Source: an optimization exercise on an open RTL-to-GDS flow (aim: small area and a short achievable clock period). Production flows keep margins and buffers that such runs may drop.
Only simulation tests tie the RTL to the original design; equivalence was not proved.
Not every run is shown, and edits may drop behaviour that the tests do not exercise.

==> design/flow/design.v <==
module alu_top(clk, A, B, opcode, OUT);
input clk;
input [31:0] A, B;
input [4:0] opcode;
output [63:0] OUT;
reg [31:0] a_r, b_r;
reg [4:0] op_r;
reg [63:0] out_r;
wire [63:0] alu_out;
ALU u_alu(.A(a_r), .B(b_r), .opcode(op_r), .OUT(alu_out));
always @(posedge clk) begin
  a_r <= A;
  b_r <= B;
  op_r <= opcode;
  out_r <= alu_out;
end
assign OUT = out_r;
endmodule

module white_dot(gl,gr,al,ar,gout,aout);
input gl,al,gr,ar;
output gout,aout;
assign gout=gl | al&gr ;
assign aout= al&ar ;
endmodule
module black_dot(gl,gr,al,gout);
input gl,al,gr;
output gout;
assign gout=gl | al&gr ;
endmodule
module prefix_adder(x,y,cin,cout,sum);
input [31:0]x,y;
input cin;
output [31:0]sum;
output cout;
wire [31:0]c,g,p,a;
wire [100:0]G;
wire [100:0]A;
assign p= x^y;
assign g= x&y;
assign a= x|y;
black_dot l11(g[0],cin,a[0],G[0]);
white_dot l12(g[2],g[1],a[2],a[1],G[1],A[1]);
white_dot l13(g[4],g[3],a[4],a[3],G[2],A[2]);
white_dot l14(g[6],g[5],a[6],a[5],G[3],A[3]);
white_dot l15(g[8],g[7],a[8],a[7],G[4],A[4]);
white_dot l16(g[10],g[9],a[10],a[9],G[5],A[5]);
white_dot l17(g[12],g[11],a[12],a[11],G[6],A[6]);
white_dot l18(g[14],g[13],a[14],a[13],G[7],A[7]);
white_dot l19(g[16],g[15],a[16],a[15],G[8],A[8]);
white_dot l110(g[18],g[17],a[18],a[17],G[9],A[9]);
white_dot l111(g[20],g[19],a[20],a[19],G[10],A[10]);
white_dot l112(g[22],g[21],a[22],a[21],G[11],A[11]);
white_dot l113(g[24],g[23],a[24],a[23],G[12],A[12]);
white_dot l114(g[26],g[25],a[26],a[25],G[13],A[13]);
white_dot l115(g[28],g[27],a[28],a[27],G[14],A[14]);
white_dot l116(g[30],g[29],a[30],a[29],G[15],A[15]);
black_dot l21(g[1],G[0],a[1],G[16]);
black_dot l22(G[1],G[0],A[1],G[17]);
white_dot l23(g[5],G[2],a[5],A[2],G[18],A[18]);
white_dot l24(G[3],G[2],A[3],A[2],G[19],A[19]);
white_dot l25(g[9],G[4],a[9],A[4],G[20],A[20]);
white_dot l26(G[5],G[4],A[5],A[4],G[21],A[21]);
white_dot l27(g[13],G[6],a[13],A[6],G[22],A[22]);
white_dot l28(G[7],G[6],A[7],A[6],G[23],A[23]);
white_dot l29(g[17],G[8],a[17],A[8],G[24],A[24]);
white_dot l210(G[9],G[8],A[9],A[8],G[25],A[25]);
white_dot l211(g[21],G[10],a[21],A[10],G[26],A[26]);
white_dot l212(G[11],G[10],A[11],A[10],G[27],A[27]);
white_dot l213(g[25],G[12],a[25],A[12],G[28],A[28]);
white_dot l214(G[13],G[12],A[13],A[12],G[29],A[29]);
white_dot l215(g[29],G[14],a[29],A[14],G[30],A[30]);
white_dot l216(G[15],G[14],A[15],A[14],G[31],A[31]);
black_dot l31(g[3],G[17],a[3],G[32]);
black_dot l32(G[2],G[17],A[2],G[33]);
black_dot l33(G[18],G[17],A[18],G[34]);
black_dot l34(G[19],G[17],A[19],G[35]);
white_dot l35(g[11],G[21],a[11],A[21],G[36],A[36]);
white_dot l36(G[6],G[21],A[6],A[21],G[37],A[37]);
white_dot l37(G[22],G[21],A[22],A[21],G[38],A[38]);
white_dot l38(G[23],G[21],A[23],A[21],G[39],A[39]);
white_dot l39(g[19],G[25],a[19],A[25],G[40],A[40]);
white_dot l310(G[10],G[25],A[10],A[25],G[41],A[41]);
white_dot l311(G[26],G[25],A[26],A[25],G[42],A[42]);
white_dot l312(G[27],G[25],A[27],A[25],G[43],A[43]);
white_dot l313(g[27],G[29],a[27],A[29],G[44],A[44]);
white_dot l314(G[14],G[29],A[14],A[29],G[45],A[45]);
white_dot l315(G[30],G[29],A[30],A[29],G[46],A[46]);
white_dot l316(G[31],G[29],A[31],A[29],G[47],A[47]);
black_dot l41(g[7],G[35],a[7],G[48]);  
black_dot l42(G[4],G[35],A[4],G[49]);
black_dot l43(G[20],G[35],A[20],G[50]);
black_dot l44(G[21],G[35],A[21],G[51]);
black_dot l45(G[36],G[35],A[36],G[52]);
black_dot l46(G[37],G[35],A[37],G[53]);
black_dot l47(G[38],G[35],A[38],G[54]);
black_dot l48(G[39],G[35],A[39],G[55]);
white_dot l49(g[23],G[43],a[23],A[43],G[56],A[56]);
white_dot l410(G[12],G[43],A[12],A[43],G[57],A[57]);
white_dot l411(G[28],G[43],A[28],A[43],G[58],A[58]);
white_dot l412(G[29],G[43],A[29],A[43],G[59],A[59]);
white_dot l413(G[44],G[43],A[44],A[43],G[60],A[60]);
white_dot l414(G[45],G[43],A[45],A[43],G[61],A[61]);
white_dot l415(G[46],G[43],A[46],A[43],G[62],A[62]);
white_dot l416(G[47],G[43],A[47],A[43],G[63],A[63]);
black_dot l51(g[15],G[55],a[15],G[64]);
black_dot l52(G[8],G[55],A[8],G[65]);
black_dot l53(G[24],G[55],A[24],G[66]);
black_dot l54(G[25],G[55],A[25],G[67]);
black_dot l55(G[40],G[55],A[40],G[68]);
black_dot l56(G[41],G[55],A[41],G[69]);
black_dot l57(G[42],G[55],A[42],G[70]);
black_dot l58(G[43],G[55],A[43],G[71]);
black_dot l59(G[56],G[55],A[56],G[72]);
black_dot l510(G[57],G[55],A[57],G[73]);
black_dot l511(G[58],G[55],A[58],G[74]);
black_dot l512(G[59],G[55],A[59],G[75]);
black_dot l513(G[60],G[55],A[60],G[76]);
black_dot l514(G[61],G[55],A[61],G[77]);
black_dot l515(G[62],G[55],A[62],G[78]);
black_dot l516(G[63],G[55],A[63],G[79]);
black_dot l61(g[31],G[79],a[31],G[80]);
assign sum[0]= p[0]^cin;
assign sum[1]= p[1]^G[0];
assign sum[2]= p[2]^G[16];
assign sum[3]= p[3]^G[17];
assign sum[4]= p[4]^G[32];
assign sum[5]= p[5]^G[33];
assign sum[6]= p[6]^G[34];
assign sum[7]= p[7]^G[35];
assign sum[8]= p[8]^G[48];
assign sum[9]= p[9]^G[49];
assign sum[10]= p[10]^G[50];
assign sum[11]= p[11]^G[51];
assign sum[12]= p[12]^G[52];
assign sum[13]= p[13]^G[53];
assign sum[14]= p[14]^G[54];
assign sum[15]= p[15]^G[55];
assign sum[16]= p[16]^G[64];
assign sum[17]= p[17]^G[65];
assign sum[18]= p[18]^G[66];
assign sum[19]= p[19]^G[67];
assign sum[20]= p[20]^G[68];
assign sum[21]= p[21]^G[69];
assign sum[22]= p[22]^G[70];
assign sum[23]= p[23]^G[71];
assign sum[24]= p[24]^G[72];
assign sum[25]= p[25]^G[73];
assign sum[26]= p[26]^G[74];
assign sum[27]= p[27]^G[75];
assign sum[28]= p[28]^G[76];
assign sum[29]= p[29]^G[77];
assign sum[30]= p[30]^G[78];
assign sum[31]= p[31]^G[79];
assign cout= G[80];
endmodule 
module csa(a,b,c,sum,carry);
input [62:0]a,b,c;
output [63:0]sum,carry;
assign sum[62:0]=a^b^c;
assign carry[63:1]= a&b | b&c | c&a;
assign carry[0]=0;
assign sum[63]=0;
endmodule                  
module multiplier(a,b,out);
input [31:0]a,b;
output [63:0]out;
wire [62:0]p[0:31];
wire [31:0]x[31:0];
AND a1(a,b[0],x[0]);
AND a2(a,b[1],x[1]);
AND a3(a,b[2],x[2]);
AND a4(a,b[3],x[3]);
AND a5(a,b[4],x[4]);
AND a6(a,b[5],x[5]);
AND a7(a,b[6],x[6]);
AND a8(a,b[7],x[7]);
AND a9(a,b[8],x[8]);
AND a10(a,b[9],x[9]);
AND a11(a,b[10],x[10]);
AND a12(a,b[11],x[11]);
AND a13(a,b[12],x[12]);
AND a14(a,b[13],x[13]);
AND a15(a,b[14],x[14]);
AND a16(a,b[15],x[15]);
AND a17(a,b[16],x[16]);
AND a18(a,b[17],x[17]);
AND a19(a,b[18],x[18]);
AND a20(a,b[19],x[19]);
AND a21(a,b[20],x[20]);
AND a22(a,b[21],x[21]);
AND a23(a,b[22],x[22]);
AND a24(a,b[23],x[23]);
AND a25(a,b[24],x[24]);
AND a26(a,b[25],x[25]);
AND a27(a,b[26],x[26]);
AND a28(a,b[27],x[27]);
AND a29(a,b[28],x[28]);
AND a30(a,b[29],x[29]);
AND a31(a,b[30],x[30]);
AND a32(a,b[31],x[31]);
assign p[0][31:0]=x[0];
assign p[1][32:1]=x[1];
assign p[2][33:2]=x[2];
assign p[3][34:3]=x[3];
assign p[4][35:4]=x[4];
assign p[5][36:5]=x[5];
assign p[6][37:6]=x[6]; 	
assign p[7][38:7]=x[7];
assign p[8][39:8]=x[8];
assign p[9][40:9]=x[9];
assign p[10][41:10]=x[10];
assign p[11][42:11]=x[11];
assign p[12][43:12]=x[12];
assign p[13][44:13]=x[13];
assign p[14][45:14]=x[14]; 	
assign p[15][46:15]=x[15];
assign p[16][47:16]=x[16];
assign p[17][48:17]=x[17];
assign p[18][49:18]=x[18];
assign p[19][50:19]=x[19];
assign p[20][51:20]=x[20];
assign p[21][52:21]=x[21];
assign p[22][53:22]=x[22]; 	
assign p[23][54:23]=x[23];
assign p[24][55:24]=x[24];
assign p[25][56:25]=x[25];
assign p[26][57:26]=x[26];
assign p[27][58:27]=x[27];
assign p[28][59:28]=x[28];
assign p[29][60:29]=x[29];
assign p[30][61:30]=x[30]; 	
assign p[31][62:31]=x[31];
assign p[0][62:32]=0;
assign p[1][62:33]=0;
assign p[2][62:34]=0;
assign p[3][62:35]=0;
assign p[4][62:36]=0;
assign p[5][62:37]=0;
assign p[6][62:38]=0;
assign p[7][62:39]=0;
assign p[8][62:40]=0;
assign p[9][62:41]=0;
assign p[10][62:42]=0;
assign p[11][62:43]=0;
assign p[12][62:44]=0;
assign p[13][62:45]=0;
assign p[14][62:46]=0;
assign p[15][62:47]=0;
assign p[16][62:48]=0;
assign p[17][62:49]=0;
assign p[18][62:50]=0;
assign p[19][62:51]=0;
assign p[20][62:52]=0;
assign p[21][62:53]=0;
assign p[22][62:54]=0;
assign p[23][62:55]=0;
assign p[24][62:56]=0;
assign p[25][62:57]=0;
assign p[26][62:58]=0;
assign p[27][62:59]=0;
assign p[28][62:60]=0;
assign p[29][62:61]=0;
assign p[30][62:62]=0;
assign p[1][0:0]=0;
assign p[2][1:0]=0;
assign p[3][2:0]=0;
assign p[4][3:0]=0;
assign p[5][4:0]=0;
assign p[6][5:0]=0;
assign p[7][6:0]=0;
assign p[8][7:0]=0;
assign p[9][8:0]=0;
assign p[10][9:0]=0;
assign p[11][10:0]=0;
assign p[12][11:0]=0;
assign p[13][12:0]=0;
assign p[14][13:0]=0;
assign p[15][14:0]=0;
assign p[16][15:0]=0;
assign p[17][16:0]=0;
assign p[18][17:0]=0;
assign p[19][18:0]=0;
assign p[20][19:0]=0;
assign p[21][20:0]=0;
assign p[22][21:0]=0;
assign p[23][22:0]=0;
assign p[24][23:0]=0;
assign p[25][24:0]=0;
assign p[26][25:0]=0;
assign p[27][26:0]=0;
assign p[28][27:0]=0;
assign p[29][28:0]=0;
assign p[30][29:0]=0;
assign p[31][30:0]=0;
wire [63:0]p1,p2,p3,p4,p5,p6,p7,p8,p9,p10,p11,p12,p13,p14,p15,p16,p17,p18,p19,p20,p21,p22;
csa l11(p[0],p[1],p[2],p1,p2);
csa l12(p[3],p[4],p[5],p3,p4);
csa l13(p[6],p[7],p[8],p5,p6);
csa l14(p[9],p[10],p[11],p7,p8);
csa l15(p[12],p[13],p[14],p9,p10);
csa l16(p[15],p[16],p[17],p11,p12);
csa l17(p[18],p[19],p[20],p13,p14);
csa l18(p[21],p[22],p[23],p15,p16);
csa l19(p[24],p[25],p[26],p17,p18);
csa l110(p[27],p[28],p[29],p19,p20);
assign p21[63]=0;
assign p22[63]=0;
assign p21[62:0]=p[30];
assign p22[62:0]=p[31];
wire [63:0]q1,q2,q3,q4,q5,q6,q7,q8,q9,q10,q11,q12,q13,q14,q15;
csa  l21(p1[62:0],p2[62:0],p3[62:0],q1,q2);
csa  l22(p4[62:0],p5[62:0],p6[62:0],q3,q4);
csa  l23(p7[62:0],p8[62:0],p9[62:0],q5,q6);
csa  l24(p10[62:0],p11[62:0],p12[62:0],q7,q8);
csa  l25(p13[62:0],p14[62:0],p15[62:0],q9,q10);
csa  l26(p16[62:0],p17[62:0],p18[62:0],q11,q12);
csa  l27(p19[62:0],p20[62:0],p21[62:0],q13,q14);
assign q15=p22;
wire [63:0]r1,r2,r3,r4,r5,r6,r7,r8,r9,r10;
csa  l31(q1[62:0],q2[62:0],q3[62:0],r1,r2);
csa  l32(q4[62:0],q5[62:0],q6[62:0],r3,r4);
csa  l33(q7[62:0],q8[62:0],q9[62:0],r5,r6);
csa  l34(q10[62:0],q11[62:0],q12[62:0],r7,r8);
csa  l35(q13[62:0],q14[62:0],q15[62:0],r9,r10);
wire [63:0]s1,s2,s3,s4,s5,s6,s7;
csa  l41(r1[62:0],r2[62:0],r3[62:0],s1,s2);
csa  l42(r4[62:0],r5[62:0],r6[62:0],s3,s4);
csa  l43(r7[62:0],r8[62:0],r9[62:0],s5,s6);
assign s7=r10;
wire [63:0]t1,t2,t3,t4,t5;
csa  l51(s1[62:0],s2[62:0],s3[62:0],t1,t2);
csa  l52(s4[62:0],s5[62:0],s6[62:0],t3,t4);
assign t5=s7;
wire [63:0]u1,u2,u3,u4;
csa  l61(t1[62:0],t2[62:0],t3[62:0],u1,u2);
assign u3=t4;
assign u4=t5;
wire [63:0]v1,v2,v3;
csa  l71(u1[62:0],u2[62:0],u3[62:0],v1,v2);
assign v3=u4;
wire [63:0]w1,w2;
csa  l81(v1[62:0],v2[62:0],v3[62:0],w1,w2);
wire [63:0]mult;
prefix_adder pre(w1[31:0],w2[31:0],0,cout,mult[31:0]);
prefix_adder pre1(w1[63:32],w2[63:32],cout,Cout,mult[63:32]);
assign out=mult;
endmodule  
module AND(a,b,c);
input [31:0]a;
input b;
output [31:0]c;
assign c[0]=a[0]&b;
assign c[1]=a[1]&b;
assign c[2]=a[2]&b;
assign c[3]=a[3]&b;
assign c[4]=a[4]&b;
assign c[5]=a[5]&b;
assign c[6]=a[6]&b;
assign c[7]=a[7]&b;
assign c[8]=a[8]&b;
assign c[9]=a[9]&b;
assign c[10]=a[10]&b;
assign c[11]=a[11]&b;
assign c[12]=a[12]&b;
assign c[13]=a[13]&b;
assign c[14]=a[14]&b;
assign c[15]=a[15]&b;
assign c[16]=a[16]&b;
assign c[17]=a[17]&b;
assign c[18]=a[18]&b;
assign c[19]=a[19]&b;
assign c[20]=a[20]&b;
assign c[21]=a[21]&b;
assign c[22]=a[22]&b;
assign c[23]=a[23]&b;
assign c[24]=a[24]&b;
assign c[25]=a[25]&b;
assign c[26]=a[26]&b;
assign c[27]=a[27]&b;
assign c[28]=a[28]&b;
assign c[29]=a[29]&b;
assign c[30]=a[30]&b;
assign c[31]=a[31]&b;
endmodule
module acompare_shift(Sa,Sb,SaOut,SbOut,Ma,Mb,Ea,Eb,Ec,MaOut,MbOut);
input Sa,Sb;
output SaOut,SbOut;
input [23:0]Ma,Mb;
output reg [23:0]MaOut,MbOut;
input [7:0]Ea,Eb;
output reg [7:0]Ec;
reg diff;
assign SaOut = Sa;
assign SbOut = Sb;
always@ (*)
begin
	if(Ea==Eb)
	begin
		diff=1'b0;
		 Ec=Ea;
		 MbOut=Mb;
		 MaOut=Ma;
	end
	else if(Ea>Eb)
	begin
		diff=Ea-Eb;
		MbOut=Mb>>diff;
		MaOut=Ma;
		Ec=Ea;
	end
	else
	begin
		 diff=Eb-Ea;
		 MaOut=Ma>>diff;
		 Ec=Eb;
		 MbOut=Mb;
	end
end
endmodule        
module acarry_calculation(a,b,p,cin,c);
input [23:0]a,b;
input cin;
output [23:0]p;
wire [23:0]g;
output [24:0]c;  
assign g=a&b;
assign p=a^b;
assign c[0]=g[0]|(p[0]&cin);
assign c[1]=g[1]|(p[1]&(g[0]|(p[0]&cin)));
assign c[2]=g[2]|(p[2]&(g[1]|(p[1]&(g[0]|(p[0]&cin)))));
assign c[3]=g[3]|(p[3]&(g[2]|(p[2]&(g[1]|(p[1]&(g[0]|(p[0]&cin)))))));
assign c[4]=g[4]|(p[4]&(g[3]|(p[3]&(g[2]|(p[2]&(g[1]|(p[1]&(g[0]|(p[0]&cin)))))))));
assign c[5]=g[5]|(p[5]&(g[4]|(p[4]&(g[3]|(p[3]&(g[2]|(p[2]&(g[1]|(p[1]&(g[0]|(p[0]&cin)))))))))));
assign c[6]=g[6]|(p[6]&(g[5]|(p[5]&(g[4]|(p[4]&(g[3]|(p[3]&(g[2]|(p[2]&(g[1]|(p[1]&(g[0]|(p[0]&cin)))))))))))));
assign c[7]=g[7]|(p[7]&(g[6]|(p[6]&(g[5]|(p[5]&(g[4]|(p[4]&(g[3]|(p[3]&(g[2]|(p[2]&(g[1]|(p[1]&(g[0]|(p[0]&cin)))))))))))))));
assign c[8]=g[8]|(p[8]&(g[7]|(p[7]&(g[6]|(p[6]&(g[5]|(p[5]&(g[4]|(p[4]&(g[3]|(p[3]&(g[2]|(p[2]&(g[1]|(p[1]&(g[0]|(p[0]&cin)))))))))))))))));
assign c[9]=g[9]|(p[9]&(g[8]|(p[8]&(g[7]|(p[7]&(g[6]|(p[6]&(g[5]|(p[5]&(g[4]|(p[4]&(g[3]|(p[3]&(g[2]|(p[2]&(g[1]|(p[1]&(g[0]|(p[0]&cin)))))))))))))))))));
assign c[10]=g[10]|(p[10]&(g[9]|(p[9]&(g[8]|(p[8]&(g[7]|(p[7]&(g[6]|(p[6]&(g[5]|(p[5]&(g[4]|(p[4]&(g[3]|(p[3]&(g[2]|(p[2]&(g[1]|(p[1]&(g[0]|(p[0]&cin)))))))))))))))))))));
assign c[11]=g[11]|(p[11]&(g[10]|(p[10]&(g[9]|(p[9]&(g[8]|(p[8]&(g[7]|(p[7]&(g[6]|(p[6]&(g[5]|(p[5]&(g[4]|(p[4]&(g[3]|(p[3]&(g[2]|(p[2]&(g[1]|(p[1]&(g[0]|(p[0]&cin)))))))))))))))))))))));
assign c[12]=g[12]|(p[12]&(g[11]|(p[11]&(g[10]|(p[10]&(g[9]|(p[9]&(g[8]|(p[8]&(g[7]|(p[7]&(g[6]|(p[6]&(g[5]|(p[5]&(g[4]|(p[4]&(g[3]|(p[3]&(g[2]|(p[2]&(g[1]|(p[1]&(g[0]|(p[0]&cin)))))))))))))))))))))))));
assign c[13]=g[13]|(p[13]&(g[12]|(p[12]&(g[11]|(p[11]&(g[10]|(p[10]&(g[9]|(p[9]&(g[8]|(p[8]&(g[7]|(p[7]&(g[6]|(p[6]&(g[5]|(p[5]&(g[4]|(p[4]&(g[3]|(p[3]&(g[2]|(p[2]&(g[1]|(p[1]&(g[0]|(p[0]&cin)))))))))))))))))))))))))));
assign c[14]=g[14]|(p[14]&(g[13]|(p[13]&(g[12]|(p[12]&(g[11]|(p[11]&(g[10]|(p[10]&(g[9]|(p[9]&(g[8]|(p[8]&(g[7]|(p[7]&(g[6]|(p[6]&(g[5]|(p[5]&(g[4]|(p[4]&(g[3]|(p[3]&(g[2]|(p[2]&(g[1]|(p[1]&(g[0]|(p[0]&cin)))))))))))))))))))))))))))));
assign c[15]=g[15]|(p[15]&(g[14]|(p[14]&(g[13]|(p[13]&(g[12]|(p[12]&(g[11]|(p[11]&(g[10]|(p[10]&(g[9]|(p[9]&(g[8]|(p[8]&(g[7]|(p[7]&(g[6]|(p[6]&(g[5]|(p[5]&(g[4]|(p[4]&(g[3]|(p[3]&(g[2]|(p[2]&(g[1]|(p[1]&(g[0]|(p[0]&cin)))))))))))))))))))))))))))))));
assign c[16]=g[16]|(p[16]&(g[15]|(p[15]&(g[14]|(p[14]&(g[13]|(p[13]&(g[12]|(p[12]&(g[11]|(p[11]&(g[10]|(p[10]&(g[9]|(p[9]&(g[8]|(p[8]&(g[7]|(p[7]&(g[6]|(p[6]&(g[5]|(p[5]&(g[4]|(p[4]&(g[3]|(p[3]&(g[2]|(p[2]&(g[1]|(p[1]&(g[0]|(p[0]&cin)))))))))))))))))))))))))))))))));
assign c[17]=g[17]|(p[17]&(g[16]|(p[16]&(g[15]|(p[15]&(g[14]|(p[14]&(g[13]|(p[13]&(g[12]|(p[12]&(g[11]|(p[11]&(g[10]|(p[10]&(g[9]|(p[9]&(g[8]|(p[8]&(g[7]|(p[7]&(g[6]|(p[6]&(g[5]|(p[5]&(g[4]|(p[4]&(g[3]|(p[3]&(g[2]|(p[2]&(g[1]|(p[1]&(g[0]|(p[0]&cin)))))))))))))))))))))))))))))))))));
assign c[18]=g[18]|(p[18]&(g[17]|(p[17]&(g[16]|(p[16]&(g[15]|(p[15]&(g[14]|(p[14]&(g[13]|(p[13]&(g[12]|(p[12]&(g[11]|(p[11]&(g[10]|(p[10]&(g[9]|(p[9]&(g[8]|(p[8]&(g[7]|(p[7]&(g[6]|(p[6]&(g[5]|(p[5]&(g[4]|(p[4]&(g[3]|(p[3]&(g[2]|(p[2]&(g[1]|(p[1]&(g[0]|(p[0]&cin)))))))))))))))))))))))))))))))))))));
assign c[19]=g[19]|(p[19]&(g[18]|(p[18]&(g[17]|(p[17]&(g[16]|(p[16]&(g[15]|(p[15]&(g[14]|(p[14]&(g[13]|(p[13]&(g[12]|(p[12]&(g[11]|(p[11]&(g[10]|(p[10]&(g[9]|(p[9]&(g[8]|(p[8]&(g[7]|(p[7]&(g[6]|(p[6]&(g[5]|(p[5]&(g[4]|(p[4]&(g[3]|(p[3]&(g[2]|(p[2]&(g[1]|(p[1]&(g[0]|(p[0]&cin)))))))))))))))))))))))))))))))))))))));
assign c[20]=g[20]|(p[20]&(g[19]|(p[19]&(g[18]|(p[18]&(g[17]|(p[17]&(g[16]|(p[16]&(g[15]|(p[15]&(g[14]|(p[14]&(g[13]|(p[13]&(g[12]|(p[12]&(g[11]|(p[11]&(g[10]|(p[10]&(g[9]|(p[9]&(g[8]|(p[8]&(g[7]|(p[7]&(g[6]|(p[6]&(g[5]|(p[5]&(g[4]|(p[4]&(g[3]|(p[3]&(g[2]|(p[2]&(g[1]|(p[1]&(g[0]|(p[0]&cin)))))))))))))))))))))))))))))))))))))))));
assign c[21]=g[21]|(p[21]&(g[20]|(p[20]&(g[19]|(p[19]&(g[18]|(p[18]&(g[17]|(p[17]&(g[16]|(p[16]&(g[15]|(p[15]&(g[14]|(p[14]&(g[13]|(p[13]&(g[12]|(p[12]&(g[11]|(p[11]&(g[10]|(p[10]&(g[9]|(p[9]&(g[8]|(p[8]&(g[7]|(p[7]&(g[6]|(p[6]&(g[5]|(p[5]&(g[4]|(p[4]&(g[3]|(p[3]&(g[2]|(p[2]&(g[1]|(p[1]&(g[0]|(p[0]&cin)))))))))))))))))))))))))))))))))))))))))));
assign c[22]=g[22]|(p[22]&(g[21]|(p[21]&(g[20]|(p[20]&(g[19]|(p[19]&(g[18]|(p[18]&(g[17]|(p[17]&(g[16]|(p[16]&(g[15]|(p[15]&(g[14]|(p[14]&(g[13]|(p[13]&(g[12]|(p[12]&(g[11]|(p[11]&(g[10]|(p[10]&(g[9]|(p[9]&(g[8]|(p[8]&(g[7]|(p[7]&(g[6]|(p[6]&(g[5]|(p[5]&(g[4]|(p[4]&(g[3]|(p[3]&(g[2]|(p[2]&(g[1]|(p[1]&(g[0]|(p[0]&cin)))))))))))))))))))))))))))))))))))))))))))));
assign c[23]=g[23]|(p[23]&(g[22]|(p[22]&(g[21]|(p[21]&(g[20]|(p[20]&(g[19]|(p[19]&(g[18]|(p[18]&(g[17]|(p[17]&(g[16]|(p[16]&(g[15]|(p[15]&(g[14]|(p[14]&(g[13]|(p[13]&(g[12]|(p[12]&(g[11]|(p[11]&(g[10]|(p[10]&(g[9]|(p[9]&(g[8]|(p[8]&(g[7]|(p[7]&(g[6]|(p[6]&(g[5]|(p[5]&(g[4]|(p[4]&(g[3]|(p[3]&(g[2]|(p[2]&(g[1]|(p[1]&(g[0]|(p[0]&cin)))))))))))))))))))))))))))))))))))))))))))))));
assign c[24]=cin;
endmodule   
  module asum_calculation(p,c,sum);
  output [24:0]sum;
  input [23:0]p;
  input [24:0]c;
   assign sum[0]=p[0]^c[24];
  assign sum[1]=p[1]^c[0];
  assign sum[2]=p[2]^c[1];
  assign sum[3]=p[3]^c[2];
  assign sum[4]=p[4]^c[3];
  assign sum[5]=p[5]^c[4];
  assign sum[6]=p[6]^c[5];
  assign sum[7]=p[7]^c[6];
  assign sum[8]=p[8]^c[7];
  assign sum[9]=p[9]^c[8];
  assign sum[10]=p[10]^c[9];
  assign sum[11]=p[11]^c[10];
  assign sum[12]=p[12]^c[11];
  assign sum[13]=p[13]^c[12];
  assign sum[14]=p[14]^c[13];
  assign sum[15]=p[15]^c[14];
  assign sum[16]=p[16]^c[15];
  assign sum[17]=p[17]^c[16];
  assign sum[18]=p[18]^c[17];
  assign sum[19]=p[19]^c[18];
  assign sum[20]=p[20]^c[19];
  assign sum[21]=p[21]^c[20];
  assign sum[22]=p[22]^c[21];
  assign sum[23]=p[23]^c[22];
  assign sum[24]=c[23];
endmodule
module acla(a,b,cin,s1);
  input [23:0]a,b;
  input cin;
  wire [23:0]g,p;
  wire [24:0]c;
  wire [24:0]s;
  output [24:0]s1;
  acarry_calculation acc(a,b,p,cin,c);  
  asum_calculation asc(p,c,s);
  assign s1=s;
endmodule
module aadd(Sa,Sb,Sc,MaOut,MbOut,Mc);
input Sa,Sb;
output reg Sc;
input [23:0]MaOut,MbOut;
reg [23:0]M1,M2;
wire [24:0]M;
output reg [24:0]Mc;
wire sin;
assign sin = Sa^Sb;
always@ (*)
begin
	if(sin)
	begin
		if(MaOut>MbOut)
		begin
		     M1=MaOut;
		     M2=~MbOut+1; 
			 Mc=M;
			 Sc=Sa;
		end
		else
		begin
		     M1=MbOut;
		     M2=~MaOut+1; 
			 Mc=M;
			 Sc=Sb;
		end
	end
	else
	begin
	   M1=MaOut;
	   M2=MbOut;
	   Mc=M;
	   Sc=Sa;
	end
end
acla cl(M1,M2,0,M); 
endmodule
module aresult_normalize(Mc,Sc,Ec,McOut,ScOut,EcOut);
input [24:0]Mc;
input [7:0]Ec;
input Sc;
output reg [24:0]McOut;
output reg [7:0]EcOut;
output reg ScOut;
always@(*)
begin
     McOut= Mc;
     ScOut=Sc;
     EcOut=Ec; 
	if(McOut[24]==1'b1)
	begin
		McOut=McOut>>1'b1;
		EcOut=EcOut+8'b00000001;
	end
	else
	begin
		repeat(24)
		begin
			if(McOut[23]==1'b0)
			begin
				McOut= McOut<<1'b1;
				EcOut=EcOut-8'b00000001;
			end
		end	
	end
end
endmodule
module fpa(a,b,c);
input [31:0]a,b;
output [31:0]c;
reg [31:0]cReg;
wire Sa,Sb,Sc,SaOut,SbOut;
reg SaOutReg,SbOutReg,ScOutReg,ScReg;
reg [7:0]EcReg,EcReg1;
wire [7:0]Ea,Eb,Ec;
wire [23:0]Ma,Mb,MaOut,MbOut;
wire [24:0]Mc;
reg [24:0]McReg;
reg [23:0]MaOutReg,MbOutReg;
wire [24:0]McOut;
wire [7:0]EcOut;
wire ScOut;
wire [31:0]cwire;
reg [24:0]McOutReg;
reg [7:0]EcOutReg;
assign Ma[23]=1'b1;
assign Mb[23]=1'b1;
assign Sa=a[31];
assign Sb=b[31];
assign Ma[22:0]=a[22:0];
assign Mb[22:0]=b[22:0];
assign Ea=a[30:23];
assign Eb=b[30:23];
acompare_shift acs(Sa,Sb,SaOut,SbOut,Ma,Mb,Ea,Eb,Ec,MaOut,MbOut);
aadd aad(SaOutReg,SbOutReg,Sc,MaOutReg,MbOutReg,Mc);
aresult_normalize arn(McReg,ScReg,EcReg1,McOut,ScOut,EcOut);
assign c={ScOutReg,EcOutReg,McOutReg[22:0]};
always @(*)
begin
	EcReg<=Ec;
	MaOutReg<=MaOut;
	MbOutReg<=MbOut;
	SaOutReg<=SaOut;
	SbOutReg<=SbOut;
	ScReg<=Sc;
	McReg<=Mc;
	EcReg1<=EcReg;
	McOutReg<=McOut;
	ScOutReg<=ScOut;
	EcOutReg<=EcOut;
end
endmodule       
module scompare_shift(Sa,Sb,SaOut,SbOut,Ma,Mb,Ea,Eb,Ec,MaOut,MbOut);
input [23:0]Ma,Mb;
output reg [23:0]MaOut,MbOut;
input [7:0]Ea,Eb;
output reg [7:0]Ec;
reg diff;
input Sa,Sb;
output SaOut,SbOut;
assign SaOut = Sa;
assign SbOut = Sb;
always@ (*)
begin
	if(Ea==Eb)
	begin
		diff=1'b0;
		 Ec=Ea;
		 MbOut=Mb;
		 MaOut=Ma;
	end
	else if(Ea>Eb)
	begin
		diff=Ea-Eb;
		MbOut=Mb>>diff;
		MaOut=Ma;
		Ec=Ea;
	end
	else
	begin
		 diff=Eb-Ea;
		 MaOut=Ma>>diff;
		 Ec=Eb;
		 MbOut=Mb;
	end
end
endmodule        
module scarry_calculation(a,b,p,cin,c);
input [23:0]a,b;
input cin;
output [23:0]p;
wire [23:0]g;
output [24:0]c;  
assign g=a&b;
assign p=a^b;
assign c[0]=g[0]|(p[0]&cin);
assign c[1]=g[1]|(p[1]&(g[0]|(p[0]&cin)));
assign c[2]=g[2]|(p[2]&(g[1]|(p[1]&(g[0]|(p[0]&cin)))));
assign c[3]=g[3]|(p[3]&(g[2]|(p[2]&(g[1]|(p[1]&(g[0]|(p[0]&cin)))))));
assign c[4]=g[4]|(p[4]&(g[3]|(p[3]&(g[2]|(p[2]&(g[1]|(p[1]&(g[0]|(p[0]&cin)))))))));
assign c[5]=g[5]|(p[5]&(g[4]|(p[4]&(g[3]|(p[3]&(g[2]|(p[2]&(g[1]|(p[1]&(g[0]|(p[0]&cin)))))))))));
assign c[6]=g[6]|(p[6]&(g[5]|(p[5]&(g[4]|(p[4]&(g[3]|(p[3]&(g[2]|(p[2]&(g[1]|(p[1]&(g[0]|(p[0]&cin)))))))))))));
assign c[7]=g[7]|(p[7]&(g[6]|(p[6]&(g[5]|(p[5]&(g[4]|(p[4]&(g[3]|(p[3]&(g[2]|(p[2]&(g[1]|(p[1]&(g[0]|(p[0]&cin)))))))))))))));
assign c[8]=g[8]|(p[8]&(g[7]|(p[7]&(g[6]|(p[6]&(g[5]|(p[5]&(g[4]|(p[4]&(g[3]|(p[3]&(g[2]|(p[2]&(g[1]|(p[1]&(g[0]|(p[0]&cin)))))))))))))))));
assign c[9]=g[9]|(p[9]&(g[8]|(p[8]&(g[7]|(p[7]&(g[6]|(p[6]&(g[5]|(p[5]&(g[4]|(p[4]&(g[3]|(p[3]&(g[2]|(p[2]&(g[1]|(p[1]&(g[0]|(p[0]&cin)))))))))))))))))));
assign c[10]=g[10]|(p[10]&(g[9]|(p[9]&(g[8]|(p[8]&(g[7]|(p[7]&(g[6]|(p[6]&(g[5]|(p[5]&(g[4]|(p[4]&(g[3]|(p[3]&(g[2]|(p[2]&(g[1]|(p[1]&(g[0]|(p[0]&cin)))))))))))))))))))));
assign c[11]=g[11]|(p[11]&(g[10]|(p[10]&(g[9]|(p[9]&(g[8]|(p[8]&(g[7]|(p[7]&(g[6]|(p[6]&(g[5]|(p[5]&(g[4]|(p[4]&(g[3]|(p[3]&(g[2]|(p[2]&(g[1]|(p[1]&(g[0]|(p[0]&cin)))))))))))))))))))))));
assign c[12]=g[12]|(p[12]&(g[11]|(p[11]&(g[10]|(p[10]&(g[9]|(p[9]&(g[8]|(p[8]&(g[7]|(p[7]&(g[6]|(p[6]&(g[5]|(p[5]&(g[4]|(p[4]&(g[3]|(p[3]&(g[2]|(p[2]&(g[1]|(p[1]&(g[0]|(p[0]&cin)))))))))))))))))))))))));
assign c[13]=g[13]|(p[13]&(g[12]|(p[12]&(g[11]|(p[11]&(g[10]|(p[10]&(g[9]|(p[9]&(g[8]|(p[8]&(g[7]|(p[7]&(g[6]|(p[6]&(g[5]|(p[5]&(g[4]|(p[4]&(g[3]|(p[3]&(g[2]|(p[2]&(g[1]|(p[1]&(g[0]|(p[0]&cin)))))))))))))))))))))))))));
assign c[14]=g[14]|(p[14]&(g[13]|(p[13]&(g[12]|(p[12]&(g[11]|(p[11]&(g[10]|(p[10]&(g[9]|(p[9]&(g[8]|(p[8]&(g[7]|(p[7]&(g[6]|(p[6]&(g[5]|(p[5]&(g[4]|(p[4]&(g[3]|(p[3]&(g[2]|(p[2]&(g[1]|(p[1]&(g[0]|(p[0]&cin)))))))))))))))))))))))))))));
assign c[15]=g[15]|(p[15]&(g[14]|(p[14]&(g[13]|(p[13]&(g[12]|(p[12]&(g[11]|(p[11]&(g[10]|(p[10]&(g[9]|(p[9]&(g[8]|(p[8]&(g[7]|(p[7]&(g[6]|(p[6]&(g[5]|(p[5]&(g[4]|(p[4]&(g[3]|(p[3]&(g[2]|(p[2]&(g[1]|(p[1]&(g[0]|(p[0]&cin)))))))))))))))))))))))))))))));
assign c[16]=g[16]|(p[16]&(g[15]|(p[15]&(g[14]|(p[14]&(g[13]|(p[13]&(g[12]|(p[12]&(g[11]|(p[11]&(g[10]|(p[10]&(g[9]|(p[9]&(g[8]|(p[8]&(g[7]|(p[7]&(g[6]|(p[6]&(g[5]|(p[5]&(g[4]|(p[4]&(g[3]|(p[3]&(g[2]|(p[2]&(g[1]|(p[1]&(g[0]|(p[0]&cin)))))))))))))))))))))))))))))))));
assign c[17]=g[17]|(p[17]&(g[16]|(p[16]&(g[15]|(p[15]&(g[14]|(p[14]&(g[13]|(p[13]&(g[12]|(p[12]&(g[11]|(p[11]&(g[10]|(p[10]&(g[9]|(p[9]&(g[8]|(p[8]&(g[7]|(p[7]&(g[6]|(p[6]&(g[5]|(p[5]&(g[4]|(p[4]&(g[3]|(p[3]&(g[2]|(p[2]&(g[1]|(p[1]&(g[0]|(p[0]&cin)))))))))))))))))))))))))))))))))));
assign c[18]=g[18]|(p[18]&(g[17]|(p[17]&(g[16]|(p[16]&(g[15]|(p[15]&(g[14]|(p[14]&(g[13]|(p[13]&(g[12]|(p[12]&(g[11]|(p[11]&(g[10]|(p[10]&(g[9]|(p[9]&(g[8]|(p[8]&(g[7]|(p[7]&(g[6]|(p[6]&(g[5]|(p[5]&(g[4]|(p[4]&(g[3]|(p[3]&(g[2]|(p[2]&(g[1]|(p[1]&(g[0]|(p[0]&cin)))))))))))))))))))))))))))))))))))));
assign c[19]=g[19]|(p[19]&(g[18]|(p[18]&(g[17]|(p[17]&(g[16]|(p[16]&(g[15]|(p[15]&(g[14]|(p[14]&(g[13]|(p[13]&(g[12]|(p[12]&(g[11]|(p[11]&(g[10]|(p[10]&(g[9]|(p[9]&(g[8]|(p[8]&(g[7]|(p[7]&(g[6]|(p[6]&(g[5]|(p[5]&(g[4]|(p[4]&(g[3]|(p[3]&(g[2]|(p[2]&(g[1]|(p[1]&(g[0]|(p[0]&cin)))))))))))))))))))))))))))))))))))))));
assign c[20]=g[20]|(p[20]&(g[19]|(p[19]&(g[18]|(p[18]&(g[17]|(p[17]&(g[16]|(p[16]&(g[15]|(p[15]&(g[14]|(p[14]&(g[13]|(p[13]&(g[12]|(p[12]&(g[11]|(p[11]&(g[10]|(p[10]&(g[9]|(p[9]&(g[8]|(p[8]&(g[7]|(p[7]&(g[6]|(p[6]&(g[5]|(p[5]&(g[4]|(p[4]&(g[3]|(p[3]&(g[2]|(p[2]&(g[1]|(p[1]&(g[0]|(p[0]&cin)))))))))))))))))))))))))))))))))))))))));
assign c[21]=g[21]|(p[21]&(g[20]|(p[20]&(g[19]|(p[19]&(g[18]|(p[18]&(g[17]|(p[17]&(g[16]|(p[16]&(g[15]|(p[15]&(g[14]|(p[14]&(g[13]|(p[13]&(g[12]|(p[12]&(g[11]|(p[11]&(g[10]|(p[10]&(g[9]|(p[9]&(g[8]|(p[8]&(g[7]|(p[7]&(g[6]|(p[6]&(g[5]|(p[5]&(g[4]|(p[4]&(g[3]|(p[3]&(g[2]|(p[2]&(g[1]|(p[1]&(g[0]|(p[0]&cin)))))))))))))))))))))))))))))))))))))))))));
assign c[22]=g[22]|(p[22]&(g[21]|(p[21]&(g[20]|(p[20]&(g[19]|(p[19]&(g[18]|(p[18]&(g[17]|(p[17]&(g[16]|(p[16]&(g[15]|(p[15]&(g[14]|(p[14]&(g[13]|(p[13]&(g[12]|(p[12]&(g[11]|(p[11]&(g[10]|(p[10]&(g[9]|(p[9]&(g[8]|(p[8]&(g[7]|(p[7]&(g[6]|(p[6]&(g[5]|(p[5]&(g[4]|(p[4]&(g[3]|(p[3]&(g[2]|(p[2]&(g[1]|(p[1]&(g[0]|(p[0]&cin)))))))))))))))))))))))))))))))))))))))))))));
assign c[23]=g[23]|(p[23]&(g[22]|(p[22]&(g[21]|(p[21]&(g[20]|(p[20]&(g[19]|(p[19]&(g[18]|(p[18]&(g[17]|(p[17]&(g[16]|(p[16]&(g[15]|(p[15]&(g[14]|(p[14]&(g[13]|(p[13]&(g[12]|(p[12]&(g[11]|(p[11]&(g[10]|(p[10]&(g[9]|(p[9]&(g[8]|(p[8]&(g[7]|(p[7]&(g[6]|(p[6]&(g[5]|(p[5]&(g[4]|(p[4]&(g[3]|(p[3]&(g[2]|(p[2]&(g[1]|(p[1]&(g[0]|(p[0]&cin)))))))))))))))))))))))))))))))))))))))))))))));
assign c[24]=cin;
endmodule   
module ssum_calculation(p,c,sum);
  output [24:0]sum;
  input [23:0]p;
  input [24:0]c;
  assign sum[0]=p[0]^c[24];
  assign sum[1]=p[1]^c[0];
  assign sum[2]=p[2]^c[1];
  assign sum[3]=p[3]^c[2];
  assign sum[4]=p[4]^c[3];
  assign sum[5]=p[5]^c[4];
  assign sum[6]=p[6]^c[5];
  assign sum[7]=p[7]^c[6];
  assign sum[8]=p[8]^c[7];
  assign sum[9]=p[9]^c[8];
  assign sum[10]=p[10]^c[9];
  assign sum[11]=p[11]^c[10];
  assign sum[12]=p[12]^c[11];
  assign sum[13]=p[13]^c[12];
  assign sum[14]=p[14]^c[13];
  assign sum[15]=p[15]^c[14];
  assign sum[16]=p[16]^c[15];
  assign sum[17]=p[17]^c[16];
  assign sum[18]=p[18]^c[17];
  assign sum[19]=p[19]^c[18];
  assign sum[20]=p[20]^c[19];
  assign sum[21]=p[21]^c[20];
  assign sum[22]=p[22]^c[21];
  assign sum[23]=p[23]^c[22];
  assign sum[24]=c[23];
endmodule
module scla(a,b,cin,s1);
  input [23:0]a,b;
  input cin;
  wire [23:0]g,p;
  wire [24:0]c;
  wire [24:0]s;
  output [24:0]s1;
  scarry_calculation cc(a,b,p,cin,c);  
  ssum_calculation sc(p,c,s);
  assign s1=s;
endmodule
module sadd(Sa,Sb,Sc,MaOut,MbOut,Mc);
input Sa,Sb;
output reg Sc;
input [23:0]MaOut,MbOut;
reg [23:0]M1,M2;
wire [24:0]M;
output reg [24:0]Mc;
wire sin;
assign sin = Sa^Sb;
always@ (*)
begin
	if(sin)
	begin
		M1=MaOut;
	   	M2=MbOut;
	    Mc=M;
	    if(Sa==1'b0 && Sb==1'b1)
	    	Sc=1'b0;
	    else
	    	Sc=1'b1;		
	end
	else
	begin
	    if(MaOut>MbOut)
		begin
		     M1=MaOut;
		     M2=~MbOut+1; 
			 Mc=M;
			 Sc=Sa;
		end
		else
		begin
		     M1=MbOut;
		     M2=~MaOut+1; 
			 Mc=M;
			 Sc=Sb;
		end
	end
end
	scla cl(M1,M2,0,M); 
endmodule
module sresult_normalize(Mc,Sc,Ec,McOut,ScOut,EcOut);
input [24:0]Mc;
input [7:0]Ec;
input Sc;
output reg [24:0]McOut;
output reg [7:0]EcOut;
output reg ScOut;
always@ (*)
begin
     McOut= Mc;
     ScOut=Sc;
     EcOut=Ec; 
	if(McOut[24]==1'b1)
	begin
		McOut=McOut>>1'b1;
		EcOut=EcOut+8'b00000001;
	end
	else
	begin
		repeat(24)
		begin
			if(McOut[23]==1'b0)
			begin
				McOut= McOut<<1'b1;
				EcOut=EcOut-8'b00000001;
			end
		end	
	end
end
endmodule
module fps(a,b,c);
input [31:0]a,b;
output [31:0]c;
reg [31:0]cReg;
wire Sa,Sb,Sc,SaOut,SbOut;
reg SaOutReg,SbOutReg,ScOutReg,ScReg;
reg [7:0]EcReg,EcReg1;
wire [7:0]Ea,Eb,Ec;
wire [23:0]Ma,Mb,MaOut,MbOut;
wire [24:0]Mc;
reg [24:0]McReg;
reg [23:0]MaOutReg,MbOutReg;
wire [24:0]McOut;
wire [7:0]EcOut;
wire ScOut;wire [31:0]fpa_out;
fpa fla(a,b,fpa_out);
wire [31:0]cwire;
reg [24:0]McOutReg;
reg [7:0]EcOutReg;
assign Ma[23]=1'b1;
assign Mb[23]=1'b1;
assign Sa=a[31];
assign Sb=b[31];
assign Ma[22:0]=a[22:0];
assign Mb[22:0]=b[22:0];
assign Ea=a[30:23];
assign Eb=b[30:23];
scompare_shift cs(Sa,Sb,SaOut,SbOut,Ma,Mb,Ea,Eb,Ec,MaOut,MbOut);
sadd ad(SaOutReg,SbOutReg,Sc,MaOutReg,MbOutReg,Mc);
sresult_normalize rn(McReg,ScReg,EcReg1,McOut,ScOut,EcOut);
assign c={ScOutReg,EcOutReg,McOutReg[22:0]};
always @(*)
begin
	EcReg<=Ec;
	MaOutReg<=MaOut;
	MbOutReg<=MbOut;
	SaOutReg<=SaOut;
	SbOutReg<=SbOut;
	ScReg<=Sc;
	McReg<=Mc;
	EcReg1<=EcReg;
	McOutReg<=McOut;
	ScOutReg<=ScOut;
	EcOutReg<=EcOut;
end
endmodule       
module mresult_normalize(Mc,Sc,Ec,ScOut,EcOut,Mc1);
input [48:0]Mc;
input [7:0]Ec;
input Sc;
reg [48:0]McOut;
output reg [24:0]Mc1;
output reg [7:0]EcOut;
output reg ScOut;
always@ (*)
 begin
     McOut= Mc;
     ScOut=Sc;
     EcOut=Ec; 
     Mc1[24:0]=McOut[48:24];
	if(Mc1[24]==1'b1)
	begin
		Mc1=Mc1>>1'b1;
		EcOut=EcOut+8'b00000001;
	end
	else
	begin
		repeat(24)
		begin
			if(Mc1[23]==1'b0)
			begin
				Mc1= Mc1<<1'b1;
				EcOut=EcOut-8'b00000001;
			end
		end	
	end
end
endmodule
module mcarry_calculation(a,b,p,cin,c);
  input [47:0]a,b;
  input cin;
  output [47:0]p;
  wire [47:0]g;
  output [48:0]c;  
assign g=a&b;
assign p=a^b;
assign c[0]=g[0]|(p[0]&cin);
assign c[1]=g[1]|(p[1]&(g[0]|(p[0]&cin)));
assign c[2]=g[2]|(p[2]&(g[1]|(p[1]&(g[0]|(p[0]&cin)))));
assign c[3]=g[3]|(p[3]&(g[2]|(p[2]&(g[1]|(p[1]&(g[0]|(p[0]&cin)))))));
assign c[4]=g[4]|(p[4]&(g[3]|(p[3]&(g[2]|(p[2]&(g[1]|(p[1]&(g[0]|(p[0]&cin)))))))));
assign c[5]=g[5]|(p[5]&(g[4]|(p[4]&(g[3]|(p[3]&(g[2]|(p[2]&(g[1]|(p[1]&(g[0]|(p[0]&cin)))))))))));
assign c[6]=g[6]|(p[6]&(g[5]|(p[5]&(g[4]|(p[4]&(g[3]|(p[3]&(g[2]|(p[2]&(g[1]|(p[1]&(g[0]|(p[0]&cin)))))))))))));
assign c[7]=g[7]|(p[7]&(g[6]|(p[6]&(g[5]|(p[5]&(g[4]|(p[4]&(g[3]|(p[3]&(g[2]|(p[2]&(g[1]|(p[1]&(g[0]|(p[0]&cin)))))))))))))));
assign c[8]=g[8]|(p[8]&(g[7]|(p[7]&(g[6]|(p[6]&(g[5]|(p[5]&(g[4]|(p[4]&(g[3]|(p[3]&(g[2]|(p[2]&(g[1]|(p[1]&(g[0]|(p[0]&cin)))))))))))))))));
assign c[9]=g[9]|(p[9]&(g[8]|(p[8]&(g[7]|(p[7]&(g[6]|(p[6]&(g[5]|(p[5]&(g[4]|(p[4]&(g[3]|(p[3]&(g[2]|(p[2]&(g[1]|(p[1]&(g[0]|(p[0]&cin)))))))))))))))))));
assign c[10]=g[10]|(p[10]&(g[9]|(p[9]&(g[8]|(p[8]&(g[7]|(p[7]&(g[6]|(p[6]&(g[5]|(p[5]&(g[4]|(p[4]&(g[3]|(p[3]&(g[2]|(p[2]&(g[1]|(p[1]&(g[0]|(p[0]&cin)))))))))))))))))))));
assign c[11]=g[11]|(p[11]&(g[10]|(p[10]&(g[9]|(p[9]&(g[8]|(p[8]&(g[7]|(p[7]&(g[6]|(p[6]&(g[5]|(p[5]&(g[4]|(p[4]&(g[3]|(p[3]&(g[2]|(p[2]&(g[1]|(p[1]&(g[0]|(p[0]&cin)))))))))))))))))))))));
assign c[12]=g[12]|(p[12]&(g[11]|(p[11]&(g[10]|(p[10]&(g[9]|(p[9]&(g[8]|(p[8]&(g[7]|(p[7]&(g[6]|(p[6]&(g[5]|(p[5]&(g[4]|(p[4]&(g[3]|(p[3]&(g[2]|(p[2]&(g[1]|(p[1]&(g[0]|(p[0]&cin)))))))))))))))))))))))));
assign c[13]=g[13]|(p[13]&(g[12]|(p[12]&(g[11]|(p[11]&(g[10]|(p[10]&(g[9]|(p[9]&(g[8]|(p[8]&(g[7]|(p[7]&(g[6]|(p[6]&(g[5]|(p[5]&(g[4]|(p[4]&(g[3]|(p[3]&(g[2]|(p[2]&(g[1]|(p[1]&(g[0]|(p[0]&cin)))))))))))))))))))))))))));
assign c[14]=g[14]|(p[14]&(g[13]|(p[13]&(g[12]|(p[12]&(g[11]|(p[11]&(g[10]|(p[10]&(g[9]|(p[9]&(g[8]|(p[8]&(g[7]|(p[7]&(g[6]|(p[6]&(g[5]|(p[5]&(g[4]|(p[4]&(g[3]|(p[3]&(g[2]|(p[2]&(g[1]|(p[1]&(g[0]|(p[0]&cin)))))))))))))))))))))))))))));
assign c[15]=g[15]|(p[15]&(g[14]|(p[14]&(g[13]|(p[13]&(g[12]|(p[12]&(g[11]|(p[11]&(g[10]|(p[10]&(g[9]|(p[9]&(g[8]|(p[8]&(g[7]|(p[7]&(g[6]|(p[6]&(g[5]|(p[5]&(g[4]|(p[4]&(g[3]|(p[3]&(g[2]|(p[2]&(g[1]|(p[1]&(g[0]|(p[0]&cin)))))))))))))))))))))))))))))));
assign c[16]=g[16]|(p[16]&(g[15]|(p[15]&(g[14]|(p[14]&(g[13]|(p[13]&(g[12]|(p[12]&(g[11]|(p[11]&(g[10]|(p[10]&(g[9]|(p[9]&(g[8]|(p[8]&(g[7]|(p[7]&(g[6]|(p[6]&(g[5]|(p[5]&(g[4]|(p[4]&(g[3]|(p[3]&(g[2]|(p[2]&(g[1]|(p[1]&(g[0]|(p[0]&cin)))))))))))))))))))))))))))))))));
assign c[17]=g[17]|(p[17]&(g[16]|(p[16]&(g[15]|(p[15]&(g[14]|(p[14]&(g[13]|(p[13]&(g[12]|(p[12]&(g[11]|(p[11]&(g[10]|(p[10]&(g[9]|(p[9]&(g[8]|(p[8]&(g[7]|(p[7]&(g[6]|(p[6]&(g[5]|(p[5]&(g[4]|(p[4]&(g[3]|(p[3]&(g[2]|(p[2]&(g[1]|(p[1]&(g[0]|(p[0]&cin)))))))))))))))))))))))))))))))))));
assign c[18]=g[18]|(p[18]&(g[17]|(p[17]&(g[16]|(p[16]&(g[15]|(p[15]&(g[14]|(p[14]&(g[13]|(p[13]&(g[12]|(p[12]&(g[11]|(p[11]&(g[10]|(p[10]&(g[9]|(p[9]&(g[8]|(p[8]&(g[7]|(p[7]&(g[6]|(p[6]&(g[5]|(p[5]&(g[4]|(p[4]&(g[3]|(p[3]&(g[2]|(p[2]&(g[1]|(p[1]&(g[0]|(p[0]&cin)))))))))))))))))))))))))))))))))))));
assign c[19]=g[19]|(p[19]&(g[18]|(p[18]&(g[17]|(p[17]&(g[16]|(p[16]&(g[15]|(p[15]&(g[14]|(p[14]&(g[13]|(p[13]&(g[12]|(p[12]&(g[11]|(p[11]&(g[10]|(p[10]&(g[9]|(p[9]&(g[8]|(p[8]&(g[7]|(p[7]&(g[6]|(p[6]&(g[5]|(p[5]&(g[4]|(p[4]&(g[3]|(p[3]&(g[2]|(p[2]&(g[1]|(p[1]&(g[0]|(p[0]&cin)))))))))))))))))))))))))))))))))))))));
assign c[20]=g[20]|(p[20]&(g[19]|(p[19]&(g[18]|(p[18]&(g[17]|(p[17]&(g[16]|(p[16]&(g[15]|(p[15]&(g[14]|(p[14]&(g[13]|(p[13]&(g[12]|(p[12]&(g[11]|(p[11]&(g[10]|(p[10]&(g[9]|(p[9]&(g[8]|(p[8]&(g[7]|(p[7]&(g[6]|(p[6]&(g[5]|(p[5]&(g[4]|(p[4]&(g[3]|(p[3]&(g[2]|(p[2]&(g[1]|(p[1]&(g[0]|(p[0]&cin)))))))))))))))))))))))))))))))))))))))));
assign c[21]=g[21]|(p[21]&(g[20]|(p[20]&(g[19]|(p[19]&(g[18]|(p[18]&(g[17]|(p[17]&(g[16]|(p[16]&(g[15]|(p[15]&(g[14]|(p[14]&(g[13]|(p[13]&(g[12]|(p[12]&(g[11]|(p[11]&(g[10]|(p[10]&(g[9]|(p[9]&(g[8]|(p[8]&(g[7]|(p[7]&(g[6]|(p[6]&(g[5]|(p[5]&(g[4]|(p[4]&(g[3]|(p[3]&(g[2]|(p[2]&(g[1]|(p[1]&(g[0]|(p[0]&cin)))))))))))))))))))))))))))))))))))))))))));
assign c[22]=g[22]|(p[22]&(g[21]|(p[21]&(g[20]|(p[20]&(g[19]|(p[19]&(g[18]|(p[18]&(g[17]|(p[17]&(g[16]|(p[16]&(g[15]|(p[15]&(g[14]|(p[14]&(g[13]|(p[13]&(g[12]|(p[12]&(g[11]|(p[11]&(g[10]|(p[10]&(g[9]|(p[9]&(g[8]|(p[8]&(g[7]|(p[7]&(g[6]|(p[6]&(g[5]|(p[5]&(g[4]|(p[4]&(g[3]|(p[3]&(g[2]|(p[2]&(g[1]|(p[1]&(g[0]|(p[0]&cin)))))))))))))))))))))))))))))))))))))))))))));
assign c[23]=g[23]|(p[23]&(g[22]|(p[22]&(g[21]|(p[21]&(g[20]|(p[20]&(g[19]|(p[19]&(g[18]|(p[18]&(g[17]|(p[17]&(g[16]|(p[16]&(g[15]|(p[15]&(g[14]|(p[14]&(g[13]|(p[13]&(g[12]|(p[12]&(g[11]|(p[11]&(g[10]|(p[10]&(g[9]|(p[9]&(g[8]|(p[8]&(g[7]|(p[7]&(g[6]|(p[6]&(g[5]|(p[5]&(g[4]|(p[4]&(g[3]|(p[3]&(g[2]|(p[2]&(g[1]|(p[1]&(g[0]|(p[0]&cin)))))))))))))))))))))))))))))))))))))))))))))));
assign c[24]=g[24]|(p[24]&(g[23]|(p[23]&(g[22]|(p[22]&(g[21]|(p[21]&(g[20]|(p[20]&(g[19]|(p[19]&(g[18]|(p[18]&(g[17]|(p[17]&(g[16]|(p[16]&(g[15]|(p[15]&(g[14]|(p[14]&(g[13]|(p[13]&(g[12]|(p[12]&(g[11]|(p[11]&(g[10]|(p[10]&(g[9]|(p[9]&(g[8]|(p[8]&(g[7]|(p[7]&(g[6]|(p[6]&(g[5]|(p[5]&(g[4]|(p[4]&(g[3]|(p[3]&(g[2]|(p[2]&(g[1]|(p[1]&(g[0]|(p[0]&cin)))))))))))))))))))))))))))))))))))))))))))))))));
assign c[25]=g[25]|(p[25]&(g[24]|(p[24]&(g[23]|(p[23]&(g[22]|(p[22]&(g[21]|(p[21]&(g[20]|(p[20]&(g[19]|(p[19]&(g[18]|(p[18]&(g[17]|(p[17]&(g[16]|(p[16]&(g[15]|(p[15]&(g[14]|(p[14]&(g[13]|(p[13]&(g[12]|(p[12]&(g[11]|(p[11]&(g[10]|(p[10]&(g[9]|(p[9]&(g[8]|(p[8]&(g[7]|(p[7]&(g[6]|(p[6]&(g[5]|(p[5]&(g[4]|(p[4]&(g[3]|(p[3]&(g[2]|(p[2]&(g[1]|(p[1]&(g[0]|(p[0]&cin)))))))))))))))))))))))))))))))))))))))))))))))))));
assign c[26]=g[26]|(p[26]&(g[25]|(p[25]&(g[24]|(p[24]&(g[23]|(p[23]&(g[22]|(p[22]&(g[21]|(p[21]&(g[20]|(p[20]&(g[19]|(p[19]&(g[18]|(p[18]&(g[17]|(p[17]&(g[16]|(p[16]&(g[15]|(p[15]&(g[14]|(p[14]&(g[13]|(p[13]&(g[12]|(p[12]&(g[11]|(p[11]&(g[10]|(p[10]&(g[9]|(p[9]&(g[8]|(p[8]&(g[7]|(p[7]&(g[6]|(p[6]&(g[5]|(p[5]&(g[4]|(p[4]&(g[3]|(p[3]&(g[2]|(p[2]&(g[1]|(p[1]&(g[0]|(p[0]&cin)))))))))))))))))))))))))))))))))))))))))))))))))))));
assign c[27]=g[27]|(p[27]&(g[26]|(p[26]&(g[25]|(p[25]&(g[24]|(p[24]&(g[23]|(p[23]&(g[22]|(p[22]&(g[21]|(p[21]&(g[20]|(p[20]&(g[19]|(p[19]&(g[18]|(p[18]&(g[17]|(p[17]&(g[16]|(p[16]&(g[15]|(p[15]&(g[14]|(p[14]&(g[13]|(p[13]&(g[12]|(p[12]&(g[11]|(p[11]&(g[10]|(p[10]&(g[9]|(p[9]&(g[8]|(p[8]&(g[7]|(p[7]&(g[6]|(p[6]&(g[5]|(p[5]&(g[4]|(p[4]&(g[3]|(p[3]&(g[2]|(p[2]&(g[1]|(p[1]&(g[0]|(p[0]&cin)))))))))))))))))))))))))))))))))))))))))))))))))))))));
assign c[28]=g[28]|(p[28]&(g[27]|(p[27]&(g[26]|(p[26]&(g[25]|(p[25]&(g[24]|(p[24]&(g[23]|(p[23]&(g[22]|(p[22]&(g[21]|(p[21]&(g[20]|(p[20]&(g[19]|(p[19]&(g[18]|(p[18]&(g[17]|(p[17]&(g[16]|(p[16]&(g[15]|(p[15]&(g[14]|(p[14]&(g[13]|(p[13]&(g[12]|(p[12]&(g[11]|(p[11]&(g[10]|(p[10]&(g[9]|(p[9]&(g[8]|(p[8]&(g[7]|(p[7]&(g[6]|(p[6]&(g[5]|(p[5]&(g[4]|(p[4]&(g[3]|(p[3]&(g[2]|(p[2]&(g[1]|(p[1]&(g[0]|(p[0]&cin)))))))))))))))))))))))))))))))))))))))))))))))))))))))));
assign c[29]=g[29]|(p[29]&(g[28]|(p[28]&(g[27]|(p[27]&(g[26]|(p[26]&(g[25]|(p[25]&(g[24]|(p[24]&(g[23]|(p[23]&(g[22]|(p[22]&(g[21]|(p[21]&(g[20]|(p[20]&(g[19]|(p[19]&(g[18]|(p[18]&(g[17]|(p[17]&(g[16]|(p[16]&(g[15]|(p[15]&(g[14]|(p[14]&(g[13]|(p[13]&(g[12]|(p[12]&(g[11]|(p[11]&(g[10]|(p[10]&(g[9]|(p[9]&(g[8]|(p[8]&(g[7]|(p[7]&(g[6]|(p[6]&(g[5]|(p[5]&(g[4]|(p[4]&(g[3]|(p[3]&(g[2]|(p[2]&(g[1]|(p[1]&(g[0]|(p[0]&cin)))))))))))))))))))))))))))))))))))))))))))))))))))))))))));
assign c[30]=g[30]|(p[30]&(g[29]|(p[29]&(g[28]|(p[28]&(g[27]|(p[27]&(g[26]|(p[26]&(g[25]|(p[25]&(g[24]|(p[24]&(g[23]|(p[23]&(g[22]|(p[22]&(g[21]|(p[21]&(g[20]|(p[20]&(g[19]|(p[19]&(g[18]|(p[18]&(g[17]|(p[17]&(g[16]|(p[16]&(g[15]|(p[15]&(g[14]|(p[14]&(g[13]|(p[13]&(g[12]|(p[12]&(g[11]|(p[11]&(g[10]|(p[10]&(g[9]|(p[9]&(g[8]|(p[8]&(g[7]|(p[7]&(g[6]|(p[6]&(g[5]|(p[5]&(g[4]|(p[4]&(g[3]|(p[3]&(g[2]|(p[2]&(g[1]|(p[1]&(g[0]|(p[0]&cin)))))))))))))))))))))))))))))))))))))))))))))))))))))))))))));
assign c[31]=g[31]|(p[31]&(g[30]|(p[30]&(g[29]|(p[29]&(g[28]|(p[28]&(g[27]|(p[27]&(g[26]|(p[26]&(g[25]|(p[25]&(g[24]|(p[24]&(g[23]|(p[23]&(g[22]|(p[22]&(g[21]|(p[21]&(g[20]|(p[20]&(g[19]|(p[19]&(g[18]|(p[18]&(g[17]|(p[17]&(g[16]|(p[16]&(g[15]|(p[15]&(g[14]|(p[14]&(g[13]|(p[13]&(g[12]|(p[12]&(g[11]|(p[11]&(g[10]|(p[10]&(g[9]|(p[9]&(g[8]|(p[8]&(g[7]|(p[7]&(g[6]|(p[6]&(g[5]|(p[5]&(g[4]|(p[4]&(g[3]|(p[3]&(g[2]|(p[2]&(g[1]|(p[1]&(g[0]|(p[0]&cin)))))))))))))))))))))))))))))))))))))))))))))))))))))))))))))));
assign c[32]=g[32]|(p[32]&(g[31]|(p[31]&(g[30]|(p[30]&(g[29]|(p[29]&(g[28]|(p[28]&(g[27]|(p[27]&(g[26]|(p[26]&(g[25]|(p[25]&(g[24]|(p[24]&(g[23]|(p[23]&(g[22]|(p[22]&(g[21]|(p[21]&(g[20]|(p[20]&(g[19]|(p[19]&(g[18]|(p[18]&(g[17]|(p[17]&(g[16]|(p[16]&(g[15]|(p[15]&(g[14]|(p[14]&(g[13]|(p[13]&(g[12]|(p[12]&(g[11]|(p[11]&(g[10]|(p[10]&(g[9]|(p[9]&(g[8]|(p[8]&(g[7]|(p[7]&(g[6]|(p[6]&(g[5]|(p[5]&(g[4]|(p[4]&(g[3]|(p[3]&(g[2]|(p[2]&(g[1]|(p[1]&(g[0]|(p[0]&cin))))))))))))))))))))))))))))))))))))))))))))))))))))))))))))))))); 
assign c[33]=g[33]|(p[33]&(g[32]|(p[32]&(g[31]|(p[31]&(g[30]|(p[30]&(g[29]|(p[29]&(g[28]|(p[28]&(g[27]|(p[27]&(g[26]|(p[26]&(g[25]|(p[25]&(g[24]|(p[24]&(g[23]|(p[23]&(g[22]|(p[22]&(g[21]|(p[21]&(g[20]|(p[20]&(g[19]|(p[19]&(g[18]|(p[18]&(g[17]|(p[17]&(g[16]|(p[16]&(g[15]|(p[15]&(g[14]|(p[14]&(g[13]|(p[13]&(g[12]|(p[12]&(g[11]|(p[11]&(g[10]|(p[10]&(g[9]|(p[9]&(g[8]|(p[8]&(g[7]|(p[7]&(g[6]|(p[6]&(g[5]|(p[5]&(g[4]|(p[4]&(g[3]|(p[3]&(g[2]|(p[2]&(g[1]|(p[1]&(g[0]|(p[0]&cin)))))))))))))))))))))))))))))))))))))))))))))))))))))))))))))))))));
assign c[34]=g[34]|(p[34]&(g[33]|(p[33]&(g[32]|(p[32]&(g[31]|(p[31]&(g[30]|(p[30]&(g[29]|(p[29]&(g[28]|(p[28]&(g[27]|(p[27]&(g[26]|(p[26]&(g[25]|(p[25]&(g[24]|(p[24]&(g[23]|(p[23]&(g[22]|(p[22]&(g[21]|(p[21]&(g[20]|(p[20]&(g[19]|(p[19]&(g[18]|(p[18]&(g[17]|(p[17]&(g[16]|(p[16]&(g[15]|(p[15]&(g[14]|(p[14]&(g[13]|(p[13]&(g[12]|(p[12]&(g[11]|(p[11]&(g[10]|(p[10]&(g[9]|(p[9]&(g[8]|(p[8]&(g[7]|(p[7]&(g[6]|(p[6]&(g[5]|(p[5]&(g[4]|(p[4]&(g[3]|(p[3]&(g[2]|(p[2]&(g[1]|(p[1]&(g[0]|(p[0]&cin)))))))))))))))))))))))))))))))))))))))))))))))))))))))))))))))))))));
assign c[35]=g[35]|(p[35]&(g[34]|(p[34]&(g[33]|(p[33]&(g[32]|(p[32]&(g[31]|(p[31]&(g[30]|(p[30]&(g[29]|(p[29]&(g[28]|(p[28]&(g[27]|(p[27]&(g[26]|(p[26]&(g[25]|(p[25]&(g[24]|(p[24]&(g[23]|(p[23]&(g[22]|(p[22]&(g[21]|(p[21]&(g[20]|(p[20]&(g[19]|(p[19]&(g[18]|(p[18]&(g[17]|(p[17]&(g[16]|(p[16]&(g[15]|(p[15]&(g[14]|(p[14]&(g[13]|(p[13]&(g[12]|(p[12]&(g[11]|(p[11]&(g[10]|(p[10]&(g[9]|(p[9]&(g[8]|(p[8]&(g[7]|(p[7]&(g[6]|(p[6]&(g[5]|(p[5]&(g[4]|(p[4]&(g[3]|(p[3]&(g[2]|(p[2]&(g[1]|(p[1]&(g[0]|(p[0]&cin)))))))))))))))))))))))))))))))))))))))))))))))))))))))))))))))))))))));
assign c[36]=g[36]|(p[36]&(g[35]|(p[35]&(g[34]|(p[34]&(g[33]|(p[33]&(g[32]|(p[32]&(g[31]|(p[31]&(g[30]|(p[30]&(g[29]|(p[29]&(g[28]|(p[28]&(g[27]|(p[27]&(g[26]|(p[26]&(g[25]|(p[25]&(g[24]|(p[24]&(g[23]|(p[23]&(g[22]|(p[22]&(g[21]|(p[21]&(g[20]|(p[20]&(g[19]|(p[19]&(g[18]|(p[18]&(g[17]|(p[17]&(g[16]|(p[16]&(g[15]|(p[15]&(g[14]|(p[14]&(g[13]|(p[13]&(g[12]|(p[12]&(g[11]|(p[11]&(g[10]|(p[10]&(g[9]|(p[9]&(g[8]|(p[8]&(g[7]|(p[7]&(g[6]|(p[6]&(g[5]|(p[5]&(g[4]|(p[4]&(g[3]|(p[3]&(g[2]|(p[2]&(g[1]|(p[1]&(g[0]|(p[0]&cin)))))))))))))))))))))))))))))))))))))))))))))))))))))))))))))))))))))))));
assign c[37]=g[37]|(p[37]&(g[36]|(p[36]&(g[35]|(p[35]&(g[34]|(p[34]&(g[33]|(p[33]&(g[32]|(p[32]&(g[31]|(p[31]&(g[30]|(p[30]&(g[29]|(p[29]&(g[28]|(p[28]&(g[27]|(p[27]&(g[26]|(p[26]&(g[25]|(p[25]&(g[24]|(p[24]&(g[23]|(p[23]&(g[22]|(p[22]&(g[21]|(p[21]&(g[20]|(p[20]&(g[19]|(p[19]&(g[18]|(p[18]&(g[17]|(p[17]&(g[16]|(p[16]&(g[15]|(p[15]&(g[14]|(p[14]&(g[13]|(p[13]&(g[12]|(p[12]&(g[11]|(p[11]&(g[10]|(p[10]&(g[9]|(p[9]&(g[8]|(p[8]&(g[7]|(p[7]&(g[6]|(p[6]&(g[5]|(p[5]&(g[4]|(p[4]&(g[3]|(p[3]&(g[2]|(p[2]&(g[1]|(p[1]&(g[0]|(p[0]&cin)))))))))))))))))))))))))))))))))))))))))))))))))))))))))))))))))))))))))));
assign c[38]=g[38]|(p[38]&(g[37]|(p[37]&(g[36]|(p[36]&(g[35]|(p[35]&(g[34]|(p[34]&(g[33]|(p[33]&(g[32]|(p[32]&(g[31]|(p[31]&(g[30]|(p[30]&(g[29]|(p[29]&(g[28]|(p[28]&(g[27]|(p[27]&(g[26]|(p[26]&(g[25]|(p[25]&(g[24]|(p[24]&(g[23]|(p[23]&(g[22]|(p[22]&(g[21]|(p[21]&(g[20]|(p[20]&(g[19]|(p[19]&(g[18]|(p[18]&(g[17]|(p[17]&(g[16]|(p[16]&(g[15]|(p[15]&(g[14]|(p[14]&(g[13]|(p[13]&(g[12]|(p[12]&(g[11]|(p[11]&(g[10]|(p[10]&(g[9]|(p[9]&(g[8]|(p[8]&(g[7]|(p[7]&(g[6]|(p[6]&(g[5]|(p[5]&(g[4]|(p[4]&(g[3]|(p[3]&(g[2]|(p[2]&(g[1]|(p[1]&(g[0]|(p[0]&cin)))))))))))))))))))))))))))))))))))))))))))))))))))))))))))))))))))))))))))));
assign c[39]=g[39]|(p[39]&(g[38]|(p[38]&(g[37]|(p[37]&(g[36]|(p[36]&(g[35]|(p[35]&(g[34]|(p[34]&(g[33]|(p[33]&(g[32]|(p[32]&(g[31]|(p[31]&(g[30]|(p[30]&(g[29]|(p[29]&(g[28]|(p[28]&(g[27]|(p[27]&(g[26]|(p[26]&(g[25]|(p[25]&(g[24]|(p[24]&(g[23]|(p[23]&(g[22]|(p[22]&(g[21]|(p[21]&(g[20]|(p[20]&(g[19]|(p[19]&(g[18]|(p[18]&(g[17]|(p[17]&(g[16]|(p[16]&(g[15]|(p[15]&(g[14]|(p[14]&(g[13]|(p[13]&(g[12]|(p[12]&(g[11]|(p[11]&(g[10]|(p[10]&(g[9]|(p[9]&(g[8]|(p[8]&(g[7]|(p[7]&(g[6]|(p[6]&(g[5]|(p[5]&(g[4]|(p[4]&(g[3]|(p[3]&(g[2]|(p[2]&(g[1]|(p[1]&(g[0]|(p[0]&cin)))))))))))))))))))))))))))))))))))))))))))))))))))))))))))))))))))))))))))))));
assign c[40]=g[40]|(p[40]&(g[39]|(p[39]&(g[38]|(p[38]&(g[37]|(p[37]&(g[36]|(p[36]&(g[35]|(p[35]&(g[34]|(p[34]&(g[33]|(p[33]&(g[32]|(p[32]&(g[31]|(p[31]&(g[30]|(p[30]&(g[29]|(p[29]&(g[28]|(p[28]&(g[27]|(p[27]&(g[26]|(p[26]&(g[25]|(p[25]&(g[24]|(p[24]&(g[23]|(p[23]&(g[22]|(p[22]&(g[21]|(p[21]&(g[20]|(p[20]&(g[19]|(p[19]&(g[18]|(p[18]&(g[17]|(p[17]&(g[16]|(p[16]&(g[15]|(p[15]&(g[14]|(p[14]&(g[13]|(p[13]&(g[12]|(p[12]&(g[11]|(p[11]&(g[10]|(p[10]&(g[9]|(p[9]&(g[8]|(p[8]&(g[7]|(p[7]&(g[6]|(p[6]&(g[5]|(p[5]&(g[4]|(p[4]&(g[3]|(p[3]&(g[2]|(p[2]&(g[1]|(p[1]&(g[0]|(p[0]&cin)))))))))))))))))))))))))))))))))))))))))))))))))))))))))))))))))))))))))))))))));
assign c[41]=g[41]|(p[41]&(g[40]|(p[40]&(g[39]|(p[39]&(g[38]|(p[38]&(g[37]|(p[37]&(g[36]|(p[36]&(g[35]|(p[35]&(g[34]|(p[34]&(g[33]|(p[33]&(g[32]|(p[32]&(g[31]|(p[31]&(g[30]|(p[30]&(g[29]|(p[29]&(g[28]|(p[28]&(g[27]|(p[27]&(g[26]|(p[26]&(g[25]|(p[25]&(g[24]|(p[24]&(g[23]|(p[23]&(g[22]|(p[22]&(g[21]|(p[21]&(g[20]|(p[20]&(g[19]|(p[19]&(g[18]|(p[18]&(g[17]|(p[17]&(g[16]|(p[16]&(g[15]|(p[15]&(g[14]|(p[14]&(g[13]|(p[13]&(g[12]|(p[12]&(g[11]|(p[11]&(g[10]|(p[10]&(g[9]|(p[9]&(g[8]|(p[8]&(g[7]|(p[7]&(g[6]|(p[6]&(g[5]|(p[5]&(g[4]|(p[4]&(g[3]|(p[3]&(g[2]|(p[2]&(g[1]|(p[1]&(g[0]|(p[0]&cin)))))))))))))))))))))))))))))))))))))))))))))))))))))))))))))))))))))))))))))))))));
assign c[42]=g[42]|(p[42]&(g[41]|(p[41]&(g[40]|(p[40]&(g[39]|(p[39]&(g[38]|(p[38]&(g[37]|(p[37]&(g[36]|(p[36]&(g[35]|(p[35]&(g[34]|(p[34]&(g[33]|(p[33]&(g[32]|(p[32]&(g[31]|(p[31]&(g[30]|(p[30]&(g[29]|(p[29]&(g[28]|(p[28]&(g[27]|(p[27]&(g[26]|(p[26]&(g[25]|(p[25]&(g[24]|(p[24]&(g[23]|(p[23]&(g[22]|(p[22]&(g[21]|(p[21]&(g[20]|(p[20]&(g[19]|(p[19]&(g[18]|(p[18]&(g[17]|(p[17]&(g[16]|(p[16]&(g[15]|(p[15]&(g[14]|(p[14]&(g[13]|(p[13]&(g[12]|(p[12]&(g[11]|(p[11]&(g[10]|(p[10]&(g[9]|(p[9]&(g[8]|(p[8]&(g[7]|(p[7]&(g[6]|(p[6]&(g[5]|(p[5]&(g[4]|(p[4]&(g[3]|(p[3]&(g[2]|(p[2]&(g[1]|(p[1]&(g[0]|(p[0]&cin)))))))))))))))))))))))))))))))))))))))))))))))))))))))))))))))))))))))))))))))))))));
assign c[43]=g[43]|(p[43]&(g[42]|(p[42]&(g[41]|(p[41]&(g[40]|(p[40]&(g[39]|(p[39]&(g[38]|(p[38]&(g[37]|(p[37]&(g[36]|(p[36]&(g[35]|(p[35]&(g[34]|(p[34]&(g[33]|(p[33]&(g[32]|(p[32]&(g[31]|(p[31]&(g[30]|(p[30]&(g[29]|(p[29]&(g[28]|(p[28]&(g[27]|(p[27]&(g[26]|(p[26]&(g[25]|(p[25]&(g[24]|(p[24]&(g[23]|(p[23]&(g[22]|(p[22]&(g[21]|(p[21]&(g[20]|(p[20]&(g[19]|(p[19]&(g[18]|(p[18]&(g[17]|(p[17]&(g[16]|(p[16]&(g[15]|(p[15]&(g[14]|(p[14]&(g[13]|(p[13]&(g[12]|(p[12]&(g[11]|(p[11]&(g[10]|(p[10]&(g[9]|(p[9]&(g[8]|(p[8]&(g[7]|(p[7]&(g[6]|(p[6]&(g[5]|(p[5]&(g[4]|(p[4]&(g[3]|(p[3]&(g[2]|(p[2]&(g[1]|(p[1]&(g[0]|(p[0]&cin)))))))))))))))))))))))))))))))))))))))))))))))))))))))))))))))))))))))))))))))))))))));
assign c[44]=g[44]|(p[44]&(g[43]|(p[43]&(g[42]|(p[42]&(g[41]|(p[41]&(g[40]|(p[40]&(g[39]|(p[39]&(g[38]|(p[38]&(g[37]|(p[37]&(g[36]|(p[36]&(g[35]|(p[35]&(g[34]|(p[34]&(g[33]|(p[33]&(g[32]|(p[32]&(g[31]|(p[31]&(g[30]|(p[30]&(g[29]|(p[29]&(g[28]|(p[28]&(g[27]|(p[27]&(g[26]|(p[26]&(g[25]|(p[25]&(g[24]|(p[24]&(g[23]|(p[23]&(g[22]|(p[22]&(g[21]|(p[21]&(g[20]|(p[20]&(g[19]|(p[19]&(g[18]|(p[18]&(g[17]|(p[17]&(g[16]|(p[16]&(g[15]|(p[15]&(g[14]|(p[14]&(g[13]|(p[13]&(g[12]|(p[12]&(g[11]|(p[11]&(g[10]|(p[10]&(g[9]|(p[9]&(g[8]|(p[8]&(g[7]|(p[7]&(g[6]|(p[6]&(g[5]|(p[5]&(g[4]|(p[4]&(g[3]|(p[3]&(g[2]|(p[2]&(g[1]|(p[1]&(g[0]|(p[0]&cin)))))))))))))))))))))))))))))))))))))))))))))))))))))))))))))))))))))))))))))))))))))))));
assign c[45]=g[45]|(p[45]&(g[44]|(p[44]&(g[43]|(p[43]&(g[42]|(p[42]&(g[41]|(p[41]&(g[40]|(p[40]&(g[39]|(p[39]&(g[38]|(p[38]&(g[37]|(p[37]&(g[36]|(p[36]&(g[35]|(p[35]&(g[34]|(p[34]&(g[33]|(p[33]&(g[32]|(p[32]&(g[31]|(p[31]&(g[30]|(p[30]&(g[29]|(p[29]&(g[28]|(p[28]&(g[27]|(p[27]&(g[26]|(p[26]&(g[25]|(p[25]&(g[24]|(p[24]&(g[23]|(p[23]&(g[22]|(p[22]&(g[21]|(p[21]&(g[20]|(p[20]&(g[19]|(p[19]&(g[18]|(p[18]&(g[17]|(p[17]&(g[16]|(p[16]&(g[15]|(p[15]&(g[14]|(p[14]&(g[13]|(p[13]&(g[12]|(p[12]&(g[11]|(p[11]&(g[10]|(p[10]&(g[9]|(p[9]&(g[8]|(p[8]&(g[7]|(p[7]&(g[6]|(p[6]&(g[5]|(p[5]&(g[4]|(p[4]&(g[3]|(p[3]&(g[2]|(p[2]&(g[1]|(p[1]&(g[0]|(p[0]&cin)))))))))))))))))))))))))))))))))))))))))))))))))))))))))))))))))))))))))))))))))))))))))));
assign c[46]=g[46]|(p[46]&(g[45]|(p[45]&(g[44]|(p[44]&(g[43]|(p[43]&(g[42]|(p[42]&(g[41]|(p[41]&(g[40]|(p[40]&(g[39]|(p[39]&(g[38]|(p[38]&(g[37]|(p[37]&(g[36]|(p[36]&(g[35]|(p[35]&(g[34]|(p[34]&(g[33]|(p[33]&(g[32]|(p[32]&(g[31]|(p[31]&(g[30]|(p[30]&(g[29]|(p[29]&(g[28]|(p[28]&(g[27]|(p[27]&(g[26]|(p[26]&(g[25]|(p[25]&(g[24]|(p[24]&(g[23]|(p[23]&(g[22]|(p[22]&(g[21]|(p[21]&(g[20]|(p[20]&(g[19]|(p[19]&(g[18]|(p[18]&(g[17]|(p[17]&(g[16]|(p[16]&(g[15]|(p[15]&(g[14]|(p[14]&(g[13]|(p[13]&(g[12]|(p[12]&(g[11]|(p[11]&(g[10]|(p[10]&(g[9]|(p[9]&(g[8]|(p[8]&(g[7]|(p[7]&(g[6]|(p[6]&(g[5]|(p[5]&(g[4]|(p[4]&(g[3]|(p[3]&(g[2]|(p[2]&(g[1]|(p[1]&(g[0]|(p[0]&cin)))))))))))))))))))))))))))))))))))))))))))))))))))))))))))))))))))))))))))))))))))))))))))));
assign c[47]=g[47]|(p[47]&(g[46]|(p[46]&(g[45]|(p[45]&(g[44]|(p[44]&(g[43]|(p[43]&(g[42]|(p[42]&(g[41]|(p[41]&(g[40]|(p[40]&(g[39]|(p[39]&(g[38]|(p[38]&(g[37]|(p[37]&(g[36]|(p[36]&(g[35]|(p[35]&(g[34]|(p[34]&(g[33]|(p[33]&(g[32]|(p[32]&(g[31]|(p[31]&(g[30]|(p[30]&(g[29]|(p[29]&(g[28]|(p[28]&(g[27]|(p[27]&(g[26]|(p[26]&(g[25]|(p[25]&(g[24]|(p[24]&(g[23]|(p[23]&(g[22]|(p[22]&(g[21]|(p[21]&(g[20]|(p[20]&(g[19]|(p[19]&(g[18]|(p[18]&(g[17]|(p[17]&(g[16]|(p[16]&(g[15]|(p[15]&(g[14]|(p[14]&(g[13]|(p[13]&(g[12]|(p[12]&(g[11]|(p[11]&(g[10]|(p[10]&(g[9]|(p[9]&(g[8]|(p[8]&(g[7]|(p[7]&(g[6]|(p[6]&(g[5]|(p[5]&(g[4]|(p[4]&(g[3]|(p[3]&(g[2]|(p[2]&(g[1]|(p[1]&(g[0]|(p[0]&cin)))))))))))))))))))))))))))))))))))))))))))))))))))))))))))))))))))))))))))))))))))))))))))))));
assign c[48]=cin;
endmodule  
module msum_calculation(p,c,sum);
  output [48:0]sum;
  input [47:0]p;
  input [48:0]c;
  assign sum[0]=p[0]^c[48];
  assign sum[1]=p[1]^c[0];
  assign sum[2]=p[2]^c[1];
  assign sum[3]=p[3]^c[2];
  assign sum[4]=p[4]^c[3];
  assign sum[5]=p[5]^c[4];
  assign sum[6]=p[6]^c[5];
  assign sum[7]=p[7]^c[6];
  assign sum[8]=p[8]^c[7];
  assign sum[9]=p[9]^c[8];
  assign sum[10]=p[10]^c[9];
  assign sum[11]=p[11]^c[10];
  assign sum[12]=p[12]^c[11];
  assign sum[13]=p[13]^c[12];
  assign sum[14]=p[14]^c[13];
  assign sum[15]=p[15]^c[14];
  assign sum[16]=p[16]^c[15];
  assign sum[17]=p[17]^c[16];
  assign sum[18]=p[18]^c[17];
  assign sum[19]=p[19]^c[18];
  assign sum[20]=p[20]^c[19];
  assign sum[21]=p[21]^c[20];
  assign sum[22]=p[22]^c[21];
  assign sum[23]=p[23]^c[22];
  assign sum[24]=p[24]^c[23];
  assign sum[25]=p[25]^c[24];
  assign sum[26]=p[26]^c[25];
  assign sum[27]=p[27]^c[26];
  assign sum[28]=p[28]^c[27];
  assign sum[29]=p[29]^c[28];
  assign sum[30]=p[30]^c[29];
  assign sum[31]=p[31]^c[30];
  assign sum[32]=p[32]^c[31];
  assign sum[33]=p[33]^c[32];
  assign sum[34]=p[34]^c[33];
  assign sum[35]=p[35]^c[34];
  assign sum[36]=p[36]^c[35];
  assign sum[37]=p[37]^c[36];
  assign sum[38]=p[38]^c[37];
  assign sum[39]=p[39]^c[38];
  assign sum[40]=p[40]^c[39];
  assign sum[41]=p[41]^c[40];
  assign sum[42]=p[42]^c[41];
  assign sum[43]=p[43]^c[42];
  assign sum[44]=p[44]^c[43];
  assign sum[45]=p[45]^c[44];
  assign sum[46]=p[46]^c[45];
  assign sum[47]=p[47]^c[46];
  assign sum[48]=c[47];
endmodule
module mcla64(a,b,cin,sum);
  input [47:0]a,b;
  input cin;
  output [48:0]sum;
  wire [47:0]p;
  wire [48:0]c;
mcarry_calculation cc(a,b,p,cin,c);  
msum_calculation sc(p,c,sum);  
endmodule
module mfulladder(a,b,cin,s,cout);
input a,b,cin;
output s,cout;
assign s=a^b^cin;
assign cout=(a&b)|(b&cin)|(cin&a);
endmodule
module mcsaveadder(X,Y,Z,U,V);
input [47:0]X;
input [47:0]Y;
input [47:0]Z;
output [47:0]U;
output [47:0]V;
wire m;
assign V[0] = 0;
mfulladder fa0(X[0],Y[0],Z[0],U[0],V[1]);
mfulladder fa1(X[1],Y[1],Z[1],U[1],V[2]);
mfulladder fa2(X[2],Y[2],Z[2],U[2],V[3]);
mfulladder fa3(X[3],Y[3],Z[3],U[3],V[4]);
mfulladder fa4(X[4],Y[4],Z[4],U[4],V[5]);
mfulladder fa5(X[5],Y[5],Z[5],U[5],V[6]);
mfulladder fa6(X[6],Y[6],Z[6],U[6],V[7]);
mfulladder fa7(X[7],Y[7],Z[7],U[7],V[8]);
mfulladder fa8(X[8],Y[8],Z[8],U[8],V[9]);
mfulladder fa9(X[9],Y[9],Z[9],U[9],V[10]);
mfulladder fa10(X[10],Y[10],Z[10],U[10],V[11]);
mfulladder fa11(X[11],Y[11],Z[11],U[11],V[12]);
mfulladder fa12(X[12],Y[12],Z[12],U[12],V[13]);
mfulladder fa13(X[13],Y[13],Z[13],U[13],V[14]);
mfulladder fa14(X[14],Y[14],Z[14],U[14],V[15]);
mfulladder fa15(X[15],Y[15],Z[15],U[15],V[16]);
mfulladder fa16(X[16],Y[16],Z[16],U[16],V[17]);
mfulladder fa17(X[17],Y[17],Z[17],U[17],V[18]);
mfulladder fa18(X[18],Y[18],Z[18],U[18],V[19]);
mfulladder fa19(X[19],Y[19],Z[19],U[19],V[20]);
mfulladder fa20(X[20],Y[20],Z[20],U[20],V[21]);
mfulladder fa21(X[21],Y[21],Z[21],U[21],V[22]);
mfulladder fa22(X[22],Y[22],Z[22],U[22],V[23]);
mfulladder fa23(X[23],Y[23],Z[23],U[23],V[24]);
mfulladder fa24(X[24],Y[24],Z[24],U[24],V[25]);
mfulladder fa25(X[25],Y[25],Z[25],U[25],V[26]);
mfulladder fa26(X[26],Y[26],Z[26],U[26],V[27]);
mfulladder fa27(X[27],Y[27],Z[27],U[27],V[28]);
mfulladder fa28(X[28],Y[28],Z[28],U[28],V[29]);
mfulladder fa29(X[29],Y[29],Z[29],U[29],V[30]);
mfulladder fa30(X[30],Y[30],Z[30],U[30],V[31]);
mfulladder fa31(X[31],Y[31],Z[31],U[31],V[32]);
mfulladder fa32(X[32],Y[32],Z[32],U[32],V[33]);
mfulladder fa33(X[33],Y[33],Z[33],U[33],V[34]);
mfulladder fa34(X[34],Y[34],Z[34],U[34],V[35]);
mfulladder fa35(X[35],Y[35],Z[35],U[35],V[36]);
mfulladder fa36(X[36],Y[36],Z[36],U[36],V[37]);
mfulladder fa37(X[37],Y[37],Z[37],U[37],V[38]);
mfulladder fa38(X[38],Y[38],Z[38],U[38],V[39]);
mfulladder fa39(X[39],Y[39],Z[39],U[39],V[40]);
mfulladder fa40(X[40],Y[40],Z[40],U[40],V[41]);
mfulladder fa41(X[41],Y[41],Z[41],U[41],V[42]);
mfulladder fa42(X[42],Y[42],Z[42],U[42],V[43]);
mfulladder fa43(X[43],Y[43],Z[43],U[43],V[44]);
mfulladder fa44(X[44],Y[44],Z[44],U[44],V[45]);
mfulladder fa45(X[45],Y[45],Z[45],U[45],V[46]);
mfulladder fa46(X[46],Y[46],Z[46],U[46],V[47]);
mfulladder fa47(X[47],Y[47],Z[47],U[47],m);
endmodule
module mpartial_product_add(P0,P1,P2,P3,P4,P5,P6,P7,P8,P9,P10,P11,P12,P13,P14,P15,P16,P17,P18,P19,P20,P21,P22,P23,U0,U1,U2,U3,U4,U5,U6,U7,U8,U9,U10,U11,U12,U13,U14,U15,U16,U17,U18,U19,U20,U29,V0,V1,V2,V3,V4,V5,V6,V7,V8,V9,V10,V11,V12,V13,V14,V15,V16,V17,V18,V19,V20,V29);
input [47:0]P0,P1,P2,P3,P4,P5,P6,P7,P8,P9,P10,P11,P12,P13,P14,P15,P16,P17,P18,P19,P20,P21,P22,P23;
output [47:0]U0,U1,U2,U3,U4,U5,U6,U7,U8,U9,U10,U11,U12,U13,U14,U15,U16,U17,U18,U19,U20,U29;
output [47:0]V0,V1,V2,V3,V4,V5,V6,V7,V8,V9,V10,V11,V12,V13,V14,V15,V16,V17,V18,V19,V20,V29;
mcsaveadder c1(P0,P1,P2,U0,V0);
mcsaveadder c2(P3,P4,P5,U1,V1);
mcsaveadder c3(P6,P7,P8,U2,V2);
mcsaveadder c4(P9,P10,P11,U3,V3);
mcsaveadder c5(P12,P13,P14,U4,V4);
mcsaveadder c6(P15,P16,P17,U5,V5);
mcsaveadder c7(P18,P19,P20,U6,V6);
mcsaveadder c8(P21,P22,P23,U7,V7);
mcsaveadder c9(U0,V0,U1,U8,V8);
mcsaveadder c10(V1,U2,V2,U9,V9);
mcsaveadder c11(U3,V3,U4,U10,V10);
mcsaveadder c12(V4,U5,V5,U11,V11);
mcsaveadder c13(U6,V6,U7,U12,V12);
mcsaveadder c14(U8,V8,U9,U13,V13);
mcsaveadder c15(V9,U10,V10,U14,V14);
mcsaveadder c16(U11,V11,U12,U15,V15);
mcsaveadder c17(U13,V13,U14,U16,V16);
mcsaveadder c18(V14,U15,V15,U17,V17);
mcsaveadder c19(U16,V16,U17,U18,V18);
mcsaveadder c20(V17,V12,V7,U19,V19);
mcsaveadder c21(U18,V18,U19,U20,V20);
mcsaveadder c22(U20,V20,V19,U29,V29);
endmodule
module mpartial_product_gen(A,B,P0,P1,P2,P3,P4,P5,P6,P7,P8,P9,P10,P11,P12,P13,P14,P15,P16,P17,P18,P19,P20,P21,P22,P23);
output [47:0]P0,P1,P2,P3,P4,P5,P6,P7,P8,P9,P10,P11,P12,P13,P14,P15,P16,P17,P18,P19,P20,P21,P22,P23;
input [23:0]A,B;
assign P0=B[0]?A:48'd0;
assign P1=B[1]?A<<1:48'd0;
assign P2=B[2]?A<<2:48'd0;
assign P3=B[3]?A<<3:48'd0;
assign P4=B[4]?A<<4:48'd0;
assign P5=B[5]?A<<5:48'd0;
assign P6=B[6]?A<<6:48'd0;
assign P7=B[7]?A<<7:48'd0;
assign P8=B[8]?A<<8:48'd0;
assign P9=B[9]?A<<9:48'd0;
assign P10=B[10]?A<<10:48'd0;
assign P11=B[11]?A<<11:48'd0;
assign P12=B[12]?A<<12:48'd0;
assign P13=B[13]?A<<13:48'd0;
assign P14=B[14]?A<<14:48'd0;
assign P15=B[15]?A<<15:48'd0;
assign P16=B[16]?A<<16:48'd0;
assign P17=B[17]?A<<17:48'd0;
assign P18=B[18]?A<<18:48'd0;
assign P19=B[19]?A<<19:48'd0;
assign P20=B[20]?A<<20:48'd0;
assign P21=B[21]?A<<21:48'd0;
assign P22=B[22]?A<<22:48'd0;
assign P23=B[23]?A<<23:48'd0;
endmodule
module mwallace_tree_mult32(A,B,product);
input [23:0]A,B;
wire [47:0]U0,U1,U2,U3,U4,U5,U6,U7,U8,U9,U10,U11,U12,U13,U14,U15,U16,U17,U18,U19,U20,U29;
wire [47:0]V0,V1,V2,V3,V4,V5,V6,V7,V8,V9,V10,V11,V12,V13,V14,V15,V16,V17,V18,V19,V20,V29;
wire carry_wire;
wire [48:0]product_wire;
reg [47:0]product_reg;
reg carry_reg;
output [48:0]product;
wire carry;
wire [47:0]P0,P1,P2,P3,P4,P5,P6,P7,P8,P9,P10,P11,P12,P13,P14,P15,P16,P17,P18,P19,P20,P21,P22,P23;
reg [47:0]regU29,regV29;
mpartial_product_gen ppgen(A,B,P0,P1,P2,P3,P4,P5,P6,P7,P8,P9,P10,P11,P12,P13,P14,P15,P16,P17,P18,P19,P20,P21,P22,P23);
mpartial_product_add ppadd(P0,P1,P2,P3,P4,P5,P6,P7,P8,P9,P10,P11,P12,P13,P14,P15,P16,P17,P18,P19,P20,P21,P22,P23,U0,U1,U2,U3,U4,U5,U6,U7,U8,U9,U10,U11,U12,U13,U14,U15,U16,U17,U18,U19,U20,U29,V0,V1,V2,V3,V4,V5,V6,V7,V8,V9,V10,V11,V12,V13,V14,V15,V16,V17,V18,V19,V20,V29);
mcla64 cla(U29,V29,0,product_wire);
assign product=product_wire;
endmodule
module madd(Sa,Sb,Sc,MaOut,MbOut,Mc);
input Sa,Sb;
output reg Sc;   
input [23:0]MaOut,MbOut;
reg [23:0]M1,M2;
wire [48:0]M;
output reg [48:0]Mc;
wire sin;
assign sin = Sa^Sb;
always@ (*)
begin
	if(sin)
	begin
		M1=MaOut;
	   	M2=MbOut;
	    Mc=M;
	    Sc=1'b1;	
	end
	else
	begin
	   	M1=MaOut;
		M2=MbOut; 
		Mc=M;
		Sc=1'b0;
	end
end
mwallace_tree_mult32 wc(M1,M2,M);	
endmodule
module exponent_add(Sa,Sb,SaOut,SbOut,Ma,Mb,Ea,Eb,Ec,MaOut,MbOut);
input Sa,Sb;
output SaOut,SbOut;
input [23:0]Ma,Mb;
output [23:0]MaOut,MbOut;
input [7:0]Ea,Eb;
wire [7:0]EaOut,EbOut;
output [7:0]Ec;
assign EaOut = Ea-8'b11111111;
assign EbOut = Eb-8'b11111111;
assign Ec = EaOut+EbOut+8'b11111111;
assign MaOut = Ma;
assign MbOut = Mb;
assign SaOut = Sa;
assign SbOut = Sb;
endmodule        
module fpm(a,b,c);
input [31:0]a,b;
output [31:0]c;
wire [31:0]cwire;
reg [31:0]cReg;
wire Sa,Sb,Sc;
wire [7:0]Ea,Eb,Ec;
wire [23:0]Ma,Mb,MaOut,MbOut;
wire [48:0]Mc;
wire [24:0]Mc1;
reg [24:0]Mc1Reg;
reg [48:0]McReg;
reg ScReg;
wire [48:0]McOut;
wire [7:0]EcOut;
wire ScOut,SaOut,SbOut;
reg SaOutReg,SbOutReg,ScOutReg;
reg [7:0]EcReg,EcReg1,EcOutReg;
reg [23:0]MaOutReg,MbOutReg;
assign Ma[23]=1'b1;
assign Mb[23]=1'b1;
assign Sa=a[31];
assign Sb=b[31];
assign Ma[22:0]=a[22:0];
assign Mb[22:0]=b[22:0];
assign Ea=a[30:23];
assign Eb=b[30:23];
exponent_add cs(Sa,Sb,SaOut,SbOut,Ma,Mb,Ea,Eb,Ec,MaOut,MbOut);
madd ad(SaOutReg,SbOutReg,Sc,MaOutReg,MbOutReg,Mc);
mresult_normalize rn(McReg,ScReg,EcReg1,ScOut,EcOut,Mc1);
assign c={ScOutReg,EcOutReg,Mc1Reg[22:0]};
always @(*)
  begin
	 SaOutReg<=SaOut;
	 SbOutReg<=SbOut;
	 MaOutReg<=MaOut;
	 MbOutReg<=MbOut;
	 EcReg<=Ec;
	 ScReg<=Sc;
	 McReg<=Mc;
	 EcReg1<=EcReg;
	 ScOutReg<=ScOut;
	 EcOutReg<=EcOut;
	 Mc1Reg<=Mc1;
  end
endmodule       
`timescale 1ns / 1ps
module ALU(A,B,opcode,OUT);
input [31:0] A,B;
input [4:0] opcode;
output [63:0] OUT;          
wire [31:0] A,B;                 
wire [4:0] opcode;
wire [31:0] mem [31:0];
reg [63:0] OUT;                  
wire [63:0]mult;
multiplier mul(A,B,mult);                      
wire [31:0]s_car;
wire c_car;
prefix_adder addc(A,B,1,c_car,s_car);         
wire [31:0]subt;
wire cou;
prefix_adder sub(A,~B,1,cou,subt);            
wire [31:0]s;
wire cout;
prefix_adder add(A,B,0,cout,s);                
wire [31:0]sub_bor;
wire c_bor;
prefix_adder subb(A,~B,0,c_bor,sub_bor);      
wire [31:0]fpa_out;
fpa fla(A,B,fpa_out);
wire [31:0]fps_out;
fps fls(A,B,fps_out);
wire [31:0]fpm_out;
fpm flm(A,B,fpm_out);
        parameter   ADD = 5'b0000;
        parameter   ADD_CARRY = 5'b0001;
        parameter   SUB = 5'b0010;
        parameter   SUB_BORROW = 5'b0011;
        parameter   MUL = 5'b0100;
        parameter   FPA = 5'b0101;
        parameter   FPS = 5'b0110;
        parameter   FPM = 5'b0111;
        parameter   AND = 5'b1000;
        parameter   OR  = 5'b1001;
        parameter   XOR = 5'b1010;
        parameter   NAND = 5'b1011;
        parameter   NOR = 5'b1100;
        parameter   XNOR = 5'b1101;
        parameter   NOT = 5'b1110;
        parameter   NEG = 5'b1111;
        parameter   LOAD = 5'b10000;
        parameter   STORE = 5'b10001;
always @(*)
begin
    case(opcode)
        ADD: OUT <= {cout,s};           
        ADD_CARRY: OUT <= {c_car,s_car};
        SUB: OUT <= {cou,subt};
        SUB_BORROW: OUT <= {c_bor,sub_bor};
        MUL: OUT <= mult;
        FPA: OUT <= fpa_out;
        FPS: OUT <= fps_out;
        FPM: OUT <= fpm_out;
        AND: OUT <= A & B;
        OR:  OUT <= A | B;
        XOR: OUT <= A ^ B;
        XNOR: OUT <= A ~^ B;
        NOR: OUT <= ~(A|B);
        NAND: OUT <= ~(A&B);
        NOT: OUT <= ~A;
        NEG: OUT <= !A;
        default: OUT <= 16'b0000000000000000;
    endcase
end
endmodule
==> design/flow/run.sh <==
#!/bin/bash
# synth_recipe.tcl (not shown) runs the flow's synth.tcl, then flattens the netlist and writes it again
# the make line also repeats each setting of config.mk as NAME=value (left out here)
make -C /OpenROAD-flow-scripts/flow DESIGN_CONFIG=/design/flow/config.mk WORK_HOME=/design/flow/orfs CLKGATE_MAP_FILE= SYNTH_SCRIPT=/design/flow/synth_recipe.tcl finish
==> design/flow/config.mk <==
export PLATFORM = sky130hd
export DESIGN_NAME = alu_top
export DESIGN_NICKNAME = alu_top
export VERILOG_FILES = /design/flow/design.v
export SDC_FILE = /design/flow/constraint.sdc
export NUM_CORES = 4
export LEC_CHECK = 0
export CAP_MARGIN = 20
export CORE_MARGIN = 2
export CORE_UTILIZATION = 45
export SLEW_MARGIN = 20
==> design/flow/constraint.sdc <==
create_clock -name core_clock -period 28.0 [get_ports {clk}]
set_input_delay 5.6000 -clock core_clock [delete_from_list [all_inputs] [get_ports {clk}]]
set_output_delay 5.6000 -clock core_clock [all_outputs]
set_load 0.01 [all_outputs]
==> run_1/met2.png <==
Scale bar: 100 um.
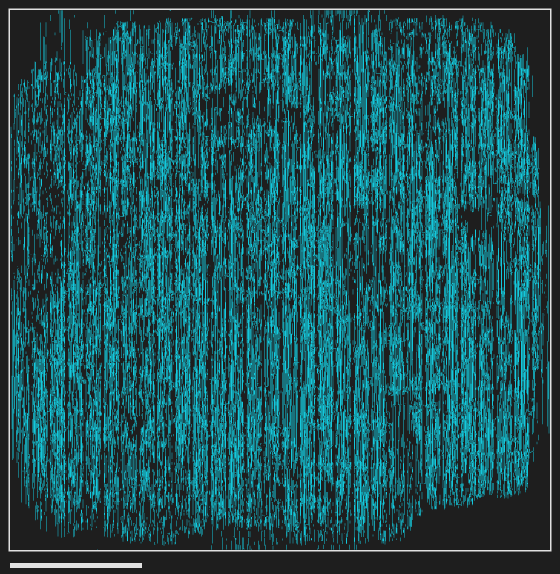
The longest straight run is 172 um. The wires run mostly vertical. The layer holds 45% of the routed length. 9,494 nets have wire on it. The layer carries 143 mm of wire.

==> run_1/cell_classes.png <==
Scale bar: 100 um.
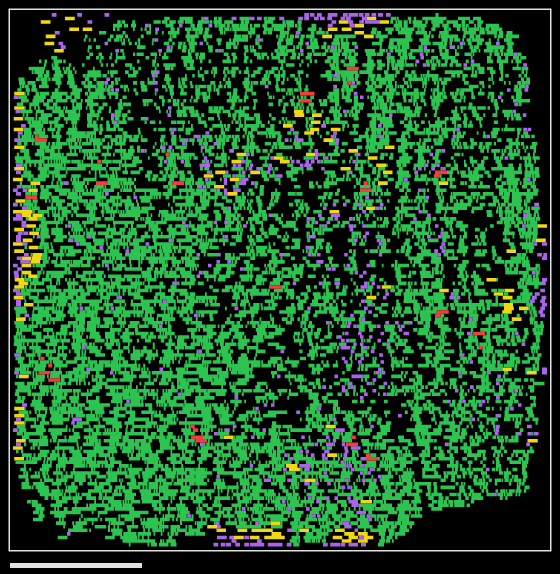
Key: red = clock drivers and dummy loads [cells 32]; yellow = flops [cells 133]; green = all other logic [cells 8,852]; purple = other buffers and delay cells [cells 583]
final core occ: 49.6%
sequential cell area share: 3.30%
core box area: 164,000 um^2
fin area: 81,600 um^2
row cnt: 149

==> run_1/layout.png <==
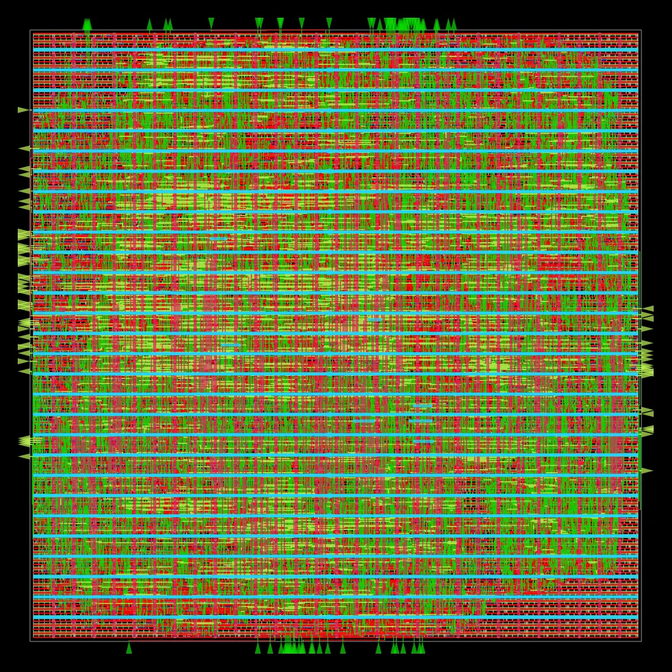
WL final: 321,000 um
Die Y: 410 um
Die ar.: 168,000 um^2
non-filler cells, final: 11,800

==> run_results.csv, run 1 <==
group,metric,value,unit
floorplan,ioPinCount,134,
synth,synth-edff-count,0,
placement,dp_hpwl,259000,um
outcome,status,"complete, no violations",
final_layout,final_common_cell,"inv_1",
sta,setup_viol,0,
cts,cts_tree,"built",
final_layout,final_cell_mix,"inv_1, nor2_1, fa_1, nand2_1, ha_1",
worst_setup_path,critPathKind,"flip-flop to flip-flop",
sta,tightest_slew,1260,ps
worst_setup_path,critPathMaxFanout,21,
synth,syn_inst,9501,
synth,yosysMostFrequentCell,"inv_1",
route,drt-wirelength-per-cell,27.2,um
synth,yosysWarnings,26,
route,final_antenna_net_count,0,
worst_setup_path,slowest_stage,"fa_1",
final_layout,drive_gt1_share,10.2,%
cts,cts_max_path_buffers,2,
sta,finalHoldViolations,0,
worst_setup_path,slowest_delay,540,ps
job,maxCapViolations,0,
sta,slew-limit-headroom,15.9,%
route,routed_via_density,6.04,
sta,fmax,37.0,MHz
route,drt_iter0_drc,7363,
sta,slew_violations,0,
synth,yosys.cell_types.count,116,
synth,synth_flop_cell,"dfxtp_1",
sta,fin_ws,973,ps
final_layout,final_nets,11400,
placement,io_buffer_count,133,
worst_setup_path,crit_path_frequent_cell,"fa_1",
synth,synth_seq_cells,133,
grt,grtUsageTotal,38.1,%
synth,syn-cell-area,74300,um^2
placement,placed_cells,11700,
cts,cts-hold-fix-buffers,0,
final_layout,synthToLayoutAreaGrowth,9.85,%
worst_setup_path,required,28460,ps
route,vias,71300,
cts,clkLatencyLatePin,610,ps
cts,clkTransAtPathRegs,90,ps
placement,dpl_worst_slack,-510,ps
placement,routabilityCongestion,1.00,
sta,fin_crit,27030,ps
worst_setup_path,endpoint_kind,"flip-flop",
cts,cts_num_sinks,133,
cts,h-tree-depth,4,
worst_hold_path,hp-class,"flip-flop to flip-flop",
worst_setup_path,critPathArrivalTime,27490,ps
grt,grt_pass1_vias,71900,
route,drc,0,
grt,antenna_found_initial,17,
sta,finClkSkew,39.8,ps
route,drtPass1Iterations,6,
grt,grt_max_degree,76,
floorplan,initial_utilization,45.2,%
synth,yosysTopAreaCell,"fa_1",
grt,grt_pass1_wl,475000,um
floorplan,die_x,410,um
sta,fin_crit_sh,96.5,%
cts,numCtsBuffers,17,
synth,synth_top_area_share,31.7,%
synth,synth_commonest_cells,"inv_1, nor2_1, fa_1",
worst_setup_path,startpoint_type,"flip-flop",
synth,async_flop_share,0,%
grt,overflow,0,
synth,ys_seq_area_share,3.58,%
sta,holdWs,982,ps
synth,syn_area_per_cell,7.82,um^2
synth,synthTopCellsByArea,"fa_1, ha_1, inv_1",
cts,root_buffer,"clkbuf_16",
run 1: what timing repair did:
action / in CTS / in global routing
gates resized for setup: 27 / 163
setup endpoints to repair: 5 / 7
cloned: 0 / 2
buffers inserted: 10 / 43
pin swaps: 9 / 55
run 1: routing by layer:
metal,up-vias,track usage (%),routed length (um)
met1,35700,48.9,127000
met3,723,8.27,29900
met2,3501,60.0,143000
met5,-,0,77
met4,14,19.7,20500
li1,31400,-,-
run 1: flip-flops by register name, indices dropped and copies added, names as in the netlist:
signal and flops:
a_r 32, out_r 64, b_r 32, op_r 5
run 1: logic make-up after synthesis:
group	synth area share, %
compound gates	15.6
xor+xnor	6.07
fa+ha+maj	40.6
buf+inv	10.3
flops	3.58
mux	4.94
simple gates	18.8
run 1: worst max-delay path, delay by kind of cell (launching register included):
kind,cells,cell delay [ps]
adder cells (fa/ha/maj),46,16650
multiplexers,11,2840
AO/OA/AOI/OAI,18,2670
AND/OR/NAND/NOR,16,1870
buffers and inverters,10,1260
XOR/XNOR,5,1180
flip-flops,1,400
run 1: metrics by stage:
stage               area (um^2)  setup TNS (ps)
finish                    81600               0
CTS                       80600               0
global placement          79800           -48.6
detailed placement        79800            -695
floorplan                 74900               0
global route              81600            -216
run 1: path summary, 6_finish.rpt:
| path | startpoint | to | slack [ps] | cells after the start |
|---|---|---|---|---|
| worst max-delay path | b_r[2] | out_r[30] | 970 | 106 |
| worst min-delay path | b_r[24] | out_r[24] | 980 | 6 |
| worst max register to register | b_r[2] | out_r[30] | 970 | 106 |
| worst min register to register | b_r[24] | out_r[24] | 980 | 6 |
run 1: area by class of cell:
class	count	area (um^2)
Clock buffer	17	425
Sequential cell	133	2700
Tap cell	2189	2740
Multi-Input combinational cell	7344	65100
Timing Repair Buffer	583	4840
Fill cell	16200	82800
Inverter	1508	5690
Clock inverter	15	158
Antenna cell	11	27.5
==> run_1/registers.png <==
Scale bar: 100 um.
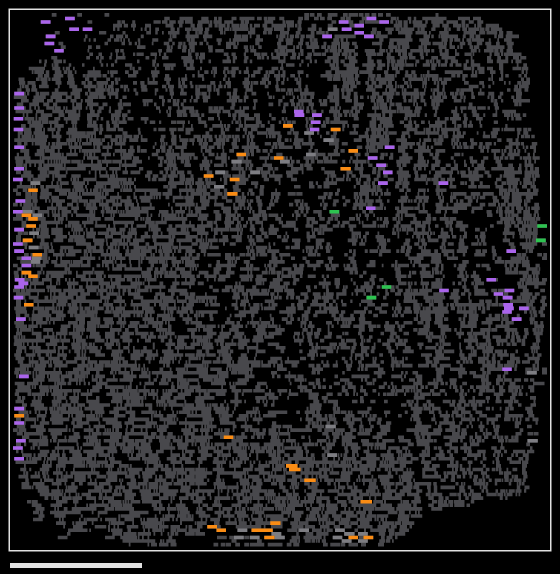

## Run 2: large edit since run 1, in outline
design/flow/design.v: 1283 -> 1947 lines; modules unchanged: 1
  fa: new, 6 lines
  benc: new, 7 lines
  brow: new, 11 lines
  bcell: new, 5 lines
  fadd: new, 1184 lines
  ALU: edited, 69 -> 715 lines
  removed: white_dot, black_dot, prefix_adder, csa, multiplier, AND, acompare_shift, acarry_calculation, asum_calculation, acla, aadd, aresult_normalize, fpa, scompare_shift, scarry_calculation, ssum_calculation, scla, sadd, sresult_normalize, fps, mresult_normalize, mcarry_calculation, msum_calculation, mcla64, mfulladder, mcsaveadder, mpartial_product_add, mpartial_product_gen, mwallace_tree_mult32, madd and 2 more
==> module benc as of run 2 <==
module benc(b, one, two, neg);
input [2:0] b;
output one, two, neg;
assign one = b[1] ^ b[0];
assign two = (b[2] & ~b[1] & ~b[0]) | (~b[2] & b[1] & b[0]);
assign neg = b[2];
endmodule
==> module bcell as of run 2 <==
module bcell(a, b, one, two, neg, p);
input a, b, one, two, neg;
output p;
assign p = ((one & a) | (two & b)) ^ neg;
endmodule
==> module fa as of run 2 <==
module fa(a, b, c, s, co);
input a, b, c;
output s, co;
assign s = a ^ b ^ c;
assign co = (a & b) | (a & c) | (b & c);
endmodule
==> module brow as of run 2 <==
module brow(x, one, two, neg, p);
input [31:0] x;
input one, two, neg;
output [33:0] p;
wire [33:0] xa = {2'b0, x};
wire [33:0] xb = {1'b0, x, 1'b0};
genvar i;
generate for (i = 0; i < 34; i = i + 1) begin : bits
  bcell uc(.a(xa[i]), .b(xb[i]), .one(one), .two(two), .neg(neg), .p(p[i]));
end endgenerate
endmodule
--- a/design/flow/config.mk
+++ b/design/flow/config.mk
@@ -10,2 +10,4 @@
 export CORE_UTILIZATION = 45
 export SLEW_MARGIN = 20
+export SYNTH_HIERARCHICAL = 1
+export SYNTH_MINIMUM_KEEP_SIZE = 0
==> run_2/registers.png <==
Scale bar: 100 um.
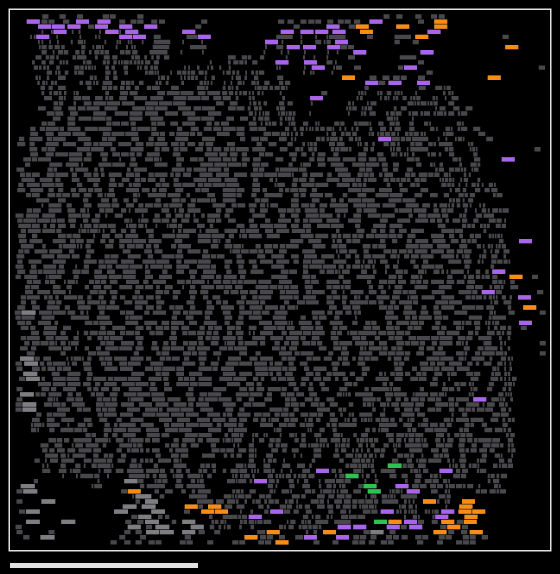
Key: orange = `b_r` [sequential cells 32]; green = `op_r` [sequential cells 5]; purple = `out_r` [sequential cells 64, where spread over the die]
Another 32 sequential cells are not colored.
register area: 2700 um^2
final core occ: 50.5%

==> run 2 against run 1 <==
Effect of this change: die area shrank 51%; register-to-register slack improved by 15000 ps; non-clock buffer count fell by 342; clock-buffer cell count rose by 1; synthesized cell count down 64%; worst setup slack improved by 15000 ps; core utilization rose by 0.90 points; sequential cell count did not move; largest cell class unchanged.
==> run_results.csv, run 2 <==
group,metric,value,unit
outcome,status,"complete, no violations",
final_layout,largest_register_ffs,64,
synth,yosysMostFrequentCell,"xnor2_1",
worst_setup_path,endpoint_kind,"flip-flop",
placement,dp_hpwl,101000,um
synth,synth_seq_cells,133,
synth,yosysWarnings,8,
sta,slew-limit-headroom,19.2,%
synth,yosys.cell_types.count,88,
worst_setup_path,slowest_stage,"nand2_2",
placement,place_area,39900,um^2
grt,busiest_layer,"met2",
worst_setup_path,cp_num_buf_inv,4,
route,drt-wirelength-per-cell,29.7,um
synth,synth_commonest_cells,"xnor2_1, a22oi_2, fa_1",
final_layout,fin_cells,4731,
sta,fmax,85.3,MHz
worst_setup_path,slowest_delay,760,ps
synth,synth_top_area_share,28.4,%
synth,yosysTopAreaCell,"fa_1",
cts,h-tree-depth,4,
floorplan,ioPinCount,134,
worst_setup_path,cpLargestDelayFamily,"adder cells",
floorplan,die_x,288,um
worst_setup_path,critPathMaxFanout,35,
floorplan,die_y,288,um
synth,async_flop_share,0,%
worst_hold_path,hp-class,"flip-flop to flip-flop",
sta,tightest_slew,1200,ps
sta,fin_crit,11720,ps
worst_setup_path,critPathKind,"flip-flop to flip-flop",
floorplan,fp-row-count,104,
final_layout,top_register,"out_r",
worst_setup_path,startpoint_type,"flip-flop",
final_layout,synthToLayoutAreaGrowth,11.9,%
worst_setup_path,required,28340,ps
final_layout,final_cell_mix,"xnor2_1, a22oi_2, fa_1, nand2_1, ha_1",
worst_setup_path,critPathArrivalTime,12060,ps
final_layout,stdcell_area,40500,um^2
synth,syn_area_per_cell,10.5,um^2
worst_setup_path,reg2reg_from,"op_r[1]",
route,drc,0,
sta,setup_tns,0,ps
floorplan,core,80200,um^2
grt,grt_pass1_wl,209000,um
grt,met1_usage,43.4,%
synth,syn_inst,3461,
synth,synth-edff-count,0,
cts,numCtsBuffers,17,
sta,setup_viol,0,
final_layout,final_nets,4394,
route,vias,30200,
cts,cts_setup_buffers,0,
sta,finalHoldViolations,0,
sta,grt_setup_unrepaired,"no",
synth,syn-cell-area,36200,um^2
sta,fin_crit_sh,41.9,%
route,drtPass1Iterations,8,
placement,io_buffer_count,133,
route,drt_iter0_drc,2898,
grt,grt_pass1_vias,30800,
cts,clkTransAtPathRegs,80,ps
final_layout,drive_gt1_share,22.7,%
cts,root_buffer,"clkbuf_16",
cts,cts_num_sinks,133,
placement,routabilityCongestion,0.948,
cts,cts-hold-fix-buffers,0,
grt,overflow,0,
grt,met2_usage,52.8,%
placement,placed_cells,4697,
worst_setup_path,crit_path_frequent_cell,"fa_1",
final_layout,multi_input_area,33600,um^2
synth,synth_flop_cell,"dfxtp_1",
job,maxCapViolations,0,
final_layout,fillers,7546,
grt,met3_usage,6.21,%
floorplan,die_area,82800,um^2
sta,slew_violations,0,
grt,antenna_found_initial,1,
worst_hold_path,min_from,"b_r[20]",
route,wl,140000,um
final_layout,top_regs,"out_r: 64 flops, a_r: 32 flops, b_r: 32 flops",
route,final_antenna_net_count,0,
grt,grtUsageTotal,34.2,%
grt,grt_max_degree,70,
worst_setup_path,crit_start,"op_r[1]",
route,routed_via_density,6.38,
cts,cts_max_path_buffers,2,
synth,synthTopCellsByArea,"fa_1, a22oi_2, xnor2_1",
final_layout,final_common_cell,"xnor2_1",
cts,ctsResizeCount,0,
synth,ys_seq_area_share,7.35,%
cts,cts_tree,"built",
floorplan,initial_utilization,45.2,%
==> run_2/clock_map.png <==
Scale bar: 100 um.
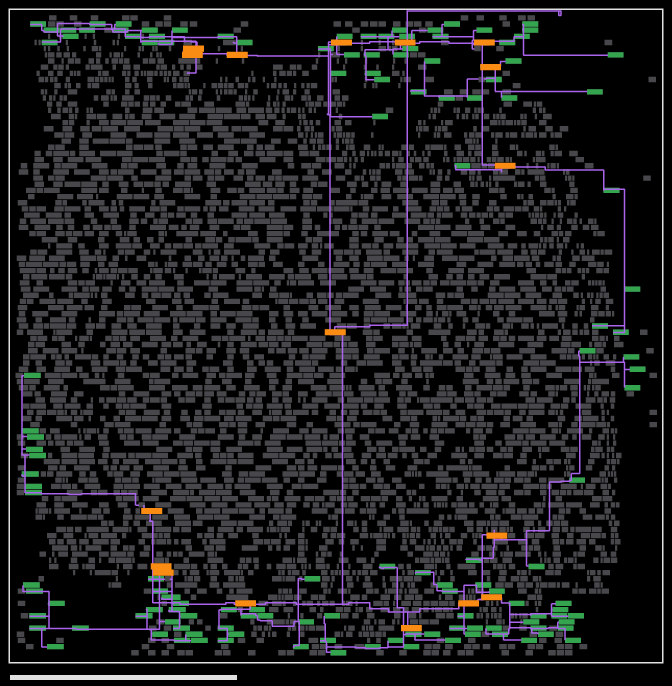
Key: green = flip-flops [count 133]; purple = clock wires [length 2,770 um]; orange = cells driving clock nets [count 17]
Position of the flops: spread over the die.
Clock Latency Late Sink: 490 ps
final clock skew: 24.3 ps

[run 2: worst min-delay path: cells and delay by family, from the launching register on]
family,cells,cell delay [ps]
flip-flops,1,390
AND/OR/NAND/NOR,1,90
AO/OA/AOI/OAI,1,80
[run 2: path summary, 6_finish.rpt]
kind,slack (ps),depth (start not counted),to
max,16280,33,out_r[29]
min,620,2,out_r[20]
min reg2reg,620,2,out_r[20]
max reg2reg,16280,33,out_r[29]
[run 2: Yosys stat by module, one instance, submodules excluded]
module | area [um^2] | copies in the design
ALU | 6650 | 1
fadd | 4400 | 1
alu_top | 2660 | 1
benc | 38.8 | 16
bcell | 21.3 | 544
fa | 20.0 | 512
brow | 3.75 | 16
[run 2: per-stage QoR]
step / setup slack, ps / hold slack, ps / utilization, %
finish: 16280 / 615 / 50.5
CTS: 16510 / 622 / 50.5
global placement: 16520 / 614 / 49.8
floorplan: 16940 / 520 / -
global route: 15860 / 638 / 50.5
detailed placement: 16590 / 617 / 49.8
[run 2: metal layers]
layer,share of wire [%],vias to the layer above,wire length [um]
li1,-,12900,-
met3,7.5,378,10500
met1,40,15500,55700
met2,45,1456,63200
met5,0,-,0
met4,7.9,0,11000
[run 2: cell families (layout without fill, tap and decap cells)]
group	after synthesis	in the layout	share of synthesized area, %
other	18	85	0.187
adders and majority gates	668	668	33.7
buffers and inverters	188	331	2.44
xor gates and xnor gates	717	717	17.4
DFF	133	133	7.35
AOI/OAI and AO/OA	1056	1056	28.4
muxes	99	99	2.85
and+or+nand+nor	582	582	7.69
[run 2: layout make-up]
cell class	instances	area share, %
multi-input cells	3205	82.8
flip-flops and latches	133	6.65
clock inverters	14	0.330
clock buffers	18	1.06
well taps	1060	3.27
inverters	58	0.537
diodes	2	0.0124
repair buffers	241	5.29
==> run_2/met2.png <==
Scale bar: 100 um.
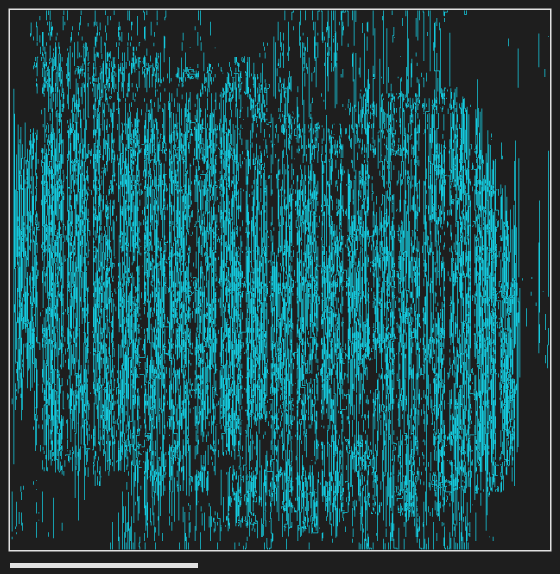

==> inputs of run 3 (changes only) <==
--- a/design/flow/design.v
+++ b/design/flow/design.v
@@ -34,17 +34,7 @@
 input [31:0] x;
 input one, two, neg;
 output [33:0] p;
-wire [33:0] xa = {2'b0, x};
-wire [33:0] xb = {1'b0, x, 1'b0};
-genvar i;
-generate for (i = 0; i < 34; i = i + 1) begin : bits
-  bcell uc(.a(xa[i]), .b(xb[i]), .one(one), .two(two), .neg(neg), .p(p[i]));
-end endgenerate
-endmodule
-module bcell(a, b, one, two, neg, p);
-input a, b, one, two, neg;
-output p;
-assign p = ((one & a) | (two & b)) ^ neg;
+assign p = (({2'b0, x} & {34{one}}) | ({1'b0, x, 1'b0} & {34{two}})) ^ {34{neg}};
 endmodule
 module fadd(a, b, s, s1);
 input [63:0] a, b;
--- a/design/flow/config.mk
+++ b/design/flow/config.mk
@@ -7,7 +7,7 @@
 export LEC_CHECK = 0
 export CAP_MARGIN = 20
 export CORE_MARGIN = 2
-export CORE_UTILIZATION = 45
+export CORE_UTILIZATION = 60
 export SLEW_MARGIN = 20
 export SYNTH_HIERARCHICAL = 1
 export SYNTH_MINIMUM_KEEP_SIZE = 0
==> run_3/met2.png <==
Scale bar: 50 um.
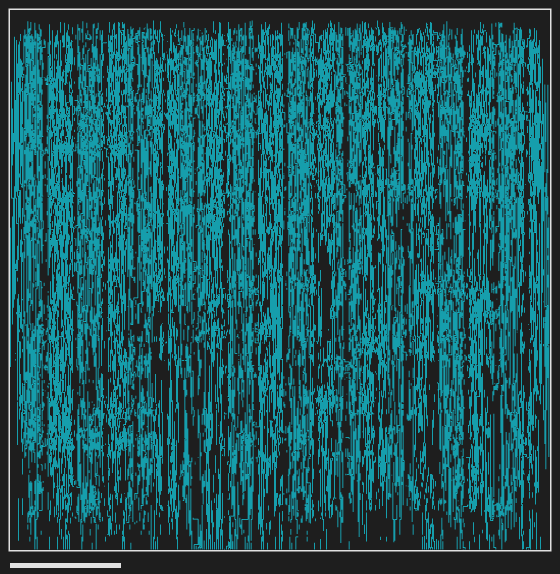
The layer holds 45% of the routed length. The layer carries 61.1 mm of wire.
DR vias: 31,600
WL final: 135,000 um
met2 usage: 71.0%

==> run_3/layout.png <==
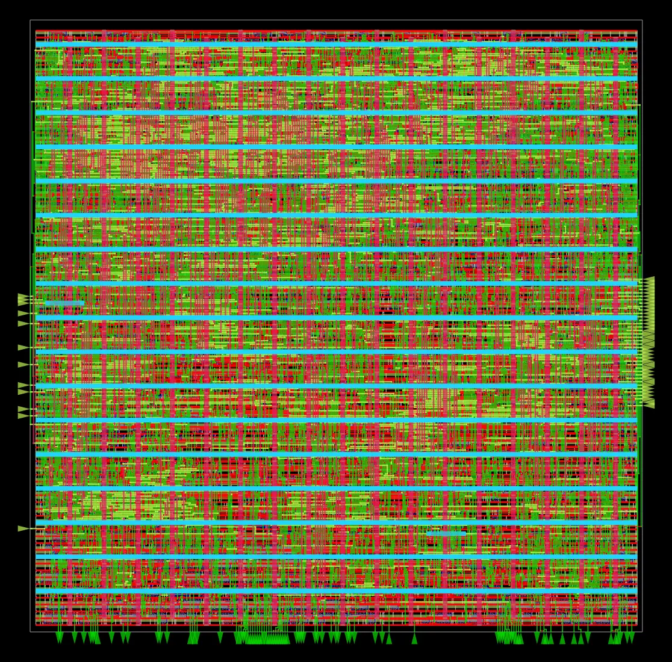
DIE WIDTH: 244 um
row cnt: 87

==> run 3 against run 2 <==
Effect of this change: sequential cell count unchanged; final cell count is 8.4% lower; clock-buffer cell count is the same; worst setup slack gained 110 ps; wire length decreased by 3.7%; still clean; core utilization grew 14 points; first-iteration DRC count grew 53%.
==> run_results.csv, run 3 <==
group,metric,value,unit
outcome,status,"complete, no violations",
cts,cts_setup_buffers,0,
placement,routabilityCongestion,0.987,
worst_setup_path,slowest_delay,930,ps
cts,h-tree-depth,4,
synth,synth_seq_cells,133,
cts,clkTransAtPathRegs,70,ps
sta,grt_setup_unrepaired,"no",
cts,numCtsBuffers,17,
worst_setup_path,cp_num_buf_inv,4,
floorplan,die_area,59400,um^2
placement,dp_hpwl,91500,um
placement,io_buffer_count,133,
final_layout,final_nets,4301,
cts,clkLatencyLatePin,470,ps
worst_setup_path,cpLargestDelayFamily,"adder cells",
job,maxCapViolations,0,
worst_setup_path,critPathArrivalTime,11940,ps
final_layout,top_regs,"out_r: 64 flops, a_r: 32 flops, b_r: 32 flops",
sta,slew_violations,0,
grt,grt_pass1_wl,201000,um
final_layout,fin_cells,4335,
floorplan,ioPinCount,134,
grt,grt_pass1_vias,33100,
sta,setup_viol,0,
grt,grtUsageTotal,45.0,%
final_layout,final_cell_mix,"xnor2_1, fa_1, a22oi_1, nand2_1, ha_1",
grt,grt_max_degree,76,
worst_setup_path,endpoint_kind,"flip-flop",
final_layout,top_register,"out_r",
floorplan,core,56600,um^2
sta,finClkSkew,26.4,ps
synth,yosysWarnings,8,
cts,cts_num_sinks,133,
synth,syn_area_per_cell,9.58,um^2
synth,synth_commonest_cells,"xnor2_1, fa_1, a22oi_1",
grt,overflow,0,
worst_setup_path,startpoint_type,"flip-flop",
sta,fin_crit,11610,ps
synth,async_flop_share,0,%
cts,ctsResizeCount,0,
synth,synth_flop_cell,"dfxtp_1",
sta,setup_tns,0,ps
cts,root_buffer,"clkbuf_16",
route,routed_via_density,7.29,
worst_setup_path,crit_path_frequent_cell,"fa_1",
floorplan,initial_utilization,60.9,%
route,drt-wirelength-per-cell,31.2,um
sta,fmax,86.1,MHz
sta,fin_crit_sh,41.5,%
cts,cts_tree,"built",
final_layout,synthToLayoutAreaGrowth,6.10,%
route,drc,0,
synth,yosys.cell_types.count,89,
synth,synth-edff-count,0,
sta,holdWs,594,ps
worst_hold_path,hp-class,"flip-flop to flip-flop",
cts,cts-hold-fix-buffers,0,
sta,slew-limit-headroom,19.2,%
placement,placed_cells,4299,
final_layout,drive_gt1_share,7.52,%
synth,yosysMostFrequentCell,"xnor2_1",
grt,antenna_found_initial,4,
worst_setup_path,required,28330,ps
synth,synth_top_area_share,29.9,%
final_layout,largest_register_ffs,64,
route,drtPass1Iterations,13,
cts,cts_max_path_buffers,2,
synth,yosysTopAreaCell,"fa_1",
synth,syn_inst,3595,
route,drt_iter0_drc,4435,
synth,synthTopCellsByArea,"fa_1, xnor2_1, a22oi_1",
worst_setup_path,critPathMaxFanout,38,
synth,syn-cell-area,34500,um^2
worst_setup_path,critPathKind,"flip-flop to flip-flop",
route,final_antenna_net_count,0,
sta,tightest_slew,1210,ps
worst_setup_path,slowest_stage,"o22ai_4",
synth,ys_seq_area_share,7.73,%
final_layout,final_common_cell,"xnor2_1",
sta,finalHoldViolations,0,
==> run 3: cell count changes after synthesis, sizes merged, moves of 8 or more <==
cell and delta:
buf +174, a22oi -45, nand2 +26, conb -16, xnor2 -9, o21ai +8
==> run 3: Yosys stat by module, one instance, submodules excluded <==
module	cells inside	flip-flops and latches	area, um^2
alu_top	133	133	2660
fa	1	0	20.0
brow	77	0	614
ALU	998	0	6690
benc	5	0	38.8
fadd	640	0	4400
==> run 3: worst reg2reg max path, delay by kind of cell (launching register included) <==
family                   cells  cell delay [ps]
adder cells (fa/ha/maj)      9             3650
AND/OR/NAND/NOR              8             2540
flip-flops                   1              310
XOR/XNOR                     4              690
AO/OA/AOI/OAI               10             2810
buffers and inverters        4             1500
==> run 3: worst paths after layout <==
| path | start | to | slack (ps) | depth (start not counted) |
|---|---|---|---|---|
| max | op_r[1] | out_r[30] | 16390 | 35 |
| min | b_r[13] | out_r[13] | 590 | 2 |
| max reg2reg | op_r[1] | out_r[30] | 16390 | 35 |
| min reg2reg | b_r[13] | out_r[13] | 590 | 2 |
==> run 3: cell families (layout without fill, tap and decap cells) <==
group	Yosys count	count (layout)	share of synthesized area (%)
AOI/OAI and AO/OA	1019	1019	21.1
xor gates and xnor gates	706	706	17.9
adders and majority gates	668	668	35.5
and+or+nand+nor	607	607	8.34
buffers and inverters	363	326	6.46
DFF	133	133	7.73
muxes	97	97	2.93
other	2	23	0.0218
==> run 3: final cells by class <==
class	instances	area [um^2]
clock inverter	13	196
fill	4726	20000
multi-input combinational	3116	30000
timing repair buffer	236	2120
inverter	59	221
antenna	4	10.0
tap	756	946
sequential	133	2670
clock buffer	18	429
==> run 3: metal layers <==
layer  part of all wire [%]  vias to the layer above  global-route usage, %  wire length, um
met5                  0.020                        -                      0               27
met4                    9.2                        4                   35.1            12500
met3                     11                      851                   10.5            15300
met2                     45                     2705                   71.0            61100
met1                     34                    15400                   53.2            46200
li1                       -                    12600                      -                -
==> run 3: per-stage QoR <==
| step | area, um^2 | setup slack (ps) | utilization [%] |
|---|---|---|---|
| floorplan | 34500 | 18920 | - |
| global placement | 35900 | 16880 | 63.4 |
| detailed placement | 35900 | 16660 | 63.4 |
| CTS | 36500 | 16620 | 64.5 |
| global route | 36500 | 16110 | 64.6 |
| finish | 36600 | 16390 | 64.6 |
==> run_3/clock_map.png <==
Scale bar: 50 um.
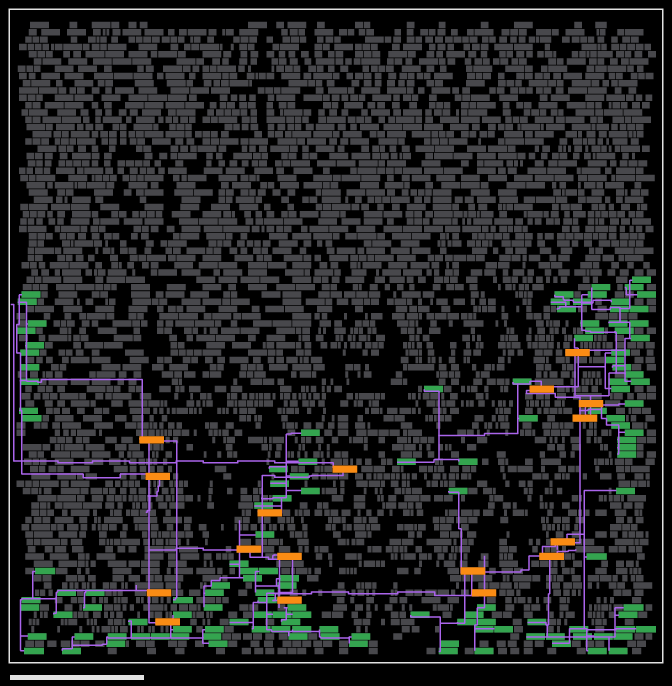

==> inputs of run 4 (changes only) <==
--- a/design/flow/design.v
+++ b/design/flow/design.v
@@ -1247,15 +1247,17 @@
 wire eff_sub = sa ^ sb ^ is_fps;
 wire [7:0] em = ea + eb;
 wire [7:0] em1 = em + 8'd1;
-wire [31:0] x = {A[31:24] & {8{~is_fpm}}, A[23] | is_fpm, A[22:0]};
-wire [31:0] y = {B[31:24] & {8{is_mul}}, (B[23] & is_mul) | is_fpm,
-                 B[22:1] & {22{is_mul | is_fpm}}, B[0] | is_add};
+wire en_x = is_mul | is_fpm;
+wire [31:0] x = {A[31:24] & {8{is_mul}}, (A[23] & is_mul) | is_fpm, A[22:0] & {23{en_x}}};
+wire [31:0] y = {B[31:24] & {8{~is_fpm}}, B[23] | is_fpm, B[22:0]};
+wire ovr = is_add | is_fas;
+wire [33:0] ov0 = is_fas ? {10'b0, ma_al} : {2'b0, A};
 wire [31:0] z = is_add ? (B ^ {32{opcode[1]}}) :
                 is_fas ? {8'b0, mb_al ^ {24{eff_sub}}} : 32'b0;
 wire cin = is_add & (opcode[0] ^ opcode[1]);
-wire [31:0] pp0 = is_fas ? {8'b0, ma_al} : (x & {32{y[0]}});
 wire [34:0] ye = {2'b0, y, 1'b0};
 wire [15:0] one, two, neg;
+wire neg0e = neg[0] & ~ovr;
 genvar k;
 generate for (k = 0; k < 16; k = k + 1) begin : benc
   benc ue(.b(ye[2*k+2:2*k]), .one(one[k]), .two(two[k]), .neg(neg[k]));
@@ -1263,7 +1265,7 @@
 wire [33:0] bp0;
 wire [33:0] bs0;
 brow ur0(.x(x), .one(one[0]), .two(two[0]), .neg(neg[0]), .p(bs0));
-assign bp0 = is_fas ? {10'b0, ma_al} : bs0;
+assign bp0 = ovr ? ov0 : bs0;
 wire [33:0] bp1;
 brow ur1(.x(x), .one(one[1]), .two(two[1]), .neg(neg[1]), .p(bp1));
 wire [33:0] bp2;
@@ -1296,7 +1298,7 @@
 brow ur15(.x(x), .one(one[15]), .two(two[15]), .neg(neg[15]), .p(bp15));
 wire [31:0] bq = x & {32{y[31]}};
 wire fs1, fc2, hs3, hc4, fs5, fc6, hs7, hc8, fs9, fc10, hs11, hc12, fs13, fc14, fs15, fc16, hs17, hc18, fs19, fc20, fs21, fc22, hs23, hc24, fs25, fc26, fs27, fc28, fs29, fc30, hs31, hc32, fs33, fc34, fs35, fc36, fs37, fc38, hs39, hc40, fs41, fc42, fs43, fc44, fs45, fc46, fs47, fc48, hs49, hc50, fs51, fc52, fs53, fc54, fs55, fc56, fs57, fc58, hs59, hc60, fs61, fc62, fs63, fc64, fs65, fc66, fs67, fc68, fs69, fc70, hs71, hc72, fs73, fc74, fs75, fc76, fs77, fc78, fs79, fc80, fs81, fc82, hs83, hc84, fs85, fc86, fs87, fc88, fs89, fc90, fs91, fc92, fs93, fc94, fs95, fc96, hs97, hc98, fs99, fc100, fs101, fc102, fs103, fc104, fs105, fc106, fs107, fc108, fs109, fc110, hs111, hc112, fs113, fc114, fs115, fc116, fs117, fc118, fs119, fc120, fs121, fc122, fs123, fc124, fs125, fc126, hs127, hc128, fs129, fc130, fs131, fc132, fs133, fc134, fs135, fc136, fs137, fc138, fs139, fc140, fs141, fc142, hs143, hc144, fs145, fc146, fs147, fc148, fs149, fc150, fs151, fc152, fs153, fc154, fs155, fc156, fs157, fc158, fs159, fc160, hs161, hc162, fs163, fc164, fs165, fc166, fs167, fc168, fs169, fc170, fs171, fc172, fs173, fc174, fs175, fc176, fs177, fc178, hs179, hc180, fs181, fc182, fs183, fc184, fs185, fc186, fs187, fc188, fs189, fc190, fs191, fc192, fs193, fc194, fs195, fc196, fs197, fc198, hs199, hc200, fs201, fc202, fs203, fc204, fs205, fc206, fs207, fc208, fs209, fc210, fs211, fc212, fs213, fc214, fs215, fc216, fs217, fc218, hs219, hc220, fs221, fc222, fs223, fc224, fs225, fc226, fs227, fc228, fs229, fc230, fs231, fc232, fs233, fc234, fs235, fc236, fs237, fc238, fs239, fc240, hs241, hc242, fs243, fc244, fs245, fc246, fs247, fc248, fs249, fc250, fs251, fc252, fs253, fc254, fs255, fc256, fs257, fc258, fs259, fc260, fs261, fc262, hs263, hc264, fs265, fc266, fs267, fc268, fs269, fc270, fs271, fc272, fs273, fc274, fs275, fc276, fs277, fc278, fs279, fc280, fs281, fc282, fs283, fc284, fs285, fc286, hs287, hc288, fs289, fc290, fs291, fc292, fs293, fc294, fs295, fc296, fs297, fc298, fs299, fc300, fs301, fc302, fs303, fc304, fs305, fc306, fs307, fc308, fs309, fc310, hs311, hc312, fs313, fc314, fs315, fc316, fs317, fc318, fs319, fc320, fs321, fc322, fs323, fc324, fs325, fc326, fs327, fc328, fs329, fc330, fs331, fc332, fs333, fc334, fs335, fc336, hs337, hc338, fs339, fc340, fs341, fc342, fs343, fc344, fs345, fc346, fs347, fc348, fs349, fc350, fs351, fc352, fs353, fc354, fs355, fc356, fs357, fc358, fs359, fc360, fs361, fc362, hs363, hc364, fs365, fc366, fs367, fc368, fs369, fc370, fs371, fc372, fs373, fc374, fs375, fc376, fs377, fc378, fs379, fc380, fs381, fc382, fs383, fc384, fs385, fc386, fs387, fc388, fs389, fc390, hs391, hc392, fs393, fc394, fs395, fc396, fs397, fc398, fs399, fc400, fs401, fc402, fs403, fc404, fs405, fc406, fs407, fc408, fs409, fc410, fs411, fc412, fs413, fc414, fs415, fc416, fs417, fc418, hs419, hc420, fs421, fc422, fs423, fc424, fs425, fc426, fs427, fc428, fs429, fc430, fs431, fc432, fs433, fc434, fs435, fc436, fs437, fc438, fs439, fc440, fs441, fc442, fs443, fc444, fs445, fc446, fs447, fc448, hs449, hc450, fs451, fc452, fs453, fc454, fs455, fc456, fs457, fc458, fs459, fc460, fs461, fc462, fs463, fc464, fs465, fc466, fs467, fc468, fs469, fc470, fs471, fc472, fs473, fc474, fs475, fc476, fs477, fc478, hs479, hc480, fs481, fc482, fs483, fc484, fs485, fc486, fs487, fc488, fs489, fc490, fs491, fc492, fs493, fc494, fs495, fc496, fs497, fc498, fs499, fc500, fs501, fc502, fs503, fc504, fs505, fc506, fs507, fc508, fs509, fc510, hs511, hc512, fs513, fc514, fs515, fc516, fs517, fc518, fs519, fc520, fs521, fc522, fs523, fc524, fs525, fc526, fs527, fc528, fs529, fc530, fs531, fc532, fs533, fc534, fs535, fc536, fs537, fc538, fs539, fc540, fs541, fc542, hs543, hc544, fs545, fc546, fs547, fc548, fs549, fc550, fs551, fc552, fs553, fc554, fs555, fc556, fs557, fc558, fs559, fc560, fs561, fc562, fs563, fc564, fs565, fc566, fs567, fc568, fs569, fc570, fs571, fc572, fs573, fc574, hs575, hc576, fs577, fc578, fs579, fc580, fs581, fc582, fs583, fc584, fs585, fc586, fs587, fc588, fs589, fc590, fs591, fc592, fs593, fc594, fs595, fc596, fs597, fc598, fs599, fc600, fs601, fc602, fs603, fc604, fs605, fc606, fs607, fc608, fs609, fc610, fs611, fc612, fs613, fc614, fs615, fc616, fs617, fc618, fs619, fc620, fs621, fc622, fs623, fc624, fs625, fc626, fs627, fc628, fs629, fc630, fs631, fc632, fs633, fc634, fs635, fc636, fs637, fc638, hs639, hc640, fs641, fc642, fs643, fc644, fs645, fc646, fs647, fc648, fs649, fc650, fs651, fc652, fs653, fc654, fs655, fc656, fs657, fc658, fs659, fc660, fs661, fc662, fs663, fc664, fs665, fc666, fs667, fc668, fs669, fc670, fs671, fc672, fs673, fc674, fs675, fc676, fs677, fc678, fs679, fc680, fs681, fc682, fs683, fc684, fs685, fc686, fs687, fc688, fs689, fc690, fs691, fc692, fs693, fc694, fs695, fc696, fs697, fc698, hs699, hc700, fs701, fc702, fs703, fc704, fs705, fc706, fs707, fc708, fs709, fc710, fs711, fc712, fs713, fc714, fs715, fc716, fs717, fc718, fs719, fc720, fs721, fc722, fs723, fc724, fs725, fc726, fs727, fc728, fs729, fc730, fs731, fc732, fs733, fc734, fs735, fc736, fs737, fc738, fs739, fc740, fs741, fc742, fs743, fc744, fs745, fc746, fs747, fc748, fs749, fc750, fs751, fc752, fs753, fc754, hs755, hc756, fs757, fc758, fs759, fc760, fs761, fc762, fs763, fc764, fs765, fc766, fs767, fc768, fs769, fc770, fs771, fc772, fs773, fc774, fs775, fc776, fs777, fc778, fs779, fc780, fs781, fc782, fs783, fc784, fs785, fc786, fs787, fc788, fs789, fc790, fs791, fc792, fs793, fc794, fs795, fc796, fs797, fc798, fs799, fc800, fs801, fc802, fs803, fc804, fs805, fc806, hs807, hc808, fs809, fc810, fs811, fc812, fs813, fc814, fs815, fc816, fs817, fc818, fs819, fc820, fs821, fc822, fs823, fc824, fs825, fc826, fs827, fc828, fs829, fc830, fs831, fc832, fs833, fc834, fs835, fc836, fs837, fc838, fs839, fc840, fs841, fc842, fs843, fc844, fs845, fc846, fs847, fc848, fs849, fc850, fs851, fc852, fs853, fc854, hs855, hc856, fs857, fc858, fs859, fc860, fs861, fc862, fs863, fc864, fs865, fc866, fs867, fc868, fs869, fc870, fs871, fc872, fs873, fc874, fs875, fc876, fs877, fc878, fs879, fc880, fs881, fc882, fs883, fc884, fs885, fc886, fs887, fc888, fs889, fc890, fs891, fc892, fs893, fc894, fs895, fc896, fs897, fc898, hs899, hc900, fs901, fc902, fs903, fc904, fs905, fc906, fs907, fc908, fs909, fc910, fs911, fc912, fs913, fc914, fs915, fc916, fs917, fc918, fs919, fc920, fs921, fc922, fs923, fc924, fs925, fc926, fs927, fc928, fs929, fc930, fs931, fc932, fs933, fc934, fs935, fc936, fs937, fc938, hs939, hc940, fs941, fc942, fs943, fc944, fs945, fc946, fs947, fc948, fs949, fc950, fs951, fc952, fs953, fc954, fs955, fc956, fs957, fc958, fs959, fc960, fs961, fc962, fs963, fc964, fs965, fc966, fs967, fc968, fs969, fc970, fs971, fc972, fs973, fc974, hs975, hc976, fs977, fc978, fs979, fc980, fs981, fc982, fs983, fc984, fs985, fc986, fs987, fc988, fs989, fc990, fs991, fc992, fs993, fc994, fs995, fc996, fs997, fc998, fs999, fc1000, fs1001, fc1002, fs1003, fc1004, fs1005, fc1006, hs1007, hc1008, fs1009, fc1010, fs1011, fc1012, fs1013, fc1014, fs1015, fc1016, fs1017, fc1018, fs1019, fc1020, fs1021, fc1022, fs1023, fc1024, fs1025, fc1026, fs1027, fc1028, fs1029, fc1030, fs1031, fc1032, fs1033, fc1034, hs1035, hc1036, fs1037, fc1038, fs1039, fc1040, fs1041, fc1042, fs1043, fc1044, fs1045, fc1046, fs1047, fc1048, fs1049, fc1050, fs1051, fc1052, fs1053, fc1054, fs1055, fc1056, fs1057, fc1058, hs1059, hc1060, fs1061, fc1062, fs1063, fc1064, fs1065, fc1066, fs1067, fc1068, fs1069, fc1070, fs1071, fc1072, fs1073, fc1074, fs1075, fc1076, fs1077, fc1078, hs1079, hc1080, fs1081, fc1082, fs1083, fc1084, fs1085, fc1086, fs1087, fc1088, fs1089, fc1090, fs1091, fc1092, fs1093, fc1094, hs1095, hc1096, fs1097, fc1098, fs1099, fc1100, fs1101, fc1102, fs1103, fc1104, fs1105, fc1106, hs1107, hc1108, fs1109, fc1110, fs1111, fc1112, fs1113, fc1114, hs1115, hc1116, fs1117, fc1118;
-fa ufs1(.a(neg[0]), .b(bp0[0]), .c(z[0]), .s(fs1), .co(fc2));
+fa ufs1(.a(neg0e), .b(bp0[0]), .c(z[0]), .s(fs1), .co(fc2));
 assign hs3 = bp0[1] ^ z[1];
 assign hc4 = bp0[1] & z[1];
 fa ufs5(.a(bp1[0]), .b(neg[1]), .c(bp0[2]), .s(fs5), .co(fc6));
@@ -1906,16 +1908,16 @@
 wire [23:1] prod1;
 fadd uadd(.a({hc1116, fc1112, hc1108, fc1102, hc1096, fc1088, hc1080, fc1070, hc1060, fc1048, hc1036, fc1022, hc1008, fc992, hc976, fc958, hc940, fc920, hc900, fc878, hc856, fc832, hc808, fc782, hc756, fc728, hc700, fc670, hc640, fc608, hc576, hc544, hc512, hc480, hc450, hc420, hc392, hc364, hc338, fs335, hc288, hc264, hc242, hc220, hc200, hc180, hc162, hc144, fs141, hc112, hc98, hc84, hc72, hc60, fs57, hc40, hc32, hc24, fs21, hc12, fs9, fs5, fc2, cin}), .b({fs1117, hs1115, fs1111, hs1107, fs1101, hs1095, fs1087, hs1079, fs1069, hs1059, fs1047, hs1035, fs1021, hs1007, fs991, hs975, fs957, hs939, fs919, hs899, fs877, hs855, fs831, hs807, fs781, hs755, fs727, hs699, fs669, hs639, fs607, hs575, hs543, hs511, hs479, hs449, hs419, hs391, hs363, hs337, hs311, hs287, hs263, hs241, hs219, hs199, hs179, hs161, hs143, hs127, hs111, hs97, hs83, hs71, hs59, hs49, hs39, hs31, hs23, hs17, hs11, hs7, hs3, fs1}), .s(prod), .s1(prod1));
 wire r24 = prod[24];
-wire [22:0] m_add = r24 ? prod[23:1] : prod[22:0];
-wire [22:0] m_sub = r24 ? prod1[23:1] : ~prod[23:1];
-wire [22:0] m_as = eff_sub ? m_sub : m_add;
 wire [7:0] e_as = (eff_sub | r24) ? ec1 : ec;
 wire s_as = (eff_sub & ~is_fps) ? (r24 ? sa : sb) : sa;
 wire p47 = prod[47];
-wire [22:0] m_m = p47 ? prod[46:24] : {prod[45:24], 1'b0};
 wire [7:0] e_m = p47 ? em1 : em;
 wire s_m = sa ^ sb;
-wire [31:0] fpres = is_fpm ? {s_m, e_m, m_m} : {s_as, e_as, m_as};
+wire late = is_fpm ? p47 : r24;
+wire [22:0] m_hi = is_fpm ? prod[46:24] : (eff_sub ? prod1[23:1] : prod[23:1]);
+wire [22:0] m_lo = is_fpm ? {prod[45:24], 1'b0} : (eff_sub ? ~prod[23:1] : prod[22:0]);
+wire [22:0] m_fp = late ? m_hi : m_lo;
+wire [31:0] fpres = is_fpm ? {s_m, e_m, m_fp} : {s_as, e_as, m_fp};
 reg [3:0] tt;
 always @(*) begin
   case (opcode)
--- a/design/flow/config.mk
+++ b/design/flow/config.mk
@@ -5,9 +5,9 @@
 export SDC_FILE = /design/flow/constraint.sdc
 export NUM_CORES = 4
 export LEC_CHECK = 0
-export CAP_MARGIN = 20
+export CAP_MARGIN = 50
 export CORE_MARGIN = 2
 export CORE_UTILIZATION = 60
-export SLEW_MARGIN = 20
+export SLEW_MARGIN = 70
 export SYNTH_HIERARCHICAL = 1
 export SYNTH_MINIMUM_KEEP_SIZE = 0
==> run_4/clock_map.png <==
Scale bar: 50 um.
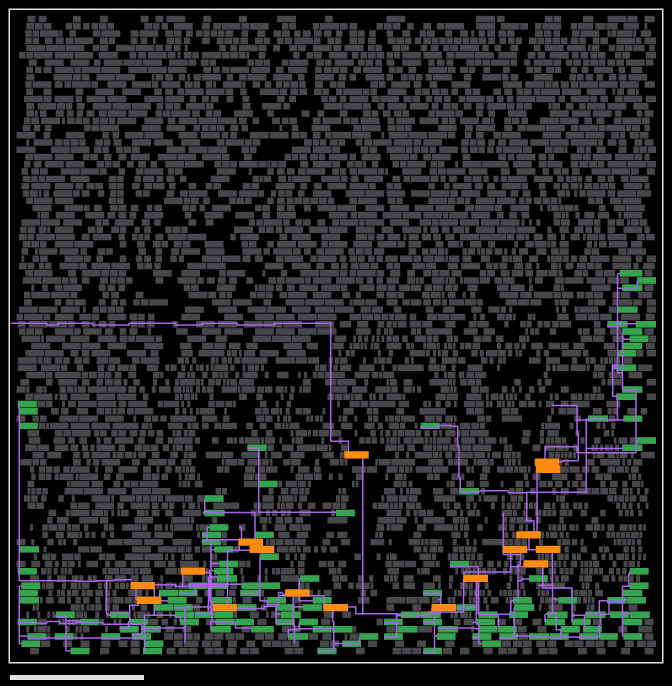
Key: purple = clock wires [length 2,210 um]; orange = cells driving clock nets [count 17]; green = flip-flops [count 133]
There are 18 routed clock nets.
final clock skew: 20.3 ps

==> run 4 against run 3 <==
Effect of this change: fmax is 20% higher; core utilization increased by 1.9 points; first-iteration DRC count decreased by 6.9%; highest routed layer unchanged; sequential cell count stayed put; largest cell class unchanged; critical path type unchanged; critical path depth decreased by 1.
==> run_results.csv, run 4 <==
group,metric,value,unit
outcome,status,"complete, no violations",
sta,grt_setup_unrepaired,"no",
sta,setup_tns,0,ps
sta,fin_crit,9680,ps
synth,yosysWarnings,8,
synth,synthXorXnorAreaFrac,17.9,%
cts,root_buffer,"clkbuf_16",
floorplan,die_x,244,um
floorplan,fp-row-count,88,
floorplan,initial_utilization,60.3,%
placement,dpl_worst_slack,18460,ps
synth,synth_flop_cell,"dfxtp_1",
route,drc,0,
synth,yosysMostFrequentCell,"xnor2_1",
final_layout,final_common_cell,"xnor2_1",
synth,synth_compound_gate_area_share,21.7,%
cts,clkLatencyLatePin,440,ps
cts,cts-hold-fix-buffers,0,
sta,fin_crit_sh,34.6,%
worst_setup_path,critPathKind,"flip-flop to flip-flop",
worst_setup_path,slowest_stage,"dfxtp_1",
final_layout,synthToLayoutAreaGrowth,10.3,%
synth,async_flop_share,0,%
placement,io_buffer_count,133,
cts,clkTransAtPathRegs,70,ps
route,routed_via_density,7.28,
route,final_antenna_net_count,0,
route,wl,145000,um
synth,synth.area.mux_share,1.67,%
cts,cts_setup_buffers,0,
cts,cts_tree,"built",
grt,met3_usage,16.8,%
placement,routabilityCongestion,1.04,
worst_setup_path,endpoint_kind,"flip-flop",
grt,antenna_found_initial,6,
final_layout,top_regs,"out_r: 64 flops, a_r: 32 flops, b_r: 32 flops",
synth,synth_top_family_by_area,"adder cells",
final_layout,largest_register_ffs,64,
final_layout,drive_gt1_share,10.8,%
synth,ys_seq_area_share,7.70,%
cts,numCtsBuffers,17,
worst_setup_path,slowest_delay,480,ps
grt,busiest_layer,"met2",
route,drtPass1Iterations,10,
final_layout,final_cell_mix,"xnor2_1, fa_1, a22oi_1, nand2_1, a21oi_1",
worst_setup_path,critPathMaxFanout,40,
grt,grtUsageTotal,47.9,%
grt,met2_usage,72.3,%
synth,synth_top_area_share,29.7,%
final_layout,top_register,"out_r",
sta,fmax,103,MHz
worst_setup_path,cp_num_buf_inv,6,
final_layout,final_nets,4423,
placement,dp_hpwl,102000,um
grt,overflow,0,
grt,grt_max_degree,65,
sta,fin_ws,18320,ps
synth,synth_fa_ha_area_share,35.3,%
cts,h-tree-depth,4,
worst_setup_path,startpoint_type,"flip-flop",
synth,synth-edff-count,0,
sta,holdWs,658,ps
floorplan,core,57400,um^2
synth,synth_simple_gate_area_share,8.88,%
sta,tightest_slew,497,ps
worst_setup_path,critPathArrivalTime,9980,ps
grt,grt_pass1_wl,212000,um
final_layout,fillers,4674,
grt,met1_usage,55.0,%
synth,syn-cell-area,34600,um^2
worst_setup_path,required,28300,ps
cts,cts_max_path_buffers,2,
cts,ctsResizeCount,0,
sta,finalHoldViolations,0,
route,vias,32500,
synth,synthTopCellsByArea,"fa_1, xnor2_1, a22oi_1",
sta,setup_viol,0,
synth,syn_area_per_cell,9.41,um^2
synth,syn_inst,3676,
synth,yosys.cell_types.count,93,
worst_setup_path,crit_path_frequent_cell,"fa_1",
placement,place_area,37300,um^2
synth,synth_commonest_cells,"xnor2_1, fa_1, a22oi_1",
sta,slew_violations,0,
synth,synth_seq_cells,133,
worst_setup_path,worst-r2r-setup-slack,18320,ps
sta,slew-limit-headroom,66.6,%
synth,yosysTopAreaCell,"fa_1",
route,drt_iter0_drc,4127,
route,drt-wirelength-per-cell,32.4,um
grt,grt_pass1_vias,33300,
cts,cts_num_sinks,133,
job,maxCapViolations,0,
worst_setup_path,cpLargestDelayFamily,"adder cells",
worst_hold_path,hp-class,"flip-flop to flip-flop",
floorplan,die_area,59600,um^2
==> run_4/layout.png <==
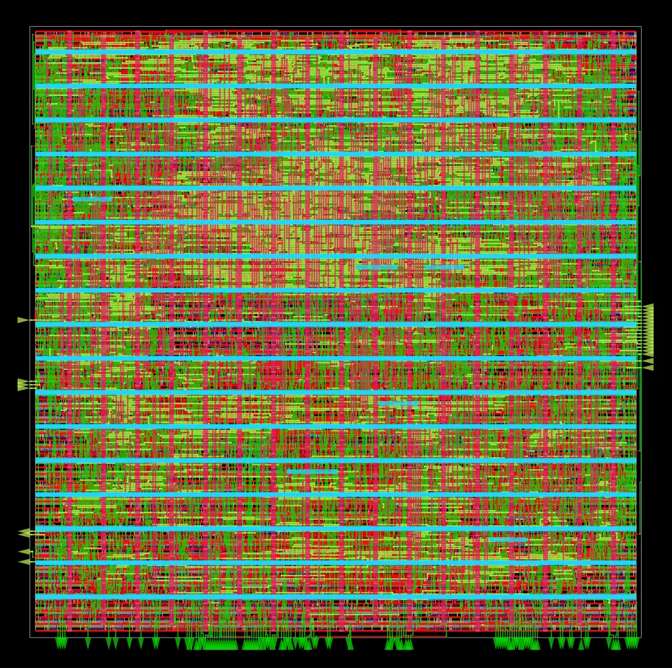
Ports: 134
Die Y: 244 um
fin area: 38,200 um^2

[run 4: changes by cell type after synthesis, moves of 20 or more]
| cell | delta |
|---|---|
| a21oi_1 | +23 |
| o21ai_0 | +76 |
| mux2_2 | -21 |
| and3_1 | -21 |
| a211oi_1 | -20 |
| a221oi_1 | +22 |
| a222oi_1 | -23 |
| mux2i_1 | -22 |
| o211ai_1 | -22 |
[run 4: worst register-to-register path: cells and delay by family (launching register included)]
family	cells	cell delay, ps
AND/OR/NAND/NOR	9	1550
flip-flops	1	480
AO/OA/AOI/OAI	7	1330
XOR/XNOR	4	1070
buffers and inverters	6	1630
adder cells (fa/ha/maj)	8	3490
[run 4: stage by stage]
step,util (%),std cells
6_report,66.5,4466
5_1_grt,66.5,4465
3_5_place_dp,65.0,4425
3_3_place_gp,62.7,4384
4_1_cts,66.0,4457
2_1_floorplan,-,3693
[run 4: cell families (layout without fill, tap and decap cells)]
family	count (synthesis)	after routing
other	2	22
and+or+nand+nor	644	644
adders and majority gates	668	668
DFF	133	133
buffers and inverters	386	391
AOI/OAI and AO/OA	1083	1083
muxes	55	55
xor gates and xnor gates	705	705
[run 4: path summary, 6_finish.rpt]
kind                start   endpoint  cells past startpoint
setup / recovery  op_r[2]  out_r[29]                     34
hold / removal    b_r[17]  out_r[17]                      3
setup reg to reg  op_r[2]  out_r[29]                     34
hold reg to reg   b_r[17]  out_r[17]                      3
[run 4: cell type report]
class	instances	area, um^2	area share, %
multi-input combinational	3174	30400	79.7
timing repair buffer	298	3230	8.48
sequential	133	2710	7.10
tap	765	957	2.51
clock buffer	17	425	1.11
inverter	61	229	0.600
clock inverter	15	181	0.475
antenna	3	7.51	0.0197
[run 4: layer usage]
layer  share of wire [%]  vias to the layer above  wire [um]
met3                  13                      901      18900
met1                  33                    15900      48000
met4                 9.8                       12      14100
li1                    -                    12800          -
met5               0.060                        -         87
met2                  44                     2902      63500
[run 4: Yosys stat by module, one instance, submodules excluded]
module / cells inside / flops+latches / copies in the design / cell area, um^2
fadd: 640 / 0 / 1 / 4400
ALU: 1079 / 0 / 1 / 6820
fa: 1 / 0 / 512 / 20.0
benc: 5 / 0 / 16 / 38.8
brow: 77 / 0 / 16 / 614
alu_top: 133 / 133 / 1 / 2660
==> run_4/cell_classes.png <==
Scale bar: 50 um.
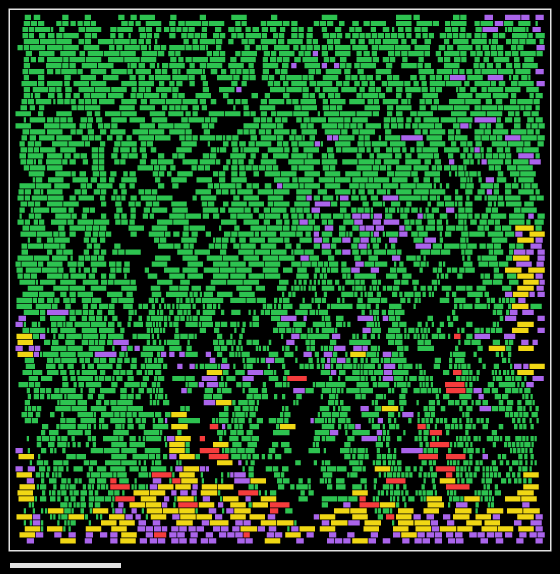

## Run 5: large edit since run 4, in outline
design/flow/design.v: 1939 -> 1570 lines; modules unchanged: 3
  benc: edited, 7 -> 8 lines
  fadd: edited, 1184 -> 797 lines
  omux: new, 6 lines
  fa1: new, 6 lines
  ALU: edited, 717 -> 722 lines
==> module benc as of run 5 <==
module benc(b, en, one, two, neg);
input [2:0] b;
input en;
output one, two, neg;
assign one = (b[1] ^ b[0]) & en;
assign two = ((b[2] & ~b[1] & ~b[0]) | (~b[2] & b[1] & b[0])) & en;
assign neg = b[2] & en;
endmodule
==> module fa1 as of run 5 <==
module fa1(b, c, s, co);
input b, c;
output s, co;
assign s = ~(b ^ c);
assign co = b | c;
endmodule
==> module omux as of run 5 <==
module omux(s, a, b, y);
input s;
input [31:0] a, b;
output [31:0] y;
assign y = s ? a : b;
endmodule
==> design/flow/flow/run.sh (new file) <==
#!/bin/bash
# Own flow: the standard layout (standard.sh, unchanged synthesis), with
# plain buf_1 port buffers instead of the delay-cell buffers buffer_ports picks.
# The SDC is not changed.
set -euo pipefail
bash standard.sh "BUFFER_PORTS_ARGS=-buffer_cell sky130_fd_sc_hd__buf_1" finish > flow_standard.log 2>&1
==> design/flow/standard.sh (new file) <==
#!/bin/bash
# synth_recipe.tcl (not shown) runs the flow's synth.tcl, then flattens the netlist and writes it again
# the make line also repeats each setting of config.mk as NAME=value (left out here)
make -C /OpenROAD-flow-scripts/flow DESIGN_CONFIG=/design/flow/config.mk WORK_HOME=/design/flow/orfs CLKGATE_MAP_FILE= SYNTH_SCRIPT=/design/flow/synth_recipe.tcl "${@:-finish}"
--- a/design/flow/config.mk
+++ b/design/flow/config.mk
@@ -6,8 +6,9 @@
 export NUM_CORES = 4
 export LEC_CHECK = 0
-export CAP_MARGIN = 50
+export CAP_MARGIN = 20
 export CORE_MARGIN = 2
-export CORE_UTILIZATION = 60
-export SLEW_MARGIN = 70
+export CORE_UTILIZATION = 70
+export PLACE_DENSITY = 0.8
+export SLEW_MARGIN = 20
 export SYNTH_HIERARCHICAL = 1
 export SYNTH_MINIMUM_KEEP_SIZE = 0
removed: design/flow/run.sh
==> run_5/cell_classes.png <==
Scale bar: 50 um.
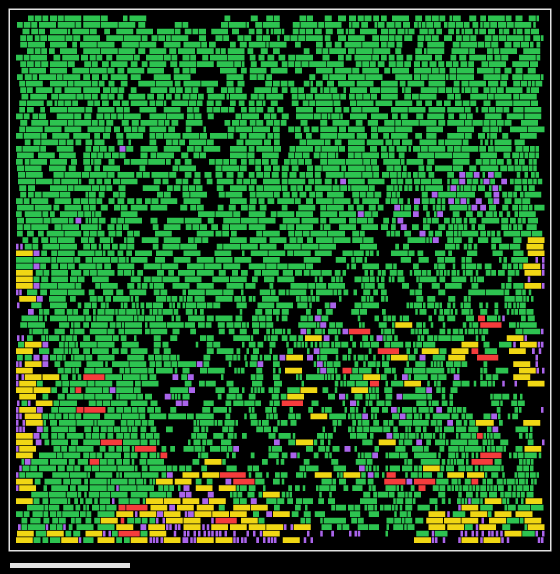
Key: red = clock drivers and dummy loads [cells 32]; green = all other logic [cells 3,110]; purple = other buffers and delay cells [cells 234]; yellow = flops [cells 133]

==> run 5 against run 4 <==
Effect of this change: critical endpoint is now out_r[31]; area after synthesis decreased by 0.97%; hold slack gained 360 ps; core utilization increased by 6.2 points; global-route usage increased by 6.5 points; design area fell by 7.3%; highest routed layer unchanged; critical path type unchanged; sequential cell count unchanged.
==> run_results.csv, run 5 <==
group,metric,value,unit
final_layout,fin_util,72.7,%
placement,dp_hpwl,88700,um
floorplan,die_area,50700,um^2
floorplan,fp-row-count,81,
synth,synth_flop_cell,"dfxtp_1",
worst_setup_path,critPathKind,"flip-flop to flip-flop",
worst_hold_path,hp-class,"flip-flop to flip-flop",
synth,synth_commonest_cells,"xnor2_1, fa_1, a22oi_1",
synth,yosys.cell_types.count,89,
sta,setup_viol,0,
placement,io_buffer_count,133,
worst_setup_path,required,28340,ps
sta,fin_crit_sh,40.6,%
worst_setup_path,critPathMaxFanout,46,
synth,synthTopCellsByArea,"fa_1, xnor2_1, a22oi_1",
final_layout,final_cell_mix,"xnor2_1, fa_1, a22oi_1, nand2_1, ha_1",
final_layout,largest_register_ffs,64,
cts,clkLatencyLatePin,460,ps
worst_hold_path,min_from,"b_r[14]",
cts,numCtsBuffers,17,
sta,fmax,87.9,MHz
final_layout,synthToLayoutAreaGrowth,3.32,%
placement,routabilityCongestion,1.08,
outcome,status,"complete, no violations",
sta,tightest_slew,1110,ps
worst_setup_path,slowest_stage,"or2_2",
synth,synth_seq_cells,133,
floorplan,core,48600,um^2
sta,fin_ws,16620,ps
worst_hold_path,min_to,"out_r[14]",
route,final_antenna_net_count,0,
cts,ctsResizeCount,0,
floorplan,initial_utilization,70.4,%
synth,async_flop_share,0,%
grt,grt_pass1_vias,33400,
route,drt_iter0_drc,5670,
worst_setup_path,endpoint_kind,"flip-flop",
sta,setup_tns,0,ps
floorplan,die_y,225,um
worst_setup_path,critPathArrivalTime,11720,ps
worst_setup_path,startpoint_type,"flip-flop",
cts,cts_num_sinks,133,
final_layout,final_common_cell,"xnor2_1",
sta,finClkSkew,15.0,ps
grt,grt_pass1_wl,203000,um
final_layout,top_regs,"out_r: 64 flops, a_r: 32 flops, b_r: 32 flops",
cts,h-tree-depth,4,
sta,fin_crit,11380,ps
cts,cts_tree,"built",
final_layout,stdcell_area,35400,um^2
sta,grt_setup_unrepaired,"no",
final_layout,top_register,"out_r",
job,maxCapViolations,0,
route,drtPass1Iterations,9,
synth,synth-edff-count,0,
grt,overflow,0,
final_layout,drive_gt1_share,7.15,%
sta,slew_violations,0,
worst_setup_path,rr_worst_depth,30,
synth,ys_seq_area_share,7.77,%
final_layout,fillers,3594,
worst_hold_path,hold_depth,4,
sta,finalHoldViolations,0,
cts,root_buffer,"clkbuf_16",
final_layout,final_nets,4263,
route,vias,32300,
cts,cts_setup_buffers,0,
worst_setup_path,reg2reg_from,"op_r[1]",
synth,yosysTopAreaCell,"fa_1",
placement,dpl_worst_slack,17140,ps
route,wl,138000,um
grt,grt_max_degree,77,
cts,cts_max_path_buffers,2,
floorplan,ioPinCount,134,
sta,slew-limit-headroom,25.2,%
placement,place_area,34800,um^2
synth,yosysWarnings,8,
route,drc,0,
synth,syn-cell-area,34300,um^2
grt,antenna_found_initial,2,
worst_setup_path,crit_path_frequent_cell,"fa_1",
grt,grtUsageTotal,54.5,%
worst_setup_path,slowest_delay,710,ps
synth,syn_area_per_cell,9.78,um^2
synth,synth_top_area_share,31.9,%
synth,syn_inst,3502,
worst_setup_path,worst-r2r-setup-slack,16620,ps
synth,yosysMostFrequentCell,"xnor2_1",
cts,cts-hold-fix-buffers,0,
route,routed_via_density,7.82,
worst_setup_path,r2r-end,"out_r[31]",
cts,clkTransAtPathRegs,70,ps
route,drt-wirelength-per-cell,33.4,um
floorplan,die_x,225,um
==> run_5/registers.png <==
Scale bar: 50 um.
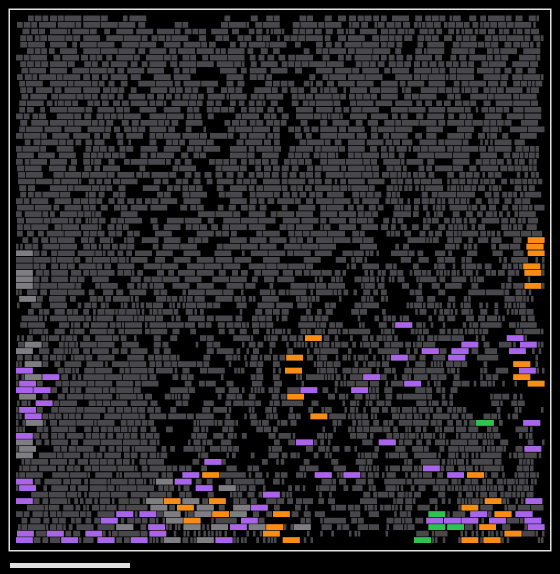
Key: orange = `b_r` [sequential cells 32]; purple = `out_r` [sequential cells 64]; green = `op_r` [sequential cells 5, where south-east]

==> run 5: changes by cell type after synthesis, sizes merged, moves of 36 or more <==
| cell | previous run | this run |
|---|---|---|
| and3 | 22 | 62 |
| buf | 236 | 199 |
| a21oi | 169 | 65 |
| xnor2 | 649 | 613 |
| o211ai | 13 | 60 |
| o22ai | 42 | 4 |
| nor2 | 140 | 103 |
==> run 5: cell type report <==
type | instances | area, um^2 | area share [%]
Timing Repair Buffer | 234 | 1260 | 3.55
Tap cell | 622 | 778 | 2.20
Antenna cell | 4 | 10.0 | 0.0283
Sequential cell | 133 | 2660 | 7.53
Clock buffer | 17 | 425 | 1.20
Inverter | 91 | 344 | 0.972
Multi-Input combinational cell | 3019 | 29800 | 84.1
Clock inverter | 15 | 156 | 0.442
==> run 5: stage by stage <==
step                      hold slack, ps  instances
after floorplan                      772       3519
after global placement               968       4099
after detailed placement             976       4099
after CTS                           1010       4131
after global routing                1040       4131
final                               1010       4135
==> run 5: cells by family after synthesis <==
kind of cell,share of synthesized area (%)
mux,2.91
fa+ha+maj,37.4
other cells,0.0219
buf+inv,6.47
simple gates,7.98
flops,7.77
xor+xnor,17.2
compound gates,20.2
==> run 5: worst max-delay path, delay by kind of cell (launching register included) <==
kind | cells | cell delay, ps
AOI/OAI and AO/OA | 6 | 1860
xor gates and xnor gates | 2 | 610
adders and majority gates | 9 | 4090
buffers and inverters | 5 | 2090
DFF | 1 | 310
muxes | 1 | 400
and+or+nand+nor | 7 | 1770
==> run 5: per-layer routing <==
layer	GRT usage [%]	wire (um)	vias to the layer above
met2	79.1	57600	3438
li1	-	-	12300
met5	1.66	92	-
met1	63.6	44300	15400
met3	21.0	20900	1206
met4	45.3	15100	4
==> run 5: how the worst max path moves through the flow <==
stage	start	end	slack, ps
2_1_floorplan	op_r[1]	out_r[0]	18900
3_3_place_gp	op_r[1]	out_r[31]	17430
3_5_place_dp	op_r[1]	out_r[31]	17140
4_1_cts	op_r[1]	out_r[31]	17070
5_1_grt	op_r[1]	out_r[31]	16320
6_report	op_r[1]	out_r[31]	16620

==> what the ideal ports hide <==
The results above use ideal ports. As a check the final layouts listed here were re-extracted and re-timed, cells and wires unchanged. Step 1, drivers: a clkbuf_16 drives clk and a buf_2 each remaining input, both assumed. Step 2 times the ports against the registers' clock, not the clock port: input delays grow and output delays shrink by t, the midpoint of the rising clock arrivals with the driver on. Three values: ideal ports, drivers, drivers and shift; two values: the first two.
| run | shift t [ns] | setup WS [ns] | clock arrival spread, ns | worst slew at a driven data input, ns | cell pins on the clock port's net |
|---|---|---|---|---|---|
| run 1 | 0.670 | 0.973 / 0.973 / 0.973 | 0.040 / 0.040 | 0.14 | 1 |
| run 2 | 0.545 | 16.277 / 16.277 / 16.277 | 0.025 / 0.024 | 0.04 | 1 |
| run 3 | 0.510 | 16.388 / 16.388 / 16.388 | 0.027 / 0.026 | 0.05 | 1 |
| run 4 | 0.489 | 18.321 / 18.321 / 18.321 | 0.020 / 0.021 | 0.06 | 1 |
| run 5 | 0.510 | 16.619 / 16.619 / 16.619 | 0.015 / 0.015 | 0.07 | 1 |
After both steps setup and hold are still met in every run listed.
